This design comes from an exercise in tuning for small area on the open sky130 flow, not from production work. Only simulation tests tie the RTL to the original design; equivalence was not proved. Some runs may be left out. An edit can pass the tests and still lose a function that they never use. Power figures rest on the tool's default switching activity, not on a simulated workload.

===== design/flow/design.v =====
`timescale 1ns / 1ps
module anode_control(input [1:0] counter, output reg [3:0] anode);
    always @ (counter) begin
        case (counter) 
            0: 
                anode = 4'b1110;
            1: 
                anode = 4'b1101;
            2: 
                anode = 4'b1011;
            default:
                anode = 4'b1111;
        endcase
    end
endmodule
`timescale 1ns / 1ps
module seg_disp( input [3:0] one, ten, hun, input [1:0] counter, output reg [3:0] digit);
    always @ (*) begin
        case (counter) 
            0: 
                digit = one;
            1: 
                digit = ten;
            2: 
                digit = hun;
            default:
                digit = 0;
        endcase
    end
endmodule
`timescale 1ns / 1ps
module refresh_counter(input CLOCK, input rst, input tick, output reg [1:0] counter);
    always @ (posedge CLOCK) begin
        if (rst) counter <= 0;
        else if (!tick) counter <= counter;
        else if (counter == 2) counter <= 0;
        else counter <= counter + 1;
    end
endmodule
`timescale 1ns / 1ps
module disp_dist( input clk50, input rst, input tick, input [13:0] distance, output reg [7:0] seg_map, output wire [3:0] an_map);
    wire [1:0] counter;
    wire [3:0] one, ten, hun, digit;
    refresh_counter fa01 (clk50, rst, tick, counter);
    anode_control fa02 (counter, an_map);
    seg_disp fa03 (one, ten, hun, counter, digit);
    assign one = distance % 10;
    assign ten = (distance/10) % 10;
    assign hun = (distance/100) % 10;
    always @ (digit) begin
        case (digit)
            0: begin
                seg_map <= 8'b11000000;
            end
            1: begin
                seg_map <= 8'b11111001;
            end
            2: begin
                seg_map <= 8'b10100100;
            end
            3: begin
                seg_map <= 8'b10110000;
            end
            4: begin
                seg_map <= 8'b10011001;
            end
            5: begin
                seg_map <= 8'b10010010;
            end
            6: begin
                seg_map <= 8'b10000010;
            end
            7: begin
                seg_map <= 8'b11111000;
            end
            8: begin;
                seg_map <= 8'b10000000;
            end
            9: begin
                seg_map <= 8'b10010000;
            end
            default: begin
                seg_map <= 8'b11000000;
            end
        endcase
    end
endmodule
`timescale 1ns / 1ps
module sqrt
    #(parameter N = 14)
    (   input Clock,   
        input rst,     
        input [6:0] set_x1, set_y1, set_x2, set_y2,
        output reg done,      
        output reg [N/2-1:0] sq_root   
    );
    reg [6:0] x, y;
    reg [N-1:0] num_in;
    reg [N-1:0] a;    
    reg [N/2+1:0] left,right;      
    reg signed [N/2+1:0] r;
    reg [N/2-1:0] q;     
    integer i;    
    always @(posedge Clock) 
    begin
        if (rst || !(set_x1 && set_y1 && set_x2 && set_y2)) begin    
            done <= 0;
            sq_root <= 0;
            i = 0;
            a = 0;
            left = 0;
            right = 0;
            r = 0;
            q = 0;
        end    
        else begin
            x = (set_x1 > set_x2) ? set_x1 - set_x2 : set_x2 - set_x1;
            y = (set_y1 > set_y2) ? set_y1 - set_y2 : set_y2 - set_y1;
            num_in = x*x + y*y;
            if(i == 0) begin  
                a = num_in;
                done <= 0;     
                i = i+1;    
            end
            else if(i < N/2) begin  
                i = i+1;  
            end
            right = {q,r[N/2+1],1'b1};
            left = {r[N/2-1:0], a[N-1:N-2]};
            a = {a[N-3:0], 2'b0};   
            if ( r[N/2+1] == 1)     
                r = left + right;
            else
                r = left - right;
            q = {q[N/2-2:0], ~r[N/2+1]};
            if(i == N/2) begin     
                done <= 1;     
                i = 0;  
                sq_root <= q;    
                left = 0;
                right = 0;
                r = 0;
                q = 0;
            end
        end    
    end
endmodule
`timescale 1ns / 1ps
module boundary_r( input clk50, input rst, input tick, input [6:0] x, y, output reg map);
    parameter [31:0] a = 4; 
    always @ (posedge clk50) begin
        if (rst) map <= 0;
        else if (tick)
        map <= (y==a && (x>= 45 && x<=53)) || (y==a+1 && (x>= 44 && x<=54)) || (y==a+2 && (x>= 41 && x<=55)) || (y==a+3 && (x>= 41 && x<=55)) || (y==a+4 && ((x>= 28 && x<=31)||(x>=39 && x<=57)))
            || (y==a+5 && ((x>= 28 && x<=31)||(x>= 39 && x<=57))) || (y==a+6 && ((x>= 25 && x<=32)||(x>= 39 && x<=58))) || (y==a+7 && ((x>= 24 && x<=32)||(x>= 37 && x<=58))) || (y==a+8 && (x>= 23 && x<=57))
            || (y==a+9 && ((x>= 21 && x<=57)||(x>=60 && x<=63))) 
            || (y==a+10 && ((x>= 19 && x<=55)||(x>= 59 && x<=63)||(x>= 72 && x<=76))) 
            || (y==a+11 && ((x>= 19 && x<=55)||(x>= 59 && x<=63)||(x==65)||(x>= 72 && x<=76))) 
            || (y==a+12 && ((x>= 19 && x<=53)||(x>= 57 && x<=65)||(x>=67 && x<=68)||(x>= 73 && x<=81)))                
            || (y==a+13 && ((x>= 19 && x<=51)||(x>= 56 && x<=65)||(x>=67 && x<=68)||(x>= 77 && x<=83))) 
            || (y==a+14 && ((x>= 18 && x<=51)||(x>= 53 && x<=69)||(x>= 78 && x<=81)))
            || (y==a+15 && ((x>= 18 && x<=49)||(x>= 53 && x<=69)||(x>= 78 && x<=81))) || (y==a+16 && (x>= 17 && x<=72)) || (y==a+17 && ((x>= 17 && x<=73)||(x>=83 && x<=85))) || (y==a+18 && ((x>= 17 && x<=73)||(x>=83 && x<=85))) 
            || (y==a+19 && ((x>= 17 && x<=75)||(x>=82 && x<=89))) || (y==a+20 && ((x>= 16 && x<=77)||(x>=80 && x<=88))) || (y==a+21 && (x>= 16 && x<=89)) || (y==a+22 && (x>= 16 && x<=89)) || (y==a+23 && (x>= 13 && x<=88)) 
            || (y==a+24 && (x>= 13 && x<=88)) || (y==a+25 && (x>= 12 && x<=89)) || (y==a+26 && (x>= 12 && x<=89)) || (y==a+27 && (x>= 11 && x<=89)) || (y==a+28 && (x>= 11 && x<=89)) || (y==a+29 && (x>= 11 && x<=89)) || (y==a+30 && (x>= 11 && x<=88)) || (y==a+31 && (x>= 10 && x<=88)) || (y==a+32 && (x>= 10 && x<=88)) || (y==a+33 && (x>= 10 && x<=87)) || (y==a+34 && (x>= 10 && x<=87)) || (y==a+35 && (x>= 10 && x<=90)) 
            || (y==a+36 && (x>= 9 && x<=91)) || (y==a+37 && ((x>= 9 && x<=10)||(x>=13 && x<=77))) || (y==a+38 && ((x>= 9 && x<=10)||(x>=16 && x<=24)||(x>=30 && x<=71))) || (y==a+39 && ((x>= 8 && x<=11)||(x>=16 && x<=18)||(x>=34 && x<=67))) || (y==a+40 && ((x>= 8 && x<=11)||(x>=16 && x<=18)||(x>=34 && x<=67))) || (y==a+41 && ((x>= 8 && x<=12)||(x>=16 && x<=18)||(x>=27 && x<=29)||(x>=37 && x<=65))) || (y==a+42 && ((x>= 8 && x<=12)||(x>=24 && x<=29)||(x>=39 && x<=63))) 
            || (y==a+43 && ((x>= 9 && x<=12)||(x>=24 && x<=30)||(x>=35 && x<=38)||(x>=40 && x<=60))) || (y==a+44 && ((x>= 9 && x<=12)||(x>=24 && x<=30)||(x>=35 && x<=38)||(x>=40 && x<=60))) || (y==a+45 && ((x>= 19 && x<=20)||(x>=23 && x<=33)||(x>=36 && x<=39)||(x>=42 && x<=59))) || (y==a+46 && ((x>= 18 && x<=21)||(x>=23 && x<=29)||(x==32)||(x>=37 && x<=39)||(x>=45 && x<=58))) || (y==a+47 && ((x>= 18 && x<=21)||(x>=23 && x<=29)||(x==32)||(x>=37 && x<=39)||(x>=45 && x<=58))) 
            || (y==a+48 && ((x>= 17 && x<=26)||(x>=28 && x<=30)||(x>=46 && x<=54))) || (y==a+49 && ((x>= 16 && x<=24)||(x>=49 && x<=50))) || (y==a+50 && ((x>= 17 && x<=22)||(x>=24 && x<=26)||(x>=47 && x<=50)||(x>=52 && x<=54))) || (y==a+51 && ((x>= 17 && x<=21)||(x>=48 && x<=55))) || (y==a+52 && ((x>= 18 && x<=20)||(x>=51 && x<=54)))
            || (y==a+53 && ((x>= 18 && x<=20)||(x>=51 && x<=54))) || (y==a+54 && ((x>= 18 && x<=20)||(x==52))) || (y==a+55 && ((x>= 18 && x<=20)||(x==52)));
    end
endmodule
`timescale 1ns / 1ps
module boundary_l( input clk50, input rst, input tick, input [6:0] x, y, output reg map);
    parameter [31:0] a = 4; 
    always @ (posedge clk50) begin
        if (rst) map <= 0;
        else if (tick)
        map <= (y==a && (x>= 45 && x<=53)) || (y==a+1 && (x>= 44 && x<=54)) || (y==a+2 && (x>= 41 && x<=55)) || (y==a+3 && (x>= 41 && x<=55)) || (y==a+4 && ((x>= 28 && x<=31)||(x>=39 && x<=57)))
            || (y==a+5 && ((x>= 28 && x<=31)||(x>= 39 && x<=57))) || (y==a+6 && ((x>= 25 && x<=32)||(x>= 39 && x<=58))) || (y==a+7 && ((x>= 24 && x<=32)||(x>= 37 && x<=58))) || (y==a+8 && (x>= 23 && x<=57))
            || (y==a+9 && ((x>= 21 && x<=57)||(x>=60 && x<=63))) 
            || (y==a+10 && ((x>= 19 && x<=55)||(x>= 59 && x<=63)||(x>= 72 && x<=76))) 
            || (y==a+11 && ((x>= 19 && x<=55)||(x>= 59 && x<=63)||(x==65)||(x>= 72 && x<=76))) 
            || (y==a+12 && ((x>= 19 && x<=53)||(x>= 57 && x<=65)||(x>=67 && x<=68)||(x>= 73 && x<=81)))                
            || (y==a+13 && ((x>= 19 && x<=51)||(x>= 56 && x<=65)||(x>=67 && x<=68)||(x>= 77 && x<=83))) 
            || (y==a+14 && ((x>= 18 && x<=51)||(x>= 53 && x<=69)||(x>= 78 && x<=81)))
            || (y==a+15 && ((x>= 18 && x<=49)||(x>= 53 && x<=69)||(x>= 78 && x<=81))) || (y==a+16 && (x>= 17 && x<=72)) || (y==a+17 && ((x>= 17 && x<=73)||(x>=83 && x<=85))) || (y==a+18 && ((x>= 17 && x<=73)||(x>=83 && x<=85))) 
            || (y==a+19 && ((x>= 17 && x<=75)||(x>=82 && x<=89))) || (y==a+20 && ((x>= 16 && x<=77)||(x>=80 && x<=88))) || (y==a+21 && (x>= 16 && x<=89)) || (y==a+22 && (x>= 16 && x<=89)) || (y==a+23 && (x>= 13 && x<=88)) 
            || (y==a+24 && (x>= 13 && x<=88)) || (y==a+25 && (x>= 12 && x<=89)) || (y==a+26 && (x>= 12 && x<=89)) || (y==a+27 && (x>= 11 && x<=89)) || (y==a+28 && (x>= 11 && x<=89)) || (y==a+29 && (x>= 11 && x<=89)) || (y==a+30 && (x>= 11 && x<=88)) || (y==a+31 && (x>= 10 && x<=88)) || (y==a+32 && (x>= 10 && x<=88)) || (y==a+33 && (x>= 10 && x<=87)) || (y==a+34 && (x>= 10 && x<=87)) || (y==a+35 && (x>= 10 && x<=90)) 
            || (y==a+36 && (x>= 9 && x<=91)) || (y==a+37 && ((x>= 9 && x<=10)||(x>=13 && x<=77))) || (y==a+38 && ((x>= 9 && x<=10)||(x>=16 && x<=24)||(x>=30 && x<=71))) || (y==a+39 && ((x>= 8 && x<=11)||(x>=16 && x<=18)||(x>=34 && x<=67))) || (y==a+40 && ((x>= 8 && x<=11)||(x>=16 && x<=18)||(x>=34 && x<=67))) || (y==a+41 && ((x>= 8 && x<=12)||(x>=16 && x<=18)||(x>=27 && x<=29)||(x>=37 && x<=65))) || (y==a+42 && ((x>= 8 && x<=12)||(x>=24 && x<=29)||(x>=39 && x<=63))) 
            || (y==a+43 && ((x>= 9 && x<=12)||(x>=24 && x<=30)||(x>=35 && x<=38)||(x>=40 && x<=60))) || (y==a+44 && ((x>= 9 && x<=12)||(x>=24 && x<=30)||(x>=35 && x<=38)||(x>=40 && x<=60))) || (y==a+45 && ((x>= 19 && x<=20)||(x>=23 && x<=33)||(x>=36 && x<=39)||(x>=42 && x<=59))) || (y==a+46 && ((x>= 18 && x<=21)||(x>=23 && x<=29)||(x==32)||(x>=37 && x<=39)||(x>=45 && x<=58))) || (y==a+47 && ((x>= 18 && x<=21)||(x>=23 && x<=29)||(x==32)||(x>=37 && x<=39)||(x>=45 && x<=58))) 
            || (y==a+48 && ((x>= 17 && x<=26)||(x>=28 && x<=30)||(x>=46 && x<=54))) || (y==a+49 && ((x>= 16 && x<=24)||(x>=49 && x<=50))) || (y==a+50 && ((x>= 17 && x<=22)||(x>=24 && x<=26)||(x>=47 && x<=50)||(x>=52 && x<=54))) || (y==a+51 && ((x>= 17 && x<=21)||(x>=48 && x<=55))) || (y==a+52 && ((x>= 18 && x<=20)||(x>=51 && x<=54)))
            || (y==a+53 && ((x>= 18 && x<=20)||(x>=51 && x<=54))) || (y==a+54 && ((x>= 18 && x<=20)||(x==52))) || (y==a+55 && ((x>= 18 && x<=20)||(x==52)));
    end
endmodule
`timescale 1ns / 1ps
module boundary_u( input clk50, input rst, input tick, input [6:0] x, y, output reg map);
    parameter [31:0] a = 4; 
    always @ (posedge clk50) begin
        if (rst) map <= 0;
        else if (tick)
        map <= (y==a && (x>= 45 && x<=53)) || (y==a+1 && (x>= 44 && x<=54)) || (y==a+2 && (x>= 41 && x<=55)) || (y==a+3 && (x>= 41 && x<=55)) || (y==a+4 && ((x>= 28 && x<=31)||(x>=39 && x<=57)))
            || (y==a+5 && ((x>= 28 && x<=31)||(x>= 39 && x<=57))) || (y==a+6 && ((x>= 25 && x<=32)||(x>= 39 && x<=58))) || (y==a+7 && ((x>= 24 && x<=32)||(x>= 37 && x<=58))) || (y==a+8 && (x>= 23 && x<=57))
            || (y==a+9 && ((x>= 21 && x<=57)||(x>=60 && x<=63))) 
            || (y==a+10 && ((x>= 19 && x<=55)||(x>= 59 && x<=63)||(x>= 72 && x<=76))) 
            || (y==a+11 && ((x>= 19 && x<=55)||(x>= 59 && x<=63)||(x==65)||(x>= 72 && x<=76))) 
            || (y==a+12 && ((x>= 19 && x<=53)||(x>= 57 && x<=65)||(x>=67 && x<=68)||(x>= 73 && x<=81)))                
            || (y==a+13 && ((x>= 19 && x<=51)||(x>= 56 && x<=65)||(x>=67 && x<=68)||(x>= 77 && x<=83))) 
            || (y==a+14 && ((x>= 18 && x<=51)||(x>= 53 && x<=69)||(x>= 78 && x<=81)))
            || (y==a+15 && ((x>= 18 && x<=49)||(x>= 53 && x<=69)||(x>= 78 && x<=81))) || (y==a+16 && (x>= 17 && x<=72)) || (y==a+17 && ((x>= 17 && x<=73)||(x>=83 && x<=85))) || (y==a+18 && ((x>= 17 && x<=73)||(x>=83 && x<=85))) 
            || (y==a+19 && ((x>= 17 && x<=75)||(x>=82 && x<=89))) || (y==a+20 && ((x>= 16 && x<=77)||(x>=80 && x<=88))) || (y==a+21 && (x>= 16 && x<=89)) || (y==a+22 && (x>= 16 && x<=89)) || (y==a+23 && (x>= 13 && x<=88)) 
            || (y==a+24 && (x>= 13 && x<=88)) || (y==a+25 && (x>= 12 && x<=89)) || (y==a+26 && (x>= 12 && x<=89)) || (y==a+27 && (x>= 11 && x<=89)) || (y==a+28 && (x>= 11 && x<=89)) || (y==a+29 && (x>= 11 && x<=89)) || (y==a+30 && (x>= 11 && x<=88)) || (y==a+31 && (x>= 10 && x<=88)) || (y==a+32 && (x>= 10 && x<=88)) || (y==a+33 && (x>= 10 && x<=87)) || (y==a+34 && (x>= 10 && x<=87)) || (y==a+35 && (x>= 10 && x<=90)) 
            || (y==a+36 && (x>= 9 && x<=91)) || (y==a+37 && ((x>= 9 && x<=10)||(x>=13 && x<=77))) || (y==a+38 && ((x>= 9 && x<=10)||(x>=16 && x<=24)||(x>=30 && x<=71))) || (y==a+39 && ((x>= 8 && x<=11)||(x>=16 && x<=18)||(x>=34 && x<=67))) || (y==a+40 && ((x>= 8 && x<=11)||(x>=16 && x<=18)||(x>=34 && x<=67))) || (y==a+41 && ((x>= 8 && x<=12)||(x>=16 && x<=18)||(x>=27 && x<=29)||(x>=37 && x<=65))) || (y==a+42 && ((x>= 8 && x<=12)||(x>=24 && x<=29)||(x>=39 && x<=63))) 
            || (y==a+43 && ((x>= 9 && x<=12)||(x>=24 && x<=30)||(x>=35 && x<=38)||(x>=40 && x<=60))) || (y==a+44 && ((x>= 9 && x<=12)||(x>=24 && x<=30)||(x>=35 && x<=38)||(x>=40 && x<=60))) || (y==a+45 && ((x>= 19 && x<=20)||(x>=23 && x<=33)||(x>=36 && x<=39)||(x>=42 && x<=59))) || (y==a+46 && ((x>= 18 && x<=21)||(x>=23 && x<=29)||(x==32)||(x>=37 && x<=39)||(x>=45 && x<=58))) || (y==a+47 && ((x>= 18 && x<=21)||(x>=23 && x<=29)||(x==32)||(x>=37 && x<=39)||(x>=45 && x<=58))) 
            || (y==a+48 && ((x>= 17 && x<=26)||(x>=28 && x<=30)||(x>=46 && x<=54))) || (y==a+49 && ((x>= 16 && x<=24)||(x>=49 && x<=50))) || (y==a+50 && ((x>= 17 && x<=22)||(x>=24 && x<=26)||(x>=47 && x<=50)||(x>=52 && x<=54))) || (y==a+51 && ((x>= 17 && x<=21)||(x>=48 && x<=55))) || (y==a+52 && ((x>= 18 && x<=20)||(x>=51 && x<=54)))
            || (y==a+53 && ((x>= 18 && x<=20)||(x>=51 && x<=54))) || (y==a+54 && ((x>= 18 && x<=20)||(x==52))) || (y==a+55 && ((x>= 18 && x<=20)||(x==52)));
    end
endmodule
`timescale 1ns / 1ps
module boundary_d( input clk50, input rst, input tick, input [6:0] x, y, output reg map);
    parameter [31:0] a = 4; 
    always @ (posedge clk50) begin
        if (rst) map <= 0;
        else if (tick)
        map <= (y==a && (x>= 45 && x<=53)) || (y==a+1 && (x>= 44 && x<=54)) || (y==a+2 && (x>= 41 && x<=55)) || (y==a+3 && (x>= 41 && x<=55)) || (y==a+4 && ((x>= 28 && x<=31)||(x>=39 && x<=57)))
            || (y==a+5 && ((x>= 28 && x<=31)||(x>= 39 && x<=57))) || (y==a+6 && ((x>= 25 && x<=32)||(x>= 39 && x<=58))) || (y==a+7 && ((x>= 24 && x<=32)||(x>= 37 && x<=58))) || (y==a+8 && (x>= 23 && x<=57))
            || (y==a+9 && ((x>= 21 && x<=57)||(x>=60 && x<=63))) 
            || (y==a+10 && ((x>= 19 && x<=55)||(x>= 59 && x<=63)||(x>= 72 && x<=76))) 
            || (y==a+11 && ((x>= 19 && x<=55)||(x>= 59 && x<=63)||(x==65)||(x>= 72 && x<=76))) 
            || (y==a+12 && ((x>= 19 && x<=53)||(x>= 57 && x<=65)||(x>=67 && x<=68)||(x>= 73 && x<=81)))                
            || (y==a+13 && ((x>= 19 && x<=51)||(x>= 56 && x<=65)||(x>=67 && x<=68)||(x>= 77 && x<=83))) 
            || (y==a+14 && ((x>= 18 && x<=51)||(x>= 53 && x<=69)||(x>= 78 && x<=81)))
            || (y==a+15 && ((x>= 18 && x<=49)||(x>= 53 && x<=69)||(x>= 78 && x<=81))) || (y==a+16 && (x>= 17 && x<=72)) || (y==a+17 && ((x>= 17 && x<=73)||(x>=83 && x<=85))) || (y==a+18 && ((x>= 17 && x<=73)||(x>=83 && x<=85))) 
            || (y==a+19 && ((x>= 17 && x<=75)||(x>=82 && x<=89))) || (y==a+20 && ((x>= 16 && x<=77)||(x>=80 && x<=88))) || (y==a+21 && (x>= 16 && x<=89)) || (y==a+22 && (x>= 16 && x<=89)) || (y==a+23 && (x>= 13 && x<=88)) 
            || (y==a+24 && (x>= 13 && x<=88)) || (y==a+25 && (x>= 12 && x<=89)) || (y==a+26 && (x>= 12 && x<=89)) || (y==a+27 && (x>= 11 && x<=89)) || (y==a+28 && (x>= 11 && x<=89)) || (y==a+29 && (x>= 11 && x<=89)) || (y==a+30 && (x>= 11 && x<=88)) || (y==a+31 && (x>= 10 && x<=88)) || (y==a+32 && (x>= 10 && x<=88)) || (y==a+33 && (x>= 10 && x<=87)) || (y==a+34 && (x>= 10 && x<=87)) || (y==a+35 && (x>= 10 && x<=90)) 
            || (y==a+36 && (x>= 9 && x<=91)) || (y==a+37 && ((x>= 9 && x<=10)||(x>=13 && x<=77))) || (y==a+38 && ((x>= 9 && x<=10)||(x>=16 && x<=24)||(x>=30 && x<=71))) || (y==a+39 && ((x>= 8 && x<=11)||(x>=16 && x<=18)||(x>=34 && x<=67))) || (y==a+40 && ((x>= 8 && x<=11)||(x>=16 && x<=18)||(x>=34 && x<=67))) || (y==a+41 && ((x>= 8 && x<=12)||(x>=16 && x<=18)||(x>=27 && x<=29)||(x>=37 && x<=65))) || (y==a+42 && ((x>= 8 && x<=12)||(x>=24 && x<=29)||(x>=39 && x<=63))) 
            || (y==a+43 && ((x>= 9 && x<=12)||(x>=24 && x<=30)||(x>=35 && x<=38)||(x>=40 && x<=60))) || (y==a+44 && ((x>= 9 && x<=12)||(x>=24 && x<=30)||(x>=35 && x<=38)||(x>=40 && x<=60))) || (y==a+45 && ((x>= 19 && x<=20)||(x>=23 && x<=33)||(x>=36 && x<=39)||(x>=42 && x<=59))) || (y==a+46 && ((x>= 18 && x<=21)||(x>=23 && x<=29)||(x==32)||(x>=37 && x<=39)||(x>=45 && x<=58))) || (y==a+47 && ((x>= 18 && x<=21)||(x>=23 && x<=29)||(x==32)||(x>=37 && x<=39)||(x>=45 && x<=58))) 
            || (y==a+48 && ((x>= 17 && x<=26)||(x>=28 && x<=30)||(x>=46 && x<=54))) || (y==a+49 && ((x>= 16 && x<=24)||(x>=49 && x<=50))) || (y==a+50 && ((x>= 17 && x<=22)||(x>=24 && x<=26)||(x>=47 && x<=50)||(x>=52 && x<=54))) || (y==a+51 && ((x>= 17 && x<=21)||(x>=48 && x<=55))) || (y==a+52 && ((x>= 18 && x<=20)||(x>=51 && x<=54)))
            || (y==a+53 && ((x>= 18 && x<=20)||(x>=51 && x<=54))) || (y==a+54 && ((x>= 18 && x<=20)||(x==52))) || (y==a+55 && ((x>= 18 && x<=20)||(x==52)));
    end
endmodule
`timescale 1ns / 1ps
module boundary_r2( input clk50, input rst, input tick, input [6:0] x, y, output reg map);
    parameter [31:0] a = 4; 
    always @ (posedge clk50) begin
        if (rst) map <= 0;
        else if (tick)
        map <= (y==a && (x>= 45 && x<=53)) || (y==a+1 && (x>= 44 && x<=54)) || (y==a+2 && (x>= 41 && x<=55)) || (y==a+3 && (x>= 41 && x<=55)) || (y==a+4 && ((x>= 28 && x<=31)||(x>=39 && x<=57)))
            || (y==a+5 && ((x>= 28 && x<=31)||(x>= 39 && x<=57))) || (y==a+6 && ((x>= 25 && x<=32)||(x>= 39 && x<=58))) || (y==a+7 && ((x>= 24 && x<=32)||(x>= 37 && x<=58))) || (y==a+8 && (x>= 23 && x<=57))
            || (y==a+9 && ((x>= 21 && x<=57)||(x>=60 && x<=63))) 
            || (y==a+10 && ((x>= 19 && x<=55)||(x>= 59 && x<=63)||(x>= 72 && x<=76))) 
            || (y==a+11 && ((x>= 19 && x<=55)||(x>= 59 && x<=63)||(x==65)||(x>= 72 && x<=76))) 
            || (y==a+12 && ((x>= 19 && x<=53)||(x>= 57 && x<=65)||(x>=67 && x<=68)||(x>= 73 && x<=81)))                
            || (y==a+13 && ((x>= 19 && x<=51)||(x>= 56 && x<=65)||(x>=67 && x<=68)||(x>= 77 && x<=83))) 
            || (y==a+14 && ((x>= 18 && x<=51)||(x>= 53 && x<=69)||(x>= 78 && x<=81)))
            || (y==a+15 && ((x>= 18 && x<=49)||(x>= 53 && x<=69)||(x>= 78 && x<=81))) || (y==a+16 && (x>= 17 && x<=72)) || (y==a+17 && ((x>= 17 && x<=73)||(x>=83 && x<=85))) || (y==a+18 && ((x>= 17 && x<=73)||(x>=83 && x<=85))) 
            || (y==a+19 && ((x>= 17 && x<=75)||(x>=82 && x<=89))) || (y==a+20 && ((x>= 16 && x<=77)||(x>=80 && x<=88))) || (y==a+21 && (x>= 16 && x<=89)) || (y==a+22 && (x>= 16 && x<=89)) || (y==a+23 && (x>= 13 && x<=88)) 
            || (y==a+24 && (x>= 13 && x<=88)) || (y==a+25 && (x>= 12 && x<=89)) || (y==a+26 && (x>= 12 && x<=89)) || (y==a+27 && (x>= 11 && x<=89)) || (y==a+28 && (x>= 11 && x<=89)) || (y==a+29 && (x>= 11 && x<=89)) || (y==a+30 && (x>= 11 && x<=88)) || (y==a+31 && (x>= 10 && x<=88)) || (y==a+32 && (x>= 10 && x<=88)) || (y==a+33 && (x>= 10 && x<=87)) || (y==a+34 && (x>= 10 && x<=87)) || (y==a+35 && (x>= 10 && x<=90)) 
            || (y==a+36 && (x>= 9 && x<=91)) || (y==a+37 && ((x>= 9 && x<=10)||(x>=13 && x<=77))) || (y==a+38 && ((x>= 9 && x<=10)||(x>=16 && x<=24)||(x>=30 && x<=71))) || (y==a+39 && ((x>= 8 && x<=11)||(x>=16 && x<=18)||(x>=34 && x<=67))) || (y==a+40 && ((x>= 8 && x<=11)||(x>=16 && x<=18)||(x>=34 && x<=67))) || (y==a+41 && ((x>= 8 && x<=12)||(x>=16 && x<=18)||(x>=27 && x<=29)||(x>=37 && x<=65))) || (y==a+42 && ((x>= 8 && x<=12)||(x>=24 && x<=29)||(x>=39 && x<=63))) 
            || (y==a+43 && ((x>= 9 && x<=12)||(x>=24 && x<=30)||(x>=35 && x<=38)||(x>=40 && x<=60))) || (y==a+44 && ((x>= 9 && x<=12)||(x>=24 && x<=30)||(x>=35 && x<=38)||(x>=40 && x<=60))) || (y==a+45 && ((x>= 19 && x<=20)||(x>=23 && x<=33)||(x>=36 && x<=39)||(x>=42 && x<=59))) || (y==a+46 && ((x>= 18 && x<=21)||(x>=23 && x<=29)||(x==32)||(x>=37 && x<=39)||(x>=45 && x<=58))) || (y==a+47 && ((x>= 18 && x<=21)||(x>=23 && x<=29)||(x==32)||(x>=37 && x<=39)||(x>=45 && x<=58))) 
            || (y==a+48 && ((x>= 17 && x<=26)||(x>=28 && x<=30)||(x>=46 && x<=54))) || (y==a+49 && ((x>= 16 && x<=24)||(x>=49 && x<=50))) || (y==a+50 && ((x>= 17 && x<=22)||(x>=24 && x<=26)||(x>=47 && x<=50)||(x>=52 && x<=54))) || (y==a+51 && ((x>= 17 && x<=21)||(x>=48 && x<=55))) || (y==a+52 && ((x>= 18 && x<=20)||(x>=51 && x<=54)))
            || (y==a+53 && ((x>= 18 && x<=20)||(x>=51 && x<=54))) || (y==a+54 && ((x>= 18 && x<=20)||(x==52))) || (y==a+55 && ((x>= 18 && x<=20)||(x==52)));
    end
endmodule
`timescale 1ns / 1ps
module boundary_l2( input clk50, input rst, input tick, input [6:0] x, y, output reg map);
    parameter [31:0] a = 4; 
    always @ (posedge clk50) begin
        if (rst) map <= 0;
        else if (tick)
        map <= (y==a && (x>= 45 && x<=53)) || (y==a+1 && (x>= 44 && x<=54)) || (y==a+2 && (x>= 41 && x<=55)) || (y==a+3 && (x>= 41 && x<=55)) || (y==a+4 && ((x>= 28 && x<=31)||(x>=39 && x<=57)))
            || (y==a+5 && ((x>= 28 && x<=31)||(x>= 39 && x<=57))) || (y==a+6 && ((x>= 25 && x<=32)||(x>= 39 && x<=58))) || (y==a+7 && ((x>= 24 && x<=32)||(x>= 37 && x<=58))) || (y==a+8 && (x>= 23 && x<=57))
            || (y==a+9 && ((x>= 21 && x<=57)||(x>=60 && x<=63))) 
            || (y==a+10 && ((x>= 19 && x<=55)||(x>= 59 && x<=63)||(x>= 72 && x<=76))) 
            || (y==a+11 && ((x>= 19 && x<=55)||(x>= 59 && x<=63)||(x==65)||(x>= 72 && x<=76))) 
            || (y==a+12 && ((x>= 19 && x<=53)||(x>= 57 && x<=65)||(x>=67 && x<=68)||(x>= 73 && x<=81)))                
            || (y==a+13 && ((x>= 19 && x<=51)||(x>= 56 && x<=65)||(x>=67 && x<=68)||(x>= 77 && x<=83))) 
            || (y==a+14 && ((x>= 18 && x<=51)||(x>= 53 && x<=69)||(x>= 78 && x<=81)))
            || (y==a+15 && ((x>= 18 && x<=49)||(x>= 53 && x<=69)||(x>= 78 && x<=81))) || (y==a+16 && (x>= 17 && x<=72)) || (y==a+17 && ((x>= 17 && x<=73)||(x>=83 && x<=85))) || (y==a+18 && ((x>= 17 && x<=73)||(x>=83 && x<=85))) 
            || (y==a+19 && ((x>= 17 && x<=75)||(x>=82 && x<=89))) || (y==a+20 && ((x>= 16 && x<=77)||(x>=80 && x<=88))) || (y==a+21 && (x>= 16 && x<=89)) || (y==a+22 && (x>= 16 && x<=89)) || (y==a+23 && (x>= 13 && x<=88)) 
            || (y==a+24 && (x>= 13 && x<=88)) || (y==a+25 && (x>= 12 && x<=89)) || (y==a+26 && (x>= 12 && x<=89)) || (y==a+27 && (x>= 11 && x<=89)) || (y==a+28 && (x>= 11 && x<=89)) || (y==a+29 && (x>= 11 && x<=89)) || (y==a+30 && (x>= 11 && x<=88)) || (y==a+31 && (x>= 10 && x<=88)) || (y==a+32 && (x>= 10 && x<=88)) || (y==a+33 && (x>= 10 && x<=87)) || (y==a+34 && (x>= 10 && x<=87)) || (y==a+35 && (x>= 10 && x<=90)) 
            || (y==a+36 && (x>= 9 && x<=91)) || (y==a+37 && ((x>= 9 && x<=10)||(x>=13 && x<=77))) || (y==a+38 && ((x>= 9 && x<=10)||(x>=16 && x<=24)||(x>=30 && x<=71))) || (y==a+39 && ((x>= 8 && x<=11)||(x>=16 && x<=18)||(x>=34 && x<=67))) || (y==a+40 && ((x>= 8 && x<=11)||(x>=16 && x<=18)||(x>=34 && x<=67))) || (y==a+41 && ((x>= 8 && x<=12)||(x>=16 && x<=18)||(x>=27 && x<=29)||(x>=37 && x<=65))) || (y==a+42 && ((x>= 8 && x<=12)||(x>=24 && x<=29)||(x>=39 && x<=63))) 
            || (y==a+43 && ((x>= 9 && x<=12)||(x>=24 && x<=30)||(x>=35 && x<=38)||(x>=40 && x<=60))) || (y==a+44 && ((x>= 9 && x<=12)||(x>=24 && x<=30)||(x>=35 && x<=38)||(x>=40 && x<=60))) || (y==a+45 && ((x>= 19 && x<=20)||(x>=23 && x<=33)||(x>=36 && x<=39)||(x>=42 && x<=59))) || (y==a+46 && ((x>= 18 && x<=21)||(x>=23 && x<=29)||(x==32)||(x>=37 && x<=39)||(x>=45 && x<=58))) || (y==a+47 && ((x>= 18 && x<=21)||(x>=23 && x<=29)||(x==32)||(x>=37 && x<=39)||(x>=45 && x<=58))) 
            || (y==a+48 && ((x>= 17 && x<=26)||(x>=28 && x<=30)||(x>=46 && x<=54))) || (y==a+49 && ((x>= 16 && x<=24)||(x>=49 && x<=50))) || (y==a+50 && ((x>= 17 && x<=22)||(x>=24 && x<=26)||(x>=47 && x<=50)||(x>=52 && x<=54))) || (y==a+51 && ((x>= 17 && x<=21)||(x>=48 && x<=55))) || (y==a+52 && ((x>= 18 && x<=20)||(x>=51 && x<=54)))
            || (y==a+53 && ((x>= 18 && x<=20)||(x>=51 && x<=54))) || (y==a+54 && ((x>= 18 && x<=20)||(x==52))) || (y==a+55 && ((x>= 18 && x<=20)||(x==52)));
    end
endmodule
`timescale 1ns / 1ps
module boundary_u2( input clk50, input rst, input tick, input [6:0] x, y, output reg map);
    parameter [31:0] a = 4; 
    always @ (posedge clk50) begin
        if (rst) map <= 0;
        else if (tick)
        map <= (y==a && (x>= 45 && x<=53)) || (y==a+1 && (x>= 44 && x<=54)) || (y==a+2 && (x>= 41 && x<=55)) || (y==a+3 && (x>= 41 && x<=55)) || (y==a+4 && ((x>= 28 && x<=31)||(x>=39 && x<=57)))
            || (y==a+5 && ((x>= 28 && x<=31)||(x>= 39 && x<=57))) || (y==a+6 && ((x>= 25 && x<=32)||(x>= 39 && x<=58))) || (y==a+7 && ((x>= 24 && x<=32)||(x>= 37 && x<=58))) || (y==a+8 && (x>= 23 && x<=57))
            || (y==a+9 && ((x>= 21 && x<=57)||(x>=60 && x<=63))) 
            || (y==a+10 && ((x>= 19 && x<=55)||(x>= 59 && x<=63)||(x>= 72 && x<=76))) 
            || (y==a+11 && ((x>= 19 && x<=55)||(x>= 59 && x<=63)||(x==65)||(x>= 72 && x<=76))) 
            || (y==a+12 && ((x>= 19 && x<=53)||(x>= 57 && x<=65)||(x>=67 && x<=68)||(x>= 73 && x<=81)))                
            || (y==a+13 && ((x>= 19 && x<=51)||(x>= 56 && x<=65)||(x>=67 && x<=68)||(x>= 77 && x<=83))) 
            || (y==a+14 && ((x>= 18 && x<=51)||(x>= 53 && x<=69)||(x>= 78 && x<=81)))
            || (y==a+15 && ((x>= 18 && x<=49)||(x>= 53 && x<=69)||(x>= 78 && x<=81))) || (y==a+16 && (x>= 17 && x<=72)) || (y==a+17 && ((x>= 17 && x<=73)||(x>=83 && x<=85))) || (y==a+18 && ((x>= 17 && x<=73)||(x>=83 && x<=85))) 
            || (y==a+19 && ((x>= 17 && x<=75)||(x>=82 && x<=89))) || (y==a+20 && ((x>= 16 && x<=77)||(x>=80 && x<=88))) || (y==a+21 && (x>= 16 && x<=89)) || (y==a+22 && (x>= 16 && x<=89)) || (y==a+23 && (x>= 13 && x<=88)) 
            || (y==a+24 && (x>= 13 && x<=88)) || (y==a+25 && (x>= 12 && x<=89)) || (y==a+26 && (x>= 12 && x<=89)) || (y==a+27 && (x>= 11 && x<=89)) || (y==a+28 && (x>= 11 && x<=89)) || (y==a+29 && (x>= 11 && x<=89)) || (y==a+30 && (x>= 11 && x<=88)) || (y==a+31 && (x>= 10 && x<=88)) || (y==a+32 && (x>= 10 && x<=88)) || (y==a+33 && (x>= 10 && x<=87)) || (y==a+34 && (x>= 10 && x<=87)) || (y==a+35 && (x>= 10 && x<=90)) 
            || (y==a+36 && (x>= 9 && x<=91)) || (y==a+37 && ((x>= 9 && x<=10)||(x>=13 && x<=77))) || (y==a+38 && ((x>= 9 && x<=10)||(x>=16 && x<=24)||(x>=30 && x<=71))) || (y==a+39 && ((x>= 8 && x<=11)||(x>=16 && x<=18)||(x>=34 && x<=67))) || (y==a+40 && ((x>= 8 && x<=11)||(x>=16 && x<=18)||(x>=34 && x<=67))) || (y==a+41 && ((x>= 8 && x<=12)||(x>=16 && x<=18)||(x>=27 && x<=29)||(x>=37 && x<=65))) || (y==a+42 && ((x>= 8 && x<=12)||(x>=24 && x<=29)||(x>=39 && x<=63))) 
            || (y==a+43 && ((x>= 9 && x<=12)||(x>=24 && x<=30)||(x>=35 && x<=38)||(x>=40 && x<=60))) || (y==a+44 && ((x>= 9 && x<=12)||(x>=24 && x<=30)||(x>=35 && x<=38)||(x>=40 && x<=60))) || (y==a+45 && ((x>= 19 && x<=20)||(x>=23 && x<=33)||(x>=36 && x<=39)||(x>=42 && x<=59))) || (y==a+46 && ((x>= 18 && x<=21)||(x>=23 && x<=29)||(x==32)||(x>=37 && x<=39)||(x>=45 && x<=58))) || (y==a+47 && ((x>= 18 && x<=21)||(x>=23 && x<=29)||(x==32)||(x>=37 && x<=39)||(x>=45 && x<=58))) 
            || (y==a+48 && ((x>= 17 && x<=26)||(x>=28 && x<=30)||(x>=46 && x<=54))) || (y==a+49 && ((x>= 16 && x<=24)||(x>=49 && x<=50))) || (y==a+50 && ((x>= 17 && x<=22)||(x>=24 && x<=26)||(x>=47 && x<=50)||(x>=52 && x<=54))) || (y==a+51 && ((x>= 17 && x<=21)||(x>=48 && x<=55))) || (y==a+52 && ((x>= 18 && x<=20)||(x>=51 && x<=54)))
            || (y==a+53 && ((x>= 18 && x<=20)||(x>=51 && x<=54))) || (y==a+54 && ((x>= 18 && x<=20)||(x==52))) || (y==a+55 && ((x>= 18 && x<=20)||(x==52)));
    end
endmodule
`timescale 1ns / 1ps
module boundary_d2( input clk50, input rst, input tick, input [6:0] x, y, output reg map);
    parameter [31:0] a = 4; 
    always @ (posedge clk50) begin
        if (rst) map <= 0;
        else if (tick)
        map <= (y==a && (x>= 45 && x<=53)) || (y==a+1 && (x>= 44 && x<=54)) || (y==a+2 && (x>= 41 && x<=55)) || (y==a+3 && (x>= 41 && x<=55)) || (y==a+4 && ((x>= 28 && x<=31)||(x>=39 && x<=57)))
            || (y==a+5 && ((x>= 28 && x<=31)||(x>= 39 && x<=57))) || (y==a+6 && ((x>= 25 && x<=32)||(x>= 39 && x<=58))) || (y==a+7 && ((x>= 24 && x<=32)||(x>= 37 && x<=58))) || (y==a+8 && (x>= 23 && x<=57))
            || (y==a+9 && ((x>= 21 && x<=57)||(x>=60 && x<=63))) 
            || (y==a+10 && ((x>= 19 && x<=55)||(x>= 59 && x<=63)||(x>= 72 && x<=76))) 
            || (y==a+11 && ((x>= 19 && x<=55)||(x>= 59 && x<=63)||(x==65)||(x>= 72 && x<=76))) 
            || (y==a+12 && ((x>= 19 && x<=53)||(x>= 57 && x<=65)||(x>=67 && x<=68)||(x>= 73 && x<=81)))                
            || (y==a+13 && ((x>= 19 && x<=51)||(x>= 56 && x<=65)||(x>=67 && x<=68)||(x>= 77 && x<=83))) 
            || (y==a+14 && ((x>= 18 && x<=51)||(x>= 53 && x<=69)||(x>= 78 && x<=81)))
            || (y==a+15 && ((x>= 18 && x<=49)||(x>= 53 && x<=69)||(x>= 78 && x<=81))) || (y==a+16 && (x>= 17 && x<=72)) || (y==a+17 && ((x>= 17 && x<=73)||(x>=83 && x<=85))) || (y==a+18 && ((x>= 17 && x<=73)||(x>=83 && x<=85))) 
            || (y==a+19 && ((x>= 17 && x<=75)||(x>=82 && x<=89))) || (y==a+20 && ((x>= 16 && x<=77)||(x>=80 && x<=88))) || (y==a+21 && (x>= 16 && x<=89)) || (y==a+22 && (x>= 16 && x<=89)) || (y==a+23 && (x>= 13 && x<=88)) 
            || (y==a+24 && (x>= 13 && x<=88)) || (y==a+25 && (x>= 12 && x<=89)) || (y==a+26 && (x>= 12 && x<=89)) || (y==a+27 && (x>= 11 && x<=89)) || (y==a+28 && (x>= 11 && x<=89)) || (y==a+29 && (x>= 11 && x<=89)) || (y==a+30 && (x>= 11 && x<=88)) || (y==a+31 && (x>= 10 && x<=88)) || (y==a+32 && (x>= 10 && x<=88)) || (y==a+33 && (x>= 10 && x<=87)) || (y==a+34 && (x>= 10 && x<=87)) || (y==a+35 && (x>= 10 && x<=90)) 
            || (y==a+36 && (x>= 9 && x<=91)) || (y==a+37 && ((x>= 9 && x<=10)||(x>=13 && x<=77))) || (y==a+38 && ((x>= 9 && x<=10)||(x>=16 && x<=24)||(x>=30 && x<=71))) || (y==a+39 && ((x>= 8 && x<=11)||(x>=16 && x<=18)||(x>=34 && x<=67))) || (y==a+40 && ((x>= 8 && x<=11)||(x>=16 && x<=18)||(x>=34 && x<=67))) || (y==a+41 && ((x>= 8 && x<=12)||(x>=16 && x<=18)||(x>=27 && x<=29)||(x>=37 && x<=65))) || (y==a+42 && ((x>= 8 && x<=12)||(x>=24 && x<=29)||(x>=39 && x<=63))) 
            || (y==a+43 && ((x>= 9 && x<=12)||(x>=24 && x<=30)||(x>=35 && x<=38)||(x>=40 && x<=60))) || (y==a+44 && ((x>= 9 && x<=12)||(x>=24 && x<=30)||(x>=35 && x<=38)||(x>=40 && x<=60))) || (y==a+45 && ((x>= 19 && x<=20)||(x>=23 && x<=33)||(x>=36 && x<=39)||(x>=42 && x<=59))) || (y==a+46 && ((x>= 18 && x<=21)||(x>=23 && x<=29)||(x==32)||(x>=37 && x<=39)||(x>=45 && x<=58))) || (y==a+47 && ((x>= 18 && x<=21)||(x>=23 && x<=29)||(x==32)||(x>=37 && x<=39)||(x>=45 && x<=58))) 
            || (y==a+48 && ((x>= 17 && x<=26)||(x>=28 && x<=30)||(x>=46 && x<=54))) || (y==a+49 && ((x>= 16 && x<=24)||(x>=49 && x<=50))) || (y==a+50 && ((x>= 17 && x<=22)||(x>=24 && x<=26)||(x>=47 && x<=50)||(x>=52 && x<=54))) || (y==a+51 && ((x>= 17 && x<=21)||(x>=48 && x<=55))) || (y==a+52 && ((x>= 18 && x<=20)||(x>=51 && x<=54)))
            || (y==a+53 && ((x>= 18 && x<=20)||(x>=51 && x<=54))) || (y==a+54 && ((x>= 18 && x<=20)||(x==52))) || (y==a+55 && ((x>= 18 && x<=20)||(x==52)));
    end
endmodule
`timescale 1ns / 1ps 
module map(input CLOCK, input rst, input tick, input pbu, pbu_ndb, pbd, pbd_ndb, pbl, pbl_ndb, pbr, pbr_ndb, pbc, SW0, SW1, SW14, input [2:0] layer, input [31:0] x, y, output reg [15:0] oled_data, output reg [7:0] seg_map, output reg [3:0] an_map); 
    parameter [6:0] b = 6;
    parameter [31:0] a = 4; 
    reg [6:0] x_ini;  
    reg [6:0] y_ini;  
    reg [6:0] x_ini2;  
    reg [6:0] y_ini2;  
    reg [6:0] set_x1;
    reg [6:0] set_y1;
    reg [6:0] set_x2;
    reg [6:0] set_y2;
    reg [2:0] cursor_state;
    reg [31:0] COUNT;
    reg [6:0] n_x_ini, n_y_ini, n_x_ini2, n_y_ini2, n_set_x1, n_set_y1, n_set_x2, n_set_y2;
    reg [2:0] n_cursor_state;
    wire sg_flag, map1, map2, cursor1, cursor2, pos1, pos2, distance_get, vert, vert2, done_sqrt, up, down, left, right, up2, down2, left2, right2;
    wire [6:0] borderx, bordery;
    wire [15:0] map [3:0];
    wire [13:0] distance;
    wire [6:0] x1, x2, y1, y2;
    wire [7:0] seg;
    wire [3:0] an;
    assign x1 = set_x1;
    assign x2 = set_x2;
    assign y1 = set_y1;
    assign y2 = set_y2;
    sqrt fa06 ( .Clock(CLOCK), .rst(rst), .set_x1(x1), .set_y1(y1), .set_x2(x2), .set_y2(y2), .done(done_sqrt), .sq_root(distance[6:0]));
    assign distance[13:7] = 7'd0;  
    boundary_r fa07 (.clk50(CLOCK), .rst(rst), .tick(tick), .x(x_ini+1), .y(y_ini), .map(right));
    boundary_l fa08 (.clk50(CLOCK), .rst(rst), .tick(tick), .x(x_ini-1), .y(y_ini), .map(left));
    boundary_u fa09 (.clk50(CLOCK), .rst(rst), .tick(tick), .x(x_ini), .y(y_ini-1), .map(up));
    boundary_d fa10 (.clk50(CLOCK), .rst(rst), .tick(tick), .x(x_ini), .y(y_ini+1), .map(down));
    boundary_r2 fa11 (.clk50(CLOCK), .rst(rst), .tick(tick), .x(x_ini2+1), .y(y_ini2), .map(right2));
    boundary_l2 fa12 (.clk50(CLOCK), .rst(rst), .tick(tick), .x(x_ini2-1), .y(y_ini2), .map(left2));
    boundary_u2 fa13 (.clk50(CLOCK), .rst(rst), .tick(tick), .x(x_ini2), .y(y_ini2-1), .map(up2));
    boundary_d2 fa14 (.clk50(CLOCK), .rst(rst), .tick(tick), .x(x_ini2), .y(y_ini2+1), .map(down2));
    disp_dist fa15 ( .clk50(CLOCK), .rst(rst), .tick(tick), .distance(distance/2), .seg_map(seg), .an_map(an));
    assign map1 = (y==a && (x>= 45 && x<=53)) || (y==a+1 && (x>= 44 && x<=54)) || (y==a+2 && (x>= 41 && x<=55)) || (y==a+3 && (x>= 41 && x<=55)) || (y==a+4 && ((x>= 28 && x<=31)||(x>=39 && x<=57)))
                || (y==a+5 && ((x>= 28 && x<=31)||(x>= 39 && x<=57))) || (y==a+6 && ((x>= 25 && x<=32)||(x>= 39 && x<=58))) || (y==a+7 && ((x>= 24 && x<=32)||(x>= 37 && x<=58))) || (y==a+8 && (x>= 23 && x<=57))
                || (y==a+9 && ((x>= 21 && x<=57)||(x>=60 && x<=63))) 
                || (y==a+10 && ((x>= 19 && x<=55)||(x>= 59 && x<=63)||(x>= 72 && x<=76))) 
                || (y==a+11 && ((x>= 19 && x<=55)||(x>= 59 && x<=63)||(x==65)||(x>= 72 && x<=76))) 
                || (y==a+12 && ((x>= 19 && x<=53)||(x>= 57 && x<=65)||(x>=67 && x<=68)||(x>= 73 && x<=81)))                
                || (y==a+13 && ((x>= 19 && x<=51)||(x>= 56 && x<=65)||(x>=67 && x<=68)||(x>= 77 && x<=83))) 
                || (y==a+14 && ((x>= 18 && x<=51)||(x>= 53 && x<=69)||(x>= 78 && x<=81)))
                || (y==a+15 && ((x>= 18 && x<=49)||(x>= 53 && x<=69)||(x>= 78 && x<=81))) || (y==a+16 && (x>= 17 && x<=72)) || (y==a+17 && ((x>= 17 && x<=73)||(x>=83 && x<=85))) || (y==a+18 && ((x>= 17 && x<=73)||(x>=83 && x<=85))) 
                || (y==a+19 && ((x>= 17 && x<=75)||(x>=82 && x<=89))) || (y==a+20 && ((x>= 16 && x<=77)||(x>=80 && x<=88))) || (y==a+21 && (x>= 16 && x<=89)) || (y==a+22 && (x>= 16 && x<=89)) || (y==a+23 && (x>= 13 && x<=88)) 
                || (y==a+24 && (x>= 13 && x<=88)) || (y==a+25 && (x>= 12 && x<=89)) || (y==a+26 && (x>= 12 && x<=89)) || (y==a+27 && (x>= 11 && x<=89));
     assign map2 = (y==a+28 && (x>= 11 && x<=89)) || (y==a+29 && (x>= 11 && x<=89)) || (y==a+30 && (x>= 11 && x<=88)) || (y==a+31 && (x>= 10 && x<=88)) || (y==a+32 && (x>= 10 && x<=88)) || (y==a+33 && (x>= 10 && x<=87)) || (y==a+34 && (x>= 10 && x<=87)) || (y==a+35 && (x>= 10 && x<=90)) 
                || (y==a+36 && (x>= 9 && x<=91)) || (y==a+37 && ((x>= 9 && x<=10)||(x>=13 && x<=77))) || (y==a+38 && ((x>= 9 && x<=10)||(x>=16 && x<=24)||(x>=30 && x<=71))) || (y==a+39 && ((x>= 8 && x<=11)||(x>=16 && x<=18)||(x>=34 && x<=67))) || (y==a+40 && ((x>= 8 && x<=11)||(x>=16 && x<=18)||(x>=34 && x<=67))) || (y==a+41 && ((x>= 8 && x<=12)||(x>=16 && x<=18)||(x>=27 && x<=29)||(x>=37 && x<=65))) || (y==a+42 && ((x>= 8 && x<=12)||(x>=24 && x<=29)||(x>=39 && x<=63))) 
                || (y==a+43 && ((x>= 9 && x<=12)||(x>=24 && x<=30)||(x>=35 && x<=38)||(x>=40 && x<=60))) || (y==a+44 && ((x>= 9 && x<=12)||(x>=24 && x<=30)||(x>=35 && x<=38)||(x>=40 && x<=60))) || (y==a+45 && ((x>= 19 && x<=20)||(x>=23 && x<=33)||(x>=36 && x<=39)||(x>=42 && x<=59))) || (y==a+46 && ((x>= 18 && x<=21)||(x>=23 && x<=29)||(x==32)||(x>=37 && x<=39)||(x>=45 && x<=58))) || (y==a+47 && ((x>= 18 && x<=21)||(x>=23 && x<=29)||(x==32)||(x>=37 && x<=39)||(x>=45 && x<=58))) 
                || (y==a+48 && ((x>= 17 && x<=26)||(x>=28 && x<=30)||(x>=46 && x<=54))) || (y==a+49 && ((x>= 16 && x<=24)||(x>=49 && x<=50))) || (y==a+50 && ((x>= 17 && x<=22)||(x>=24 && x<=26)||(x>=47 && x<=50)||(x>=52 && x<=54))) || (y==a+51 && ((x>= 17 && x<=21)||(x>=48 && x<=55))) || (y==a+52 && ((x>= 18 && x<=20)||(x>=51 && x<=54)))
                || (y==a+53 && ((x>= 18 && x<=20)||(x>=51 && x<=54))) || (y==a+54 && ((x>= 18 && x<=20)||(x==52))) || (y==a+55 && ((x>= 18 && x<=20)||(x==52)));
    assign sg_flag = (x == 27 && ( y >= 19 && y <= 22)) || (x == 28 && ( y >= 18 && y <= 23)) || (x == 29 && ( y == 17 || y == 18 || y == 23 || y == 24)) || (x == 30 && ( y == 17 || y == 24)) || (x == 31 && ( y == 17 || y == 24))
                     || (x == 32 && y == 20) || (x == 33 && y == 22) || (x == 34 && y == 18) || (x == 35 && y == 22) || (x == 36 && y == 20);
      assign vert = y >= 14 && y <= 20;
      assign vert2 = y >= 32 && y <= 38;
      assign distance_get = (x == b && vert) || (x == b+1 && ( y == 14 || y == 20)) || (x == b+2 && ( y == 14 || y == 20)) || (x == b+3 && ( y == 14 || y == 20)) || (x == b+4 && ( y >= 15 && y <= 19)) 
                            || (x == b+6 && vert) 
                            || (x == b+8 && ( y == 15 || y == 16 || y == 19)) || (x == b+9 && ( y == 14 || y == 20 || y == 17)) || (x == b+10 && ( y == 14 || y == 20 || y == 17)) || (x == b+11 && ( y == 14 || y == 20 || y == 17)) || (x == b+12 && ( y == 15 || y == 19 || y == 18)) 
                            || (x == b+14 && y == 14) || (x == b+15 && y == 14)|| (x == b+16 && vert)  || (x == b+17 && y == 14) || (x == b+18 && y == 14) 
                            || (x == b+20 && ( y >= 16 && y <= 20)) || (x == b+21 && ( y == 15 || y == 18)) || (x == b+22 && ( y == 14 || y == 18)) || (x == b+23 && ( y == 15 || y == 18)) || (x == b+24 && ( y >= 16 && y <= 20)) 
                            || (x == b+26 && vert) || (x == b+27 && y == 16) || (x == b+28 && y == 17) || (x == b+29 && y == 18) || (x == b+30 && vert)
                            || (x == b+32 && ( y >= 15 && y <= 19)) || (x == b+33 && ( y == 14 || y == 20)) || (x == b+34 && ( y == 14 || y == 20)) || (x == b+35 && ( y == 14 || y == 20)) || (x == b+36 && ( y == 15 || y == 19)) 
                            || (x == b+38 && vert) || (x == b+39 && ( y == 14 || y == 20 || y == 17)) || (x == b+40 && ( y == 14 || y == 20 || y == 17)) || (x == b+41 && ( y == 14 || y == 20)) || (x == b+42 && ( y == 14 || y == 20)) 
                            || (x == b+49 && ( y >= 16 && y <= 20)) || (x == b+50 && ( y == 15 || y == 18)) || (x == b+51 && ( y == 14 || y == 18)) || (x == b+52 && ( y == 15 || y == 18)) || (x == b+53 && ( y >= 16 && y <= 20)) 
                            || (x == b+55 && ( y >= 15 && y <= 19)) || (x == b+56 && ( y == 14 || y == 20)) || (x == b+57 && ( y == 14 || y == 20 || y == 18)) || (x == b+58 && ( y == 14 || y == 20 || y == 19)) || (x == b+59 && ( y >= 15 && y <= 19))
                            || (x == b+61 && ( y >= 14 && y <= 19)) || (x == b+62 && y == 20) || (x == b+63 && y == 20) || (x == b+64 && y == 20) || (x == b+65 && ( y >= 14 && y <= 19))
                            || (x == b+67 && vert) || (x == b+69 && vert) || (x == b+70 && ( y == 14 || y == 17)) || (x == b+71 && ( y == 14 || y == 18 || y == 17)) || (x == b+72 && ( y == 14 || y == 19 || y == 17)) || (x == b+73 && ( y == 15 || y == 20 || y == 16))
                            || (x == b+75 && vert) || (x == b+76 && ( y == 14 || y == 20 || y == 17)) || (x == b+77 && ( y == 14 || y == 20 || y == 17)) || (x == b+78 && ( y == 14 || y == 20)) || (x == b+79 && ( y == 14 || y == 20)) 
                            || (x == b+81 && vert) || (x == b+82 && ( y == 14 || y == 20)) || (x == b+83 && ( y == 14 || y == 20)) || (x == b+84 && ( y == 14 || y == 20)) || (x == b+85 && ( y >= 15 && y <= 19)) 
                            || ((x >= 6 && x <= 91) && y ==22)
                            || (x == a && y == 35) || (x == a+1 && (y >= 34 && y <= 36)) || (x == a+2 && (y >= 33 && y <= 37)) || (x == a+3 && (y >= 32 && y <= 38)) || (x == a+4 && (y >= 31 && y <= 39)) || (x == a+5 && (y >= 30 && y <= 40)) || ((x >= a+6 && x <= a+18) && (y >= 34 && y <= 36))
                            || (x == a+21 && vert2) || (x == a+22 && ( y == 32 || y == 38)) || (x == a+23 && ( y == 32 || y == 38)) || (x == a+24 && ( y == 32 || y == 38)) || (x == a+25 && ( y >= 33 && y <= 37)) 
                            || (x == a+27 && vert2) 
                            || (x== a+29 && (y ==33 || y == 34 || y ==37)) || (x==a+30 && (y ==32 || y == 35 || y ==38)) || (x==a+31 && (y ==32 || y == 35 || y ==38)) || (x==a+32 && (y ==32 || y == 35 || y ==38)) || (x==a+33 && (y ==33 || y == 36 || y ==37)) 
                            || (x==a+35 && y ==32) || (x==36 && y ==32) || (x==a+37 && vert2) || (x==38 && y ==32) || (x==a+39 && y ==32)
                            || (x == a+41 && (y >= 34 && y <= 38)) || (x== a+42 && (y ==33 || y == 36)) || (x== a+43 && (y ==32 || y == 36)) || (x== a+44 && (y ==33 || y == 36)) || (x == a+45 && (y >= 34 && y <= 38))
                            || (x == a+47 && vert2) || (x== a+48 && y ==34) || (x== a+49 && y ==35) || (x== a+50 && y ==36) || (x == a+51 && vert2)
                            || (x == a+53 && (y >= 33 && y <= 37)) || (x== a+54 && (y ==32 || y == 38)) || (x== a+55 && (y ==32 || y == 38)) || (x== a+56 && (y ==32 || y == 38)) || (x== a+57 && (y ==33 || y == 37))
                            || (x == a+59 && vert2) || (x== a+60 && (y ==32 || y == 35 || y ==38)) || (x== a+61 && (y ==32 || y == 35 || y ==38)) || (x== a+62 && (y ==32 || y ==38)) || (x== a+63 && (y ==32 || y ==38))
                            || (x == a+68 && vert2) 
                            || (x == a+70 && vert2) || (x== a+71 && y ==34) || (x== a+72 && y ==35) || (x== a+73 && y ==36) || (x == a+74 && vert2)
                            || (x == a+79 && vert2) || (x== a+80 && y ==35) || (x== a+81 && y ==35) || (x== a+82 && (y ==34 || y==36))|| (x== a+83 && (y ==32 || y==33 || y ==37 || y==38))
                            || (x == a+85 && vert2) || (x== a+86 && y ==33) || (x== a+87 && y ==34) || (x== a+88 && y ==33) || (x == a+89 && vert2);
      assign cursor1 = (x == x_ini && (y >= y_ini - 1 && y<= y_ini + 1)) || (y == y_ini && (x== x_ini - 1 || x== x_ini + 1));
      assign cursor2 = (x == x_ini2 && (y >= y_ini2 - 1 && y<= y_ini2 + 1)) || (y == y_ini2 && (x== x_ini2 - 1 || x== x_ini2 + 1));
      always @ (posedge CLOCK) begin  
        if (rst) begin
          set_x1 <= 0;
          set_y1 <= 0;
          set_x2 <= 0;
          set_y2 <= 0;
          x_ini <= 45;
          y_ini <= 30;
          x_ini2 <= 45;
          y_ini2 <= 30;
          cursor_state <= 0;
          COUNT <= 0;
          an_map <= 0;
          seg_map <= 0;
        end
        else if (tick) begin
          n_set_x1 = set_x1;
          n_set_y1 = set_y1;
          n_set_x2 = set_x2;
          n_set_y2 = set_y2;
          n_x_ini2 = x_ini2;
          n_y_ini2 = y_ini2;
          n_x_ini = x_ini;
          n_y_ini = y_ini;
          n_cursor_state = cursor_state;
        if (SW14) begin
          n_set_x1 = 0;
          n_set_y1 = 0;
          n_set_x2 = 0;
          n_set_y2 = 0;
          n_x_ini = 45; 
          n_y_ini = 30; 
          n_x_ini2 = 45; 
          n_y_ini2 = 30;
          n_cursor_state = 0;
        end
        if (SW0 && layer == 1) begin
            case (n_cursor_state)
                0: begin
                  an_map <= 4'b1111;
                  seg_map <= 8'b11111111;
                  if ( pbd_ndb && layer == 1 && down) begin  
                    COUNT <= COUNT + 1;
                    if (COUNT > 20) begin
                     n_y_ini = n_y_ini + 1;
                     n_x_ini = n_x_ini;
                     COUNT <= 0;
                  end
                  end 
                  else if (pbl_ndb && layer == 1 && left) begin  
                  COUNT <= COUNT + 1;
                  if (COUNT > 20) begin
                     n_x_ini = n_x_ini - 1;
                     n_y_ini = n_y_ini;
                     COUNT <= 0;
                   end
                  end else if (pbr_ndb && layer == 1 && right) begin  
                  COUNT <= COUNT + 1;
                  if (COUNT > 20) begin
                     n_x_ini = n_x_ini + 1;
                     n_y_ini = n_y_ini;
                     COUNT <= 0;
                  end
                  end else if (pbu_ndb && layer == 1 && up) begin  
                      COUNT <= COUNT + 1;
                      if (COUNT > 20) begin
                         n_y_ini = n_y_ini - 1;
                         n_x_ini = n_x_ini;
                         COUNT <= 0;
                      end
                  end
                  else if (pbc && layer == 1) begin     
                        n_set_y1 = n_y_ini;
                        n_set_x1 = n_x_ini;
                        n_cursor_state = 1;
                   end
                  else begin
                      n_y_ini = n_y_ini;
                      n_x_ini = n_x_ini;
                 end
             end
             1: begin 
                 if (pbd_ndb && layer == 1 && down2) begin  
                 COUNT <= COUNT + 1;
                 if (COUNT > 20) begin
                      n_y_ini2 = n_y_ini2 + 1;
                      n_x_ini2 = n_x_ini2;
                      COUNT <= 0;
                 end
                   end 
                   else if (pbl_ndb && layer == 1 && left2) begin  
                   COUNT <= COUNT + 1;
                   if (COUNT > 20) begin
                      n_x_ini2 = n_x_ini2 - 1;
                      n_y_ini2 = n_y_ini2;
                      COUNT <= 0;
                   end
                   end else if (pbr_ndb && layer == 1 && right2) begin  
                   COUNT <= COUNT + 1;
                   if (COUNT > 20) begin
                      n_x_ini2 = n_x_ini2 + 1;
                      n_y_ini2 = n_y_ini2;
                      COUNT <= 0;  
                   end
                   end else if (pbu_ndb && layer == 1 && up2) begin  
                   COUNT <= COUNT + 1;
                   if (COUNT > 20) begin
                      n_y_ini2 = n_y_ini2 - 1;
                      n_x_ini2 = n_x_ini2;
                      COUNT <= 0;
                   end
                   end
                   else if (pbc && layer == 1) begin
                       n_set_y2 = n_y_ini2;
                       n_set_x2 = n_x_ini2;
                       n_cursor_state = 2;
                   end
                   else begin
                       n_y_ini2 = n_y_ini2;
                       n_x_ini2 = n_x_ini2;
                  end
             end
             2: begin
                 if (layer == 1 && pbc) begin
                     n_cursor_state = 3;
                 end
             end
             3: begin
                 if (layer == 1 && pbc) begin
                   n_cursor_state = 0;
                   n_set_x1 = 0;
                   n_set_y1 = 0;
                   n_set_x2 = 0;
                   n_set_y2 = 0;
                   n_x_ini = 45; 
                   n_y_ini = 30; 
                   n_x_ini2 = 45; 
                   n_y_ini2 = 30;
                 end
                 else if (done_sqrt && layer == 1) begin
                    an_map <= an;
                    seg_map <= seg;
                  end
             end
            endcase
        end
        else begin 
        case (n_cursor_state)
            0: begin
              an_map <= 4'b1111;
              seg_map <= 8'b11111111;
              if (pbd && layer == 1 && down) begin  
                 n_y_ini = n_y_ini + 1;
                 n_x_ini = n_x_ini;
              end 
              else if (pbl && layer == 1 && left) begin  
                 n_x_ini = n_x_ini - 1;
                 n_y_ini = n_y_ini;
              end else if (pbr && layer == 1 && right) begin  
                 n_x_ini = n_x_ini + 1;
                 n_y_ini = n_y_ini;
              end else if (pbu && layer == 1 && up) begin  
                 n_y_ini = n_y_ini - 1;
                 n_x_ini = n_x_ini;
              end
              else if (pbc && layer == 1) begin
                    n_set_y1 = n_y_ini;
                    n_set_x1 = n_x_ini;
                    n_cursor_state = 1;
               end
              else begin
                  n_y_ini = n_y_ini;
                  n_x_ini = n_x_ini;
             end
         end
         1: begin 
             if (pbd && layer == 1 && down2) begin  
                  n_y_ini2 = n_y_ini2 + 1;
                  n_x_ini2 = n_x_ini2;
               end 
               else if (pbl && layer == 1 && left2) begin  
                  n_x_ini2 = n_x_ini2 - 1;
                  n_y_ini2 = n_y_ini2;
               end else if (pbr && layer == 1 && right2) begin  
                  n_x_ini2 = n_x_ini2 + 1;
                  n_y_ini2 = n_y_ini2;
               end else if (pbu && layer == 1 && up2) begin  
                  n_y_ini2 = n_y_ini2 - 1;
                  n_x_ini2 = n_x_ini2;
               end
               else if (pbc && layer == 1) begin
                   n_set_y2 = n_y_ini2;
                   n_set_x2 = n_x_ini2;
                   n_cursor_state = 2;
               end
               else begin
                   n_y_ini2 = n_y_ini2;
                   n_x_ini2 = n_x_ini2;
              end
         end
         2: begin
             if (layer == 1 && pbc) begin
                 n_cursor_state = 3;
             end
         end
         3: begin
             if (layer == 1 && pbc) begin
                n_cursor_state = 0;
                n_set_x1 = 0;
                n_set_y1 = 0;
                n_set_x2 = 0;
                n_set_y2 = 0;
                n_x_ini = 45; 
                n_y_ini = 30; 
                n_x_ini2 = 45; 
                n_y_ini2 = 30;
             end
             else if (done_sqrt && layer == 1) begin
                    an_map <= an;
                    seg_map <= seg;
             end
         end
        endcase
        end
          set_x1 <= n_set_x1;
          set_y1 <= n_set_y1;
          set_x2 <= n_set_x2;
          set_y2 <= n_set_y2;
          x_ini2 <= n_x_ini2;
          y_ini2 <= n_y_ini2;
          x_ini <= n_x_ini;
          y_ini <= n_y_ini;
          cursor_state <= n_cursor_state;
        end
      end
     assign pos1 = (x == set_x1 && (y >= set_y1 - 1 && y <= set_y1 + 1)) || (y == set_y1 && (x== set_x1 - 1 || x== set_x1 + 1));
     assign pos2 = (x == set_x2 && (y >= set_y2 - 1 && y<= set_y2 + 1)) || (y == set_y2 && (x== set_x2 - 1 || x== set_x2 + 1));
     assign map[0] = (map1 || map2) && ~cursor1;
     assign map[1] = (map1 || map2) && ~cursor2 && ~pos1;
     assign map[2] = (map1 || map2) && ~pos2 && ~pos1;
     assign map[3] = distance_get;  
    always @ (posedge CLOCK) begin
        if (rst) begin
            oled_data <= 0;
        end
        else if(SW1 && layer == 1) begin
           oled_data <= (map1 && ~sg_flag) ? 16'b1111100000000000 : (map2 || sg_flag) ? 16'b1111111111111111 : 0;
        end
        else if (SW14 && layer == 1) begin
            oled_data <= map[0] ? 16'b11111_000000_00000 : cursor1 ? 16'b11111_111111_00000 : 0;  
        end
        else begin
            oled_data <= map[cursor_state] ? 16'b11111_000000_00000 : (cursor_state == 0 && cursor1) ? 16'b11111_111111_00000   
            : (cursor_state == 1 && cursor2) ? 16'b11111_111111_00000 : (cursor_state == 1 && pos1) ? 16'b00000_111111_00000  
            : (cursor_state == 2 && (pos1 || pos2)) ? 16'b00000_111111_00000 : 0;  
        end
    end
endmodule

===== design/flow/run.sh =====
#!/bin/bash
# synth_recipe.tcl (not shown) runs the flow's synth.tcl, then flattens the netlist and writes it again
# the make line also repeats each setting of config.mk as NAME=value (left out here)
make -C /OpenROAD-flow-scripts/flow DESIGN_CONFIG=/design/flow/config.mk WORK_HOME=/design/flow/orfs CLKGATE_MAP_FILE= SYNTH_SCRIPT=/design/flow/synth_recipe.tcl finish

===== design/flow/config.mk =====
export PLATFORM = sky130hd
export DESIGN_NAME = map
export DESIGN_NICKNAME = map
export VERILOG_FILES = /design/flow/design.v
export SDC_FILE = /design/flow/constraint.sdc
export NUM_CORES = 4
export LEC_CHECK = 0
export CAP_MARGIN = 20
export CORE_MARGIN = 2
export CORE_UTILIZATION = 40
export SLEW_MARGIN = 20

===== design/flow/constraint.sdc =====
create_clock -name core_clock -period 12.0 [get_ports {CLOCK}]
set_input_delay 2.4000 -clock core_clock [delete_from_list [all_inputs] [get_ports {CLOCK}]]
set_output_delay 2.4000 -clock core_clock [all_outputs]
set_load 0.01 [all_outputs]

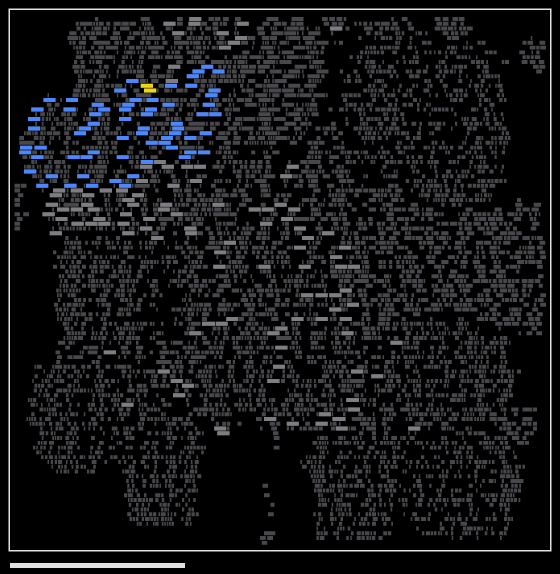
*Flops by top-level scope, run 1*
Bar = 100 um. Other sequential cells in the stronger grey, the rest of the logic in the fainter grey.
| scope | colour | placed flops |
|---|---|---|
| fa15 | yellow | 2 |
| fa06 | blue | 66 |
not coloured: 113
final core occ: 0.432
die area: 95100 um^2
Finished Layout Cells: 6737

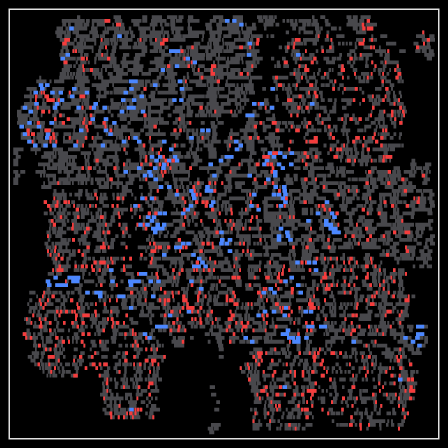
*Logic cells by family, run 1*
| family | colour | cells |
|---|---|---|
| NAND gates | red | 1032 |
| XOR/XNOR gates | blue | 265 |
multi-input combinational area share: 0.782
commonest non-fill, non-tap cell in the layout: nor2_1

==> out/metrics.csv, run 1 <==
stage;metric;value;unit
floorplanning;rows;111;
drt;wl_per_cell;24.7;um
finish;finalInstanceArea;39700;um^2
worst_setup_path;reg2reg_depth;36;
power;power.share.clock;0.300;
yosys;avgSynthCellArea;6.57;um^2
worst_setup_path;rr_startpoint;set_y2[2]$_SDFFE_PP0P_;
floorplanning;start_util;0.404;
global_route;use_met2;0.500;
worst_setup_path;slowest_delay;670;ps
power;p_int;1180;uW
yosys;synth_adder_area_share;0.137;
power;comb-power;781;uW
yosys;synth_mux_area_frac;0.0153;
worst_setup_path;reg2reg_slack;1910;ps
worst_setup_path;critical_path.startpoint_type;flop;
timing;fin_ws;1910;ps
timing;setup_violations;0;
clock_tree;post_cts_buffers;0;
worst_setup_path;cpMostUsedCell;fa_1;
clock_tree;path_clk_slew;80;ps
drt;wl;166;mm
finish;drive_gt1_frac;0.0566;
finish;fillerInstances;9684;
floorplanning;die_h;308;um
placed_design;place_area;39100;um^2
clock_tree;htreeDepth;4;
yosys;synth_top_family_by_area;compound AO/OA/AOI/OAI gates;
worst_setup_path;cp_top_family;adder cells;
power;p_seq_frac;0.310;
power;power_leader;combinational cells;
drt;drt-met1-wl;70.4;mm
worst_setup_path;worst-path-stages;36;
floorplanning;dieWidth;308;um
power;p_per_area;50.5;nW/um^2
drt;met3_length;19.2;mm
worst_setup_path;arrival;10480;ps
global_route;grt_usage;0.336;
drt;top_layer_used;met5;
finish;nets;5931;
drt;drc;0;
placed_design;hpwl;121;mm
timing;tightest_slew;1190;ps
worst_setup_path;crit_fanout;11;
global_route;grt_max_degree;55;
clock_tree;root_buffer;clkbuf_16;
yosys;synth.net_count;6093;
timing;hold_slack;460;ps
yosys;syn_area;37100;um^2
finish;syn2layout_area_growth;7.03;%
yosys;yosysWarnings;23;
worst_setup_path;slowest_stage;xor2_1;
worst_setup_path;endpoint;fa06.r[8]$_SDFF_PP0_;
drt;drtIter0Drc;7201;
finish;final_cell_mix;nor2_1, nand2_1, o21ai_0;
power;p_switching;821;uW
worst_setup_path;crit_start;set_y2[2]$_SDFFE_PP0P_;
run_status;status;no timing/DRC/antenna violations;
yosys;synth-compound-area-share;0.320;
drt;avgViaCountPerCell;6.76;
power;powerSeq;622;uW
clock_tree;clock-sinks;181;
worst_setup_path;end_kind;flop;
job;drv_cap;0;
timing;tns;0;ps
timing;grt_setup_unrepaired;no;
global_route;grt_pass1_vias;41500;
yosys;ys.flop_type;dfxtp_1;
placed_design;pre_cts_ws;1930;ps
yosys;synth-seq-area-share;0.0977;
yosys;yosys.area_share.simple;0.296;
clock_tree;cts_buffer_depth;2;
drt;antenna_left;0;
yosys;synthArstFlopShare;0;
worst_setup_path;path_buf_inv;2;
drt;dr_wl_met2;68.9;mm
timing;final_period_minus_worst_setup_slack;10090;ps
clock_tree;cts_buffers;17;
power;switching_share;0.410;
clock_tree;cts_tree;built;
min_path;min_delay_worst_endpoint;fa06.a[9]$_SDFF_PP0_;
yosys;synth_xor_area_frac;0.0636;
yosys;yosys_register_bits;181;
global_route;antenna_found_initial;4;
drt;drt_pre_antenna_iters;9;
global_route;grt_busiest_layer;met2;
yosys;synth_enable_flop_cells;0;
clock_tree;cts_hold_buf;0;
timing;period_share;0.841;
global_route;overflow;0;
global_route;grt_util_met3;0.0644;
global_route;use_met1;0.470;
power;pwr-share-comb;0.390;
power;power.total;2000;uW
min_path;hold_class;flop to flop;
global_route;grt_pass1_wl;253;mm
worst_setup_path;worst_r2r_endpoint;fa06.r[8]$_SDFF_PP0_;
placed_design;dp.cells;6702;
power;p_leak;0.0151;uW
yosys;yosys.cell_types.count;121;
drt;vias;45600;
min_path;min_path_cells;2;
timing;finalHoldViolCount;0;
placed_design;gp_congestion;1.01;
power;clock_power;601;uW
timing;timing.final.max_slew_violations;0;
clock_tree;ctsResizeCount;0;
clock_tree;clkLatencyLatePin;510;ps
timing;clock_skew;19.7;ps
yosys;synth_cells;5640;
floorplanning;core-area;91800;um^2
timing;fmax;0.0991;GHz
min_path;min-delay-start;fa06.a[7]$_SDFF_PP0_;
worst_setup_path;crit_type;flop to flop;
worst_setup_path;worstPathRequired;12390;ps
power;ir_worst_vdd;0.000122;V
timing;slew_headroom;0.198;
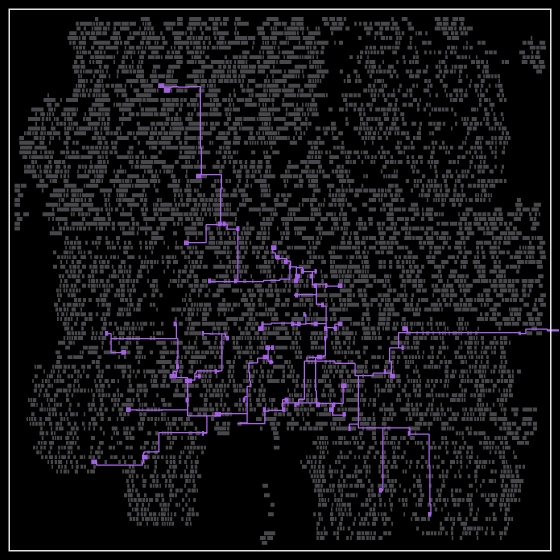
*Port wiring, run 1*
| port | colour | direction | edge | end cells | buffers | wire |
|---|---|---|---|---|---|---|
| tick | purple | input | east | 74 | 3 | 1400 um |
port buffer count: 109
# IOs: 110

[run 1: Yosys cell counts (44+ instances only)]
master / number / area [um^2]
nor2_1: 642 / 2410
nand2_1: 584 / 2190
o21ai_0: 457 / 2290
a21oi_1: 453 / 2270
ha_1: 316 / 3950
clkbuf_1: 293 / 1100
nand3_1: 253 / 1270
inv_1: 202 / 758
nor3_1: 197 / 986
dfxtp_1: 181 / 3620
xnor2_1: 163 / 1430
nand4_1: 116 / 726
a31oi_1: 104 / 651
xor2_1: 98 / 858
nor4_1: 82 / 513
a21o_1: 80 / 601
o22ai_1: 79 / 494
and3_1: 73 / 457
nand2b_1: 63 / 394
o211ai_1: 61 / 458
a211oi_1: 60 / 450
buf_2: 60 / 300
nor2b_1: 60 / 375
a22oi_1: 59 / 443
fa_1: 55 / 1100
buf_1: 46 / 173
or3_1: 46 / 288
mux2i_1: 44 / 440
[run 1: cell type report]
cell class                      instances  area (um^2)  share of cell area
Antenna cell                            3         7.51            0.000189
Clock buffer                           19          443              0.0112
Clock inverter                         13          159             0.00400
Inverter                              214          803              0.0202
Multi-Input combinational cell       4820        31100               0.782
Sequential cell                       181         3630              0.0914
Tap cell                             1243         1560              0.0392
Timing Repair Buffer                  244         2040              0.0513
## Run 2: files that changed since run 1, shown whole
==> design/flow/design.v <==
module map(input CLOCK, input rst, input tick, input pbu, pbu_ndb, pbd, pbd_ndb, pbl, pbl_ndb, pbr, pbr_ndb, pbc, SW0, SW1, SW14, input [2:0] layer, input [31:0] x, y, output reg [15:0] oled_data, output reg [7:0] seg_map, output reg [3:0] an_map);
    function mapf;
        input [6:0] fx;
        input [5:0] fy;
        begin
            case (fy)
            4: mapf = (fx >= 45 && fx <= 53);
            5: mapf = (fx >= 44 && fx <= 54);
            6: mapf = (fx >= 41 && fx <= 55);
            7: mapf = (fx >= 41 && fx <= 55);
            8: mapf = (fx >= 28 && fx <= 31) || (fx >= 39 && fx <= 57);
            9: mapf = (fx >= 28 && fx <= 31) || (fx >= 39 && fx <= 57);
            10: mapf = (fx >= 25 && fx <= 32) || (fx >= 39 && fx <= 58);
            11: mapf = (fx >= 24 && fx <= 32) || (fx >= 37 && fx <= 58);
            12: mapf = (fx >= 23 && fx <= 57);
            13: mapf = (fx >= 21 && fx <= 57) || (fx >= 60 && fx <= 63);
            14: mapf = (fx >= 19 && fx <= 55) || (fx >= 59 && fx <= 63) || (fx >= 72 && fx <= 76);
            15: mapf = (fx >= 19 && fx <= 55) || (fx >= 59 && fx <= 63) || fx == 65 || (fx >= 72 && fx <= 76);
            16: mapf = (fx >= 19 && fx <= 53) || (fx >= 57 && fx <= 65) || (fx >= 67 && fx <= 68) || (fx >= 73 && fx <= 81);
            17: mapf = (fx >= 19 && fx <= 51) || (fx >= 56 && fx <= 65) || (fx >= 67 && fx <= 68) || (fx >= 77 && fx <= 83);
            18: mapf = (fx >= 18 && fx <= 51) || (fx >= 53 && fx <= 69) || (fx >= 78 && fx <= 81);
            19: mapf = (fx >= 18 && fx <= 49) || (fx >= 53 && fx <= 69) || (fx >= 78 && fx <= 81);
            20: mapf = (fx >= 17 && fx <= 72);
            21: mapf = (fx >= 17 && fx <= 73) || (fx >= 83 && fx <= 85);
            22: mapf = (fx >= 17 && fx <= 73) || (fx >= 83 && fx <= 85);
            23: mapf = (fx >= 17 && fx <= 75) || (fx >= 82 && fx <= 89);
            24: mapf = (fx >= 16 && fx <= 77) || (fx >= 80 && fx <= 88);
            25: mapf = (fx >= 16 && fx <= 89);
            26: mapf = (fx >= 16 && fx <= 89);
            27: mapf = (fx >= 13 && fx <= 88);
            28: mapf = (fx >= 13 && fx <= 88);
            29: mapf = (fx >= 12 && fx <= 89);
            30: mapf = (fx >= 12 && fx <= 89);
            31: mapf = (fx >= 11 && fx <= 89);
            32: mapf = (fx >= 11 && fx <= 89);
            33: mapf = (fx >= 11 && fx <= 89);
            34: mapf = (fx >= 11 && fx <= 88);
            35: mapf = (fx >= 10 && fx <= 88);
            36: mapf = (fx >= 10 && fx <= 88);
            37: mapf = (fx >= 10 && fx <= 87);
            38: mapf = (fx >= 10 && fx <= 87);
            39: mapf = (fx >= 10 && fx <= 90);
            40: mapf = (fx >= 9 && fx <= 91);
            41: mapf = (fx >= 9 && fx <= 10) || (fx >= 13 && fx <= 77);
            42: mapf = (fx >= 9 && fx <= 10) || (fx >= 16 && fx <= 24) || (fx >= 30 && fx <= 71);
            43: mapf = (fx >= 8 && fx <= 11) || (fx >= 16 && fx <= 18) || (fx >= 34 && fx <= 67);
            44: mapf = (fx >= 8 && fx <= 11) || (fx >= 16 && fx <= 18) || (fx >= 34 && fx <= 67);
            45: mapf = (fx >= 8 && fx <= 12) || (fx >= 16 && fx <= 18) || (fx >= 27 && fx <= 29) || (fx >= 37 && fx <= 65);
            46: mapf = (fx >= 8 && fx <= 12) || (fx >= 24 && fx <= 29) || (fx >= 39 && fx <= 63);
            47: mapf = (fx >= 9 && fx <= 12) || (fx >= 24 && fx <= 30) || (fx >= 35 && fx <= 38) || (fx >= 40 && fx <= 60);
            48: mapf = (fx >= 9 && fx <= 12) || (fx >= 24 && fx <= 30) || (fx >= 35 && fx <= 38) || (fx >= 40 && fx <= 60);
            49: mapf = (fx >= 19 && fx <= 20) || (fx >= 23 && fx <= 33) || (fx >= 36 && fx <= 39) || (fx >= 42 && fx <= 59);
            50: mapf = (fx >= 18 && fx <= 21) || (fx >= 23 && fx <= 29) || fx == 32 || (fx >= 37 && fx <= 39) || (fx >= 45 && fx <= 58);
            51: mapf = (fx >= 18 && fx <= 21) || (fx >= 23 && fx <= 29) || fx == 32 || (fx >= 37 && fx <= 39) || (fx >= 45 && fx <= 58);
            52: mapf = (fx >= 17 && fx <= 26) || (fx >= 28 && fx <= 30) || (fx >= 46 && fx <= 54);
            53: mapf = (fx >= 16 && fx <= 24) || (fx >= 49 && fx <= 50);
            54: mapf = (fx >= 17 && fx <= 22) || (fx >= 24 && fx <= 26) || (fx >= 47 && fx <= 50) || (fx >= 52 && fx <= 54);
            55: mapf = (fx >= 17 && fx <= 21) || (fx >= 48 && fx <= 55);
            56: mapf = (fx >= 18 && fx <= 20) || (fx >= 51 && fx <= 54);
            57: mapf = (fx >= 18 && fx <= 20) || (fx >= 51 && fx <= 54);
            58: mapf = (fx >= 18 && fx <= 20) || fx == 52;
            59: mapf = (fx >= 18 && fx <= 20) || fx == 52;
            default: mapf = 1'b0;
            endcase
        end
    endfunction
    function sgf;
        input [6:0] fx;
        input [5:0] fy;
        begin
            case (fy)
            17: sgf = (fx >= 29 && fx <= 31);
            18: sgf = (fx >= 28 && fx <= 29) || fx == 34;
            19: sgf = (fx >= 27 && fx <= 28);
            20: sgf = (fx >= 27 && fx <= 28) || fx == 32 || fx == 36;
            21: sgf = (fx >= 27 && fx <= 28);
            22: sgf = (fx >= 27 && fx <= 28) || fx == 33 || fx == 35;
            23: sgf = (fx >= 28 && fx <= 29);
            24: sgf = (fx >= 29 && fx <= 31);
            default: sgf = 1'b0;
            endcase
        end
    endfunction
    function dgf;
        input [6:0] fx;
        input [5:0] fy;
        begin
            case (fy)
            14: dgf = (fx >= 6 && fx <= 9) || fx == 12 || (fx >= 15 && fx <= 17) || (fx >= 20 && fx <= 24) || fx == 28 || fx == 32 || fx == 36 || (fx >= 39 && fx <= 41) || (fx >= 44 && fx <= 48) || fx == 57 || (fx >= 62 && fx <= 64) || fx == 67 || fx == 71 || fx == 73 || (fx >= 75 && fx <= 78) || (fx >= 81 && fx <= 85) || (fx >= 87 && fx <= 90);
            15: dgf = fx == 6 || fx == 10 || fx == 12 || fx == 14 || fx == 18 || fx == 22 || fx == 27 || fx == 29 || fx == 32 || fx == 36 || fx == 38 || fx == 42 || fx == 44 || fx == 56 || fx == 58 || fx == 61 || fx == 65 || fx == 67 || fx == 71 || fx == 73 || fx == 75 || fx == 79 || fx == 81 || fx == 87 || fx == 91;
            16: dgf = fx == 6 || fx == 10 || fx == 12 || fx == 14 || fx == 22 || fx == 26 || fx == 30 || (fx >= 32 && fx <= 33) || fx == 36 || fx == 38 || fx == 44 || fx == 55 || fx == 59 || fx == 61 || fx == 65 || fx == 67 || fx == 71 || fx == 73 || fx == 75 || fx == 79 || fx == 81 || fx == 87 || fx == 91;
            17: dgf = fx == 6 || fx == 10 || fx == 12 || (fx >= 15 && fx <= 17) || fx == 22 || fx == 26 || fx == 30 || fx == 32 || fx == 34 || fx == 36 || fx == 38 || (fx >= 44 && fx <= 46) || fx == 55 || fx == 59 || fx == 61 || fx == 65 || fx == 67 || fx == 71 || fx == 73 || (fx >= 75 && fx <= 78) || (fx >= 81 && fx <= 83) || fx == 87 || fx == 91;
            18: dgf = fx == 6 || fx == 10 || fx == 12 || fx == 18 || fx == 22 || (fx >= 26 && fx <= 30) || fx == 32 || (fx >= 35 && fx <= 36) || fx == 38 || fx == 44 || (fx >= 55 && fx <= 59) || fx == 61 || fx == 63 || fx == 65 || fx == 67 || fx == 71 || fx == 73 || fx == 75 || fx == 77 || fx == 81 || fx == 87 || fx == 91;
            19: dgf = fx == 6 || fx == 10 || fx == 12 || fx == 14 || fx == 18 || fx == 22 || fx == 26 || fx == 30 || fx == 32 || fx == 36 || fx == 38 || fx == 42 || fx == 44 || fx == 55 || fx == 59 || fx == 61 || (fx >= 64 && fx <= 65) || fx == 67 || fx == 71 || fx == 73 || fx == 75 || fx == 78 || fx == 81 || fx == 87 || fx == 91;
            20: dgf = (fx >= 6 && fx <= 9) || fx == 12 || (fx >= 15 && fx <= 17) || fx == 22 || fx == 26 || fx == 30 || fx == 32 || fx == 36 || (fx >= 39 && fx <= 41) || (fx >= 44 && fx <= 48) || fx == 55 || fx == 59 || (fx >= 62 && fx <= 64) || (fx >= 68 && fx <= 70) || fx == 73 || fx == 75 || fx == 79 || (fx >= 81 && fx <= 85) || (fx >= 87 && fx <= 90);
            22: dgf = (fx >= 6 && fx <= 91);
            30: dgf = fx == 9;
            31: dgf = (fx >= 8 && fx <= 9);
            32: dgf = (fx >= 7 && fx <= 9) || (fx >= 25 && fx <= 28) || fx == 31 || (fx >= 34 && fx <= 36) || (fx >= 38 && fx <= 39) || fx == 41 || fx == 43 || fx == 47 || fx == 51 || fx == 55 || (fx >= 58 && fx <= 60) || (fx >= 63 && fx <= 67) || fx == 72 || fx == 74 || fx == 78 || fx == 83 || fx == 87 || fx == 89 || fx == 93;
            33: dgf = (fx >= 6 && fx <= 9) || fx == 25 || fx == 29 || fx == 31 || fx == 33 || fx == 37 || fx == 41 || fx == 46 || fx == 48 || fx == 51 || fx == 55 || fx == 57 || fx == 61 || fx == 63 || fx == 72 || fx == 74 || fx == 78 || fx == 83 || fx == 87 || (fx >= 89 && fx <= 90) || (fx >= 92 && fx <= 93);
            34: dgf = (fx >= 5 && fx <= 22) || fx == 25 || fx == 29 || fx == 31 || fx == 33 || fx == 41 || fx == 45 || fx == 49 || (fx >= 51 && fx <= 52) || fx == 55 || fx == 57 || fx == 63 || fx == 72 || (fx >= 74 && fx <= 75) || fx == 78 || fx == 83 || fx == 86 || fx == 89 || fx == 91 || fx == 93;
            35: dgf = (fx >= 4 && fx <= 22) || fx == 25 || fx == 29 || fx == 31 || (fx >= 34 && fx <= 36) || fx == 41 || fx == 45 || fx == 49 || fx == 51 || fx == 53 || fx == 55 || fx == 57 || (fx >= 63 && fx <= 65) || fx == 72 || fx == 74 || fx == 76 || fx == 78 || (fx >= 83 && fx <= 85) || fx == 89 || fx == 93;
            36: dgf = (fx >= 5 && fx <= 22) || fx == 25 || fx == 29 || fx == 31 || fx == 37 || fx == 41 || (fx >= 45 && fx <= 49) || fx == 51 || (fx >= 54 && fx <= 55) || fx == 57 || fx == 63 || fx == 72 || fx == 74 || (fx >= 77 && fx <= 78) || fx == 83 || fx == 86 || fx == 89 || fx == 93;
            37: dgf = (fx >= 6 && fx <= 9) || fx == 25 || fx == 29 || fx == 31 || fx == 33 || fx == 37 || fx == 41 || fx == 45 || fx == 49 || fx == 51 || fx == 55 || fx == 57 || fx == 61 || fx == 63 || fx == 72 || fx == 74 || fx == 78 || fx == 83 || fx == 87 || fx == 89 || fx == 93;
            38: dgf = (fx >= 7 && fx <= 9) || (fx >= 25 && fx <= 28) || fx == 31 || (fx >= 34 && fx <= 36) || fx == 41 || fx == 45 || fx == 49 || fx == 51 || fx == 55 || (fx >= 58 && fx <= 60) || (fx >= 63 && fx <= 67) || fx == 72 || fx == 74 || fx == 78 || fx == 83 || fx == 87 || fx == 89 || fx == 93;
            39: dgf = (fx >= 8 && fx <= 9);
            40: dgf = fx == 9;
            default: dgf = 1'b0;
            endcase
        end
    endfunction
    reg [6:0] x1, x2;
    reg [5:0] y1, y2;
    reg [1:0] cs;
    reg [4:0] cnt;
    reg [1:0] rc;
    reg [3:0] lk1, lk2;      
    reg [12:0] nsq;          
    wire L1 = (layer == 3'd1);
    wire [1:0] ncs = SW14 ? 2'd0 : cs;
    wire sel2 = (cs == 2'd1);
    wire [6:0] qx = sel2 ? x2 : x1;
    wire [5:0] qy = sel2 ? y2 : y1;
    wire [3:0] lk = {mapf(qx, qy + 6'd1), mapf(qx - 7'd1, qy), mapf(qx + 7'd1, qy), mapf(qx, qy - 6'd1)};
    wire home1 = (x1 == 7'd45) & (y1 == 6'd30);
    wire [3:0] lkc = ncs[0] ? lk2 : lk1;
    wire mode0 = SW0 & L1;
    wire bd = mode0 ? pbd_ndb : pbd;
    wire bl = mode0 ? pbl_ndb : pbl;
    wire br = mode0 ? pbr_ndb : pbr;
    wire bu = mode0 ? pbu_ndb : pbu;
    wire md = bd & L1 & lkc[3];
    wire ml = ~md & bl & L1 & lkc[2];
    wire mr = ~md & ~ml & br & L1 & lkc[1];
    wire mu = ~md & ~ml & ~mr & bu & L1 & lkc[0];
    wire any = md | ml | mr | mu;
    wire cen = ~any & pbc & L1;
    wire step = any & (~mode0 | (cnt > 5'd20));
    wire [6:0] dx = (step & mr) ? 7'd1 : (step & ml) ? 7'h7f : 7'd0;
    wire [5:0] dy = (step & md) ? 6'd1 : (step & mu) ? 6'h3f : 6'd0;
    wire [6:0] bx1 = SW14 ? 7'd45 : x1;
    wire [5:0] by1 = SW14 ? 6'd30 : y1;
    wire [6:0] bx2 = SW14 ? 7'd45 : x2;
    wire [5:0] by2 = SW14 ? 6'd30 : y2;
    wire [7:0] ddx = {1'b0, bx1} - {1'b0, bx2};
    wire [7:0] ddy = {2'b0, by1} - {2'b0, by2};
    wire [7:0] dd = (md | mu) ? ddy : ddx;
    wire neg = ncs[0] ^ (ml | mu);
    wire [7:0] sd = neg ? -dd : dd;
    wire [12:0] nbase = SW14 ? 13'd0 : nsq;
    wire [12:0] nmove = nbase + {{4{sd[7]}}, sd, 1'b1};
    wire act = cs[1];
    reg [2:0] ph;
    reg [6:0] r;
    reg [5:0] q;
    reg [1:0] nb;
    always @(*) begin
        case (ph)
            3'd1: nb = nsq[11:10];
            3'd2: nb = nsq[9:8];
            3'd3: nb = nsq[7:6];
            3'd4: nb = nsq[5:4];
            3'd5: nb = nsq[3:2];
            default: nb = {1'b0, nsq[12]};
        endcase
    end
    wire first = (ph == 3'd0) | (ph == 3'd7);
    wire [6:0] r0 = first ? 7'd0 : r;
    wire [5:0] q0 = first ? 6'd0 : q;
    wire [8:0] rr = {r0, nb};
    wire [8:0] tr = rr - {1'b0, q0, 2'b01};
    wire done = (ph == 3'd7);
    always @(posedge CLOCK) begin
        if (rst | ~act) ph <= 3'd0;
        else ph <= (ph == 3'd7) ? 3'd1 : ph + 3'd1;
        if (ph != 3'd6) begin
            if (~tr[8]) begin r <= tr[6:0]; q <= {q0[4:0], 1'b1}; end
            else begin r <= rr[6:0]; q <= {q0[4:0], 1'b0}; end
        end
    end
    wire [3:0] ones = q % 10;
    wire [3:0] tens = q / 10;
    wire [3:0] digit = (rc == 2'd0) ? ones : (rc == 2'd1) ? tens : 4'd0;
    reg [6:0] seg7;
    always @(*) begin
        case (digit)
            4'd1: seg7 = 7'b1111001;
            4'd2: seg7 = 7'b0100100;
            4'd3: seg7 = 7'b0110000;
            4'd4: seg7 = 7'b0011001;
            4'd5: seg7 = 7'b0010010;
            4'd6: seg7 = 7'b0000010;
            4'd7: seg7 = 7'b1111000;
            4'd8: seg7 = 7'b0000000;
            4'd9: seg7 = 7'b0010000;
            default: seg7 = 7'b1000000;
        endcase
    end
    wire [3:0] anc = (rc == 2'd0) ? 4'b1110 : (rc == 2'd1) ? 4'b1101 : (rc == 2'd2) ? 4'b1011 : 4'b1111;
    always @(posedge CLOCK) begin
        if (rst) begin
            x1 <= 7'd45; y1 <= 6'd30; x2 <= 7'd45; y2 <= 6'd30;
            lk1 <= 4'd0; lk2 <= 4'd0; nsq <= 13'd0;
            cs <= 2'd0; cnt <= 5'd0; rc <= 2'd0;
            an_map <= 4'd0; seg_map <= 8'd0;
        end else if (tick) begin
            lk1 <= sel2 ? (home1 ? 4'b1111 : lk1) : lk;
            lk2 <= sel2 ? lk : (cs == 2'd0) ? 4'b1111 : lk2;
            rc <= (rc == 2'd2) ? 2'd0 : rc + 2'd1;
            x1 <= bx1; y1 <= by1; x2 <= bx2; y2 <= by2;
            nsq <= nbase;
            cs <= ncs;
            if (mode0 & any & ~ncs[1]) cnt <= (cnt > 5'd20) ? 5'd0 : cnt + 5'd1;
            case (ncs)
                2'd0: begin
                    an_map <= 4'b1111; seg_map <= 8'hff;
                    x1 <= bx1 + dx; y1 <= by1 + dy;
                    if (step) nsq <= nmove;
                    if (cen) cs <= 2'd1;
                end
                2'd1: begin
                    x2 <= bx2 + dx; y2 <= by2 + dy;
                    if (step) nsq <= nmove;
                    if (cen) cs <= 2'd2;
                end
                2'd2: if (L1 & pbc) cs <= 2'd3;
                2'd3: begin
                    if (L1 & pbc) begin
                        cs <= 2'd0;
                        x1 <= 7'd45; y1 <= 6'd30; x2 <= 7'd45; y2 <= 6'd30;
                        nsq <= 13'd0;
                    end else if (done & L1) begin
                        an_map <= anc; seg_map <= {1'b1, seg7};
                    end
                end
            endcase
        end
    end
    wire [6:0] xx = x[6:0];
    wire [5:0] yy = y[5:0];
    wire m = mapf(xx, yy);
    wire sg = sgf(xx, yy);
    wire dg = dgf(xx, yy);
    wire [6:0] ex1 = xx - x1, ex2 = xx - x2;
    wire [5:0] ey1 = yy - y1, ey2 = yy - y2;
    wire c1 = (ex1 == 7'd0 && (ey1 == 6'd0 || ey1 == 6'd1 || ey1 == 6'h3f)) || (ey1 == 6'd0 && (ex1 == 7'd1 || ex1 == 7'h7f));
    wire c2 = (ex2 == 7'd0 && (ey2 == 6'd0 || ey2 == 6'd1 || ey2 == 6'h3f)) || (ey2 == 6'd0 && (ex2 == 7'd1 || ex2 == 7'h7f));
    wire SW1L = SW1 & L1;
    wire SW14L = SW14 & L1;
    wire wht = sg | (m & yy[5]);
    reg cr, cg;
    always @(*) begin
        if (SW1L) begin cr = m | sg; cg = wht; end
        else if (SW14L) begin cr = m | c1; cg = c1; end
        else case (cs)
            2'd0: begin cr = m | c1; cg = c1; end
            2'd1: begin cr = (m & ~c1) | c2; cg = c1 | c2; end
            2'd2: begin cr = m & ~c1 & ~c2; cg = c1 | c2; end
            default: begin cr = dg; cg = 1'b0; end
        endcase
    end
    reg oR, oG, oB;
    always @(posedge CLOCK) begin
        if (rst) begin oR <= 1'b0; oG <= 1'b0; oB <= 1'b0; end
        else begin oR <= cr; oG <= cg; oB <= SW1L & wht; end
    end
    always @(*) oled_data = {{5{oR}}, {6{oG}}, {5{oB}}};
endmodule
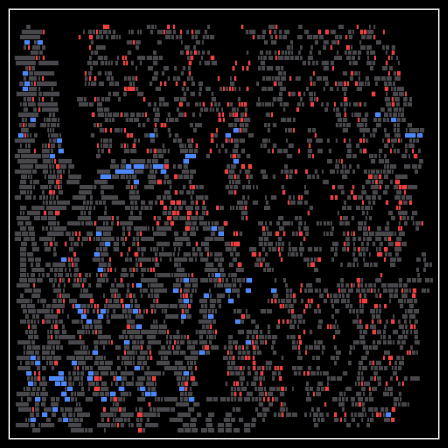
*Logic cells by family, run 2*
| family | colour | cells |
|---|---|---|
| NAND gates | red | 486 |
| XOR/XNOR gates | blue | 92 |
multi-input combinational area share: 0.785
Finished Layout Cells: 3492

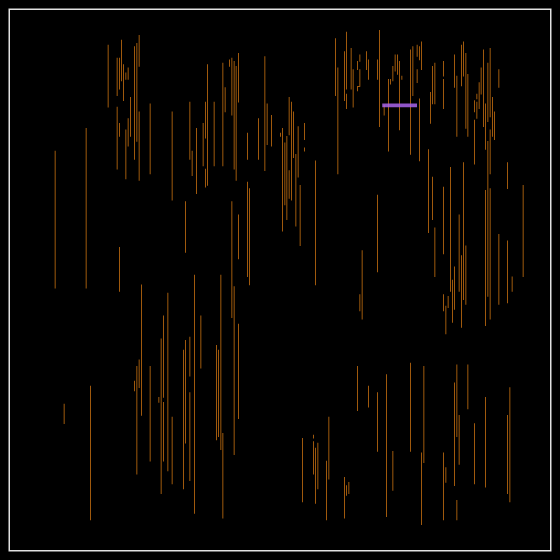
*Wiring by layer, run 2*
Two of the layers only.
| layer | colour | wire length |
|---|---|---|
| met5 | purple | 12.9 um |
| met4 | orange | 4730 um |
Post-Route WL: 102 mm
wire per inst: 29.2 um
Global Route Usage Sum: 0.385
Vias: 25600

==> run 2 against run 1 <==
Compared with the run above: clock skew is 7.0 ps lower; sequential share of layout area is 0.23 points lower; critical path depth is 17 lower; hold slack better by 34 ps; critical path type unchanged; synthesized cell count is 48% lower; combinational power is 15% higher; sequential power is 46% lower; still clean on timing, DRC and antenna; sequential cell count is 95 lower; final cell count is 48% lower.
==> out/metrics.csv, run 2 <==
stage;metric;value;unit
finish;register_area;1850;um^2
drt;drt-met1-wl;40.8;mm
finish;nets;3060;
job;drv_cap;0;
power;comb-power;902;uW
clock_tree;post_cts_buffers;0;
yosys;synth_top_cell_area_share;0.0747;
drt;met3_length;14.4;mm
min_path;min_path_cells;2;
yosys;synth.largest_area_cell;dfxtp_1;
finish;final_cell_mix;nand2_1, nor2_1, a21oi_1;
floorplanning;die_h;225;um
yosys;synth_xor_area_frac;0.0438;
power;power.total;1550;uW
worst_setup_path;cp_top_family;compound AO/OA/AOI/OAI gates;
timing;final_period_minus_worst_setup_slack;8400;ps
power;p_leak;0.00781;uW
placed_design;gp_congestion;1.06;
drt;dr_wl_met2;42.0;mm
worst_setup_path;worst_r2r_endpoint;lk2[1]$_SDFFE_PP0P_;
timing;tightest_slew;1240;ps
clock_tree;path_clk_slew;60;ps
clock_tree;clkLatencyLatePin;360;ps
yosys;yosys.cell_types.count;110;
timing;timing.final.max_slew_violations;0;
yosys;synth_cells;2958;
placed_design;hpwl;75.6;mm
timing;grt_setup_unrepaired;no;
clock_tree;cts_buffer_depth;2;
floorplanning;io_pins;110;
worst_setup_path;slowest_stage;o41ai_1;
power;switching_share;0.502;
worst_setup_path;reg2reg_slack;3600;ps
floorplanning;die-area;50700;um^2
worst_setup_path;arrival;8630;ps
run_status;status;no timing/DRC/antenna violations;
power;p_switching;778;uW
finish;syn2layout_area_growth;6.34;%
yosys;synth_adder_area_share;0.0777;
finish;multi_input_area;16300;um^2
yosys;synthArstFlopShare;0;
clock_tree;cts_hold_buf;0;
clock_tree;clock-sinks;86;
drt;drtIter0Drc;4409;
clock_tree;cts_buffers;9;
drt;top_layer_used;met5;
yosys;avgSynthCellArea;6.61;um^2
worst_setup_path;path_buf_inv;6;
yosys;synth.net_count;3154;
power;power_leader;combinational cells;
yosys;syn_area;19600;um^2
yosys;yosysWarnings;1;
global_route;use_met2;0.573;
yosys;synth-seq-area-share;0.0947;
global_route;grt_pass1_vias;23600;
yosys;yosysMostFrequentCell;nand2_1;
worst_setup_path;crit_fanout;61;
timing;setup_violations;0;
global_route;use_met1;0.520;
yosys;yosys_register_bits;86;
min_path;min_delay_worst_endpoint;seg_map[0]$_SDFFE_PP0P_;
timing;clock_skew;12.7;ps
timing;tns;0;ps
power;pwr-share-comb;0.582;
min_path;min-delay-start;seg_map[0]$_SDFFE_PP0P_;
worst_setup_path;crit_type;flop to flop;
power;powerSeq;336;uW
finish;layout_commonest_cell;nand2_1;
power;clock_power;312;uW
drt;antenna_left;0;
global_route;grt_pass1_wl;150;mm
worst_setup_path;crit_start;cs[1]$_SDFFE_PP0P_;
power;p_per_area;74.5;nW/um^2
clock_tree;root_buffer;clkbuf_16;
power;ir_worst_vdd;0.000126;V
timing;fmax;0.119;GHz
worst_setup_path;reg2reg_depth;19;
power;p_seq_frac;0.217;
drt;drc;0;
timing;finalHoldViolCount;0;
worst_setup_path;worst-path-stages;19;
drt;drt_pre_antenna_iters;7;
worst_setup_path;cpMostUsedCell;buf_4;
power;power.share.clock;0.201;
global_route;grt_busiest_layer;met2;
clock_tree;htreeDepth;3;
worst_setup_path;end_kind;flop;
global_route;grt_max_degree;79;
global_route;grt_util_met3;0.114;
power;p_int;771;uW
worst_setup_path;endpoint;lk2[1]$_SDFFE_PP0P_;
min_path;hold_class;flop to flop;
yosys;synth_top_family_by_area;compound AO/OA/AOI/OAI gates;
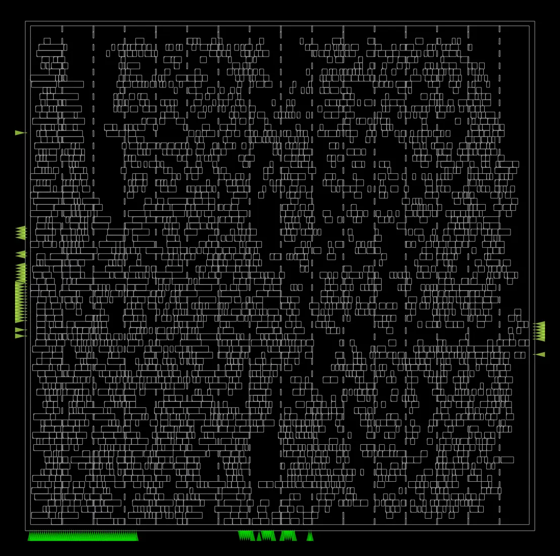
*Cell outlines without signal wires, run 2*
final core occ: 0.428
core area: 48500 um^2
Tapcells: 622
row cnt: 81
# fillers: 5118

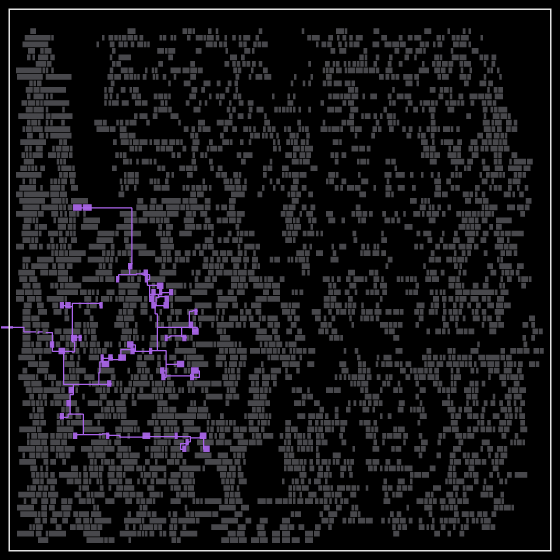
*Port wiring, run 2*
| port | colour | direction | edge | end cells | buffers | wire |
|---|---|---|---|---|---|---|
| tick | purple | input | west | 50 | 2 | 474 um |

## run 2: area by class of cell
class / instances / area share
Multi-Input combinational cell: 2524 / 0.785
Sequential cell: 86 / 0.0891
Timing Repair Buffer: 133 / 0.0528
Tap cell: 622 / 0.0374
Inverter: 110 / 0.0199
Clock buffer: 13 / 0.0135
Clock inverter: 3 / 0.00229
Antenna cell: 1 / 0.000120
## run 2: stage by stage
stage | hold slack [ps] | cell area [um^2] | setup WS, ps | cells
finish | 494 | 20800 | 3600 | 3492
global route | 523 | 20800 | 3560 | 3491
CTS | 494 | 20800 | 4190 | 3491
detailed placement | 480 | 20400 | 4110 | 3475
global placement | 476 | 20400 | 4170 | 3475
floorplan | 455 | 19600 | 5020 | 2958
## run 2: worst reg2reg max path, stage by stage, from the launching register on
cell and delay (ps):
dfxtp_1 380, inv_1 300, ha_4 670, buf_4 620, mux2i_4 110, buf_4 240, inv_2 290, ha_1 790
clkinv_1 640, o41ai_1 830, o32a_1 240, buf_4 270, nand3_1 480, o221ai_1 360, a32oi_1 100, a2111oi_0 830
nand4_1 190, nor4_1 290, o2111a_1 490, a21oi_1 130
## Run 3: files that changed since run 2, shown whole
removed: design/flow/run.sh
==> design/flow/design.v <==
module map_pixel(input [6:0] xx, input [5:0] yy, output m, output sg, output dg);
    function mapf;
        input [6:0] fx;
        input [5:0] fy;
        begin
            case (fy)
            4: mapf = (fx >= 45 && fx <= 53);
            5: mapf = (fx >= 44 && fx <= 54);
            6: mapf = (fx >= 41 && fx <= 55);
            7: mapf = (fx >= 41 && fx <= 55);
            8: mapf = (fx >= 28 && fx <= 31) || (fx >= 39 && fx <= 57);
            9: mapf = (fx >= 28 && fx <= 31) || (fx >= 39 && fx <= 57);
            10: mapf = (fx >= 25 && fx <= 32) || (fx >= 39 && fx <= 58);
            11: mapf = (fx >= 24 && fx <= 32) || (fx >= 37 && fx <= 58);
            12: mapf = (fx >= 23 && fx <= 57);
            13: mapf = (fx >= 21 && fx <= 57) || (fx >= 60 && fx <= 63);
            14: mapf = (fx >= 19 && fx <= 55) || (fx >= 59 && fx <= 63) || (fx >= 72 && fx <= 76);
            15: mapf = (fx >= 19 && fx <= 55) || (fx >= 59 && fx <= 63) || fx == 65 || (fx >= 72 && fx <= 76);
            16: mapf = (fx >= 19 && fx <= 53) || (fx >= 57 && fx <= 65) || (fx >= 67 && fx <= 68) || (fx >= 73 && fx <= 81);
            17: mapf = (fx >= 19 && fx <= 51) || (fx >= 56 && fx <= 65) || (fx >= 67 && fx <= 68) || (fx >= 77 && fx <= 83);
            18: mapf = (fx >= 18 && fx <= 51) || (fx >= 53 && fx <= 69) || (fx >= 78 && fx <= 81);
            19: mapf = (fx >= 18 && fx <= 49) || (fx >= 53 && fx <= 69) || (fx >= 78 && fx <= 81);
            20: mapf = (fx >= 17 && fx <= 72);
            21: mapf = (fx >= 17 && fx <= 73) || (fx >= 83 && fx <= 85);
            22: mapf = (fx >= 17 && fx <= 73) || (fx >= 83 && fx <= 85);
            23: mapf = (fx >= 17 && fx <= 75) || (fx >= 82 && fx <= 89);
            24: mapf = (fx >= 16 && fx <= 77) || (fx >= 80 && fx <= 88);
            25: mapf = (fx >= 16 && fx <= 89);
            26: mapf = (fx >= 16 && fx <= 89);
            27: mapf = (fx >= 13 && fx <= 88);
            28: mapf = (fx >= 13 && fx <= 88);
            29: mapf = (fx >= 12 && fx <= 89);
            30: mapf = (fx >= 12 && fx <= 89);
            31: mapf = (fx >= 11 && fx <= 89);
            32: mapf = (fx >= 11 && fx <= 89);
            33: mapf = (fx >= 11 && fx <= 89);
            34: mapf = (fx >= 11 && fx <= 88);
            35: mapf = (fx >= 10 && fx <= 88);
            36: mapf = (fx >= 10 && fx <= 88);
            37: mapf = (fx >= 10 && fx <= 87);
            38: mapf = (fx >= 10 && fx <= 87);
            39: mapf = (fx >= 10 && fx <= 90);
            40: mapf = (fx >= 9 && fx <= 91);
            41: mapf = (fx >= 9 && fx <= 10) || (fx >= 13 && fx <= 77);
            42: mapf = (fx >= 9 && fx <= 10) || (fx >= 16 && fx <= 24) || (fx >= 30 && fx <= 71);
            43: mapf = (fx >= 8 && fx <= 11) || (fx >= 16 && fx <= 18) || (fx >= 34 && fx <= 67);
            44: mapf = (fx >= 8 && fx <= 11) || (fx >= 16 && fx <= 18) || (fx >= 34 && fx <= 67);
            45: mapf = (fx >= 8 && fx <= 12) || (fx >= 16 && fx <= 18) || (fx >= 27 && fx <= 29) || (fx >= 37 && fx <= 65);
            46: mapf = (fx >= 8 && fx <= 12) || (fx >= 24 && fx <= 29) || (fx >= 39 && fx <= 63);
            47: mapf = (fx >= 9 && fx <= 12) || (fx >= 24 && fx <= 30) || (fx >= 35 && fx <= 38) || (fx >= 40 && fx <= 60);
            48: mapf = (fx >= 9 && fx <= 12) || (fx >= 24 && fx <= 30) || (fx >= 35 && fx <= 38) || (fx >= 40 && fx <= 60);
            49: mapf = (fx >= 19 && fx <= 20) || (fx >= 23 && fx <= 33) || (fx >= 36 && fx <= 39) || (fx >= 42 && fx <= 59);
            50: mapf = (fx >= 18 && fx <= 21) || (fx >= 23 && fx <= 29) || fx == 32 || (fx >= 37 && fx <= 39) || (fx >= 45 && fx <= 58);
            51: mapf = (fx >= 18 && fx <= 21) || (fx >= 23 && fx <= 29) || fx == 32 || (fx >= 37 && fx <= 39) || (fx >= 45 && fx <= 58);
            52: mapf = (fx >= 17 && fx <= 26) || (fx >= 28 && fx <= 30) || (fx >= 46 && fx <= 54);
            53: mapf = (fx >= 16 && fx <= 24) || (fx >= 49 && fx <= 50);
            54: mapf = (fx >= 17 && fx <= 22) || (fx >= 24 && fx <= 26) || (fx >= 47 && fx <= 50) || (fx >= 52 && fx <= 54);
            55: mapf = (fx >= 17 && fx <= 21) || (fx >= 48 && fx <= 55);
            56: mapf = (fx >= 18 && fx <= 20) || (fx >= 51 && fx <= 54);
            57: mapf = (fx >= 18 && fx <= 20) || (fx >= 51 && fx <= 54);
            58: mapf = (fx >= 18 && fx <= 20) || fx == 52;
            59: mapf = (fx >= 18 && fx <= 20) || fx == 52;
            default: mapf = 1'b0;
            endcase
        end
    endfunction
    function sgf;
        input [6:0] fx;
        input [5:0] fy;
        begin
            case (fy)
            17: sgf = (fx >= 29 && fx <= 31);
            18: sgf = (fx >= 28 && fx <= 29) || fx == 34;
            19: sgf = (fx >= 27 && fx <= 28);
            20: sgf = (fx >= 27 && fx <= 28) || fx == 32 || fx == 36;
            21: sgf = (fx >= 27 && fx <= 28);
            22: sgf = (fx >= 27 && fx <= 28) || fx == 33 || fx == 35;
            23: sgf = (fx >= 28 && fx <= 29);
            24: sgf = (fx >= 29 && fx <= 31);
            default: sgf = 1'b0;
            endcase
        end
    endfunction
    function dgf;
        input [6:0] fx;
        input [5:0] fy;
        begin
            case (fy)
            14: dgf = (fx >= 6 && fx <= 9) || fx == 12 || (fx >= 15 && fx <= 17) || (fx >= 20 && fx <= 24) || fx == 28 || fx == 32 || fx == 36 || (fx >= 39 && fx <= 41) || (fx >= 44 && fx <= 48) || fx == 57 || (fx >= 62 && fx <= 64) || fx == 67 || fx == 71 || fx == 73 || (fx >= 75 && fx <= 78) || (fx >= 81 && fx <= 85) || (fx >= 87 && fx <= 90);
            15: dgf = fx == 6 || fx == 10 || fx == 12 || fx == 14 || fx == 18 || fx == 22 || fx == 27 || fx == 29 || fx == 32 || fx == 36 || fx == 38 || fx == 42 || fx == 44 || fx == 56 || fx == 58 || fx == 61 || fx == 65 || fx == 67 || fx == 71 || fx == 73 || fx == 75 || fx == 79 || fx == 81 || fx == 87 || fx == 91;
            16: dgf = fx == 6 || fx == 10 || fx == 12 || fx == 14 || fx == 22 || fx == 26 || fx == 30 || (fx >= 32 && fx <= 33) || fx == 36 || fx == 38 || fx == 44 || fx == 55 || fx == 59 || fx == 61 || fx == 65 || fx == 67 || fx == 71 || fx == 73 || fx == 75 || fx == 79 || fx == 81 || fx == 87 || fx == 91;
            17: dgf = fx == 6 || fx == 10 || fx == 12 || (fx >= 15 && fx <= 17) || fx == 22 || fx == 26 || fx == 30 || fx == 32 || fx == 34 || fx == 36 || fx == 38 || (fx >= 44 && fx <= 46) || fx == 55 || fx == 59 || fx == 61 || fx == 65 || fx == 67 || fx == 71 || fx == 73 || (fx >= 75 && fx <= 78) || (fx >= 81 && fx <= 83) || fx == 87 || fx == 91;
            18: dgf = fx == 6 || fx == 10 || fx == 12 || fx == 18 || fx == 22 || (fx >= 26 && fx <= 30) || fx == 32 || (fx >= 35 && fx <= 36) || fx == 38 || fx == 44 || (fx >= 55 && fx <= 59) || fx == 61 || fx == 63 || fx == 65 || fx == 67 || fx == 71 || fx == 73 || fx == 75 || fx == 77 || fx == 81 || fx == 87 || fx == 91;
            19: dgf = fx == 6 || fx == 10 || fx == 12 || fx == 14 || fx == 18 || fx == 22 || fx == 26 || fx == 30 || fx == 32 || fx == 36 || fx == 38 || fx == 42 || fx == 44 || fx == 55 || fx == 59 || fx == 61 || (fx >= 64 && fx <= 65) || fx == 67 || fx == 71 || fx == 73 || fx == 75 || fx == 78 || fx == 81 || fx == 87 || fx == 91;
            20: dgf = (fx >= 6 && fx <= 9) || fx == 12 || (fx >= 15 && fx <= 17) || fx == 22 || fx == 26 || fx == 30 || fx == 32 || fx == 36 || (fx >= 39 && fx <= 41) || (fx >= 44 && fx <= 48) || fx == 55 || fx == 59 || (fx >= 62 && fx <= 64) || (fx >= 68 && fx <= 70) || fx == 73 || fx == 75 || fx == 79 || (fx >= 81 && fx <= 85) || (fx >= 87 && fx <= 90);
            22: dgf = (fx >= 6 && fx <= 91);
            30: dgf = fx == 9;
            31: dgf = (fx >= 8 && fx <= 9);
            32: dgf = (fx >= 7 && fx <= 9) || (fx >= 25 && fx <= 28) || fx == 31 || (fx >= 34 && fx <= 36) || (fx >= 38 && fx <= 39) || fx == 41 || fx == 43 || fx == 47 || fx == 51 || fx == 55 || (fx >= 58 && fx <= 60) || (fx >= 63 && fx <= 67) || fx == 72 || fx == 74 || fx == 78 || fx == 83 || fx == 87 || fx == 89 || fx == 93;
            33: dgf = (fx >= 6 && fx <= 9) || fx == 25 || fx == 29 || fx == 31 || fx == 33 || fx == 37 || fx == 41 || fx == 46 || fx == 48 || fx == 51 || fx == 55 || fx == 57 || fx == 61 || fx == 63 || fx == 72 || fx == 74 || fx == 78 || fx == 83 || fx == 87 || (fx >= 89 && fx <= 90) || (fx >= 92 && fx <= 93);
            34: dgf = (fx >= 5 && fx <= 22) || fx == 25 || fx == 29 || fx == 31 || fx == 33 || fx == 41 || fx == 45 || fx == 49 || (fx >= 51 && fx <= 52) || fx == 55 || fx == 57 || fx == 63 || fx == 72 || (fx >= 74 && fx <= 75) || fx == 78 || fx == 83 || fx == 86 || fx == 89 || fx == 91 || fx == 93;
            35: dgf = (fx >= 4 && fx <= 22) || fx == 25 || fx == 29 || fx == 31 || (fx >= 34 && fx <= 36) || fx == 41 || fx == 45 || fx == 49 || fx == 51 || fx == 53 || fx == 55 || fx == 57 || (fx >= 63 && fx <= 65) || fx == 72 || fx == 74 || fx == 76 || fx == 78 || (fx >= 83 && fx <= 85) || fx == 89 || fx == 93;
            36: dgf = (fx >= 5 && fx <= 22) || fx == 25 || fx == 29 || fx == 31 || fx == 37 || fx == 41 || (fx >= 45 && fx <= 49) || fx == 51 || (fx >= 54 && fx <= 55) || fx == 57 || fx == 63 || fx == 72 || fx == 74 || (fx >= 77 && fx <= 78) || fx == 83 || fx == 86 || fx == 89 || fx == 93;
            37: dgf = (fx >= 6 && fx <= 9) || fx == 25 || fx == 29 || fx == 31 || fx == 33 || fx == 37 || fx == 41 || fx == 45 || fx == 49 || fx == 51 || fx == 55 || fx == 57 || fx == 61 || fx == 63 || fx == 72 || fx == 74 || fx == 78 || fx == 83 || fx == 87 || fx == 89 || fx == 93;
            38: dgf = (fx >= 7 && fx <= 9) || (fx >= 25 && fx <= 28) || fx == 31 || (fx >= 34 && fx <= 36) || fx == 41 || fx == 45 || fx == 49 || fx == 51 || fx == 55 || (fx >= 58 && fx <= 60) || (fx >= 63 && fx <= 67) || fx == 72 || fx == 74 || fx == 78 || fx == 83 || fx == 87 || fx == 89 || fx == 93;
            39: dgf = (fx >= 8 && fx <= 9);
            40: dgf = fx == 9;
            default: dgf = 1'b0;
            endcase
        end
    endfunction
    assign m = mapf(xx, yy);
    assign sg = sgf(xx, yy);
    assign dg = dgf(xx, yy);
endmodule
module map_cross(input [6:0] xx, input [5:0] yy, input [6:0] cx, input [5:0] cy, output c);
    wire [6:0] ex = xx - cx;
    wire [5:0] ey = yy - cy;
    wire ex0 = (ex == 7'd0);
    wire ey0 = (ey == 6'd0);
    assign c = (ex0 & (ey0 | (ey == 6'd1) | (ey == 6'h3f))) | (ey0 & ((ex == 7'd1) | (ex == 7'h7f)));
endmodule
module map_lookup(input [6:0] qx, input [5:0] qy, output [3:0] lk);
    function mapf;
        input [6:0] fx;
        input [5:0] fy;
        begin
            case (fy)
            4: mapf = (fx >= 45 && fx <= 53);
            5: mapf = (fx >= 44 && fx <= 54);
            6: mapf = (fx >= 41 && fx <= 55);
            7: mapf = (fx >= 41 && fx <= 55);
            8: mapf = (fx >= 28 && fx <= 31) || (fx >= 39 && fx <= 57);
            9: mapf = (fx >= 28 && fx <= 31) || (fx >= 39 && fx <= 57);
            10: mapf = (fx >= 25 && fx <= 32) || (fx >= 39 && fx <= 58);
            11: mapf = (fx >= 24 && fx <= 32) || (fx >= 37 && fx <= 58);
            12: mapf = (fx >= 23 && fx <= 57);
            13: mapf = (fx >= 21 && fx <= 57) || (fx >= 60 && fx <= 63);
            14: mapf = (fx >= 19 && fx <= 55) || (fx >= 59 && fx <= 63) || (fx >= 72 && fx <= 76);
            15: mapf = (fx >= 19 && fx <= 55) || (fx >= 59 && fx <= 63) || fx == 65 || (fx >= 72 && fx <= 76);
            16: mapf = (fx >= 19 && fx <= 53) || (fx >= 57 && fx <= 65) || (fx >= 67 && fx <= 68) || (fx >= 73 && fx <= 81);
            17: mapf = (fx >= 19 && fx <= 51) || (fx >= 56 && fx <= 65) || (fx >= 67 && fx <= 68) || (fx >= 77 && fx <= 83);
            18: mapf = (fx >= 18 && fx <= 51) || (fx >= 53 && fx <= 69) || (fx >= 78 && fx <= 81);
            19: mapf = (fx >= 18 && fx <= 49) || (fx >= 53 && fx <= 69) || (fx >= 78 && fx <= 81);
            20: mapf = (fx >= 17 && fx <= 72);
            21: mapf = (fx >= 17 && fx <= 73) || (fx >= 83 && fx <= 85);
            22: mapf = (fx >= 17 && fx <= 73) || (fx >= 83 && fx <= 85);
            23: mapf = (fx >= 17 && fx <= 75) || (fx >= 82 && fx <= 89);
            24: mapf = (fx >= 16 && fx <= 77) || (fx >= 80 && fx <= 88);
            25: mapf = (fx >= 16 && fx <= 89);
            26: mapf = (fx >= 16 && fx <= 89);
            27: mapf = (fx >= 13 && fx <= 88);
            28: mapf = (fx >= 13 && fx <= 88);
            29: mapf = (fx >= 12 && fx <= 89);
            30: mapf = (fx >= 12 && fx <= 89);
            31: mapf = (fx >= 11 && fx <= 89);
            32: mapf = (fx >= 11 && fx <= 89);
            33: mapf = (fx >= 11 && fx <= 89);
            34: mapf = (fx >= 11 && fx <= 88);
            35: mapf = (fx >= 10 && fx <= 88);
            36: mapf = (fx >= 10 && fx <= 88);
            37: mapf = (fx >= 10 && fx <= 87);
            38: mapf = (fx >= 10 && fx <= 87);
            39: mapf = (fx >= 10 && fx <= 90);
            40: mapf = (fx >= 9 && fx <= 91);
            41: mapf = (fx >= 9 && fx <= 10) || (fx >= 13 && fx <= 77);
            42: mapf = (fx >= 9 && fx <= 10) || (fx >= 16 && fx <= 24) || (fx >= 30 && fx <= 71);
            43: mapf = (fx >= 8 && fx <= 11) || (fx >= 16 && fx <= 18) || (fx >= 34 && fx <= 67);
            44: mapf = (fx >= 8 && fx <= 11) || (fx >= 16 && fx <= 18) || (fx >= 34 && fx <= 67);
            45: mapf = (fx >= 8 && fx <= 12) || (fx >= 16 && fx <= 18) || (fx >= 27 && fx <= 29) || (fx >= 37 && fx <= 65);
            46: mapf = (fx >= 8 && fx <= 12) || (fx >= 24 && fx <= 29) || (fx >= 39 && fx <= 63);
            47: mapf = (fx >= 9 && fx <= 12) || (fx >= 24 && fx <= 30) || (fx >= 35 && fx <= 38) || (fx >= 40 && fx <= 60);
            48: mapf = (fx >= 9 && fx <= 12) || (fx >= 24 && fx <= 30) || (fx >= 35 && fx <= 38) || (fx >= 40 && fx <= 60);
            49: mapf = (fx >= 19 && fx <= 20) || (fx >= 23 && fx <= 33) || (fx >= 36 && fx <= 39) || (fx >= 42 && fx <= 59);
            50: mapf = (fx >= 18 && fx <= 21) || (fx >= 23 && fx <= 29) || fx == 32 || (fx >= 37 && fx <= 39) || (fx >= 45 && fx <= 58);
            51: mapf = (fx >= 18 && fx <= 21) || (fx >= 23 && fx <= 29) || fx == 32 || (fx >= 37 && fx <= 39) || (fx >= 45 && fx <= 58);
            52: mapf = (fx >= 17 && fx <= 26) || (fx >= 28 && fx <= 30) || (fx >= 46 && fx <= 54);
            53: mapf = (fx >= 16 && fx <= 24) || (fx >= 49 && fx <= 50);
            54: mapf = (fx >= 17 && fx <= 22) || (fx >= 24 && fx <= 26) || (fx >= 47 && fx <= 50) || (fx >= 52 && fx <= 54);
            55: mapf = (fx >= 17 && fx <= 21) || (fx >= 48 && fx <= 55);
            56: mapf = (fx >= 18 && fx <= 20) || (fx >= 51 && fx <= 54);
            57: mapf = (fx >= 18 && fx <= 20) || (fx >= 51 && fx <= 54);
            58: mapf = (fx >= 18 && fx <= 20) || fx == 52;
            59: mapf = (fx >= 18 && fx <= 20) || fx == 52;
            default: mapf = 1'b0;
            endcase
        end
    endfunction
    function sgf;
        input [6:0] fx;
        input [5:0] fy;
        begin
            case (fy)
            17: sgf = (fx >= 29 && fx <= 31);
            18: sgf = (fx >= 28 && fx <= 29) || fx == 34;
            19: sgf = (fx >= 27 && fx <= 28);
            20: sgf = (fx >= 27 && fx <= 28) || fx == 32 || fx == 36;
            21: sgf = (fx >= 27 && fx <= 28);
            22: sgf = (fx >= 27 && fx <= 28) || fx == 33 || fx == 35;
            23: sgf = (fx >= 28 && fx <= 29);
            24: sgf = (fx >= 29 && fx <= 31);
            default: sgf = 1'b0;
            endcase
        end
    endfunction
    function dgf;
        input [6:0] fx;
        input [5:0] fy;
        begin
            case (fy)
            14: dgf = (fx >= 6 && fx <= 9) || fx == 12 || (fx >= 15 && fx <= 17) || (fx >= 20 && fx <= 24) || fx == 28 || fx == 32 || fx == 36 || (fx >= 39 && fx <= 41) || (fx >= 44 && fx <= 48) || fx == 57 || (fx >= 62 && fx <= 64) || fx == 67 || fx == 71 || fx == 73 || (fx >= 75 && fx <= 78) || (fx >= 81 && fx <= 85) || (fx >= 87 && fx <= 90);
            15: dgf = fx == 6 || fx == 10 || fx == 12 || fx == 14 || fx == 18 || fx == 22 || fx == 27 || fx == 29 || fx == 32 || fx == 36 || fx == 38 || fx == 42 || fx == 44 || fx == 56 || fx == 58 || fx == 61 || fx == 65 || fx == 67 || fx == 71 || fx == 73 || fx == 75 || fx == 79 || fx == 81 || fx == 87 || fx == 91;
            16: dgf = fx == 6 || fx == 10 || fx == 12 || fx == 14 || fx == 22 || fx == 26 || fx == 30 || (fx >= 32 && fx <= 33) || fx == 36 || fx == 38 || fx == 44 || fx == 55 || fx == 59 || fx == 61 || fx == 65 || fx == 67 || fx == 71 || fx == 73 || fx == 75 || fx == 79 || fx == 81 || fx == 87 || fx == 91;
            17: dgf = fx == 6 || fx == 10 || fx == 12 || (fx >= 15 && fx <= 17) || fx == 22 || fx == 26 || fx == 30 || fx == 32 || fx == 34 || fx == 36 || fx == 38 || (fx >= 44 && fx <= 46) || fx == 55 || fx == 59 || fx == 61 || fx == 65 || fx == 67 || fx == 71 || fx == 73 || (fx >= 75 && fx <= 78) || (fx >= 81 && fx <= 83) || fx == 87 || fx == 91;
            18: dgf = fx == 6 || fx == 10 || fx == 12 || fx == 18 || fx == 22 || (fx >= 26 && fx <= 30) || fx == 32 || (fx >= 35 && fx <= 36) || fx == 38 || fx == 44 || (fx >= 55 && fx <= 59) || fx == 61 || fx == 63 || fx == 65 || fx == 67 || fx == 71 || fx == 73 || fx == 75 || fx == 77 || fx == 81 || fx == 87 || fx == 91;
            19: dgf = fx == 6 || fx == 10 || fx == 12 || fx == 14 || fx == 18 || fx == 22 || fx == 26 || fx == 30 || fx == 32 || fx == 36 || fx == 38 || fx == 42 || fx == 44 || fx == 55 || fx == 59 || fx == 61 || (fx >= 64 && fx <= 65) || fx == 67 || fx == 71 || fx == 73 || fx == 75 || fx == 78 || fx == 81 || fx == 87 || fx == 91;
            20: dgf = (fx >= 6 && fx <= 9) || fx == 12 || (fx >= 15 && fx <= 17) || fx == 22 || fx == 26 || fx == 30 || fx == 32 || fx == 36 || (fx >= 39 && fx <= 41) || (fx >= 44 && fx <= 48) || fx == 55 || fx == 59 || (fx >= 62 && fx <= 64) || (fx >= 68 && fx <= 70) || fx == 73 || fx == 75 || fx == 79 || (fx >= 81 && fx <= 85) || (fx >= 87 && fx <= 90);
            22: dgf = (fx >= 6 && fx <= 91);
            30: dgf = fx == 9;
            31: dgf = (fx >= 8 && fx <= 9);
            32: dgf = (fx >= 7 && fx <= 9) || (fx >= 25 && fx <= 28) || fx == 31 || (fx >= 34 && fx <= 36) || (fx >= 38 && fx <= 39) || fx == 41 || fx == 43 || fx == 47 || fx == 51 || fx == 55 || (fx >= 58 && fx <= 60) || (fx >= 63 && fx <= 67) || fx == 72 || fx == 74 || fx == 78 || fx == 83 || fx == 87 || fx == 89 || fx == 93;
            33: dgf = (fx >= 6 && fx <= 9) || fx == 25 || fx == 29 || fx == 31 || fx == 33 || fx == 37 || fx == 41 || fx == 46 || fx == 48 || fx == 51 || fx == 55 || fx == 57 || fx == 61 || fx == 63 || fx == 72 || fx == 74 || fx == 78 || fx == 83 || fx == 87 || (fx >= 89 && fx <= 90) || (fx >= 92 && fx <= 93);
            34: dgf = (fx >= 5 && fx <= 22) || fx == 25 || fx == 29 || fx == 31 || fx == 33 || fx == 41 || fx == 45 || fx == 49 || (fx >= 51 && fx <= 52) || fx == 55 || fx == 57 || fx == 63 || fx == 72 || (fx >= 74 && fx <= 75) || fx == 78 || fx == 83 || fx == 86 || fx == 89 || fx == 91 || fx == 93;
            35: dgf = (fx >= 4 && fx <= 22) || fx == 25 || fx == 29 || fx == 31 || (fx >= 34 && fx <= 36) || fx == 41 || fx == 45 || fx == 49 || fx == 51 || fx == 53 || fx == 55 || fx == 57 || (fx >= 63 && fx <= 65) || fx == 72 || fx == 74 || fx == 76 || fx == 78 || (fx >= 83 && fx <= 85) || fx == 89 || fx == 93;
            36: dgf = (fx >= 5 && fx <= 22) || fx == 25 || fx == 29 || fx == 31 || fx == 37 || fx == 41 || (fx >= 45 && fx <= 49) || fx == 51 || (fx >= 54 && fx <= 55) || fx == 57 || fx == 63 || fx == 72 || fx == 74 || (fx >= 77 && fx <= 78) || fx == 83 || fx == 86 || fx == 89 || fx == 93;
            37: dgf = (fx >= 6 && fx <= 9) || fx == 25 || fx == 29 || fx == 31 || fx == 33 || fx == 37 || fx == 41 || fx == 45 || fx == 49 || fx == 51 || fx == 55 || fx == 57 || fx == 61 || fx == 63 || fx == 72 || fx == 74 || fx == 78 || fx == 83 || fx == 87 || fx == 89 || fx == 93;
            38: dgf = (fx >= 7 && fx <= 9) || (fx >= 25 && fx <= 28) || fx == 31 || (fx >= 34 && fx <= 36) || fx == 41 || fx == 45 || fx == 49 || fx == 51 || fx == 55 || (fx >= 58 && fx <= 60) || (fx >= 63 && fx <= 67) || fx == 72 || fx == 74 || fx == 78 || fx == 83 || fx == 87 || fx == 89 || fx == 93;
            39: dgf = (fx >= 8 && fx <= 9);
            40: dgf = fx == 9;
            default: dgf = 1'b0;
            endcase
        end
    endfunction
    assign lk = {mapf(qx, qy + 6'd1), mapf(qx - 7'd1, qy), mapf(qx + 7'd1, qy), mapf(qx, qy - 6'd1)};
endmodule
module map(input CLOCK, input rst, input tick, input pbu, pbu_ndb, pbd, pbd_ndb, pbl, pbl_ndb, pbr, pbr_ndb, pbc, SW0, SW1, SW14, input [2:0] layer, input [31:0] x, y, output reg [15:0] oled_data, output reg [7:0] seg_map, output reg [3:0] an_map);
    reg [6:0] x1, x2;        
    reg [5:0] y1, y2;
    reg [1:0] cs;            
    reg [4:0] cnt;           
    reg [1:0] rc;            
    reg [3:0] lk1, lk2;      
    reg [12:0] nsq;          
    reg [2:0] dm;            
    wire L1 = (layer == 3'd1);
    wire sw = SW14;
    wire [1:0] ncs = sw ? 2'd0 : cs;
    wire sel2 = ~cs[1] & cs[0];
    wire [6:0] qx = sel2 ? x2 : x1;
    wire [5:0] qy = sel2 ? y2 : y1;
    wire [3:0] lk;
    map_lookup u_lk (.qx(qx), .qy(qy), .lk(lk));
    wire home1 = (x1 == 7'd45) & (y1 == 6'd30);
    wire [3:0] lkc = ncs[0] ? lk2 : lk1;
    wire mode0 = SW0 & L1;
    wire bd = L1 & (mode0 ? pbd_ndb : pbd);
    wire bl = L1 & (mode0 ? pbl_ndb : pbl);
    wire br = L1 & (mode0 ? pbr_ndb : pbr);
    wire bu = L1 & (mode0 ? pbu_ndb : pbu);
    wire md = bd & lkc[3];
    wire ml = ~md & bl & lkc[2];
    wire mr = ~md & ~ml & br & lkc[1];
    wire mu = ~md & ~ml & ~mr & bu & lkc[0];
    wire any = md | ml | mr | mu;
    wire cen = ~any & pbc & L1;
    wire cfull = cnt[4] & cnt[2] & cnt[0];           
    wire step = any & (~mode0 | cfull) & ~ncs[1];
    wire stx = step & (ml | mr);
    wire sty = step & (md | mu);
    wire dn = ml | mu;                               
    wire clr = ncs[1] & ncs[0] & L1 & pbc;           
    wire [6:0] bx1 = sw ? 7'd45 : x1;
    wire [5:0] by1 = sw ? 6'd30 : y1;
    wire [6:0] bx2 = sw ? 7'd45 : x2;
    wire [5:0] by2 = sw ? 6'd30 : y2;
    wire [6:0] mvx = ncs[0] ? bx2 : bx1;
    wire [5:0] mvy = ncs[0] ? by2 : by1;
    wire [6:0] mvc = sty ? {1'b0, mvy} : mvx;
    reg [6:0] stp;
    reg cy;
    integer k;
    always @(*) begin
        cy = 1'b1;
        for (k = 0; k < 7; k = k + 1) begin
            stp[k] = mvc[k] ^ cy;
            cy = cy & (mvc[k] ^ dn);
        end
    end
    wire neg = ncs[0] ^ dn;
    wire [6:0] c1s = sty ? {1'b0, by1} : bx1;
    wire [6:0] c2s = sty ? {1'b0, by2} : bx2;
    wire [6:0] opa = neg ? c2s : c1s;
    wire [6:0] opb = neg ? c1s : c2s;
    wire [7:0] sd = {1'b0, opa} - {1'b0, opb};
    wire [12:0] nbase = sw ? 13'd0 : nsq;
    wire [12:0] nmove = nbase + {{4{sd[7]}}, sd, 1'b1};
    always @(posedge CLOCK) begin
        if (rst) begin
            x1 <= 7'd45; y1 <= 6'd30; x2 <= 7'd45; y2 <= 6'd30;
            lk1 <= 4'd0; lk2 <= 4'd0; nsq <= 13'd0;
            cs <= 2'd0; cnt <= 5'd0; rc <= 2'd0;
        end else if (tick) begin
            lk1 <= sel2 ? (home1 ? 4'b1111 : lk1) : lk;
            lk2 <= sel2 ? lk : (cs == 2'd0) ? 4'b1111 : lk2;
            rc <= rc[1] ? 2'd0 : {rc[0], ~rc[0]};
            if (mode0 & any & ~ncs[1]) cnt <= cfull ? 5'd0 : cnt + 5'd1;
            if (clr) begin
                x1 <= 7'd45; y1 <= 6'd30; x2 <= 7'd45; y2 <= 6'd30;
            end else begin
                x1 <= (stx & ~ncs[0]) ? stp : bx1;
                y1 <= (sty & ~ncs[0]) ? stp[5:0] : by1;
                x2 <= (stx & ncs[0]) ? stp : bx2;
                y2 <= (sty & ncs[0]) ? stp[5:0] : by2;
            end
            nsq <= clr ? 13'd0 : step ? nmove : nbase;
            case (ncs)
                2'd0: cs <= cen ? 2'd1 : 2'd0;
                2'd1: cs <= cen ? 2'd2 : 2'd1;
                2'd2: cs <= (L1 & pbc) ? 2'd3 : 2'd2;
                2'd3: cs <= clr ? 2'd0 : 2'd3;
            endcase
        end
    end
    wire act = cs[1];
    reg [2:0] ph;
    reg fin;
    reg [6:0] r;
    reg [5:0] q;
    reg [1:0] nb;
    always @(*) begin
        case (ph)
            3'd1: nb = nsq[11:10];
            3'd2: nb = nsq[9:8];
            3'd3: nb = nsq[7:6];
            3'd4: nb = nsq[5:4];
            3'd5: nb = nsq[3:2];
            default: nb = {1'b0, nsq[12]};
        endcase
    end
    wire first = (ph == 3'd0);
    wire [6:0] r0 = first ? 7'd0 : r;
    wire [5:0] q0 = first ? 6'd0 : q;
    wire [8:0] rr = {r0, nb};
    wire [8:0] tr = rr - {1'b0, q0, 2'b01};
    wire done = (ph == 3'd7);
    always @(posedge CLOCK) begin
        if (rst | ~act) begin
            ph <= 3'd0;
            fin <= 1'b0;
        end else begin
            ph <= done ? 3'd1 : ph + 3'd1;
            if (ph == 3'd6) fin <= 1'b1;
        end
        if (act & ~fin & (ph != 3'd6)) begin
            r <= tr[8] ? rr[6:0] : tr[6:0];
            q <= {q0[4:0], ~tr[8]};
        end
    end
    always @(posedge CLOCK) begin
        if (rst) dm <= 3'b000;
        else if (tick) begin
            if (ncs == 2'd0) dm <= 3'b001;
            else if ((ncs == 2'd3) & ~clr & done & L1) dm <= {1'b1, rc};
        end
    end
    wire [3:0] ones = q % 10;
    wire [3:0] tens = q / 10;
    wire [3:0] digit = dm[0] ? tens : dm[1] ? 4'd0 : ones;
    reg [6:0] seg7;
    always @(*) begin
        case (digit)
            4'd1: seg7 = 7'b1111001;
            4'd2: seg7 = 7'b0100100;
            4'd3: seg7 = 7'b0110000;
            4'd4: seg7 = 7'b0011001;
            4'd5: seg7 = 7'b0010010;
            4'd6: seg7 = 7'b0000010;
            4'd7: seg7 = 7'b1111000;
            4'd8: seg7 = 7'b0000000;
            4'd9: seg7 = 7'b0010000;
            default: seg7 = 7'b1000000;
        endcase
        if (dm[2]) begin
            seg_map = {1'b1, seg7};
            an_map = dm[1] ? 4'b1011 : dm[0] ? 4'b1101 : 4'b1110;
        end else begin
            seg_map = {8{dm[0]}};
            an_map = {4{dm[0]}};
        end
    end
    wire [6:0] xx = x[6:0];
    wire [5:0] yy = y[5:0];
    wire m, sg, dg;
    map_pixel u_px (.xx(xx), .yy(yy), .m(m), .sg(sg), .dg(dg));
    wire c1, c2;
    map_cross u_c1 (.xx(xx), .yy(yy), .cx(x1), .cy(y1), .c(c1));
    map_cross u_c2 (.xx(xx), .yy(yy), .cx(x2), .cy(y2), .c(c2));
    wire SW1L = SW1 & L1;
    wire SW14L = SW14 & L1;
    wire wht = sg | (m & yy[5]);
    reg cr, cg;
    always @(*) begin
        if (SW1L) begin cr = m | sg; cg = wht; end
        else if (SW14L) begin cr = m | c1; cg = c1; end
        else case (cs)
            2'd0: begin cr = m | c1; cg = c1; end
            2'd1: begin cr = (m & ~c1) | c2; cg = c1 | c2; end
            2'd2: begin cr = m & ~c1 & ~c2; cg = c1 | c2; end
            default: begin cr = dg; cg = 1'b0; end
        endcase
    end
    reg oR, oG, oB;
    always @(posedge CLOCK) begin
        if (rst) begin oR <= 1'b0; oG <= 1'b0; oB <= 1'b0; end
        else begin oR <= cr; oG <= cg; oB <= SW1L & wht; end
    end
    always @(*) oled_data = {{5{oR}}, {6{oG}}, {5{oB}}};
endmodule
==> design/flow/flow/run.sh <==
#!/bin/bash
# Standard layout, except that synthesis maps the logic with an area-oriented
# ABC script (see my_synth.tcl). Each tool's output goes to its own log here.
set -euo pipefail
W=$(pwd)
export MY_ABC_SCRIPT=$W/flow/area.abc
sed "s#SYNTH_SCRIPT=[^ ]*#SYNTH_SCRIPT=$W/flow/my_synth.tcl#" standard.sh > standard_area.sh
bash standard_area.sh > flow_make.log 2>&1
==> design/flow/flow/area.abc <==
strash
dch -f
map -a
strash
dch -f
map -a
strash
dch -f
map -a
topo
==> design/flow/flow/my_synth.tcl <==
# The standard flow's synthesis script, with only the ABC mapping script replaced by an
# area-oriented one (flow/area.abc); everything else is unchanged.
proc abc {args} {
  set i [lsearch -exact $args -script]
  if {$i >= 0} { lset args [expr {$i + 1}] $::env(MY_ABC_SCRIPT) }
  yosys abc {*}$args
}
source [file join [file dirname $::env(FLOW_CONFIG)] synth_recipe.tcl]
==> design/flow/standard.sh <==
#!/bin/bash
# synth_recipe.tcl (not shown) runs the flow's synth.tcl, then flattens the netlist and writes it again
# the make line also repeats each setting of config.mk as NAME=value (left out here)
make -C /OpenROAD-flow-scripts/flow DESIGN_CONFIG=/design/flow/config.mk WORK_HOME=/design/flow/orfs CLKGATE_MAP_FILE= SYNTH_SCRIPT=/design/flow/synth_recipe.tcl "${@:-finish}"
==> design/flow/config.mk <==
export PLATFORM = sky130hd
export DESIGN_NAME = map
export DESIGN_NICKNAME = map
export VERILOG_FILES = /design/flow/design.v
export SDC_FILE = /design/flow/constraint.sdc
export NUM_CORES = 4
export LEC_CHECK = 0
export ABC_AREA = 1
export CAP_MARGIN = 20
export CORE_MARGIN = 2
export CORE_UTILIZATION = 40
export SLEW_MARGIN = 20
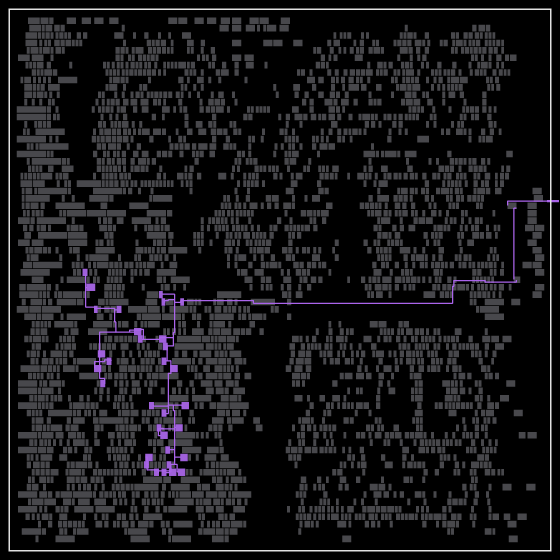
*Port wiring, run 3*
| port | colour | direction | edge | end cells | buffers | wire |
|---|---|---|---|---|---|---|
| tick | purple | input | east | 32 | 2 | 414 um |

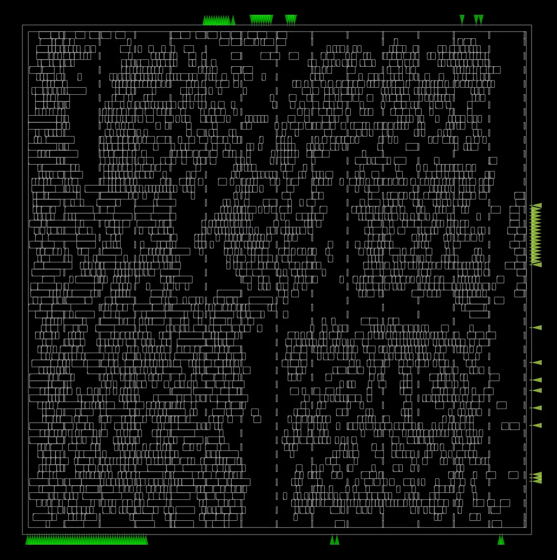
*Cell outlines without signal wires, run 3*
Tapcells: 511
final core occ: 0.447
sequential cells: 79

==> run 3 against run 2 <==
Compared with the run above: sequential power fell by 14%; hold slack got worse by 30 ps; power fell by 16%; routed wire length fell by 23%; maximum frequency fell by 15%; via count fell by 15%; global-route usage rose by 0.72 points; largest power group unchanged; highest routed layer is now met4.
==> out/metrics.csv, run 3 <==
stage;metric;value;unit
yosys;ys.flop_type;dfxtp_1;
timing;clock_skew;22.4;ps
worst_setup_path;end_kind;flop;
power;power.share.clock;0.251;
placed_design;dp.cells;3383;
timing;fmax;0.102;GHz
power;comb-power;690;uW
placed_design;pre_cts_ws;1850;ps
yosys;synth_common_cells;nor2_1, clkinv_1, nand2_1;
drt;drtIter0Drc;3525;
worst_setup_path;cp_top_family;compound AO/OA/AOI/OAI gates;
finish;clkCellAreaFrac;0.0199;
yosys;synth.net_count;2961;
global_route;use_met2;0.577;
finish;nClkBuffers;9;
floorplanning;rows;71;
worst_setup_path;cpMostUsedCell;nand2_1;
clock_tree;cts_buffer_depth;2;
yosys;yosysMostFrequentCell;nor2_1;
global_route;grt_util_met3;0.136;
clock_tree;ctsResizeCount;0;
worst_setup_path;worst_r2r_endpoint;nsq[12]$_SDFFE_PP0P_;
floorplanning;die-area;39400;um^2
global_route;grt_pass1_wl;118;mm
finish;final_cell_mix;nor2_1, clkinv_1, nand2_1;
finish;multi_input_area;11400;um^2
placed_design;io_buffer_count;58;
floorplanning;io_pins;110;
clock_tree;path_clk_slew;80;ps
timing;tightest_slew;1280;ps
finish;syn2layout_area_growth;10.9;%
power;power.total;1310;uW
drt;antenna_left;0;
timing;setup_violations;0;
worst_setup_path;reg2reg_depth;41;
finish;layout_commonest_cell;nor2_1;
yosys;yosysWarnings;3;
yosys;synth_enable_flop_cells;13;
timing;grt_setup_unrepaired;no;
power;pwr-share-comb;0.529;
min_path;min-delay-start;nsq[0]$_SDFFE_PP0P_;
run_status;status;no timing/DRC/antenna violations;
global_route;grt_max_degree;43;
drt;vias;21800;
yosys;yosys_register_bits;79;
floorplanning;die_h;198;um
clock_tree;cts_hold_buf;0;
min_path;min_path_cells;2;
drt;drt_pre_antenna_iters;9;
worst_setup_path;slowest_delay;680;ps
global_route;grt_busiest_layer;met2;
finish;inverters;509;
yosys;synth.largest_area_cell;nor2_1;
timing;finalHoldViolCount;0;
worst_setup_path;slowest_stage;nor2_1;
min_path;hold_class;flop to flop;
clock_tree;htreeDepth;3;
drt;avgViaCountPerCell;6.41;
finish;sh_seq_area;0.102;
finish;drive_gt1_frac;0.0218;
clock_tree;cts_buffers;9;
worst_setup_path;worst-path-stages;42;
job;drv_cap;0;
power;clock_power;328;uW
yosys;syn_area;15100;um^2
yosys;avgSynthCellArea;5.40;um^2
power;p_seq_frac;0.221;
clock_tree;root_buffer;clkbuf_16;
worst_setup_path;crit_fanout;37;
finish;nets;3042;
clock_tree;clock-sinks;79;
min_path;min_delay_worst_endpoint;nsq[0]$_SDFFE_PP0P_;
placed_design;hpwl;63.0;mm
power;p_per_area;77.9;nW/um^2
yosys;synth_area_leaders;nor2_1, clkinv_1, a21oi_1, o21ai_0, dfxtp_1;
global_route;grt_pass1_vias;19800;
global_route;use_met1;0.508;
clock_tree;cts_tree;built;
drt;drc;0;
clock_tree;post_cts_buffers;0;
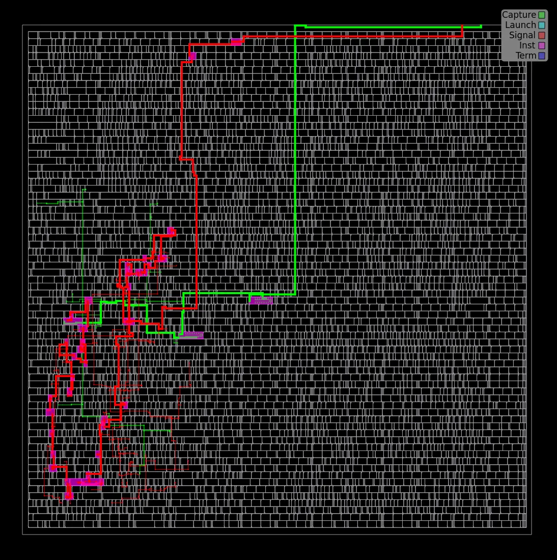
*Critical path on the layout, run 3*
setup ws final: 2150 ps
Final min period: 9850 ps

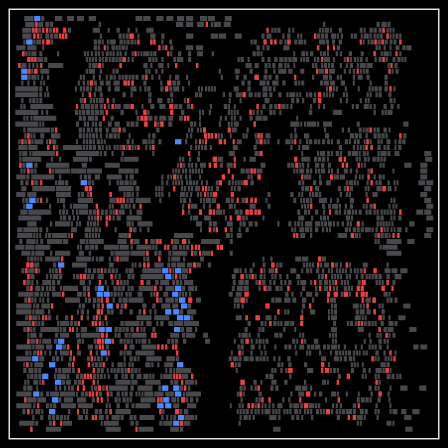
*Logic cells by family, run 3*
| family | colour | cells |
|---|---|---|
| NAND gates | red | 458 |
| XOR/XNOR gates | blue | 48 |
Finished Layout Cells: 3403
multi-input combinational area share: 0.678

## run 3: logic make-up (layout without fill, tap and decap cells)
| kind of cell | Yosys count | in the layout | synth area share |
|---|---|---|---|
| flip-flops | 79 | 79 | 0.113 |
| XOR/XNOR | 48 | 48 | 0.0278 |
| AO/OA/AOI/OAI | 831 | 831 | 0.325 |
| adder cells (fa/ha/maj) | 77 | 77 | 0.0667 |
| AND/OR/NAND/NOR | 1240 | 1240 | 0.332 |
| other | 0 | 4 | 0 |
| multiplexers | 1 | 1 | 0.000662 |
| buffers and inverters | 526 | 612 | 0.135 |
## run 3: per-stage QoR
stage / util / hold WS, ps
after floorplan: - / 439
after global placement: 0.438 / 455
after detailed placement: 0.438 / 457
after CTS: 0.447 / 467
after global routing: 0.447 / 508
final: 0.447 / 463
## run 3: metal layers
layer  routed length, um  part of all wire  vias up
li1                    -                 -     9765
met1               30500              0.39     9776
met2               31400              0.40     1867
met3               11700              0.15      399
met4                4890             0.062        0
met5                   0                 0        -
## run 3: tightest hold or removal path, delay by kind of cell (launching register included)
family	cells	cell delay (ps)
flops	1	310
compound gates	1	50
simple gates	1	60
### A small window of the routed layout, run 3

Region (79, 79) to (119, 119) um. Cells in grey, sequential cells in the stronger grey; small squares are vias.
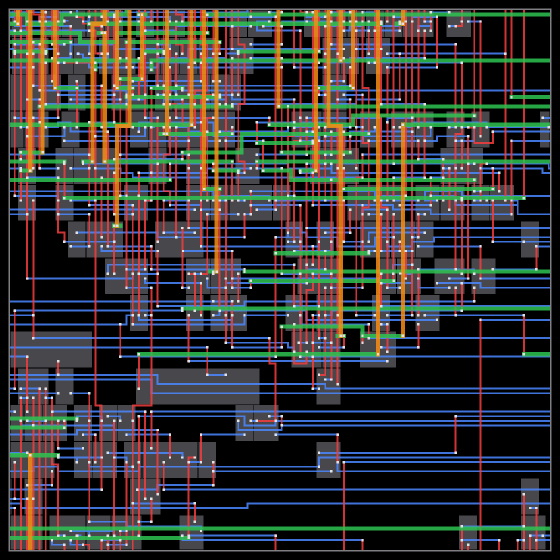

==> run 4: a larger rewrite; changed files in full <==
==> design/flow/design.v <==
module map_pixel(input [6:0] xx, input [5:0] yy, output m, output sg, output dg);
    function mapf;
        input [6:0] fx;
        input [5:0] fy;
        begin
            case (fy)
            4: mapf = (fx >= 45 && fx <= 53);
            5: mapf = (fx >= 44 && fx <= 54);
            6: mapf = (fx >= 41 && fx <= 55);
            7: mapf = (fx >= 41 && fx <= 55);
            8: mapf = (fx >= 28 && fx <= 31) || (fx >= 39 && fx <= 57);
            9: mapf = (fx >= 28 && fx <= 31) || (fx >= 39 && fx <= 57);
            10: mapf = (fx >= 25 && fx <= 32) || (fx >= 39 && fx <= 58);
            11: mapf = (fx >= 24 && fx <= 32) || (fx >= 37 && fx <= 58);
            12: mapf = (fx >= 23 && fx <= 57);
            13: mapf = (fx >= 21 && fx <= 57) || (fx >= 60 && fx <= 63);
            14: mapf = (fx >= 19 && fx <= 55) || (fx >= 59 && fx <= 63) || (fx >= 72 && fx <= 76);
            15: mapf = (fx >= 19 && fx <= 55) || (fx >= 59 && fx <= 63) || fx == 65 || (fx >= 72 && fx <= 76);
            16: mapf = (fx >= 19 && fx <= 53) || (fx >= 57 && fx <= 65) || (fx >= 67 && fx <= 68) || (fx >= 73 && fx <= 81);
            17: mapf = (fx >= 19 && fx <= 51) || (fx >= 56 && fx <= 65) || (fx >= 67 && fx <= 68) || (fx >= 77 && fx <= 83);
            18: mapf = (fx >= 18 && fx <= 51) || (fx >= 53 && fx <= 69) || (fx >= 78 && fx <= 81);
            19: mapf = (fx >= 18 && fx <= 49) || (fx >= 53 && fx <= 69) || (fx >= 78 && fx <= 81);
            20: mapf = (fx >= 17 && fx <= 72);
            21: mapf = (fx >= 17 && fx <= 73) || (fx >= 83 && fx <= 85);
            22: mapf = (fx >= 17 && fx <= 73) || (fx >= 83 && fx <= 85);
            23: mapf = (fx >= 17 && fx <= 75) || (fx >= 82 && fx <= 89);
            24: mapf = (fx >= 16 && fx <= 77) || (fx >= 80 && fx <= 88);
            25: mapf = (fx >= 16 && fx <= 89);
            26: mapf = (fx >= 16 && fx <= 89);
            27: mapf = (fx >= 13 && fx <= 88);
            28: mapf = (fx >= 13 && fx <= 88);
            29: mapf = (fx >= 12 && fx <= 89);
            30: mapf = (fx >= 12 && fx <= 89);
            31: mapf = (fx >= 11 && fx <= 89);
            32: mapf = (fx >= 11 && fx <= 89);
            33: mapf = (fx >= 11 && fx <= 89);
            34: mapf = (fx >= 11 && fx <= 88);
            35: mapf = (fx >= 10 && fx <= 88);
            36: mapf = (fx >= 10 && fx <= 88);
            37: mapf = (fx >= 10 && fx <= 87);
            38: mapf = (fx >= 10 && fx <= 87);
            39: mapf = (fx >= 10 && fx <= 90);
            40: mapf = (fx >= 9 && fx <= 91);
            41: mapf = (fx >= 9 && fx <= 10) || (fx >= 13 && fx <= 77);
            42: mapf = (fx >= 9 && fx <= 10) || (fx >= 16 && fx <= 24) || (fx >= 30 && fx <= 71);
            43: mapf = (fx >= 8 && fx <= 11) || (fx >= 16 && fx <= 18) || (fx >= 34 && fx <= 67);
            44: mapf = (fx >= 8 && fx <= 11) || (fx >= 16 && fx <= 18) || (fx >= 34 && fx <= 67);
            45: mapf = (fx >= 8 && fx <= 12) || (fx >= 16 && fx <= 18) || (fx >= 27 && fx <= 29) || (fx >= 37 && fx <= 65);
            46: mapf = (fx >= 8 && fx <= 12) || (fx >= 24 && fx <= 29) || (fx >= 39 && fx <= 63);
            47: mapf = (fx >= 9 && fx <= 12) || (fx >= 24 && fx <= 30) || (fx >= 35 && fx <= 38) || (fx >= 40 && fx <= 60);
            48: mapf = (fx >= 9 && fx <= 12) || (fx >= 24 && fx <= 30) || (fx >= 35 && fx <= 38) || (fx >= 40 && fx <= 60);
            49: mapf = (fx >= 19 && fx <= 20) || (fx >= 23 && fx <= 33) || (fx >= 36 && fx <= 39) || (fx >= 42 && fx <= 59);
            50: mapf = (fx >= 18 && fx <= 21) || (fx >= 23 && fx <= 29) || fx == 32 || (fx >= 37 && fx <= 39) || (fx >= 45 && fx <= 58);
            51: mapf = (fx >= 18 && fx <= 21) || (fx >= 23 && fx <= 29) || fx == 32 || (fx >= 37 && fx <= 39) || (fx >= 45 && fx <= 58);
            52: mapf = (fx >= 17 && fx <= 26) || (fx >= 28 && fx <= 30) || (fx >= 46 && fx <= 54);
            53: mapf = (fx >= 16 && fx <= 24) || (fx >= 49 && fx <= 50);
            54: mapf = (fx >= 17 && fx <= 22) || (fx >= 24 && fx <= 26) || (fx >= 47 && fx <= 50) || (fx >= 52 && fx <= 54);
            55: mapf = (fx >= 17 && fx <= 21) || (fx >= 48 && fx <= 55);
            56: mapf = (fx >= 18 && fx <= 20) || (fx >= 51 && fx <= 54);
            57: mapf = (fx >= 18 && fx <= 20) || (fx >= 51 && fx <= 54);
            58: mapf = (fx >= 18 && fx <= 20) || fx == 52;
            59: mapf = (fx >= 18 && fx <= 20) || fx == 52;
            default: mapf = 1'b0;
            endcase
        end
    endfunction
    function sgf;
        input [6:0] fx;
        input [5:0] fy;
        begin
            case (fy)
            17: sgf = (fx >= 29 && fx <= 31);
            18: sgf = (fx >= 28 && fx <= 29) || fx == 34;
            19: sgf = (fx >= 27 && fx <= 28);
            20: sgf = (fx >= 27 && fx <= 28) || fx == 32 || fx == 36;
            21: sgf = (fx >= 27 && fx <= 28);
            22: sgf = (fx >= 27 && fx <= 28) || fx == 33 || fx == 35;
            23: sgf = (fx >= 28 && fx <= 29);
            24: sgf = (fx >= 29 && fx <= 31);
            default: sgf = 1'b0;
            endcase
        end
    endfunction
    function dgf;
        input [6:0] fx;
        input [5:0] fy;
        begin
            case (fy)
            14: dgf = (fx >= 6 && fx <= 9) || fx == 12 || (fx >= 15 && fx <= 17) || (fx >= 20 && fx <= 24) || fx == 28 || fx == 32 || fx == 36 || (fx >= 39 && fx <= 41) || (fx >= 44 && fx <= 48) || fx == 57 || (fx >= 62 && fx <= 64) || fx == 67 || fx == 71 || fx == 73 || (fx >= 75 && fx <= 78) || (fx >= 81 && fx <= 85) || (fx >= 87 && fx <= 90);
            15: dgf = fx == 6 || fx == 10 || fx == 12 || fx == 14 || fx == 18 || fx == 22 || fx == 27 || fx == 29 || fx == 32 || fx == 36 || fx == 38 || fx == 42 || fx == 44 || fx == 56 || fx == 58 || fx == 61 || fx == 65 || fx == 67 || fx == 71 || fx == 73 || fx == 75 || fx == 79 || fx == 81 || fx == 87 || fx == 91;
            16: dgf = fx == 6 || fx == 10 || fx == 12 || fx == 14 || fx == 22 || fx == 26 || fx == 30 || (fx >= 32 && fx <= 33) || fx == 36 || fx == 38 || fx == 44 || fx == 55 || fx == 59 || fx == 61 || fx == 65 || fx == 67 || fx == 71 || fx == 73 || fx == 75 || fx == 79 || fx == 81 || fx == 87 || fx == 91;
            17: dgf = fx == 6 || fx == 10 || fx == 12 || (fx >= 15 && fx <= 17) || fx == 22 || fx == 26 || fx == 30 || fx == 32 || fx == 34 || fx == 36 || fx == 38 || (fx >= 44 && fx <= 46) || fx == 55 || fx == 59 || fx == 61 || fx == 65 || fx == 67 || fx == 71 || fx == 73 || (fx >= 75 && fx <= 78) || (fx >= 81 && fx <= 83) || fx == 87 || fx == 91;
            18: dgf = fx == 6 || fx == 10 || fx == 12 || fx == 18 || fx == 22 || (fx >= 26 && fx <= 30) || fx == 32 || (fx >= 35 && fx <= 36) || fx == 38 || fx == 44 || (fx >= 55 && fx <= 59) || fx == 61 || fx == 63 || fx == 65 || fx == 67 || fx == 71 || fx == 73 || fx == 75 || fx == 77 || fx == 81 || fx == 87 || fx == 91;
            19: dgf = fx == 6 || fx == 10 || fx == 12 || fx == 14 || fx == 18 || fx == 22 || fx == 26 || fx == 30 || fx == 32 || fx == 36 || fx == 38 || fx == 42 || fx == 44 || fx == 55 || fx == 59 || fx == 61 || (fx >= 64 && fx <= 65) || fx == 67 || fx == 71 || fx == 73 || fx == 75 || fx == 78 || fx == 81 || fx == 87 || fx == 91;
            20: dgf = (fx >= 6 && fx <= 9) || fx == 12 || (fx >= 15 && fx <= 17) || fx == 22 || fx == 26 || fx == 30 || fx == 32 || fx == 36 || (fx >= 39 && fx <= 41) || (fx >= 44 && fx <= 48) || fx == 55 || fx == 59 || (fx >= 62 && fx <= 64) || (fx >= 68 && fx <= 70) || fx == 73 || fx == 75 || fx == 79 || (fx >= 81 && fx <= 85) || (fx >= 87 && fx <= 90);
            22: dgf = (fx >= 6 && fx <= 91);
            30: dgf = fx == 9;
            31: dgf = (fx >= 8 && fx <= 9);
            32: dgf = (fx >= 7 && fx <= 9) || (fx >= 25 && fx <= 28) || fx == 31 || (fx >= 34 && fx <= 36) || (fx >= 38 && fx <= 39) || fx == 41 || fx == 43 || fx == 47 || fx == 51 || fx == 55 || (fx >= 58 && fx <= 60) || (fx >= 63 && fx <= 67) || fx == 72 || fx == 74 || fx == 78 || fx == 83 || fx == 87 || fx == 89 || fx == 93;
            33: dgf = (fx >= 6 && fx <= 9) || fx == 25 || fx == 29 || fx == 31 || fx == 33 || fx == 37 || fx == 41 || fx == 46 || fx == 48 || fx == 51 || fx == 55 || fx == 57 || fx == 61 || fx == 63 || fx == 72 || fx == 74 || fx == 78 || fx == 83 || fx == 87 || (fx >= 89 && fx <= 90) || (fx >= 92 && fx <= 93);
            34: dgf = (fx >= 5 && fx <= 22) || fx == 25 || fx == 29 || fx == 31 || fx == 33 || fx == 41 || fx == 45 || fx == 49 || (fx >= 51 && fx <= 52) || fx == 55 || fx == 57 || fx == 63 || fx == 72 || (fx >= 74 && fx <= 75) || fx == 78 || fx == 83 || fx == 86 || fx == 89 || fx == 91 || fx == 93;
            35: dgf = (fx >= 4 && fx <= 22) || fx == 25 || fx == 29 || fx == 31 || (fx >= 34 && fx <= 36) || fx == 41 || fx == 45 || fx == 49 || fx == 51 || fx == 53 || fx == 55 || fx == 57 || (fx >= 63 && fx <= 65) || fx == 72 || fx == 74 || fx == 76 || fx == 78 || (fx >= 83 && fx <= 85) || fx == 89 || fx == 93;
            36: dgf = (fx >= 5 && fx <= 22) || fx == 25 || fx == 29 || fx == 31 || fx == 37 || fx == 41 || (fx >= 45 && fx <= 49) || fx == 51 || (fx >= 54 && fx <= 55) || fx == 57 || fx == 63 || fx == 72 || fx == 74 || (fx >= 77 && fx <= 78) || fx == 83 || fx == 86 || fx == 89 || fx == 93;
            37: dgf = (fx >= 6 && fx <= 9) || fx == 25 || fx == 29 || fx == 31 || fx == 33 || fx == 37 || fx == 41 || fx == 45 || fx == 49 || fx == 51 || fx == 55 || fx == 57 || fx == 61 || fx == 63 || fx == 72 || fx == 74 || fx == 78 || fx == 83 || fx == 87 || fx == 89 || fx == 93;
            38: dgf = (fx >= 7 && fx <= 9) || (fx >= 25 && fx <= 28) || fx == 31 || (fx >= 34 && fx <= 36) || fx == 41 || fx == 45 || fx == 49 || fx == 51 || fx == 55 || (fx >= 58 && fx <= 60) || (fx >= 63 && fx <= 67) || fx == 72 || fx == 74 || fx == 78 || fx == 83 || fx == 87 || fx == 89 || fx == 93;
            39: dgf = (fx >= 8 && fx <= 9);
            40: dgf = fx == 9;
            default: dgf = 1'b0;
            endcase
        end
    endfunction
    assign m = mapf(xx, yy);
    assign sg = sgf(xx, yy);
    assign dg = dgf(xx, yy);
endmodule
module map_cross(input [6:0] xx, input [5:0] yy, input [6:0] cx, input [5:0] cy, output c);
    wire [6:0] ex = xx - cx;
    wire [5:0] ey = yy - cy;
    wire ex0 = (ex == 7'd0);
    wire ey0 = (ey == 6'd0);
    assign c = (ex0 & (ey0 | (ey == 6'd1) | (ey == 6'h3f))) | (ey0 & ((ex == 7'd1) | (ex == 7'h7f)));
endmodule
module map_lookup(input [6:0] qx, input [5:0] qy, output [3:0] lk);
    function fD;
        input [6:0] fx;
        input [5:0] fy;
        begin
            case (fy)
            3: fD = (fx >= 45 && fx <= 53);
            4: fD = (fx >= 44 && fx <= 54);
            5: fD = (fx >= 41 && fx <= 55);
            6: fD = (fx >= 41 && fx <= 55);
            7: fD = (fx >= 28 && fx <= 57);
            8: fD = (fx >= 28 && fx <= 31) || (fx >= 39 && fx <= 57);
            9: fD = (fx >= 25 && fx <= 32) || (fx >= 39 && fx <= 58);
            10: fD = (fx >= 24 && fx <= 32) || (fx >= 37 && fx <= 58);
            11: fD = (fx >= 23 && fx <= 57);
            12: fD = (fx >= 21 && fx <= 57) || (fx >= 60 && fx <= 63);
            13: fD = (fx >= 19 && fx <= 55) || (fx >= 59 && fx <= 63);
            14: fD = (fx >= 19 && fx <= 55) || (fx >= 59 && fx <= 63) || fx == 65;
            15: fD = (fx >= 19 && fx <= 53) || (fx >= 57 && fx <= 65) || (fx >= 67 && fx <= 68);
            16: fD = (fx >= 19 && fx <= 51) || (fx >= 56 && fx <= 65) || (fx >= 67 && fx <= 68);
            17: fD = (fx >= 18 && fx <= 51) || (fx >= 53 && fx <= 69);
            18: fD = (fx >= 18 && fx <= 49) || (fx >= 53 && fx <= 69);
            19: fD = (fx >= 17 && fx <= 72);
            20: fD = (fx >= 17 && fx <= 85);
            21: fD = (fx >= 17 && fx <= 73) || (fx >= 83 && fx <= 85);
            22: fD = (fx >= 17 && fx <= 89);
            23: fD = (fx >= 16 && fx <= 88);
            24: fD = (fx >= 16 && fx <= 89);
            25: fD = (fx >= 16 && fx <= 89);
            26: fD = (fx >= 13 && fx <= 88);
            27: fD = (fx >= 13 && fx <= 88);
            28: fD = (fx >= 12 && fx <= 89);
            29: fD = (fx >= 12 && fx <= 89);
            30: fD = (fx >= 11 && fx <= 89);
            31: fD = (fx >= 11 && fx <= 89);
            32: fD = (fx >= 11 && fx <= 89);
            33: fD = (fx >= 11 && fx <= 88);
            34: fD = (fx >= 10 && fx <= 88);
            35: fD = (fx >= 10 && fx <= 88);
            36: fD = (fx >= 10 && fx <= 87);
            37: fD = (fx >= 10 && fx <= 87);
            38: fD = (fx >= 10 && fx <= 90);
            39: fD = (fx >= 9 && fx <= 91);
            40: fD = (fx >= 9 && fx <= 10) || (fx >= 13 && fx <= 77);
            41: fD = (fx >= 9 && fx <= 10) || (fx >= 16 && fx <= 24) || (fx >= 30 && fx <= 71);
            42: fD = (fx >= 8 && fx <= 11) || (fx >= 16 && fx <= 18) || (fx >= 34 && fx <= 67);
            43: fD = (fx >= 8 && fx <= 11) || (fx >= 16 && fx <= 18) || (fx >= 34 && fx <= 67);
            44: fD = (fx >= 8 && fx <= 12) || (fx >= 16 && fx <= 18) || (fx >= 37 && fx <= 65);
            45: fD = (fx >= 8 && fx <= 12) || (fx >= 39 && fx <= 63);
            46: fD = (fx >= 9 && fx <= 12) || (fx >= 35 && fx <= 38) || (fx >= 40 && fx <= 60);
            47: fD = (fx >= 9 && fx <= 12) || (fx >= 35 && fx <= 38) || (fx >= 40 && fx <= 60);
            48: fD = (fx >= 36 && fx <= 39) || (fx >= 42 && fx <= 59);
            49: fD = (fx >= 37 && fx <= 39) || (fx >= 45 && fx <= 58);
            50: fD = (fx >= 37 && fx <= 39) || (fx >= 45 && fx <= 58);
            51: fD = (fx >= 46 && fx <= 54);
            52: fD = (fx >= 49 && fx <= 50);
            53: fD = (fx >= 47 && fx <= 50) || (fx >= 52 && fx <= 54);
            54: fD = (fx >= 48 && fx <= 55);
            55: fD = (fx >= 51 && fx <= 54);
            56: fD = (fx >= 51 && fx <= 54);
            57: fD = fx == 52;
            58: fD = fx == 52;
            default: fD = 1'b0;
            endcase
        end
    endfunction
    function fL;
        input [6:0] fx;
        input [5:0] fy;
        begin
            case (fy)
            4: fL = (fx >= 46 && fx <= 54);
            5: fL = (fx >= 45 && fx <= 55);
            6: fL = (fx >= 42 && fx <= 56);
            7: fL = (fx >= 42 && fx <= 56);
            8: fL = (fx >= 29 && fx <= 32) || (fx >= 40 && fx <= 58);
            9: fL = (fx >= 29 && fx <= 32) || (fx >= 40 && fx <= 58);
            10: fL = (fx >= 26 && fx <= 33) || (fx >= 40 && fx <= 59);
            11: fL = (fx >= 25 && fx <= 33) || (fx >= 38 && fx <= 59);
            12: fL = (fx >= 24 && fx <= 58);
            13: fL = (fx >= 22 && fx <= 58) || (fx >= 61 && fx <= 64);
            14: fL = (fx >= 20 && fx <= 56) || (fx >= 60 && fx <= 64);
            15: fL = (fx >= 20 && fx <= 56) || (fx >= 60 && fx <= 64) || fx == 66;
            16: fL = (fx >= 20 && fx <= 54) || (fx >= 58 && fx <= 66) || (fx >= 68 && fx <= 69);
            17: fL = (fx >= 20 && fx <= 52) || (fx >= 57 && fx <= 66) || (fx >= 68 && fx <= 69);
            18: fL = (fx >= 19 && fx <= 52) || (fx >= 54 && fx <= 70);
            19: fL = (fx >= 19 && fx <= 50) || (fx >= 54 && fx <= 70);
            20: fL = (fx >= 18 && fx <= 73);
            21: fL = (fx >= 18 && fx <= 74) || (fx >= 84 && fx <= 86);
            22: fL = (fx >= 18 && fx <= 74) || (fx >= 84 && fx <= 86);
            23: fL = (fx >= 18 && fx <= 76) || (fx >= 83 && fx <= 90);
            24: fL = (fx >= 17 && fx <= 78) || (fx >= 81 && fx <= 89);
            25: fL = (fx >= 17 && fx <= 90);
            26: fL = (fx >= 17 && fx <= 90);
            27: fL = (fx >= 14 && fx <= 89);
            28: fL = (fx >= 14 && fx <= 89);
            29: fL = (fx >= 13 && fx <= 90);
            30: fL = (fx >= 13 && fx <= 90);
            31: fL = (fx >= 12 && fx <= 90);
            32: fL = (fx >= 12 && fx <= 90);
            33: fL = (fx >= 12 && fx <= 90);
            34: fL = (fx >= 12 && fx <= 89);
            35: fL = (fx >= 11 && fx <= 89);
            36: fL = (fx >= 11 && fx <= 89);
            37: fL = (fx >= 11 && fx <= 88);
            38: fL = (fx >= 11 && fx <= 88);
            39: fL = (fx >= 11 && fx <= 91);
            40: fL = (fx >= 10 && fx <= 92);
            41: fL = (fx >= 10 && fx <= 11) || (fx >= 14 && fx <= 78);
            42: fL = (fx >= 10 && fx <= 11) || (fx >= 17 && fx <= 25) || (fx >= 31 && fx <= 72);
            43: fL = (fx >= 9 && fx <= 12) || (fx >= 17 && fx <= 19) || (fx >= 35 && fx <= 68);
            44: fL = (fx >= 9 && fx <= 12) || (fx >= 17 && fx <= 19) || (fx >= 35 && fx <= 68);
            45: fL = (fx >= 9 && fx <= 13) || (fx >= 17 && fx <= 19) || (fx >= 38 && fx <= 66);
            46: fL = (fx >= 9 && fx <= 13) || (fx >= 40 && fx <= 64);
            47: fL = (fx >= 10 && fx <= 13) || (fx >= 36 && fx <= 39) || (fx >= 41 && fx <= 61);
            48: fL = (fx >= 10 && fx <= 13) || (fx >= 36 && fx <= 39) || (fx >= 41 && fx <= 61);
            49: fL = (fx >= 37 && fx <= 40) || (fx >= 43 && fx <= 60);
            50: fL = (fx >= 38 && fx <= 40) || (fx >= 46 && fx <= 59);
            51: fL = (fx >= 38 && fx <= 40) || (fx >= 46 && fx <= 59);
            52: fL = (fx >= 47 && fx <= 55);
            53: fL = (fx >= 50 && fx <= 51);
            54: fL = (fx >= 48 && fx <= 51) || (fx >= 53 && fx <= 55);
            55: fL = (fx >= 49 && fx <= 56);
            56: fL = (fx >= 52 && fx <= 55);
            57: fL = (fx >= 52 && fx <= 55);
            58: fL = fx == 53;
            59: fL = fx == 53;
            default: fL = 1'b0;
            endcase
        end
    endfunction
    function fR;
        input [6:0] fx;
        input [5:0] fy;
        begin
            case (fy)
            4: fR = (fx >= 44 && fx <= 52);
            5: fR = (fx >= 43 && fx <= 53);
            6: fR = (fx >= 40 && fx <= 54);
            7: fR = (fx >= 40 && fx <= 54);
            8: fR = (fx >= 27 && fx <= 30) || (fx >= 38 && fx <= 56);
            9: fR = (fx >= 27 && fx <= 30) || (fx >= 38 && fx <= 56);
            10: fR = (fx >= 24 && fx <= 31) || (fx >= 38 && fx <= 57);
            11: fR = (fx >= 23 && fx <= 31) || (fx >= 36 && fx <= 57);
            12: fR = (fx >= 22 && fx <= 56);
            13: fR = (fx >= 20 && fx <= 56) || (fx >= 59 && fx <= 62);
            14: fR = (fx >= 18 && fx <= 54) || (fx >= 58 && fx <= 62);
            15: fR = (fx >= 18 && fx <= 54) || (fx >= 58 && fx <= 62) || fx == 64;
            16: fR = (fx >= 18 && fx <= 52) || (fx >= 56 && fx <= 64) || (fx >= 66 && fx <= 67);
            17: fR = (fx >= 18 && fx <= 50) || (fx >= 55 && fx <= 64) || (fx >= 66 && fx <= 67);
            18: fR = (fx >= 17 && fx <= 50) || (fx >= 52 && fx <= 68);
            19: fR = (fx >= 17 && fx <= 48) || (fx >= 52 && fx <= 68);
            20: fR = (fx >= 16 && fx <= 71);
            21: fR = (fx >= 16 && fx <= 72) || (fx >= 82 && fx <= 84);
            22: fR = (fx >= 16 && fx <= 72) || (fx >= 82 && fx <= 84);
            23: fR = (fx >= 16 && fx <= 74) || (fx >= 81 && fx <= 88);
            24: fR = (fx >= 15 && fx <= 76) || (fx >= 79 && fx <= 87);
            25: fR = (fx >= 15 && fx <= 88);
            26: fR = (fx >= 15 && fx <= 88);
            27: fR = (fx >= 12 && fx <= 87);
            28: fR = (fx >= 12 && fx <= 87);
            29: fR = (fx >= 11 && fx <= 88);
            30: fR = (fx >= 11 && fx <= 88);
            31: fR = (fx >= 10 && fx <= 88);
            32: fR = (fx >= 10 && fx <= 88);
            33: fR = (fx >= 10 && fx <= 88);
            34: fR = (fx >= 10 && fx <= 87);
            35: fR = (fx >= 9 && fx <= 87);
            36: fR = (fx >= 9 && fx <= 87);
            37: fR = (fx >= 9 && fx <= 86);
            38: fR = (fx >= 9 && fx <= 86);
            39: fR = (fx >= 9 && fx <= 89);
            40: fR = (fx >= 8 && fx <= 90);
            41: fR = (fx >= 8 && fx <= 9) || (fx >= 12 && fx <= 76);
            42: fR = (fx >= 8 && fx <= 9) || (fx >= 15 && fx <= 23) || (fx >= 29 && fx <= 70);
            43: fR = (fx >= 7 && fx <= 10) || (fx >= 15 && fx <= 17) || (fx >= 33 && fx <= 66);
            44: fR = (fx >= 7 && fx <= 10) || (fx >= 15 && fx <= 17) || (fx >= 33 && fx <= 66);
            45: fR = (fx >= 7 && fx <= 11) || (fx >= 15 && fx <= 17) || (fx >= 36 && fx <= 64);
            46: fR = (fx >= 7 && fx <= 11) || (fx >= 38 && fx <= 62);
            47: fR = (fx >= 8 && fx <= 11) || (fx >= 34 && fx <= 37) || (fx >= 39 && fx <= 59);
            48: fR = (fx >= 8 && fx <= 11) || (fx >= 34 && fx <= 37) || (fx >= 39 && fx <= 59);
            49: fR = (fx >= 35 && fx <= 38) || (fx >= 41 && fx <= 58);
            50: fR = (fx >= 36 && fx <= 38) || (fx >= 44 && fx <= 57);
            51: fR = (fx >= 36 && fx <= 38) || (fx >= 44 && fx <= 57);
            52: fR = (fx >= 45 && fx <= 53);
            53: fR = (fx >= 48 && fx <= 49);
            54: fR = (fx >= 46 && fx <= 49) || (fx >= 51 && fx <= 53);
            55: fR = (fx >= 47 && fx <= 54);
            56: fR = (fx >= 50 && fx <= 53);
            57: fR = (fx >= 50 && fx <= 53);
            58: fR = fx == 51;
            59: fR = fx == 51;
            default: fR = 1'b0;
            endcase
        end
    endfunction
    function fU;
        input [6:0] fx;
        input [5:0] fy;
        begin
            case (fy)
            5: fU = (fx >= 45 && fx <= 53);
            6: fU = (fx >= 44 && fx <= 54);
            7: fU = (fx >= 41 && fx <= 55);
            8: fU = (fx >= 41 && fx <= 55);
            9: fU = (fx >= 28 && fx <= 31) || (fx >= 39 && fx <= 57);
            10: fU = (fx >= 28 && fx <= 31) || (fx >= 39 && fx <= 57);
            11: fU = (fx >= 25 && fx <= 32) || (fx >= 39 && fx <= 58);
            12: fU = (fx >= 24 && fx <= 32) || (fx >= 37 && fx <= 58);
            13: fU = (fx >= 23 && fx <= 57);
            14: fU = (fx >= 21 && fx <= 57) || (fx >= 60 && fx <= 63);
            15: fU = (fx >= 19 && fx <= 55) || (fx >= 59 && fx <= 63);
            16: fU = (fx >= 19 && fx <= 55) || (fx >= 59 && fx <= 63) || fx == 65;
            17: fU = (fx >= 19 && fx <= 53) || (fx >= 57 && fx <= 65) || (fx >= 67 && fx <= 68);
            18: fU = (fx >= 19 && fx <= 51) || (fx >= 56 && fx <= 65) || (fx >= 67 && fx <= 68);
            19: fU = (fx >= 18 && fx <= 51) || (fx >= 53 && fx <= 69);
            20: fU = (fx >= 18 && fx <= 49) || (fx >= 53 && fx <= 69);
            21: fU = (fx >= 17 && fx <= 72);
            22: fU = (fx >= 17 && fx <= 73) || (fx >= 83 && fx <= 85);
            23: fU = (fx >= 17 && fx <= 73) || (fx >= 83 && fx <= 85);
            24: fU = (fx >= 17 && fx <= 75) || (fx >= 82 && fx <= 89);
            25: fU = (fx >= 16 && fx <= 77) || (fx >= 80 && fx <= 88);
            26: fU = (fx >= 16 && fx <= 89);
            27: fU = (fx >= 16 && fx <= 89);
            28: fU = (fx >= 13 && fx <= 88);
            29: fU = (fx >= 13 && fx <= 88);
            30: fU = (fx >= 12 && fx <= 89);
            31: fU = (fx >= 12 && fx <= 89);
            32: fU = (fx >= 11 && fx <= 89);
            33: fU = (fx >= 11 && fx <= 89);
            34: fU = (fx >= 11 && fx <= 89);
            35: fU = (fx >= 11 && fx <= 88);
            36: fU = (fx >= 10 && fx <= 88);
            37: fU = (fx >= 10 && fx <= 88);
            38: fU = (fx >= 10 && fx <= 87);
            39: fU = (fx >= 10 && fx <= 87);
            40: fU = (fx >= 10 && fx <= 90);
            41: fU = (fx >= 9 && fx <= 91);
            42: fU = (fx >= 9 && fx <= 10) || (fx >= 13 && fx <= 77);
            43: fU = (fx >= 9 && fx <= 10) || (fx >= 16 && fx <= 71);
            44: fU = (fx >= 8 && fx <= 11) || (fx >= 16 && fx <= 18) || (fx >= 34 && fx <= 67);
            45: fU = (fx >= 8 && fx <= 11) || (fx >= 16 && fx <= 18) || (fx >= 34 && fx <= 67);
            46: fU = (fx >= 8 && fx <= 12) || (fx >= 16 && fx <= 18) || (fx >= 37 && fx <= 65);
            47: fU = (fx >= 8 && fx <= 12) || (fx >= 39 && fx <= 63);
            48: fU = (fx >= 9 && fx <= 12) || (fx >= 35 && fx <= 38) || (fx >= 40 && fx <= 60);
            49: fU = (fx >= 9 && fx <= 38) || (fx >= 40 && fx <= 60);
            50: fU = (fx >= 36 && fx <= 39) || (fx >= 42 && fx <= 59);
            51: fU = (fx >= 37 && fx <= 39) || (fx >= 45 && fx <= 58);
            52: fU = (fx >= 37 && fx <= 58);
            53: fU = (fx >= 46 && fx <= 54);
            54: fU = (fx >= 49 && fx <= 50);
            55: fU = (fx >= 47 && fx <= 50) || (fx >= 52 && fx <= 54);
            56: fU = (fx >= 48 && fx <= 55);
            57: fU = (fx >= 51 && fx <= 54);
            58: fU = (fx >= 51 && fx <= 54);
            59: fU = fx == 52;
            60: fU = fx == 52;
            default: fU = 1'b0;
            endcase
        end
    endfunction
    assign lk = {fD(qx,qy), fL(qx,qy), fR(qx,qy), fU(qx,qy)};
endmodule
module map(input CLOCK, input rst, input tick, input pbu, pbu_ndb, pbd, pbd_ndb, pbl, pbl_ndb, pbr, pbr_ndb, pbc, SW0, SW1, SW14, input [2:0] layer, input [31:0] x, y, output reg [15:0] oled_data, output reg [7:0] seg_map, output reg [3:0] an_map);
    reg [6:0] x1, x2;        
    reg [5:0] y1, y2;
    reg [1:0] cs;            
    reg [4:0] cnt;           
    reg [1:0] rc;            
    reg [3:0] lk1, lk2;      
    reg [12:0] nsq;          
    reg [2:0] dm;            
    wire L1 = (layer == 3'd1);
    wire sw = SW14;
    wire [1:0] ncs = sw ? 2'd0 : cs;
    wire sel2 = ~cs[1] & cs[0];
    wire [6:0] qx = sel2 ? x2 : x1;
    wire [5:0] qy = sel2 ? y2 : y1;
    wire [3:0] lk;
    map_lookup u_lk (.qx(qx), .qy(qy), .lk(lk));
    wire home1 = (x1 == 7'd45) & (y1 == 6'd30);
    wire [3:0] lkc = ncs[0] ? lk2 : lk1;
    wire mode0 = SW0 & L1;
    wire bd = L1 & (mode0 ? pbd_ndb : pbd);
    wire bl = L1 & (mode0 ? pbl_ndb : pbl);
    wire br = L1 & (mode0 ? pbr_ndb : pbr);
    wire bu = L1 & (mode0 ? pbu_ndb : pbu);
    wire md = bd & lkc[3];
    wire ml = ~md & bl & lkc[2];
    wire mr = ~md & ~ml & br & lkc[1];
    wire mu = ~md & ~ml & ~mr & bu & lkc[0];
    wire any = md | ml | mr | mu;
    wire cen = ~any & pbc & L1;
    wire cfull = cnt[4] & cnt[2] & cnt[0];           
    wire step = any & (~mode0 | cfull) & ~ncs[1];
    wire stx = step & (ml | mr);
    wire sty = step & (md | mu);
    wire dn = ml | mu;                               
    wire clr = ncs[1] & ncs[0] & L1 & pbc;           
    wire [6:0] bx1 = sw ? 7'd45 : x1;
    wire [5:0] by1 = sw ? 6'd30 : y1;
    wire [6:0] bx2 = sw ? 7'd45 : x2;
    wire [5:0] by2 = sw ? 6'd30 : y2;
    wire [6:0] mvx = ncs[0] ? bx2 : bx1;
    wire [5:0] mvy = ncs[0] ? by2 : by1;
    wire [6:0] mvc = sty ? {1'b0, mvy} : mvx;
    reg [6:0] stp;
    reg cy;
    integer k;
    always @(*) begin
        cy = 1'b1;
        for (k = 0; k < 7; k = k + 1) begin
            stp[k] = mvc[k] ^ cy;
            cy = cy & (mvc[k] ^ dn);
        end
    end
    wire neg = ncs[0] ^ dn;
    wire [6:0] c1s = sty ? {1'b0, by1} : bx1;
    wire [6:0] c2s = sty ? {1'b0, by2} : bx2;
    wire [6:0] opa = neg ? c2s : c1s;
    wire [6:0] opb = neg ? c1s : c2s;
    wire [7:0] sd = {1'b0, opa} - {1'b0, opb};
    wire [12:0] nbase = sw ? 13'd0 : nsq;
    wire [12:0] nmove = nbase + {{4{sd[7]}}, sd, 1'b1};
    always @(posedge CLOCK) begin
        if (rst) begin
            x1 <= 7'd45; y1 <= 6'd30; x2 <= 7'd45; y2 <= 6'd30;
            lk1 <= 4'd0; lk2 <= 4'd0; nsq <= 13'd0;
            cs <= 2'd0; cnt <= 5'd0; rc <= 2'd0;
        end else if (tick) begin
            lk1 <= sel2 ? (home1 ? 4'b1111 : lk1) : lk;
            lk2 <= sel2 ? lk : (cs == 2'd0) ? 4'b1111 : lk2;
            rc <= rc[1] ? 2'd0 : {rc[0], ~rc[0]};
            if (mode0 & any & ~ncs[1]) cnt <= cfull ? 5'd0 : cnt + 5'd1;
            if (clr) begin
                x1 <= 7'd45; y1 <= 6'd30; x2 <= 7'd45; y2 <= 6'd30;
            end else begin
                x1 <= (stx & ~ncs[0]) ? stp : bx1;
                y1 <= (sty & ~ncs[0]) ? stp[5:0] : by1;
                x2 <= (stx & ncs[0]) ? stp : bx2;
                y2 <= (sty & ncs[0]) ? stp[5:0] : by2;
            end
            nsq <= clr ? 13'd0 : step ? nmove : nbase;
            case (ncs)
                2'd0: cs <= cen ? 2'd1 : 2'd0;
                2'd1: cs <= cen ? 2'd2 : 2'd1;
                2'd2: cs <= (L1 & pbc) ? 2'd3 : 2'd2;
                2'd3: cs <= clr ? 2'd0 : 2'd3;
            endcase
        end
    end
    wire act = cs[1];
    reg [2:0] ph;
    reg fin;
    reg [6:0] r;
    reg [5:0] q;
    reg [1:0] nb;
    always @(*) begin
        case (ph)
            3'd1: nb = nsq[11:10];
            3'd2: nb = nsq[9:8];
            3'd3: nb = nsq[7:6];
            3'd4: nb = nsq[5:4];
            3'd5: nb = nsq[3:2];
            default: nb = {1'b0, nsq[12]};
        endcase
    end
    wire first = (ph == 3'd0);
    wire [6:0] r0 = first ? 7'd0 : r;
    wire [5:0] q0 = first ? 6'd0 : q;
    wire [8:0] rr = {r0, nb};
    wire [8:0] tr = rr - {1'b0, q0, 2'b01};
    wire done = (ph == 3'd7);
    always @(posedge CLOCK) begin
        if (rst | ~act) begin
            ph <= 3'd0;
            fin <= 1'b0;
        end else begin
            ph <= done ? 3'd1 : ph + 3'd1;
            if (ph == 3'd6) fin <= 1'b1;
        end
        if (act & ~fin & (ph != 3'd6)) begin
            r <= tr[8] ? rr[6:0] : tr[6:0];
            q <= {q0[4:0], ~tr[8]};
        end
    end
    always @(posedge CLOCK) begin
        if (rst) dm <= 3'b000;
        else if (tick) begin
            if (ncs == 2'd0) dm <= 3'b001;
            else if ((ncs == 2'd3) & ~clr & done & L1) dm <= {1'b1, rc};
        end
    end
    wire [3:0] ones = q % 10;
    wire [3:0] tens = q / 10;
    wire [3:0] digit = dm[0] ? tens : dm[1] ? 4'd0 : ones;
    reg [6:0] seg7;
    always @(*) begin
        case (digit)
            4'd1: seg7 = 7'b1111001;
            4'd2: seg7 = 7'b0100100;
            4'd3: seg7 = 7'b0110000;
            4'd4: seg7 = 7'b0011001;
            4'd5: seg7 = 7'b0010010;
            4'd6: seg7 = 7'b0000010;
            4'd7: seg7 = 7'b1111000;
            4'd8: seg7 = 7'b0000000;
            4'd9: seg7 = 7'b0010000;
            default: seg7 = 7'b1000000;
        endcase
        if (dm[2]) begin
            seg_map = {1'b1, seg7};
            an_map = dm[1] ? 4'b1011 : dm[0] ? 4'b1101 : 4'b1110;
        end else begin
            seg_map = {8{dm[0]}};
            an_map = {4{dm[0]}};
        end
    end
    wire [6:0] xx = x[6:0];
    wire [5:0] yy = y[5:0];
    wire m, sg, dg;
    map_pixel u_px (.xx(xx), .yy(yy), .m(m), .sg(sg), .dg(dg));
    wire c1, c2;
    map_cross u_c1 (.xx(xx), .yy(yy), .cx(x1), .cy(y1), .c(c1));
    map_cross u_c2 (.xx(xx), .yy(yy), .cx(x2), .cy(y2), .c(c2));
    wire SW1L = SW1 & L1;
    wire SW14L = SW14 & L1;
    wire wht = sg | (m & yy[5]);
    reg cr, cg;
    always @(*) begin
        if (SW1L) begin cr = m | sg; cg = wht; end
        else if (SW14L) begin cr = m | c1; cg = c1; end
        else case (cs)
            2'd0: begin cr = m | c1; cg = c1; end
            2'd1: begin cr = (m & ~c1) | c2; cg = c1 | c2; end
            2'd2: begin cr = m & ~c1 & ~c2; cg = c1 | c2; end
            default: begin cr = dg; cg = 1'b0; end
        endcase
    end
    reg oR, oG, oB;
    always @(posedge CLOCK) begin
        if (rst) begin oR <= 1'b0; oG <= 1'b0; oB <= 1'b0; end
        else begin oR <= cr; oG <= cg; oB <= SW1L & wht; end
    end
    always @(*) oled_data = {{5{oR}}, {6{oG}}, {5{oB}}};
endmodule
==> design/flow/flow/run.sh <==
#!/bin/bash
# Standard layout, except that:
# * synthesis leaves adders to ABC and maps the logic with an area-oriented
#   ABC script (flow/area.abc,
#   see flow/my_synth.tcl); registers are mapped exactly as in the standard flow;
# * each port gets the smallest buffer (buf_1) instead of the default choice.
# Each tool's output goes to its own log in this folder.
set -euo pipefail
W=$(pwd)
export MY_ABC_SCRIPT=$W/flow/area.abc
export BUFFER_PORTS_ARGS="-buffer_cell sky130_fd_sc_hd__buf_1"
sed "s#SYNTH_SCRIPT=[^ ]*#SYNTH_SCRIPT=$W/flow/my_synth.tcl BUFFER_PORTS_ARGS='-buffer_cell sky130_fd_sc_hd__buf_1'#" standard.sh > standard_area.sh
bash standard_area.sh > flow_make.log 2>&1
==> design/flow/flow/area.abc <==
strash
&get -n
&deepsyn -T 300
&put
dch -f
map -a
strash
&get -n
&deepsyn -T 300
&put
dch -f
map -a
strash
dch -f
map -a
topo
==> design/flow/flow/my_synth.tcl <==
# The standard flow's synthesis script (synth_recipe.tcl, sourced unchanged below) with two
# changes to how the combinational logic is mapped; registers are mapped exactly
# as in the standard flow:
# * adders are left to ABC instead of being extracted into full/half-adder cells;
# * ABC runs an area-oriented script (flow/area.abc) instead of the default one.
proc extract_fa {args} { puts "extract_fa skipped: adders are left to ABC" }
proc abc {args} {
  set i [lsearch -exact $args -script]
  if {$i >= 0} { lset args [expr {$i + 1}] $::env(MY_ABC_SCRIPT) }
  yosys abc {*}$args
}
source [file join [file dirname $::env(FLOW_CONFIG)] synth_recipe.tcl]
==> design/flow/config.mk <==
export PLATFORM = sky130hd
export DESIGN_NAME = map
export DESIGN_NICKNAME = map
export VERILOG_FILES = /design/flow/design.v
export SDC_FILE = /design/flow/constraint.sdc
export NUM_CORES = 4
export LEC_CHECK = 0
export ABC_AREA = 1
export CAP_MARGIN = 20
export CORE_MARGIN = 2
export CORE_UTILIZATION = 40
export CTS_BUF_LIST = sky130_fd_sc_hd__clkbuf_8
export SLEW_MARGIN = 20
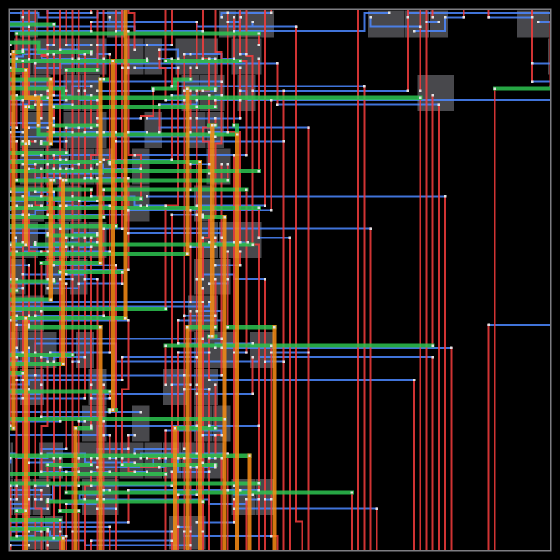
*A small window of the routed layout, run 4*
Region (60, 60) to (100, 100) um. Cells in grey, sequential cells in the stronger grey; small squares are vias.
| layer | colour |
|---|---|
| met4 | orange |
| met3 | green |
| met1 | blue |
| met2 | red |
cells with their middle in the window: 80
sequential cells in the window: 0
most frequent: nor2_1 (21), clkinv_1 (15), o21ai_0 (7)

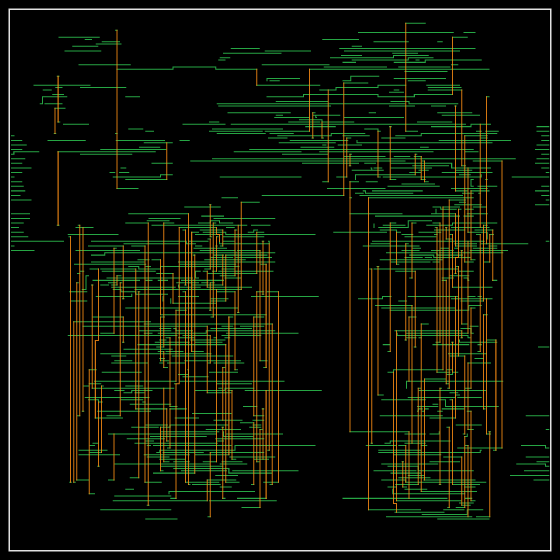
*Wiring by layer, run 4*
Two of the layers only.
| layer | colour | wire length |
|---|---|---|
| met3 | green | 6510 um |
| met4 | orange | 4240 um |

==> run 4 against run 3 <==
Compared with the run above: count of clock-buffer cells in the layout up 1; clock skew down 4.1 ps; critical path depth down 3; hold slack worse by 14 ps; still clean on timing, DRC and antenna; design area down 36%; routed wire length down 35%; core utilization down 0.26 points; setup slack better by 1600 ps; non-clock buffer count up 12; final cell count down 36%; largest cell class unchanged.
==> out/metrics.csv, run 4 <==
stage;metric;value;unit
run_status;status;no timing/DRC/antenna violations;
placed_design;place_area;10500;um^2
global_route;grt_max_degree;29;
clock_tree;htreeDepth;3;
finish;nClkBuffers;10;
timing;finalHoldViolCount;0;
yosys;synth.largest_area_cell;nor2_1;
timing;setup_violations;0;
worst_setup_path;cpMostUsedCell;nor2_1;
global_route;grt_usage;0.391;
global_route;grt_pass1_wl;76.8;mm
power;p_switching;273;uW
worst_setup_path;reg2reg_slack;5380;ps
worst_setup_path;worst-path-stages;39;
timing;fmax;0.121;GHz
drt;antenna_left;0;
drt;wl;51.4;mm
finish;n_antenna_cell;0;
power;clock_power;188;uW
worst_setup_path;arrival;8610;ps
placed_design;gp_congestion;1.05;
worst_setup_path;worstPathRequired;12310;ps
yosys;synth-seq-area-share;0.176;
yosys;synth_common_cells;nor2_1, clkinv_1, nand2_1;
worst_setup_path;slowest_delay;490;ps
drt;avgViaCountPerCell;6.46;
power;power.share.clock;0.274;
clock_tree;cts_hold_buf;0;
finish;seq_cell_count;79;
min_path;hold_class;flop to flop;
finish;nets;1938;
yosys;yosys.cell_types.count;45;
timing;slew_headroom;0.242;
floorplanning;core-area;24100;um^2
floorplanning;dieWidth;160;um
drt;dr_wl_met2;22.2;mm
finish;drive_gt1_frac;0.0365;
power;comb-power;221;uW
drt;top_layer_used;met4;
finish;layout_commonest_cell;nor2_1;
power;power.total;685;uW
global_route;grt_pass1_vias;13000;
worst_setup_path;critical_path.startpoint_type;input port;
finish;fillerInstances;2679;
worst_setup_path;reg2reg_depth;37;
worst_setup_path;slowest_stage;clkinv_1;
yosys;yosysWarnings;3;
worst_setup_path;crit_fanout;19;
floorplanning;io_pins;110;
clock_tree;ctsResizeCount;0;
clock_tree;cts_buffer_depth;2;
finish;top_register;nsq;
global_route;overflow;0;
drt;drt_pre_antenna_iters;9;
yosys;avgSynthCellArea;5.52;um^2
drt;drtIter0Drc;1891;
drt;drt-met1-wl;18.5;mm
finish;final_cell_mix;nor2_1, clkinv_1, nand2_1;
yosys;syn_area;9740;um^2
worst_setup_path;crit_type;input port to flop;
power;switching_share;0.399;
timing;tightest_slew;1130;ps
job;drv_cap;0;
finish;final_util;0.445;
worst_setup_path;path_buf_inv;6;
yosys;synth_area_leaders;nor2_1, dfxtp_1, clkinv_1, nand2_1, o21ai_0;
placed_design;io_buffer_count;58;
power;p_per_area;63.9;nW/um^2
yosys;synth_top_cell_area_share;0.146;
yosys;yosys_register_bits;79;
finish;largest_cell_class;multi-input combinational cells;
finish;inverters;296;
clock_tree;cts_tree;built;
worst_setup_path;worst_r2r_endpoint;nsq[12]$_SDFFE_PP0P_;
clock_tree;post_cts_buffers;0;
timing;tns;0;ps
worst_setup_path;crit_start;SW14;
finish;largest_register_ffs;13;
finish;finalInstanceArea;10700;um^2
drt;met3_length;6.51;mm
placed_design;hpwl;39.4;mm
finish;buffer_area_frac;0.0490;
placed_design;pre_cts_ws;3470;ps
drt;vias;14100;
power;p_int;411;uW
finish;multi_input_area;6790;um^2
finish;final_cells;2185;
finish;nNonClkBuffers;99;
yosys;synthArstFlopShare;0;
worst_setup_path;rr_startpoint;cs[0]$_SDFFE_PP0P_;
timing;hold_slack;450;ps
floorplanning;n_tap_cell;324;
floorplanning;start_util;0.404;
power;p_seq_frac;0.403;
finish;syn2layout_area_growth;10.1;%
worst_setup_path;endpoint;nsq[12]$_SDFFE_PP0P_;
placed_design;dp.cells;2168;
clock_tree;cts_buffers;9;
power;powerSeq;276;uW
floorplanning;die_h;160;um
power;p_leak;0.00374;uW
finish;clkCellAreaFrac;0.0163;
yosys;synth_cells;1763;
worst_setup_path;cp_top_family;simple AND/OR/NAND/NOR gates;
clock_tree;path_clk_slew;80;ps
worst_setup_path;end_kind;flop;
clock_tree;clock-sinks;79;
clock_tree;root_buffer;clkbuf_8;
finish;multi_input_area_share;0.633;
drt;drc;0;
timing;timing.final.max_slew_violations;0;
finish;register_area;1710;um^2
yosys;synth_enable_flop_cells;13;
finish;sh_seq_area;0.160;
floorplanning;rows;57;
yosys;synth.net_count;1845;
power;pwr-share-comb;0.323;
yosys;ys.flop_type;dfxtp_1;
power;power_leader;registers;
floorplanning;die-area;25600;um^2
drt;wl_per_cell;23.5;um
timing;period_share;0.691;
yosys;yosysMostFrequentCell;nor2_1;
global_route;antenna_found_initial;0;
power;ir_worst_vdd;0.0000619;V
finish;multi_input_gates;1371;
timing;clock_skew;18.3;ps
clock_tree;clkLatencyLatePin;390;ps
timing;grt_setup_unrepaired;no;
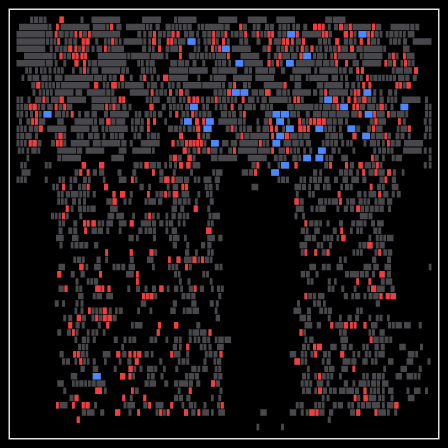
*Logic cells by family, run 4*
| family | colour | cells |
|---|---|---|
| XOR/XNOR gates | blue | 35 |
| NAND gates | red | 356 |

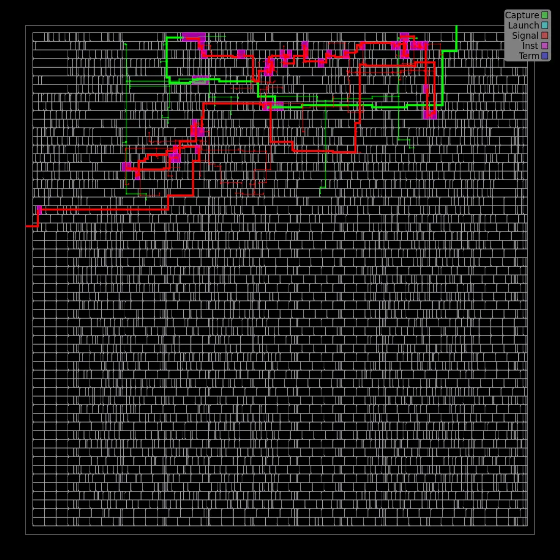
*Critical path on the layout, run 4*
setup ws final: 3700 ps
Final min period: 8300 ps

run 4: worst min path at each step:
stage                         start                    to  slack, ps  depth (start not counted)
2_1_floorplan  nsq[12]$_SDFFE_PP0P_  nsq[12]$_SDFFE_PP0P_        420                          1
3_3_place_gp   nsq[12]$_SDFFE_PP0P_  nsq[12]$_SDFFE_PP0P_        440                          1
3_5_place_dp   nsq[12]$_SDFFE_PP0P_  nsq[12]$_SDFFE_PP0P_        440                          1
4_1_cts        nsq[12]$_SDFFE_PP0P_  nsq[12]$_SDFFE_PP0P_        450                          1
5_1_grt         nsq[5]$_SDFFE_PP0P_   nsq[5]$_SDFFE_PP0P_        480                          1
6_report       nsq[12]$_SDFFE_PP0P_  nsq[12]$_SDFFE_PP0P_        450                          1
run 4: routing by layer:
layer | vias to the layer above | global-route usage
met4 | 0 | 0.261
met3 | 342 | 0.0922
met1 | 6253 | 0.471
met5 | - | 0
met2 | 1219 | 0.621
li1 | 6291 | -
run 4: cell families after synthesis:
| group | after synthesis | synth area share |
|---|---|---|
| mux | 1 | 0.00103 |
| buf+inv | 313 | 0.127 |
| simple gates | 813 | 0.342 |
| flops | 79 | 0.176 |
| compound gates | 522 | 0.322 |
| xor+xnor | 35 | 0.0315 |
==> run 5, diff against run 4 <==
--- a/design/flow/config.mk
+++ b/design/flow/config.mk
@@ -9,5 +9,4 @@
 export CAP_MARGIN = 20
 export CORE_MARGIN = 2
 export CORE_UTILIZATION = 40
-export CTS_BUF_LIST = sky130_fd_sc_hd__clkbuf_8
 export SLEW_MARGIN = 20
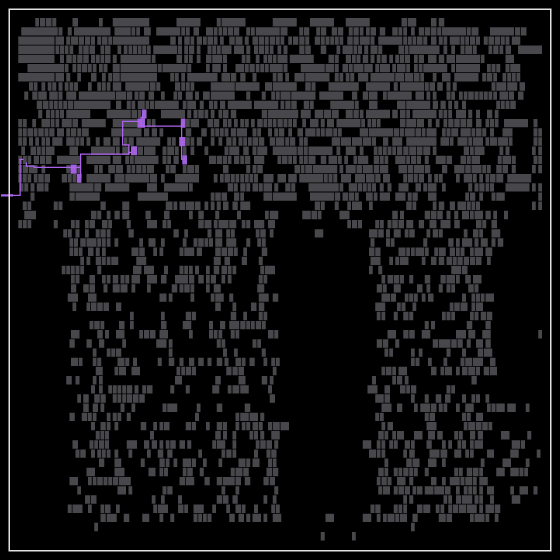
*Port wiring, run 5*
| port | colour | direction | edge | end cells | buffers | wire |
|---|---|---|---|---|---|---|
| tick | purple | input | west | 8 | 1 | 100 um |
port buffer count: 58

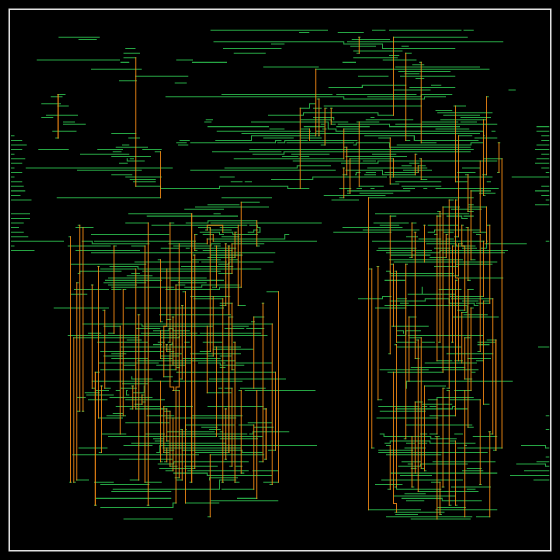
*Wiring by layer, run 5*
Two of the layers only.
| layer | colour | wire length |
|---|---|---|
| met3 | green | 6850 um |
| met4 | orange | 4150 um |
Post-Route WL: 51.3 mm
wire per inst: 23.5 um
Global Route Usage Sum: 0.392

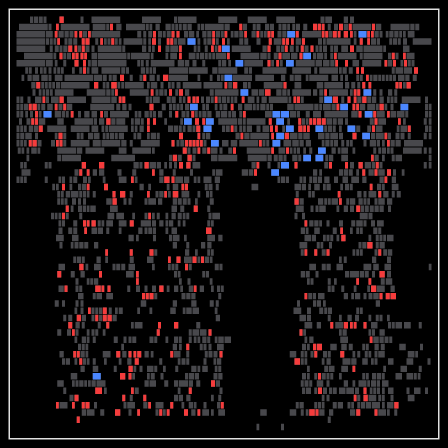
*Logic cells by family, run 5*
| family | colour | cells |
|---|---|---|
| NAND gates | red | 356 |
| XOR/XNOR gates | blue | 35 |
Finished Layout Cells: 2184
multi-input combinational area share: 0.628

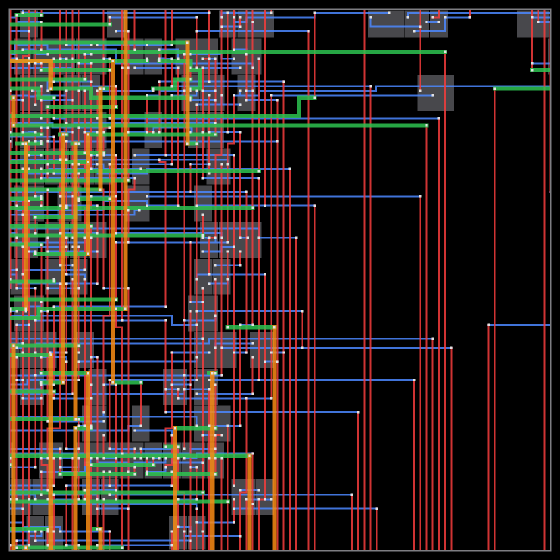
*A small window of the routed layout, run 5*
Region (60, 60) to (100, 100) um. Cells in grey, sequential cells in the stronger grey; small squares are vias.
| layer | colour |
|---|---|
| met1 | blue |
| met4 | orange |
| met2 | red |
| met3 | green |
sequential cells in the window: 0
cells with their middle in the window: 80
most frequent: nor2_1 (21), clkinv_1 (15), o21ai_0 (7)

==> run 5 against run 4 <==
Compared with the run above: still clean; clock power increased by 38%; final cell count about the same; critical path depth unchanged; synthesized cell count unchanged; via count decreased by 0.45%; clock skew decreased by 6.4 ps; design area increased by 0.88%; largest cell class unchanged; largest power group unchanged.
==> out/metrics.csv, run 5 <==
stage;metric;value;unit
run_status;status;no timing/DRC/antenna violations;
global_route;grt_max_degree;29;
worst_setup_path;critical_path.startpoint_type;input port;
clock_tree;clock-sinks;79;
yosys;synth_mux_area_frac;0.00103;
clock_tree;clkLatencyLatePin;350;ps
power;p_int;477;uW
placed_design;gp_congestion;1.05;
yosys;synth.net_count;1845;
timing;timing.final.max_slew_violations;0;
yosys;synth_top_family_by_area;simple AND/OR/NAND/NOR gates;
drt;top_layer_used;met4;
worst_setup_path;end_kind;flop;
worst_setup_path;crit_start;SW14;
timing;tightest_slew;1090;ps
timing;grt_setup_unrepaired;no;
yosys;yosys_register_bits;79;
power;p_switching;279;uW
finish;final_cell_mix;nor2_1, clkinv_1, nand2_1;
power;ir_worst_vdd;0.0000575;V
power;p_seq_frac;0.365;
global_route;grt_pass1_vias;13100;
clock_tree;path_clk_slew;60;ps
power;power_leader;registers;
finish;n_antenna_cell;0;
floorplanning;dieWidth;160;um
drt;antenna_left;0;
global_route;use_met1;0.472;
yosys;synth_xor_area_frac;0.0315;
floorplanning;io_pins;110;
yosys;ys.flop_type;dfxtp_1;
power;switching_share;0.369;
power;pwr-share-comb;0.292;
yosys;yosysWarnings;3;
clock_tree;cts_tree;built;
placed_design;dp.cells;2168;
job;drv_cap;0;
timing;tns;0;ps
worst_setup_path;worstPathRequired;12280;ps
timing;setup_violations;0;
yosys;synth_top_cell_area_share;0.146;
yosys;yosys.cell_types.count;45;
floorplanning;die-area;25600;um^2
global_route;grt_busiest_layer;met2;
min_path;min-delay-start;nsq[12]$_SDFFE_PP0P_;
global_route;grt_pass1_wl;77.0;mm
timing;fmax;0.120;GHz
finish;drive_gt1_frac;0.0360;
drt;drc;0;
floorplanning;core-area;24100;um^2
timing;period_share;0.696;
timing;slew_headroom;0.272;
yosys;synth-compound-area-share;0.322;
worst_setup_path;slowest_delay;500;ps
yosys;synth_adder_area_share;0;
yosys;yosys.area_share.simple;0.342;
clock_tree;htreeDepth;3;
yosys;synth_common_cells;nor2_1, clkinv_1, nand2_1;
clock_tree;cts_buffers;9;
worst_setup_path;slowest_stage;clkinv_1;
worst_setup_path;rr_startpoint;cs[0]$_SDFFE_PP0P_;
yosys;synthArstFlopShare;0;
global_route;antenna_found_initial;0;
drt;drtIter0Drc;1847;
clock_tree;root_buffer;clkbuf_16;
floorplanning;die_h;160;um
finish;largest_register_ffs;13;
clock_tree;cts_buffer_depth;2;
drt;drt_pre_antenna_iters;6;
drt;avgViaCountPerCell;6.43;
yosys;synth_cells;1763;
power;power.share.clock;0.344;
power;p_leak;0.00378;uW
clock_tree;ctsResizeCount;0;
placed_design;hpwl;39.4;mm
yosys;synth_area_leaders;nor2_1, dfxtp_1, clkinv_1, nand2_1, o21ai_0;
yosys;synth.largest_area_cell;nor2_1;
yosys;yosysMostFrequentCell;nor2_1;
finish;nets;1937;
power;powerSeq;276;uW
floorplanning;start_util;0.404;
floorplanning;rows;57;
clock_tree;cts_hold_buf;0;
drt;vias;14000;
power;p_per_area;70.0;nW/um^2
min_path;hold_class;flop to flop;
finish;top_register;nsq;
finish;syn2layout_area_growth;11.0;%
yosys;synth-seq-area-share;0.176;
drt;dr_wl_met2;22.2;mm
finish;layout_commonest_cell;nor2_1;
power;comb-power;221;uW
power;clock_power;260;uW
power;power.total;757;uW
timing;finalHoldViolCount;0;
yosys;synth_enable_flop_cells;13;
worst_setup_path;arrival;8630;ps
global_route;overflow;0;
drt;drt-met1-wl;18.1;mm
global_route;grt_util_met3;0.0932;
drt;met3_length;6.85;mm
global_route;use_met2;0.626;
worst_setup_path;crit_type;input port to flop;
yosys;syn_area;9740;um^2
yosys;avgSynthCellArea;5.52;um^2
timing;clock_skew;11.9;ps
timing;final_period_minus_worst_setup_slack;8350;ps
worst_setup_path;crit_fanout;19;
clock_tree;post_cts_buffers;0;
==> run 5: area by class of cell <==
cell class,count,area [um^2]
Tap cell,324,405
Fill cell,2659,13300
Multi-Input combinational cell,1371,6790
Timing Repair Buffer,98,518
Clock buffer,11,243
Clock inverter,5,33.8
Inverter,296,1110
Sequential cell,79,1710
==> run 5: through the flow <==
step           hold slack (ps)  setup slack [ps]  utilization  instance area [um^2]
5_1_grt                    477              2710        0.449                 10800
6_report                   446              3650        0.449                 10800
3_5_place_dp               441              3470        0.437                 10500
4_1_cts                    446              3790        0.448                 10800
3_3_place_gp               436              3660        0.437                 10500
2_1_floorplan              416              4200            -                  9740
==> run 5: path summary, 6_finish.rpt <==
kind / cells past startpoint / end / slack, ps
max: 39 / nsq[12]$_SDFFE_PP0P_ / 3650
min: 1 / nsq[12]$_SDFFE_PP0P_ / 450
max reg2reg: 38 / nsq[12]$_SDFFE_PP0P_ / 5360
min reg2reg: 1 / nsq[12]$_SDFFE_PP0P_ / 450
==> run 5: worst max-delay path, delay by kind of cell <==
kind,cells,cell delay [ps]
simple gates,20,2560
xor+xnor,1,180
buf+inv,7,1490
compound gates,11,1960
==> run 6: too many edits to list; what changed since run 5 <==
design/flow/design.v: 568 -> 2039 lines; modules unchanged: 1
  map_pixel: edited, 115 -> 739 lines
  map_cross: edited, 7 -> 161 lines
  map_lookup: edited, 263 -> 956 lines
==> module map_cross as of run 6 <==
module map_cross(input [6:0] xx, input [5:0] yy, input [6:0] cx, input [5:0] cy, output c);
    wire new_n100;
    wire new_n101;
    wire new_n102;
    wire new_n103;
    wire new_n104;
    wire new_n105;
    wire new_n106;
    wire new_n28;
    wire new_n29;
    wire new_n30;
    wire new_n31;
    wire new_n32;
    wire new_n33;
    wire new_n34;
    wire new_n35;
    wire new_n36;
    wire new_n37;
    wire new_n38;
    wire new_n39;
    wire new_n40;
    wire new_n41;
    wire new_n42;
    wire new_n43;
    wire new_n44;
    wire new_n45;
    wire new_n46;
    wire new_n47;
    wire new_n48;
    wire new_n49;
    wire new_n50;
    wire new_n51;
    wire new_n52;
    wire new_n53;
    wire new_n54;
    wire new_n55;
    wire new_n56;
    wire new_n57;
    wire new_n58;
    wire new_n59;
    wire new_n60;
    wire new_n61;
    wire new_n62;
    wire new_n63;
    wire new_n64;
    wire new_n65;
    wire new_n66;
    wire new_n67;
    wire new_n68;
    wire new_n69;
    wire new_n70;
    wire new_n71;
    wire new_n72;
    wire new_n73;
    wire new_n74;
    wire new_n75;
    wire new_n76;
    wire new_n77;
    wire new_n78;
    wire new_n79;
    wire new_n80;
    wire new_n81;
    wire new_n82;
    wire new_n83;
    wire new_n84;
    wire new_n85;
    wire new_n86;
    wire new_n87;
    wire new_n88;
    wire new_n89;
    wire new_n90;
    wire new_n91;
    wire new_n92;
    wire new_n93;
    wire new_n94;
    wire new_n95;
    wire new_n96;
    wire new_n97;
    wire new_n98;
    wire new_n99;
    assign new_n28 = (~cx[1]);
    assign new_n29 = (~xx[1]&~new_n28);
    assign new_n30 = (~xx[1]);
    assign new_n31 = (~cx[1]&~new_n30);
    assign new_n32 = (~new_n29&~new_n31);
    assign new_n33 = (~new_n32);
    assign new_n34 = (~cx[0]);
    assign new_n35 = (~new_n34) | (~xx[0]);
    assign new_n36 = (~new_n35);
    assign new_n37 = (~xx[0]&~new_n34&~new_n33);
    assign new_n38 = (~new_n33&~new_n37) | (~new_n36&~new_n37);
    assign new_n39 = (xx[6]&~cx[6]) | (~xx[6]&cx[6]);
    assign new_n40 = (xx[5]&~cx[5]) | (~xx[5]&cx[5]);
    assign new_n41 = (~xx[4]);
    assign new_n42 = (xx[4]&~cx[4]) | (~xx[4]&cx[4]);
    assign new_n43 = (~xx[3]);
    assign new_n44 = (xx[3]&~cx[3]) | (~xx[3]&cx[3]);
    assign new_n45 = (~xx[2]);
    assign new_n46 = (~xx[2]&~cx[2]) | (xx[2]&cx[2]);
    assign new_n47 = (~new_n46);
    assign new_n48 = (~new_n29&~new_n37);
    assign new_n49 = (~new_n47&~new_n48);
    assign new_n50 = (~new_n45&~new_n49) | (~cx[2]&~new_n49);
    assign new_n51 = (~new_n44&~new_n50);
    assign new_n52 = (~new_n43&~new_n51) | (~cx[3]&~new_n51);
    assign new_n53 = (~new_n42&~new_n52);
    assign new_n54 = (~new_n41&~new_n53) | (~cx[4]&~new_n53);
    assign new_n55 = (~xx[5]);
    assign new_n56 = (~new_n55) | (~cx[5]);
    assign new_n57 = (~new_n40&~new_n54) | (~new_n56);
    assign new_n58 = (~new_n39&~new_n57) | (new_n39&new_n57);
    assign new_n59 = (new_n40&~new_n54) | (~new_n40&new_n54);
    assign new_n60 = (new_n44&~new_n50) | (~new_n44&new_n50);
    assign new_n61 = (~new_n60);
    assign new_n62 = (~new_n29&~new_n46&~new_n37);
    assign new_n63 = (~new_n62&~new_n49);
    assign new_n64 = (~new_n63);
    assign new_n65 = (new_n42&~new_n52) | (~new_n42&new_n52);
    assign new_n66 = (~new_n65);
    assign new_n67 = (~new_n61&~new_n64&~new_n66);
    assign new_n68 = (~new_n58) | (~new_n59) | (~new_n67);
    assign new_n69 = (~xx[0]&~new_n34);
    assign new_n70 = (yy[0]&~cy[0]) | (~yy[0]&cy[0]);
    assign new_n71 = (~new_n69&~new_n36) | (~new_n70);
    assign new_n72 = (~yy[4]&~cy[4]) | (yy[4]&cy[4]);
    assign new_n73 = (~cy[3]);
    assign new_n74 = (~cy[0]);
    assign new_n75 = (~yy[0]&~new_n74);
    assign new_n76 = (~cy[1]);
    assign new_n77 = (~new_n76) | (~yy[1]);
    assign new_n78 = (~yy[1]&~new_n76);
    assign new_n79 = (~new_n75&~new_n78) | (~new_n77&~new_n78);
    assign new_n80 = (~new_n79);
    assign new_n81 = (~new_n80) | (~cy[2]);
    assign new_n82 = (~cy[2]&~new_n80);
    assign new_n83 = (~new_n81&~new_n82) | (~yy[2]&~new_n82);
    assign new_n84 = (~yy[3]&~cy[3]) | (yy[3]&cy[3]);
    assign new_n85 = (~new_n83) | (~new_n84);
    assign new_n86 = (~yy[3]&~new_n73) | (~new_n85);
    assign new_n87 = (new_n72&~new_n86) | (~new_n72&new_n86);
    assign new_n88 = (new_n84&~new_n83) | (~new_n84&new_n83);
    assign new_n89 = (~yy[2]&~new_n81) | (~new_n83);
    assign new_n90 = (~new_n82) | (~yy[2]);
    assign new_n91 = (~new_n89) | (~new_n90);
    assign new_n92 = (~new_n78);
    assign new_n93 = (~new_n92) | (~new_n77);
    assign new_n94 = (new_n75&~new_n93) | (~new_n75&new_n93);
    assign new_n95 = (~new_n91) | (~new_n70) | (~new_n94);
    assign new_n96 = (~yy[5]&~cy[5]) | (yy[5]&cy[5]);
    assign new_n97 = (~yy[4]);
    assign new_n98 = (new_n97&new_n86) | (new_n97&cy[4]) | (new_n86&cy[4]);
    assign new_n99 = (new_n96&~new_n98) | (~new_n96&new_n98);
    assign new_n100 = (~new_n94&~new_n91);
    assign new_n101 = (~new_n99) | (~new_n87) | (~new_n88) | (~new_n100);
    assign new_n102 = (~new_n87&~new_n88&~new_n95&~new_n99) | (~new_n101);
    assign new_n103 = (~new_n69&~new_n32&~new_n36) | (~new_n71) | (~new_n102);
    assign new_n104 = (~new_n66) | (~new_n61) | (~new_n64);
    assign new_n105 = (~new_n59&~new_n104&~new_n58);
    assign new_n106 = (~new_n38&~new_n105);
    assign c = (~new_n38&~new_n103&~new_n106) | (~new_n68&~new_n103&~new_n106);
endmodule
==> design/flow/flow/area.abc (replaced) <==
strash
&get -n
&deepsyn -T 400
&put
dch -f
amap -F 16 -A 16
topo
==> design/flow/flow/my_synth.tcl (replaced) <==
# The standard flow's synthesis script (synth_recipe.tcl, sourced unchanged below) with
# changes only to how the combinational logic is mapped; registers are mapped
# exactly as in the standard flow:
# * adders are left to ABC instead of being extracted into full/half-adder cells;
# * ABC runs an area-oriented script (flow/area.abc) instead of the default one;
# * wires that feed several outputs get the smallest buffer (buf_1).
proc extract_fa {args} { puts "extract_fa skipped: adders are left to ABC" }
proc abc {args} {
  set i [lsearch -exact $args -script]
  if {$i >= 0} { lset args [expr {$i + 1}] $::env(MY_ABC_SCRIPT) }
  yosys abc {*}$args
}
set ::env(MIN_BUF_CELL_AND_PORTS) "sky130_fd_sc_hd__buf_1 A X"
source [file join [file dirname $::env(FLOW_CONFIG)] synth_recipe.tcl]
--- a/design/flow/config.mk
+++ b/design/flow/config.mk
@@ -10,3 +10,4 @@
 export CORE_MARGIN = 2
 export CORE_UTILIZATION = 40
+export CTS_BUF_LIST = sky130_fd_sc_hd__clkbuf_8
 export SLEW_MARGIN = 20
==> run 6 against run 5 <==
Compared with the run above: hold slack gained 14 ps; clock skew shrank 0.76 ps; synthesized cell count shrank 14%; die area shrank 5.8%; non-clock buffer count shrank 4; sequential cell count is the same; clock power shrank 6%; sequential share of layout area grew 0.95 points; combinational power shrank 9.5%; final cell count shrank 14%; core utilization grew 0.34 points; count of clock-buffer cells in the layout is the same; critical endpoint unchanged; largest power group unchanged.
==> out/metrics.csv, run 6 <==
stage;metric;value;unit
finish;nets;1681;
floorplanning;io_pins;110;
worst_setup_path;arrival;9830;ps
global_route;grt_usage;0.382;
yosys;avgSynthCellArea;6.06;um^2
finish;final_util;0.452;
yosys;synth_top_cell_area_share;0.147;
worst_setup_path;reg2reg_slack;4280;ps
drt;avgViaCountPerCell;7.00;
worst_setup_path;path_buf_inv;3;
power;power.share.clock;0.340;
timing;finalHoldViolCount;0;
timing;clock_skew;11.1;ps
worst_setup_path;worst_r2r_endpoint;nsq[12]$_SDFFE_PP0P_;
finish;drive_gt1_frac;0.0330;
power;ir_worst_vdd;0.0000572;V
drt;antenna_left;0;
worst_setup_path;slowest_stage;nor2_1;
finish;largest_register_ffs;13;
timing;tightest_slew;1190;ps
finish;finalInstanceArea;10200;um^2
clock_tree;ctsResizeCount;0;
yosys;synthArstFlopShare;0;
worst_setup_path;reg2reg_depth;31;
finish;final_cell_mix;nor2_1, clkinv_1, o21ai_0;
drt;drtIter0Drc;1973;
finish;seq_cell_count;79;
finish;sh_seq_area;0.168;
finish;multi_input_gates;1205;
global_route;grt_max_degree;26;
worst_setup_path;cp_top_family;compound AO/OA/AOI/OAI gates;
yosys;yosysMostFrequentCell;nor2_1;
drt;vias;13200;
yosys;synth_area_leaders;nor2_1, dfxtp_1, clkinv_1, o21ai_0, a21oi_1;
placed_design;hpwl;35.1;mm
yosys;yosysWarnings;1;
yosys;yosys.cell_types.count;58;
worst_setup_path;endpoint;nsq[12]$_SDFFE_PP0P_;
finish;multi_input_area_share;0.648;
clock_tree;root_buffer;clkbuf_8;
clock_tree;cts_buffer_depth;2;
floorplanning;die_h;155;um
yosys;synth_cells;1511;
global_route;grt_pass1_vias;12000;
power;p_leak;0.00315;uW
finish;top_register;nsq;
clock_tree;cts_tree;built;
min_path;hold_class;flop to flop;
drt;wl_per_cell;25.0;um
run_status;status;no timing/DRC/antenna violations;
placed_design;place_area;9950;um^2
finish;clkCellAreaFrac;0.0244;
job;drv_cap;0;
clock_tree;post_cts_buffers;0;
finish;layout_commonest_cell;nor2_1;
power;p_seq_frac;0.382;
drt;drc;0;
drt;drt_pre_antenna_iters;8;
floorplanning;core-area;22600;um^2
finish;n_antenna_cell;0;
yosys;synth_common_cells;nor2_1, clkinv_1, o21ai_0;
finish;largest_cell_class;multi-input combinational cells;
floorplanning;rows;55;
timing;setup_violations;0;
clock_tree;htreeDepth;3;
finish;nNonClkBuffers;94;
power;p_per_area;70.6;nW/um^2
timing;period_share;0.795;
placed_design;io_buffer_count;58;
power;switching_share;0.338;
placed_design;gp_congestion;1.10;
yosys;syn_area;9160;um^2
min_path;min_delay_worst_endpoint;cnt[3]$_SDFFE_PP0P_;
worst_setup_path;crit_fanout;13;
global_route;antenna_found_initial;0;
clock_tree;cts_hold_buf;0;
power;p_switching;243;uW
finish;multi_input_area;6610;um^2
floorplanning;dieWidth;155;um
yosys;synth_enable_flop_cells;13;
yosys;yosys.area_share.simple;0.276;
yosys;ys.flop_type;dfxtp_1;
yosys;synth_xor_area_frac;0.00191;
yosys;yosys_register_bits;79;
timing;hold_slack;460;ps
timing;timing.final.max_slew_violations;0;
finish;register_area;1710;um^2
floorplanning;start_util;0.406;
==> run 6: cell types whose count changed in the layout (fill, tap and decap cells not counted), moves of 16 or more <==
cell	delta
xor2_1	-22
nor2_1	-19
o22ai_1	+42
o32ai_1	+16
nand2_1	-173
o21ai_0	-27
o22a_1	+20
clkinv_1	-86
nand3_1	-56
a21oi_1	-21
==> run 6: power by group through the flow <==
stage / Combinational [uW] / Sequential, uW / Clock, uW
after floorplan: 114 / 280 / 0
after global placement: 192 / 281 / 0
after detailed placement: 187 / 281 / 0
after CTS: 188 / 275 / 248
after global routing: 212 / 276 / 256
final: 200 / 275 / 245
==> run 6: stage by stage <==
stage | instances | setup slack, ps | total power [uW]
2_1_floorplan | 1511 | 4040 | 395
3_3_place_gp | 1873 | 2670 | 473
3_5_place_dp | 1873 | 2400 | 469
4_1_cts | 1889 | 2720 | 711
5_1_grt | 1889 | 1910 | 744
6_report | 1889 | 2460 | 720
==> run 6: layer usage <==
layer / wire, um / vias up / global-route usage
met5: 0 / - / 0
li1: - / 5823 / -
met1: 17900 / 5961 / 0.495
met4: 3160 / 0 / 0.196
met2: 20000 / 1156 / 0.591
met3: 6290 / 274 / 0.0936
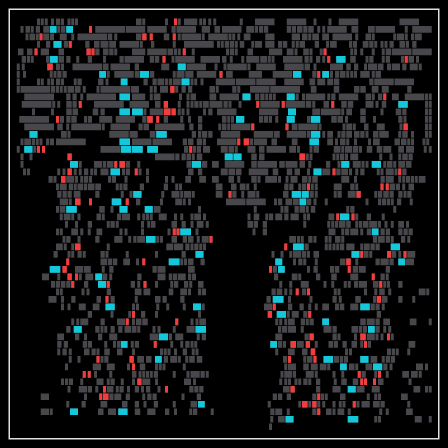
*Logic cells by family, run 6*
| family | colour | cells | where |
|---|---|---|---|
| AND-OR and OR-AND gates | cyan | 85 | spread over the die |
| NAND gates | red | 119 | spread over the die |

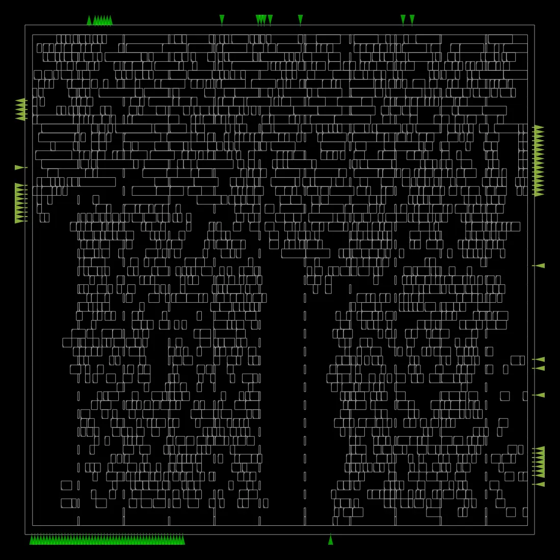
*Cell outlines without signal wires, run 6*
# fillers: 2442
Tapcells: 285

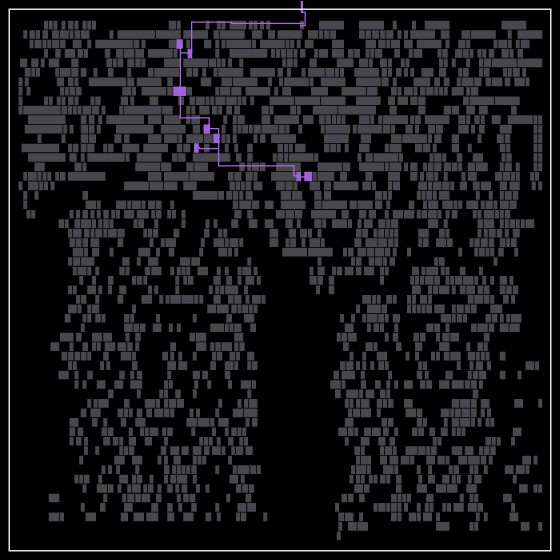
*Port wiring, run 6*
| port | colour | direction | edge | end cells | buffers | wire |
|---|---|---|---|---|---|---|
| tick | purple | input | north | 8 | 1 | 132 um |

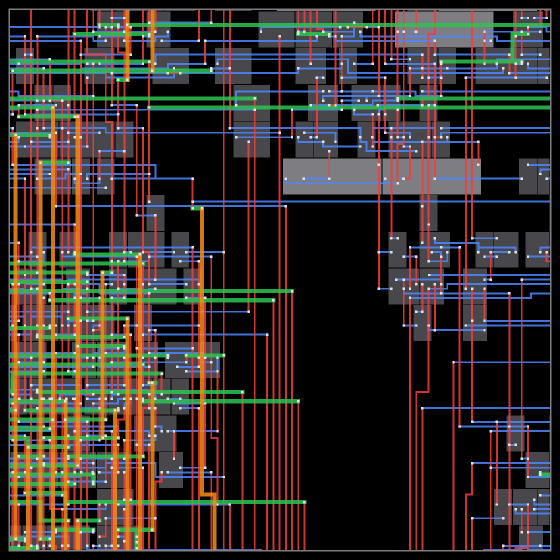
*A small window of the routed layout, run 6*
Region (58, 58) to (98, 98) um. Cells in grey, sequential cells in the stronger grey; small squares are vias.
| layer | colour |
|---|---|
| met1 | blue |
| met2 | red |
| met3 | green |
| met4 | orange |
cells with their middle in the window: 97
sequential cells in the window: 3
netlist names of flops here include: x2 (2), x1 (1)
most frequent: nor2_1 (21), clkinv_1 (15)

### Critical path on the layout, run 6

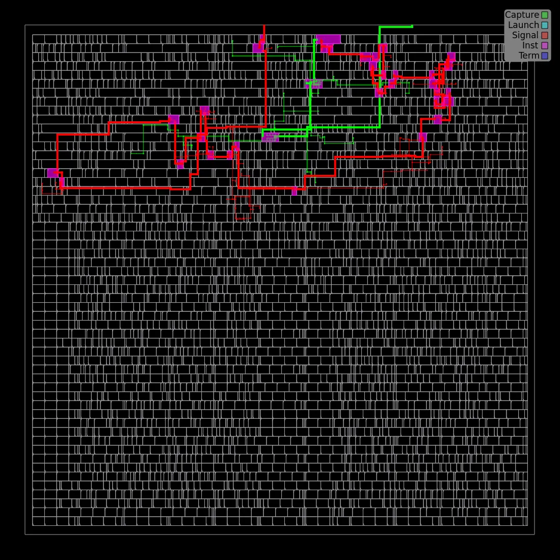

==> run 7, diff against run 6 <==
--- a/design/flow/config.mk
+++ b/design/flow/config.mk
@@ -8,6 +8,7 @@
 export ABC_AREA = 1
 export CAP_MARGIN = 20
 export CORE_MARGIN = 2
-export CORE_UTILIZATION = 40
+export CORE_UTILIZATION = 55
 export CTS_BUF_LIST = sky130_fd_sc_hd__clkbuf_8
+export GPL_TIMING_DRIVEN = 0
 export SLEW_MARGIN = 20
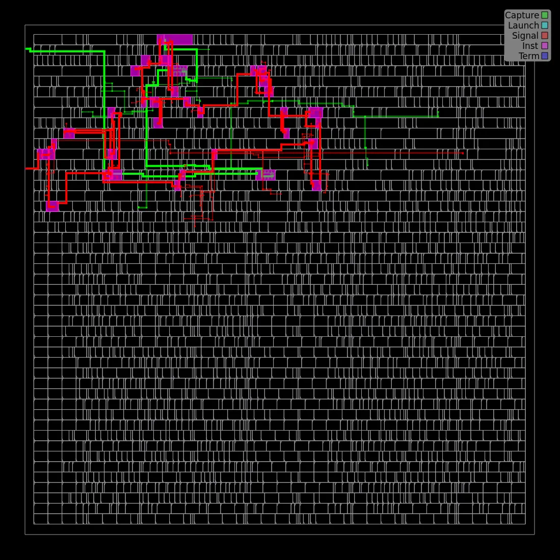
*Critical path on the layout, run 7*
final core occ: 0.607
Finished Layout Cells: 1809
Fin Setup TNS: 0 ps

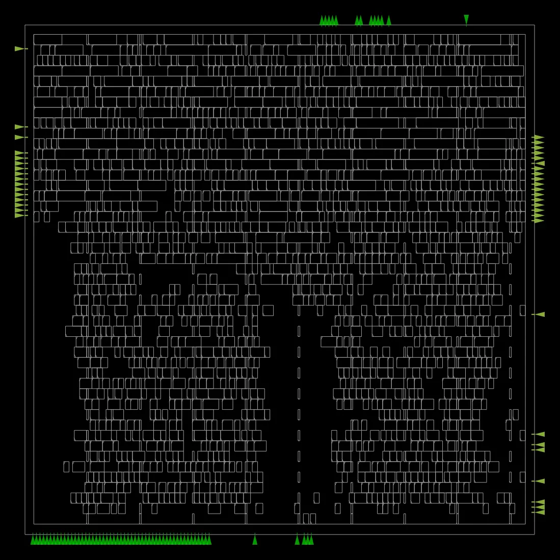
*Cell outlines without signal wires, run 7*
Tapcells: 220
# fillers: 1581
Seq area share: 0.172
row cnt: 47
core area: 16400 um^2

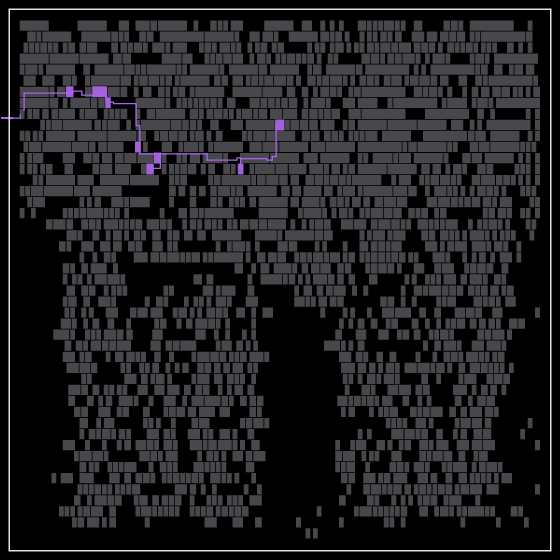
*Port wiring, run 7*
| port | colour | direction | edge | end cells | buffers | wire |
|---|---|---|---|---|---|---|
| tick | purple | input | west | 8 | 1 | 106 um |

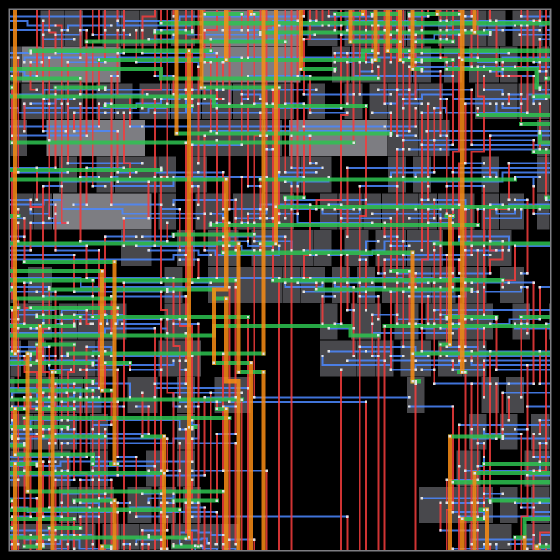
*A small window of the routed layout, run 7*
Region (47, 47) to (87, 87) um. Cells in grey, sequential cells in the stronger grey; small squares are vias.
| layer | colour |
|---|---|
| met3 | green |
| met2 | red |
| met4 | orange |
| met1 | blue |
cells with their middle in the window: 158
sequential cells in the window: 6
netlist names of flops here include: x1 (3), x2 (3)
most frequent: nor2_1 (35), clkinv_1 (28), o22ai_1 (16)

==> run 7 against run 6 <==
Compared with the run above: still clean on timing, DRC and antenna; final cell count is 4.2% lower; register-to-register slack worse by 860 ps; count of clock-buffer cells in the layout is 2 lower; first-iteration DRC count is 85% higher; critical path type unchanged; largest power group unchanged; routed wire length is 9.7% lower; setup slack worse by 43 ps; largest cell class unchanged; synthesized cell count stayed put.
==> out/metrics.csv, run 7 <==
stage;metric;value;unit
yosys;synth.largest_area_cell;nor2_1;
timing;setup_violations;0;
clock_tree;cts_buffers;9;
worst_setup_path;arrival;9870;ps
drt;drc;0;
power;p_seq_frac;0.398;
power;power.total;692;uW
clock_tree;clkLatencyLatePin;370;ps
clock_tree;path_clk_slew;90;ps
yosys;yosysWarnings;1;
power;p_int;444;uW
timing;slew_headroom;0.0846;
clock_tree;root_buffer;clkbuf_8;
timing;period_share;0.798;
placed_design;place_area;9720;um^2
finish;top_register;nsq;
finish;n_antenna_cell;0;
clock_tree;clock-sinks;79;
clock_tree;post_cts_buffers;0;
global_route;grt_pass1_vias;12000;
job;drv_cap;0;
yosys;synth_mux_area_frac;0;
global_route;grt_pass1_wl;64.9;mm
yosys;synth_xor_area_frac;0.00191;
power;comb-power;193;uW
power;p_switching;248;uW
floorplanning;die-area;17700;um^2
timing;grt_setup_unrepaired;no;
power;clock_power;223;uW
global_route;grt_util_met3;0.178;
finish;finalInstanceArea;9960;um^2
power;p_leak;0.00301;uW
placed_design;gp_congestion;1.31;
power;p_per_area;69.4;nW/um^2
placed_design;pre_cts_ws;2530;ps
power;power.share.clock;0.323;
yosys;yosysMostFrequentCell;nor2_1;
yosys;yosys.cell_types.count;58;
yosys;synth_top_cell_area_share;0.147;
worst_setup_path;slowest_delay;720;ps
run_status;status;no timing/DRC/antenna violations;
finish;syn2layout_area_growth;8.83;%
power;powerSeq;275;uW
finish;nets;1666;
worst_setup_path;slowest_stage;nor2_1;
yosys;yosys.area_share.simple;0.276;
worst_setup_path;critical_path.startpoint_type;input port;
drt;dr_wl_met2;16.8;mm
worst_setup_path;reg2reg_depth;16;
clock_tree;cts_buffer_depth;2;
worst_setup_path;cpMostUsedCell;nor2_1;
placed_design;hpwl;31.1;mm
yosys;synth_common_cells;nor2_1, clkinv_1, o21ai_0;
drt;antenna_left;0;
drt;met3_length;7.34;mm
timing;timing.final.max_slew_violations;0;
timing;fin_ws;2420;ps
drt;vias;13600;
timing;fmax;0.104;GHz
yosys;synth_top_family_by_area;compound AO/OA/AOI/OAI gates;
global_route;grt_busiest_layer;met2;
placed_design;dp.cells;1792;
drt;top_layer_used;met4;
finish;layout_commonest_cell;nor2_1;
timing;clock_skew;8.70;ps
yosys;syn_area;9160;um^2
worst_setup_path;endpoint;nsq[12]$_SDFFE_PP0P_;
timing;tightest_slew;1370;ps
drt;drt-met1-wl;14.7;mm
min_path;min-delay-start;cnt[3]$_SDFFE_PP0P_;
drt;drt_pre_antenna_iters;14;
clock_tree;htreeDepth;3;
timing;finalHoldViolCount;0;
placed_design;io_buffer_count;58;
drt;wl;42.7;mm
power;ir_worst_vdd;0.0000781;V
global_route;grt_usage;0.465;
global_route;overflow;0;
yosys;synth-seq-area-share;0.187;
timing;final_period_minus_worst_setup_slack;9580;ps
min_path;hold_class;flop to flop;
floorplanning;io_pins;110;
worst_setup_path;crit_start;layer[1];
global_route;grt_max_degree;26;
yosys;synthArstFlopShare;0;
finish;drive_gt1_frac;0.0183;
worst_setup_path;rr_startpoint;cs[0]$_SDFFE_PP0P_;
power;power_leader;registers;
worst_setup_path;crit_fanout;13;
power;pwr-share-comb;0.279;
timing;hold_slack;464;ps
finish;final_cell_mix;nor2_1, clkinv_1, o21ai_0;
yosys;synth-compound-area-share;0.442;
clock_tree;ctsResizeCount;0;
drt;wl_per_cell;23.6;um
worst_setup_path;reg2reg_slack;3420;ps
floorplanning;start_util;0.558;
worst_setup_path;worstPathRequired;12290;ps
yosys;ys.flop_type;dfxtp_1;
drt;avgViaCountPerCell;7.50;
worst_setup_path;worst_r2r_endpoint;lk2[2]$_SDFFE_PP0P_;
power;switching_share;0.359;
global_route;use_met1;0.586;
yosys;synth_area_leaders;nor2_1, dfxtp_1, clkinv_1, o21ai_0, a21oi_1;
yosys;avgSynthCellArea;6.06;um^2
clock_tree;cts_tree;built;
drt;drtIter0Drc;3648;
yosys;synth.net_count;1593;
yosys;yosys_register_bits;79;
worst_setup_path;crit_type;input port to flop;
global_route;use_met2;0.676;
finish;largest_register_ffs;13;
global_route;antenna_found_initial;1;
floorplanning;die_h;133;um
yosys;synth_adder_area_share;0;
worst_setup_path;end_kind;flop;
yosys;synth_cells;1511;
yosys;synth_enable_flop_cells;13;
floorplanning;dieWidth;133;um
clock_tree;cts_hold_buf;0;
[run 7: changes by cell type in the layout (fill, tap and decap cells not counted), moves of 4 or more]
cell	previous run	this run
o22ai_1	82	78
buf_4	36	1
o22ai_2	2	6
buf_1	58	73
[run 7: area by class of cell]
type | instances | area [um^2] | area share
flip-flops and latches | 79 | 1710 | 0.172
clock buffers | 9 | 124 | 0.0124
repair buffers | 62 | 269 | 0.0270
multi-input cells | 1205 | 6640 | 0.666
plain buffers | 17 | 63.8 | 0.00640
clock inverters | 7 | 97.6 | 0.00979
well taps | 220 | 275 | 0.0276
inverters | 210 | 788 | 0.0791
[run 7: worst min-delay path by stage]
stage / cells after the start / endpoint
after detailed placement: 1 / cnt[3]$_SDFFE_PP0P_
after global routing: 1 / cnt[3]$_SDFFE_PP0P_
after floorplan: 1 / nsq[12]$_SDFFE_PP0P_
final: 1 / cnt[3]$_SDFFE_PP0P_
after CTS: 1 / cnt[3]$_SDFFE_PP0P_
after global placement: 1 / cnt[3]$_SDFFE_PP0P_
[run 7: worst max-delay path: cells and delay by family]
kind	cells	cell delay, ps
simple gates	13	3220
buf+inv	3	810
compound gates	16	3430
==> run 8, diff against run 7 <==
--- a/design/flow/design.v
+++ b/design/flow/design.v
@@ -745,6 +745,11 @@
     wire new_n104;
     wire new_n105;
     wire new_n106;
+    wire new_n107;
+    wire new_n108;
+    wire new_n109;
+    wire new_n110;
+    wire new_n111;
     wire new_n28;
     wire new_n29;
     wire new_n30;
@@ -817,86 +822,91 @@
     wire new_n97;
     wire new_n98;
     wire new_n99;
-    assign new_n28 = (~cx[1]);
-    assign new_n29 = (~xx[1]&~new_n28);
-    assign new_n30 = (~xx[1]);
-    assign new_n31 = (~cx[1]&~new_n30);
-    assign new_n32 = (~new_n29&~new_n31);
-    assign new_n33 = (~new_n32);
-    assign new_n34 = (~cx[0]);
-    assign new_n35 = (~new_n34) | (~xx[0]);
-    assign new_n36 = (~new_n35);
-    assign new_n37 = (~xx[0]&~new_n34&~new_n33);
-    assign new_n38 = (~new_n33&~new_n37) | (~new_n36&~new_n37);
-    assign new_n39 = (xx[6]&~cx[6]) | (~xx[6]&cx[6]);
-    assign new_n40 = (xx[5]&~cx[5]) | (~xx[5]&cx[5]);
-    assign new_n41 = (~xx[4]);
-    assign new_n42 = (xx[4]&~cx[4]) | (~xx[4]&cx[4]);
-    assign new_n43 = (~xx[3]);
-    assign new_n44 = (xx[3]&~cx[3]) | (~xx[3]&cx[3]);
-    assign new_n45 = (~xx[2]);
-    assign new_n46 = (~xx[2]&~cx[2]) | (xx[2]&cx[2]);
-    assign new_n47 = (~new_n46);
-    assign new_n48 = (~new_n29&~new_n37);
-    assign new_n49 = (~new_n47&~new_n48);
-    assign new_n50 = (~new_n45&~new_n49) | (~cx[2]&~new_n49);
-    assign new_n51 = (~new_n44&~new_n50);
-    assign new_n52 = (~new_n43&~new_n51) | (~cx[3]&~new_n51);
-    assign new_n53 = (~new_n42&~new_n52);
-    assign new_n54 = (~new_n41&~new_n53) | (~cx[4]&~new_n53);
-    assign new_n55 = (~xx[5]);
-    assign new_n56 = (~new_n55) | (~cx[5]);
-    assign new_n57 = (~new_n40&~new_n54) | (~new_n56);
-    assign new_n58 = (~new_n39&~new_n57) | (new_n39&new_n57);
-    assign new_n59 = (new_n40&~new_n54) | (~new_n40&new_n54);
-    assign new_n60 = (new_n44&~new_n50) | (~new_n44&new_n50);
-    assign new_n61 = (~new_n60);
-    assign new_n62 = (~new_n29&~new_n46&~new_n37);
-    assign new_n63 = (~new_n62&~new_n49);
-    assign new_n64 = (~new_n63);
-    assign new_n65 = (new_n42&~new_n52) | (~new_n42&new_n52);
-    assign new_n66 = (~new_n65);
-    assign new_n67 = (~new_n61&~new_n64&~new_n66);
-    assign new_n68 = (~new_n58) | (~new_n59) | (~new_n67);
-    assign new_n69 = (~xx[0]&~new_n34);
-    assign new_n70 = (yy[0]&~cy[0]) | (~yy[0]&cy[0]);
-    assign new_n71 = (~new_n69&~new_n36) | (~new_n70);
-    assign new_n72 = (~yy[4]&~cy[4]) | (yy[4]&cy[4]);
-    assign new_n73 = (~cy[3]);
-    assign new_n74 = (~cy[0]);
-    assign new_n75 = (~yy[0]&~new_n74);
-    assign new_n76 = (~cy[1]);
-    assign new_n77 = (~new_n76) | (~yy[1]);
-    assign new_n78 = (~yy[1]&~new_n76);
-    assign new_n79 = (~new_n75&~new_n78) | (~new_n77&~new_n78);
-    assign new_n80 = (~new_n79);
-    assign new_n81 = (~new_n80) | (~cy[2]);
-    assign new_n82 = (~cy[2]&~new_n80);
-    assign new_n83 = (~new_n81&~new_n82) | (~yy[2]&~new_n82);
-    assign new_n84 = (~yy[3]&~cy[3]) | (yy[3]&cy[3]);
-    assign new_n85 = (~new_n83) | (~new_n84);
-    assign new_n86 = (~yy[3]&~new_n73) | (~new_n85);
-    assign new_n87 = (new_n72&~new_n86) | (~new_n72&new_n86);
-    assign new_n88 = (new_n84&~new_n83) | (~new_n84&new_n83);
-    assign new_n89 = (~yy[2]&~new_n81) | (~new_n83);
-    assign new_n90 = (~new_n82) | (~yy[2]);
-    assign new_n91 = (~new_n89) | (~new_n90);
-    assign new_n92 = (~new_n78);
-    assign new_n93 = (~new_n92) | (~new_n77);
-    assign new_n94 = (new_n75&~new_n93) | (~new_n75&new_n93);
-    assign new_n95 = (~new_n91) | (~new_n70) | (~new_n94);
-    assign new_n96 = (~yy[5]&~cy[5]) | (yy[5]&cy[5]);
-    assign new_n97 = (~yy[4]);
-    assign new_n98 = (new_n97&new_n86) | (new_n97&cy[4]) | (new_n86&cy[4]);
-    assign new_n99 = (new_n96&~new_n98) | (~new_n96&new_n98);
-    assign new_n100 = (~new_n94&~new_n91);
-    assign new_n101 = (~new_n99) | (~new_n87) | (~new_n88) | (~new_n100);
-    assign new_n102 = (~new_n87&~new_n88&~new_n95&~new_n99) | (~new_n101);
-    assign new_n103 = (~new_n69&~new_n32&~new_n36) | (~new_n71) | (~new_n102);
-    assign new_n104 = (~new_n66) | (~new_n61) | (~new_n64);
-    assign new_n105 = (~new_n59&~new_n104&~new_n58);
-    assign new_n106 = (~new_n38&~new_n105);
-    assign c = (~new_n38&~new_n103&~new_n106) | (~new_n68&~new_n103&~new_n106);
+    assign new_n28 = (~cx[2]);
+    assign new_n29 = (~xx[2]&~new_n28);
+    assign new_n30 = (~new_n29);
+    assign new_n31 = (~xx[4]);
+    assign new_n32 = (~cx[4]&~new_n31);
+    assign new_n33 = (~new_n31) | (~cx[4]);
+    assign new_n34 = (~new_n33);
+    assign new_n35 = (~xx[5]);
+    assign new_n36 = (~cx[5]&~new_n35);
+    assign new_n37 = (~new_n36);
+    assign new_n38 = (~new_n35) | (~cx[5]);
+    assign new_n39 = (~new_n37) | (~new_n38);
+    assign new_n40 = (~new_n32&~new_n34&~new_n39);
+    assign new_n41 = (~xx[1]&new_n40) | (~new_n30&new_n40);
+    assign new_n42 = (~new_n39);
+    assign new_n43 = (~cx[4]&~new_n42);
+    assign new_n44 = (~xx[3]);
+    assign new_n45 = (~cx[3]&~new_n44);
+    assign new_n46 = (~new_n34&~new_n43) | (~new_n45);
+    assign new_n47 = (~new_n44) | (~cx[3]);
+    assign new_n48 = (~new_n47);
+    assign new_n49 = (~new_n40) | (~new_n48);
+    assign new_n50 = (~new_n46&~cx[2]) | (~new_n49&~cx[2]);
+    assign new_n51 = (~xx[6]&~cx[6]) | (xx[6]&cx[6]);
+    assign new_n52 = (new_n36&~new_n51) | (~new_n36&new_n51);
+    assign new_n53 = (~new_n45&~new_n48);
+    assign new_n54 = (~new_n28) | (~xx[2]);
+    assign new_n55 = (~new_n53) | (~new_n30) | (~new_n54);
+    assign new_n56 = (~cx[1]);
+    assign new_n57 = (~new_n56) | (~xx[1]);
+    assign new_n58 = (~xx[0]);
+    assign new_n59 = (~cx[0]&~new_n58);
+    assign new_n60 = (~xx[2]&~new_n53) | (~new_n59);
+    assign new_n61 = (~xx[4]&~new_n42);
+    assign new_n62 = (~new_n55&~new_n60&~new_n61) | (~new_n57&~new_n60&~new_n61);
+    assign new_n63 = (~new_n41&~new_n50) | (~new_n52) | (~new_n62);
+    assign new_n64 = (~xx[1]&~new_n56);
+    assign new_n65 = (~new_n64);
+    assign new_n66 = (~new_n58) | (~cx[0]);
+    assign new_n67 = (~new_n66);
+    assign new_n68 = (~new_n65&~new_n67) | (~new_n57&~new_n67);
+    assign new_n69 = (~new_n51&~new_n39);
+    assign new_n70 = (~new_n68&~new_n69&~new_n43);
+    assign new_n71 = (~new_n55&~new_n52) | (~new_n55&~new_n39) | (~new_n65&~new_n52) | (~new_n65&~new_n39);
+    assign new_n72 = (~new_n32&~new_n45&~new_n61);
+    assign new_n73 = (~new_n53&~new_n65) | (~xx[2]&~new_n65) | (~new_n28&~new_n65);
+    assign new_n74 = (~new_n30&~new_n72) | (~new_n73);
+    assign new_n75 = (~new_n40&~new_n48) | (~new_n70) | (~new_n71) | (~new_n74);
+    assign new_n76 = (~yy[3]);
+    assign new_n77 = (~cy[3]&~new_n76);
+    assign new_n78 = (~new_n76) | (~cy[3]);
+    assign new_n79 = (~new_n78);
+    assign new_n80 = (~new_n77&~new_n79);
+    assign new_n81 = (~yy[2]);
+    assign new_n82 = (~cy[2]&~new_n81);
+    assign new_n83 = (~new_n81) | (~cy[2]);
+    assign new_n84 = (~new_n80) | (~new_n83);
+    assign new_n85 = (~new_n80&~new_n82) | (~new_n84);
+    assign new_n86 = (~new_n59&~new_n67);
+    assign new_n87 = (~yy[4]);
+    assign new_n88 = (~cy[4]&~new_n87);
+    assign new_n89 = (~new_n88);
+    assign new_n90 = (~yy[5]&~cy[5]) | (yy[5]&cy[5]);
+    assign new_n91 = (~new_n87&~new_n90) | (~cy[4]&~new_n90);
+    assign new_n92 = (~new_n87) | (~cy[4]);
+    assign new_n93 = (~new_n89&~new_n79) | (~new_n92&~new_n79);
+    assign new_n94 = (~new_n79&~new_n91&~new_n93) | (~new_n89&~new_n91&~new_n93) | (~new_n90&~new_n91&~new_n93);
+    assign new_n95 = (~new_n82);
+    assign new_n96 = (~cy[1]);
+    assign new_n97 = (~yy[0]);
+    assign new_n98 = (~new_n97) | (~cy[0]);
+    assign new_n99 = (~new_n95&~yy[1]&~new_n96&~new_n98) | (~new_n83&~yy[1]&~new_n96&~new_n98);
+    assign new_n100 = (~new_n89&~new_n77) | (~new_n92&~new_n77);
+    assign new_n101 = (cy[0]) | (new_n97);
+    assign new_n102 = (~new_n101&~new_n86) | (~new_n98&~new_n86);
+    assign new_n103 = (~new_n90) | (~new_n77) | (~new_n92);
+    assign new_n104 = (~new_n96) | (~yy[1]);
+    assign new_n105 = (~new_n101) | (~cy[1]);
+    assign new_n106 = (~new_n98&~new_n82) | (~yy[1]&~new_n82) | (~new_n96&~new_n82);
+    assign new_n107 = (~yy[1]&~new_n105) | (~new_n106);
+    assign new_n108 = (~new_n101&~new_n104&~new_n85) | (~new_n84&~new_n107);
+    assign new_n109 = (~new_n88&~new_n90) | (~new_n103) | (~new_n108);
+    assign new_n110 = (~new_n100&~new_n102&~new_n109);
+    assign new_n111 = (~new_n85&~new_n110) | (~new_n86&~new_n110) | (~new_n94&~new_n110) | (~new_n99&~new_n110);
+    assign c = (~new_n63&~new_n111) | (~new_n75&~new_n111);
 endmodule
 module map_lookup(input [6:0] qx, input [5:0] qy, output [3:0] lk);
     wire new_n100;
==> design/flow/flow/run.sh (replaced) <==
#!/bin/bash
# Standard layout (standard.sh), except that:
# * synthesis leaves adders to ABC and maps the logic with an area-oriented ABC
#   script (flow/area.abc, used by flow/my_synth.tcl); registers are mapped
#   exactly as in the standard synthesis;
# * each port gets the smallest buffer (buf_1) instead of the default choice.
# Each tool's output goes to its own log in this folder (flow_make.log, and
# ORFS's own logs under orfs/logs).
set -euo pipefail
W=$(pwd)
export MY_ABC_SCRIPT=$W/flow/area.abc
export BUFFER_PORTS_ARGS="-buffer_cell sky130_fd_sc_hd__buf_1"
sed "s#SYNTH_SCRIPT=[^ ]*#SYNTH_SCRIPT=$W/flow/my_synth.tcl BUFFER_PORTS_ARGS='-buffer_cell sky130_fd_sc_hd__buf_1'#" standard.sh > standard_area.sh
bash standard_area.sh > flow_make.log 2>&1
==> design/flow/flow/area.abc (replaced) <==
strash
&get -n
&deepsyn -T 300 -S 2
&put
dch -f
amap -F 16 -A 16
topo
--- a/design/flow/config.mk
+++ b/design/flow/config.mk
@@ -8,7 +8,6 @@
 export ABC_AREA = 1
 export CAP_MARGIN = 20
 export CORE_MARGIN = 2
-export CORE_UTILIZATION = 55
+export CORE_UTILIZATION = 40
 export CTS_BUF_LIST = sky130_fd_sc_hd__clkbuf_8
-export GPL_TIMING_DRIVEN = 0
 export SLEW_MARGIN = 20
==> run 8 against run 7 <==
Compared with the run above: critical path depth is the same; critical path type unchanged; synthesized cell count grew 0.40%; design area grew 0.73%; still clean; clock power is essentially flat; routed wire length grew 7.1%; via count shrank 4.9%; power grew 0.53%; count of clock-buffer cells in the layout grew 1; setup slack gained 900 ps; sequential cell count is the same; critical endpoint unchanged; largest power group unchanged; sequential share of layout area shrank 0.12 points; combinational power grew 2%.
==> out/metrics.csv, run 8 <==
stage;metric;value;unit
drt;drc;0;
min_path;min_path_cells;1;
power;comb-power;197;uW
min_path;min-delay-start;cnt[3]$_SDFFE_PP0P_;
drt;drt_pre_antenna_iters;7;
finish;layout_commonest_cell;nor2_1;
drt;antenna_left;0;
clock_tree;cts_hold_buf;0;
timing;finalHoldViolCount;0;
drt;wl;45.7;mm
worst_setup_path;endpoint;nsq[12]$_SDFFE_PP0P_;
clock_tree;clock-sinks;79;
yosys;yosysMostFrequentCell;nor2_1;
power;clock_power;222;uW
global_route;antenna_found_initial;0;
global_route;grt_max_degree;23;
drt;met3_length;6.07;mm
timing;timing.final.max_slew_violations;0;
drt;avgViaCountPerCell;6.82;
power;powerSeq;275;uW
drt;top_layer_used;met4;
global_route;overflow;0;
finish;nets;1684;
floorplanning;dieWidth;155;um
worst_setup_path;reg2reg_slack;4740;ps
yosys;yosysWarnings;1;
global_route;use_met2;0.576;
min_path;hold_class;flop to flop;
global_route;use_met1;0.485;
power;switching_share;0.382;
yosys;synth.largest_area_cell;nor2_1;
clock_tree;post_cts_buffers;0;
worst_setup_path;crit_type;input port to flop;
worst_setup_path;arrival;8990;ps
worst_setup_path;worst-path-stages;32;
run_status;status;no timing/DRC/antenna violations;
clock_tree;cts_buffers;9;
worst_setup_path;reg2reg_depth;20;
power;power_leader;registers;
drt;dr_wl_met2;19.4;mm
global_route;grt_util_met3;0.0953;
yosys;yosys.cell_types.count;55;
finish;n_antenna_cell;0;
yosys;ys.flop_type;dfxtp_1;
worst_setup_path;crit_start;SW14;
clock_tree;htreeDepth;3;
yosys;synth_enable_flop_cells;13;
clock_tree;root_buffer;clkbuf_8;
timing;clock_skew;22.2;ps
finish;largest_register_ffs;13;
drt;vias;12900;
yosys;synth-seq-area-share;0.189;
finish;final_cell_mix;nor2_1, clkinv_1, o21ai_0;
finish;drive_gt1_frac;0.0305;
worst_setup_path;cpMostUsedCell;nor2_1;
power;p_leak;0.00311;uW
power;power.share.clock;0.320;
power;pwr-share-comb;0.284;
worst_setup_path;critical_path.startpoint_type;input port;
worst_setup_path;slowest_delay;510;ps
job;drv_cap;0;
yosys;synth_cells;1517;
global_route;grt_pass1_wl;69.2;mm
clock_tree;ctsResizeCount;0;
worst_setup_path;crit_fanout;11;
drt;wl_per_cell;24.2;um
clock_tree;cts_buffer_depth;2;
timing;grt_setup_unrepaired;no;
floorplanning;die_h;155;um
floorplanning;die-area;23900;um^2
worst_setup_path;rr_startpoint;cs[0]$_SDFFE_PP0P_;
floorplanning;io_pins;110;
finish;syn2layout_area_growth;10.6;%
timing;fmax;0.115;GHz
worst_setup_path;end_kind;flop;
timing;slew_headroom;0.247;
clock_tree;cts_tree;built;
worst_setup_path;worstPathRequired;12300;ps
power;p_per_area;69.3;nW/um^2
placed_design;gp_congestion;1.13;
global_route;grt_usage;0.372;
power;p_switching;265;uW
yosys;syn_area;9070;um^2
timing;setup_violations;0;
drt;drtIter0Drc;2055;
worst_setup_path;worst_r2r_endpoint;lk1[3]$_SDFFE_PP0P_;
clock_tree;clkLatencyLatePin;390;ps
yosys;yosys_register_bits;79;
global_route;grt_busiest_layer;met2;
global_route;grt_pass1_vias;11800;
yosys;synth.net_count;1599;
yosys;synth_top_cell_area_share;0.152;
power;power.total;695;uW
worst_setup_path;slowest_stage;nor2_1;
min_path;min_delay_worst_endpoint;cnt[3]$_SDFFE_PP0P_;
yosys;synth_common_cells;nor2_1, clkinv_1, o21ai_0;
floorplanning;start_util;0.404;
worst_setup_path;cp_top_family;simple AND/OR/NAND/NOR gates;
placed_design;io_buffer_count;58;
power;p_seq_frac;0.396;
finish;top_register;nsq;
power;ir_worst_vdd;0.0000596;V
clock_tree;path_clk_slew;90;ps
placed_design;hpwl;34.3;mm
worst_setup_path;path_buf_inv;6;
timing;tightest_slew;1120;ps
yosys;avgSynthCellArea;5.98;um^2
power;p_int;430;uW
yosys;synthArstFlopShare;0;
timing;period_share;0.724;
drt;drt-met1-wl;17.7;mm
yosys;synth_area_leaders;nor2_1, dfxtp_1, o21ai_0, clkinv_1, a21oi_1;
floorplanning;core-area;22400;um^2
timing;tns;0;ps
-- run 8: cell count changes after synthesis, sizes merged, moves of 7 or more --
cell / previous run / this run
o21ai: 138 / 157
nand2: 84 / 98
nor2: 359 / 368
o22a: 20 / 11
or2: 10 / 1
a21oi: 120 / 113
nand3: 23 / 16
nor3: 51 / 58
-- run 8: metrics by stage --
step,setup WS [ps],std cells,cell area [um^2],hold slack [ps]
after global placement,3260,1876,9840,443
after CTS,3410,1892,10000,461
after floorplan,4600,1517,9070,424
final,3310,1892,10000,463
after global routing,2670,1892,10000,480
after detailed placement,3030,1876,9840,448
-- run 8: logic make-up after synthesis --
| family | Yosys count | synth area share |
|---|---|---|
| compound gates | 609 | 0.438 |
| xor+xnor | 1 | 0.000966 |
| buf+inv | 224 | 0.0927 |
| flops | 79 | 0.189 |
| simple gates | 604 | 0.280 |
-- run 8: cell type report --
type / count / area (um^2)
Clock buffer: 10 / 138
Fill cell: 2485 / 12400
Clock inverter: 6 / 60.1
Sequential cell: 79 / 1710
Inverter: 207 / 777
Multi-Input combinational cell: 1214 / 6530
Timing Repair Buffer: 91 / 465
Tap cell: 285 / 357
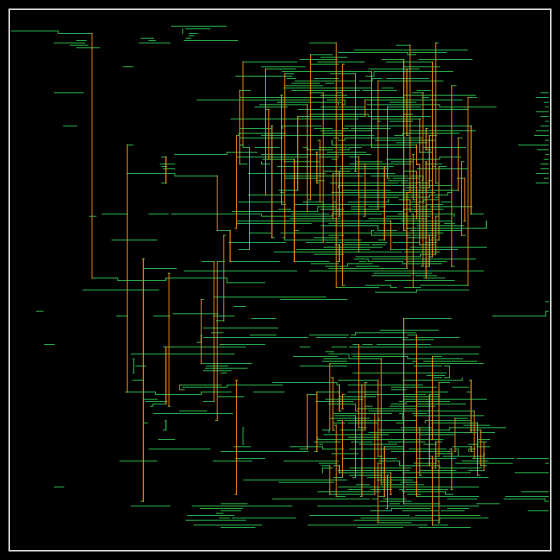
*Wiring by layer, run 8*
Two of the layers only.
| layer | colour | wire length |
|---|---|---|
| met3 | green | 6070 um |
| met4 | orange | 2550 um |

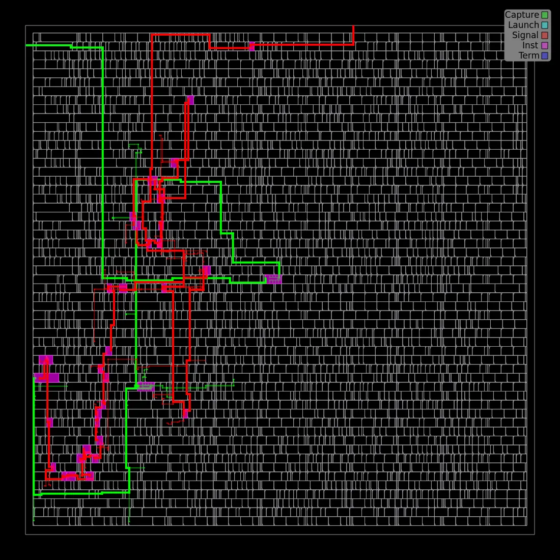
*Critical path on the layout, run 8*
setup ws final: 3310 ps
Final min period: 8690 ps

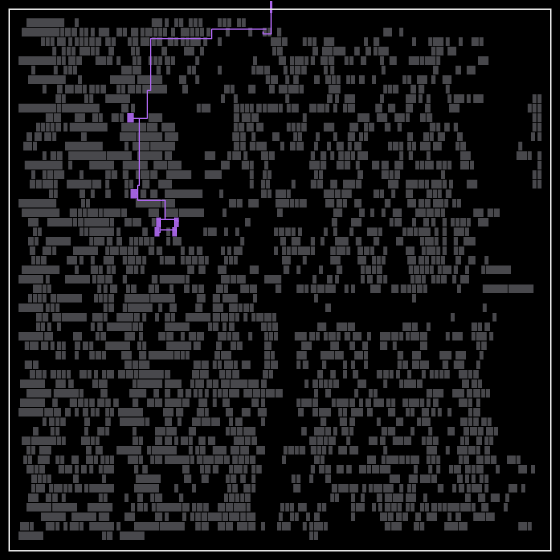
*Port wiring, run 8*
| port | colour | direction | edge | end cells | buffers | wire |
|---|---|---|---|---|---|---|
| tick | purple | input | north | 6 | 1 | 127 um |

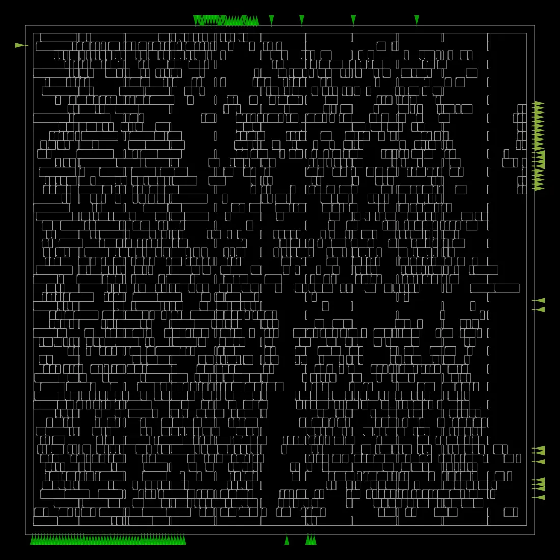
*Cell outlines without signal wires, run 8*
# fillers: 2485
Seq area share: 0.171
final core occ: 0.447
row cnt: 55

==> run 9, diff against run 8 <==
--- a/design/flow/config.mk
+++ b/design/flow/config.mk
@@ -8,6 +8,7 @@
 export ABC_AREA = 1
 export CAP_MARGIN = 20
 export CORE_MARGIN = 2
-export CORE_UTILIZATION = 40
+export CORE_UTILIZATION = 50
 export CTS_BUF_LIST = sky130_fd_sc_hd__clkbuf_8
+export GPL_TIMING_DRIVEN = 0
 export SLEW_MARGIN = 20
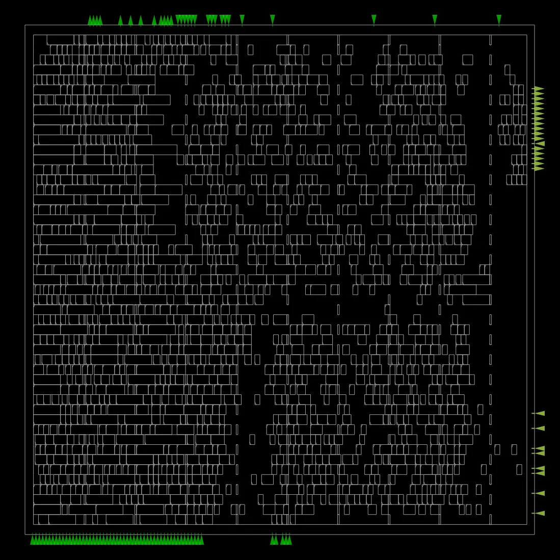
*Cell outlines without signal wires, run 9*
Seq area share: 0.173
core area: 17900 um^2

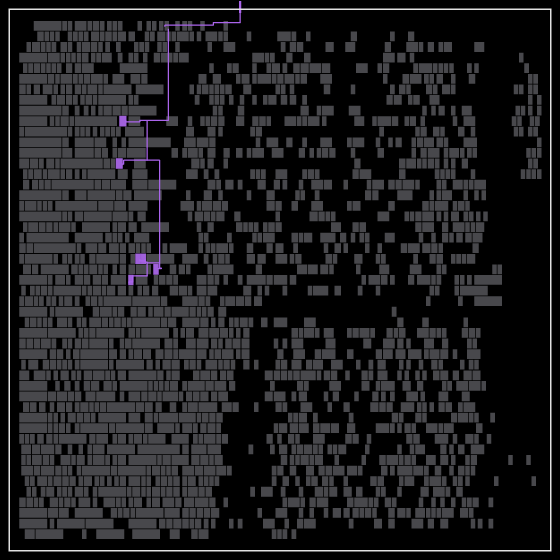
*Port wiring, run 9*
| port | colour | direction | edge | end cells | buffers | wire |
|---|---|---|---|---|---|---|
| tick | purple | input | north | 6 | 1 | 125 um |

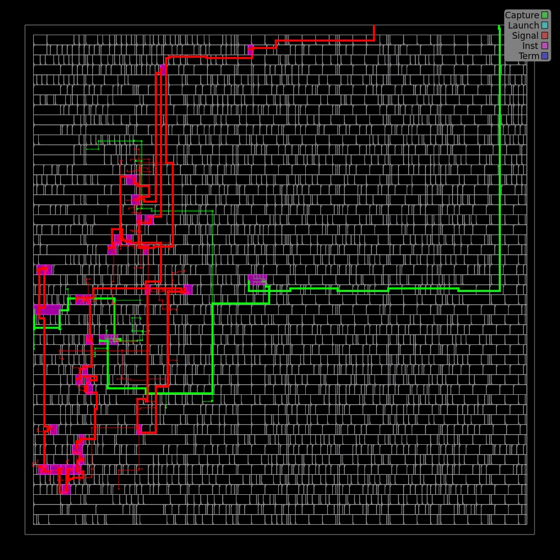
*Critical path on the layout, run 9*
Final min period: 9200 ps
final core occ: 0.554
Finished Layout Cells: 1826
setup ws final: 2800 ps

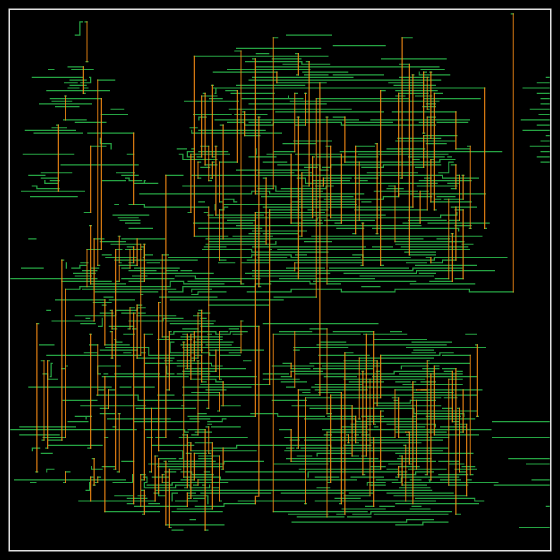
*Wiring by layer, run 9*
Two of the layers only.
| layer | colour | wire length |
|---|---|---|
| met3 | green | 7540 um |
| met4 | orange | 3640 um |

==> run 9 against run 8 <==
Compared with the run above: still clean on timing, DRC and antenna; register-to-register slack got worse by 930 ps; core utilization rose by 11 points; global-route usage rose by 8.7 points; non-clock buffer count fell by 10; final cell count fell by 3.5%; synthesized cell count did not move; sequential power barely moved; largest power group unchanged.
==> out/metrics.csv, run 9 <==
stage;metric;value;unit
run_status;status;no timing/DRC/antenna violations;
drt;avgViaCountPerCell;7.48;
finish;nets;1674;
drt;drc;0;
finish;largest_cell_class;multi-input combinational cells;
clock_tree;root_buffer;clkbuf_8;
worst_setup_path;reg2reg_slack;3810;ps
power;ir_worst_vdd;0.000111;V
placed_design;gp_congestion;1.13;
worst_setup_path;slowest_delay;510;ps
timing;fmax;0.109;GHz
yosys;synth_cells;1517;
worst_setup_path;rr_startpoint;cs[0]$_SDFFE_PP0P_;
clock_tree;path_clk_slew;90;ps
finish;multi_input_area;6590;um^2
floorplanning;io_pins;110;
yosys;synth.net_count;1599;
worst_setup_path;crit_type;input port to flop;
min_path;min-delay-start;nsq[1]$_SDFFE_PP0P_;
drt;antenna_left;0;
drt;wl;46.6;mm
yosys;synth.largest_area_cell;nor2_1;
drt;drt_pre_antenna_iters;10;
yosys;yosysWarnings;1;
floorplanning;die-area;19200;um^2
floorplanning;start_util;0.507;
finish;multi_input_gates;1214;
finish;fillerInstances;1752;
finish;final_cell_mix;nor2_1, clkinv_1, o21ai_0;
worst_setup_path;worst_r2r_endpoint;lk2[1]$_SDFFE_PP0P_;
job;drv_cap;0;
min_path;hold_class;flop to flop;
global_route;grt_usage;0.460;
timing;period_share;0.767;
yosys;synth_enable_flop_cells;13;
finish;register_area;1710;um^2
worst_setup_path;cpMostUsedCell;nor2_1;
finish;inverters;207;
timing;tightest_slew;1230;ps
global_route;grt_max_degree;23;
floorplanning;die_h;139;um
clock_tree;clock-sinks;79;
worst_setup_path;reg2reg_depth;18;
floorplanning;dieWidth;139;um
worst_setup_path;critical_path.startpoint_type;input port;
timing;clock_skew;24.7;ps
global_route;use_met2;0.676;
global_route;antenna_found_initial;0;
clock_tree;cts_tree;built;
finish;drive_gt1_frac;0.0213;
yosys;yosysMostFrequentCell;nor2_1;
drt;wl_per_cell;25.5;um
clock_tree;post_cts_buffers;0;
finish;syn2layout_area_growth;9.35;%
yosys;synth_area_leaders;nor2_1, dfxtp_1, o21ai_0, clkinv_1, a21oi_1;
worst_setup_path;arrival;9490;ps
floorplanning;n_tap_cell;229;
finish;top_register;nsq;
finish;n_antenna_cell;0;
timing;slew_headroom;0.180;
yosys;syn_area;9070;um^2
timing;setup_violations;0;
timing;tns;0;ps
timing;finalHoldViolCount;0;
finish;layout_commonest_cell;nor2_1;
worst_setup_path;endpoint;nsq[12]$_SDFFE_PP0P_;
finish;seq_cell_count;79;
worst_setup_path;slowest_stage;nor2_1;
yosys;ys.flop_type;dfxtp_1;
placed_design;io_buffer_count;58;
power;power.total;700;uW
min_path;min_delay_worst_endpoint;nsq[1]$_SDFFE_PP0P_;
floorplanning;rows;49;
drt;vias;13700;
worst_setup_path;crit_start;SW14;
yosys;yosys.cell_types.count;55;
worst_setup_path;end_kind;flop;
clock_tree;cts_buffer_depth;2;
timing;timing.final.max_slew_violations;0;
timing;grt_setup_unrepaired;no;
drt;drtIter0Drc;2862;
placed_design;hpwl;34.0;mm
global_route;grt_pass1_wl;70.1;mm
power;p_per_area;70.5;nW/um^2
worst_setup_path;worstPathRequired;12300;ps
worst_setup_path;crit_fanout;11;
placed_design;dp.cells;1810;
finish;buffer_area_frac;0.0352;
finish;clkCellAreaFrac;0.0204;
global_route;grt_busiest_layer;met2;
yosys;synth-seq-area-share;0.189;
finish;largest_register_ffs;13;
clock_tree;clkLatencyLatePin;390;ps
yosys;synth_top_cell_area_share;0.152;
global_route;grt_util_met3;0.175;
clock_tree;cts_buffers;9;
finish;nClkBuffers;10;
clock_tree;ctsResizeCount;0;
yosys;avgSynthCellArea;5.98;um^2
min_path;min_path_cells;1;
power;p_leak;0.00302;uW
global_route;use_met1;0.581;
global_route;overflow;0;
yosys;synthArstFlopShare;0;
finish;nNonClkBuffers;81;
finish;multi_input_area_share;0.665;
clock_tree;cts_hold_buf;0;
clock_tree;htreeDepth;3;
yosys;synth_common_cells;nor2_1, clkinv_1, o21ai_0;
yosys;yosys_register_bits;79;
global_route;grt_pass1_vias;12400;
-- run 9: cell counts after synthesis --
No cell type changed its count.
-- run 9: through the flow --
step / setup WS (ps) / hold WS (ps) / cell area, um^2 / utilization
4_1_cts: 3090 / 457 / 9900 / 0.553
2_1_floorplan: 4600 / 424 / 9070 / -
6_report: 2800 / 461 / 9920 / 0.554
5_1_grt: 2390 / 472 / 9920 / 0.554
3_3_place_gp: 2990 / 436 / 9580 / 0.535
3_5_place_dp: 2840 / 444 / 9690 / 0.542
-- run 9: critical path: cells and delay by family --
kind	cells	cell delay, ps
buf+inv	6	1460
compound gates	14	2840
simple gates	13	2790
-- run 9: per-layer routing --
metal  wire [um]  vias to the layer above
met4        3640                        0
met1       16800                     5981
met2       18600                     1429
met5           0                        -
li1            -                     5826
met3        7540                      422
-- run 9: cells by family after synthesis --
group	count (synthesis)	synth area share
AOI/OAI and AO/OA	609	0.438
and+or+nand+nor	604	0.280
buffers and inverters	224	0.0927
DFF	79	0.189
xor gates and xnor gates	1	0.000966
-- run 9: power by group --
part           internal [uW]  total [uW]  switching [uW]
registers                272         276            3.93
clock network            103         226             122
logic                   53.7         198             145
total                    429         700             271

## what the ideal ports hide
No port has a modelled driver above. Below, the same layouts with a new extraction and two added sets of constraints.
Step 1 (the two cells are an assumption about what drives the block):
set clk [get_ports {CLOCK}]
set_driving_cell -lib_cell sky130_fd_sc_hd__clkbuf_16 $clk
set_driving_cell -lib_cell sky130_fd_sc_hd__buf_2 [delete_from_list [all_inputs] $clk]
Step 2 moves the port delays by t, midway between the first and last clock arrival at a register: inputs arrive t later, outputs are due t later. That takes back most of the time a late clock gives input paths.
Three values: ideal, step 1, step 2; two values: the first two.
| run | shift t [ns] | setup WS [ns] | worst register clock-pin slew, ns | worst data-port slew with drivers (ns) |
|---|---|---|---|---|
| run 1 | 0.560 | 1.910 / 1.910 / 1.910 | 0.09 / 0.09 | 0.08 |
| run 2 | 0.396 | 3.602 / 3.602 / 3.602 | 0.07 / 0.07 | 0.04 |
| run 3 | 0.417 | 2.148 / 2.135 / 1.717 | 0.09 / 0.09 | 0.09 |
| run 4 | 0.411 | 3.705 / 3.713 / 3.302 | 0.10 / 0.10 | 0.04 |
| run 5 | 0.384 | 3.649 / 3.663 / 3.279 | 0.07 / 0.07 | 0.04 |
| run 6 | 0.382 | 2.462 / 2.473 / 2.092 | 0.08 / 0.08 | 0.05 |
| run 7 | 0.399 | 2.419 / 2.433 / 2.035 | 0.09 / 0.09 | 0.04 |
| run 8 | 0.423 | 3.314 / 3.323 / 2.900 | 0.11 / 0.11 | 0.06 |
| run 9 | 0.421 | 2.801 / 2.806 / 2.385 | 0.11 / 0.11 | 0.05 |
After both steps every run listed still meets setup and hold. For run 3, which loses most, drivers alone change the setup slack by -0.013 ns; drivers and shift together by -0.431 ns.
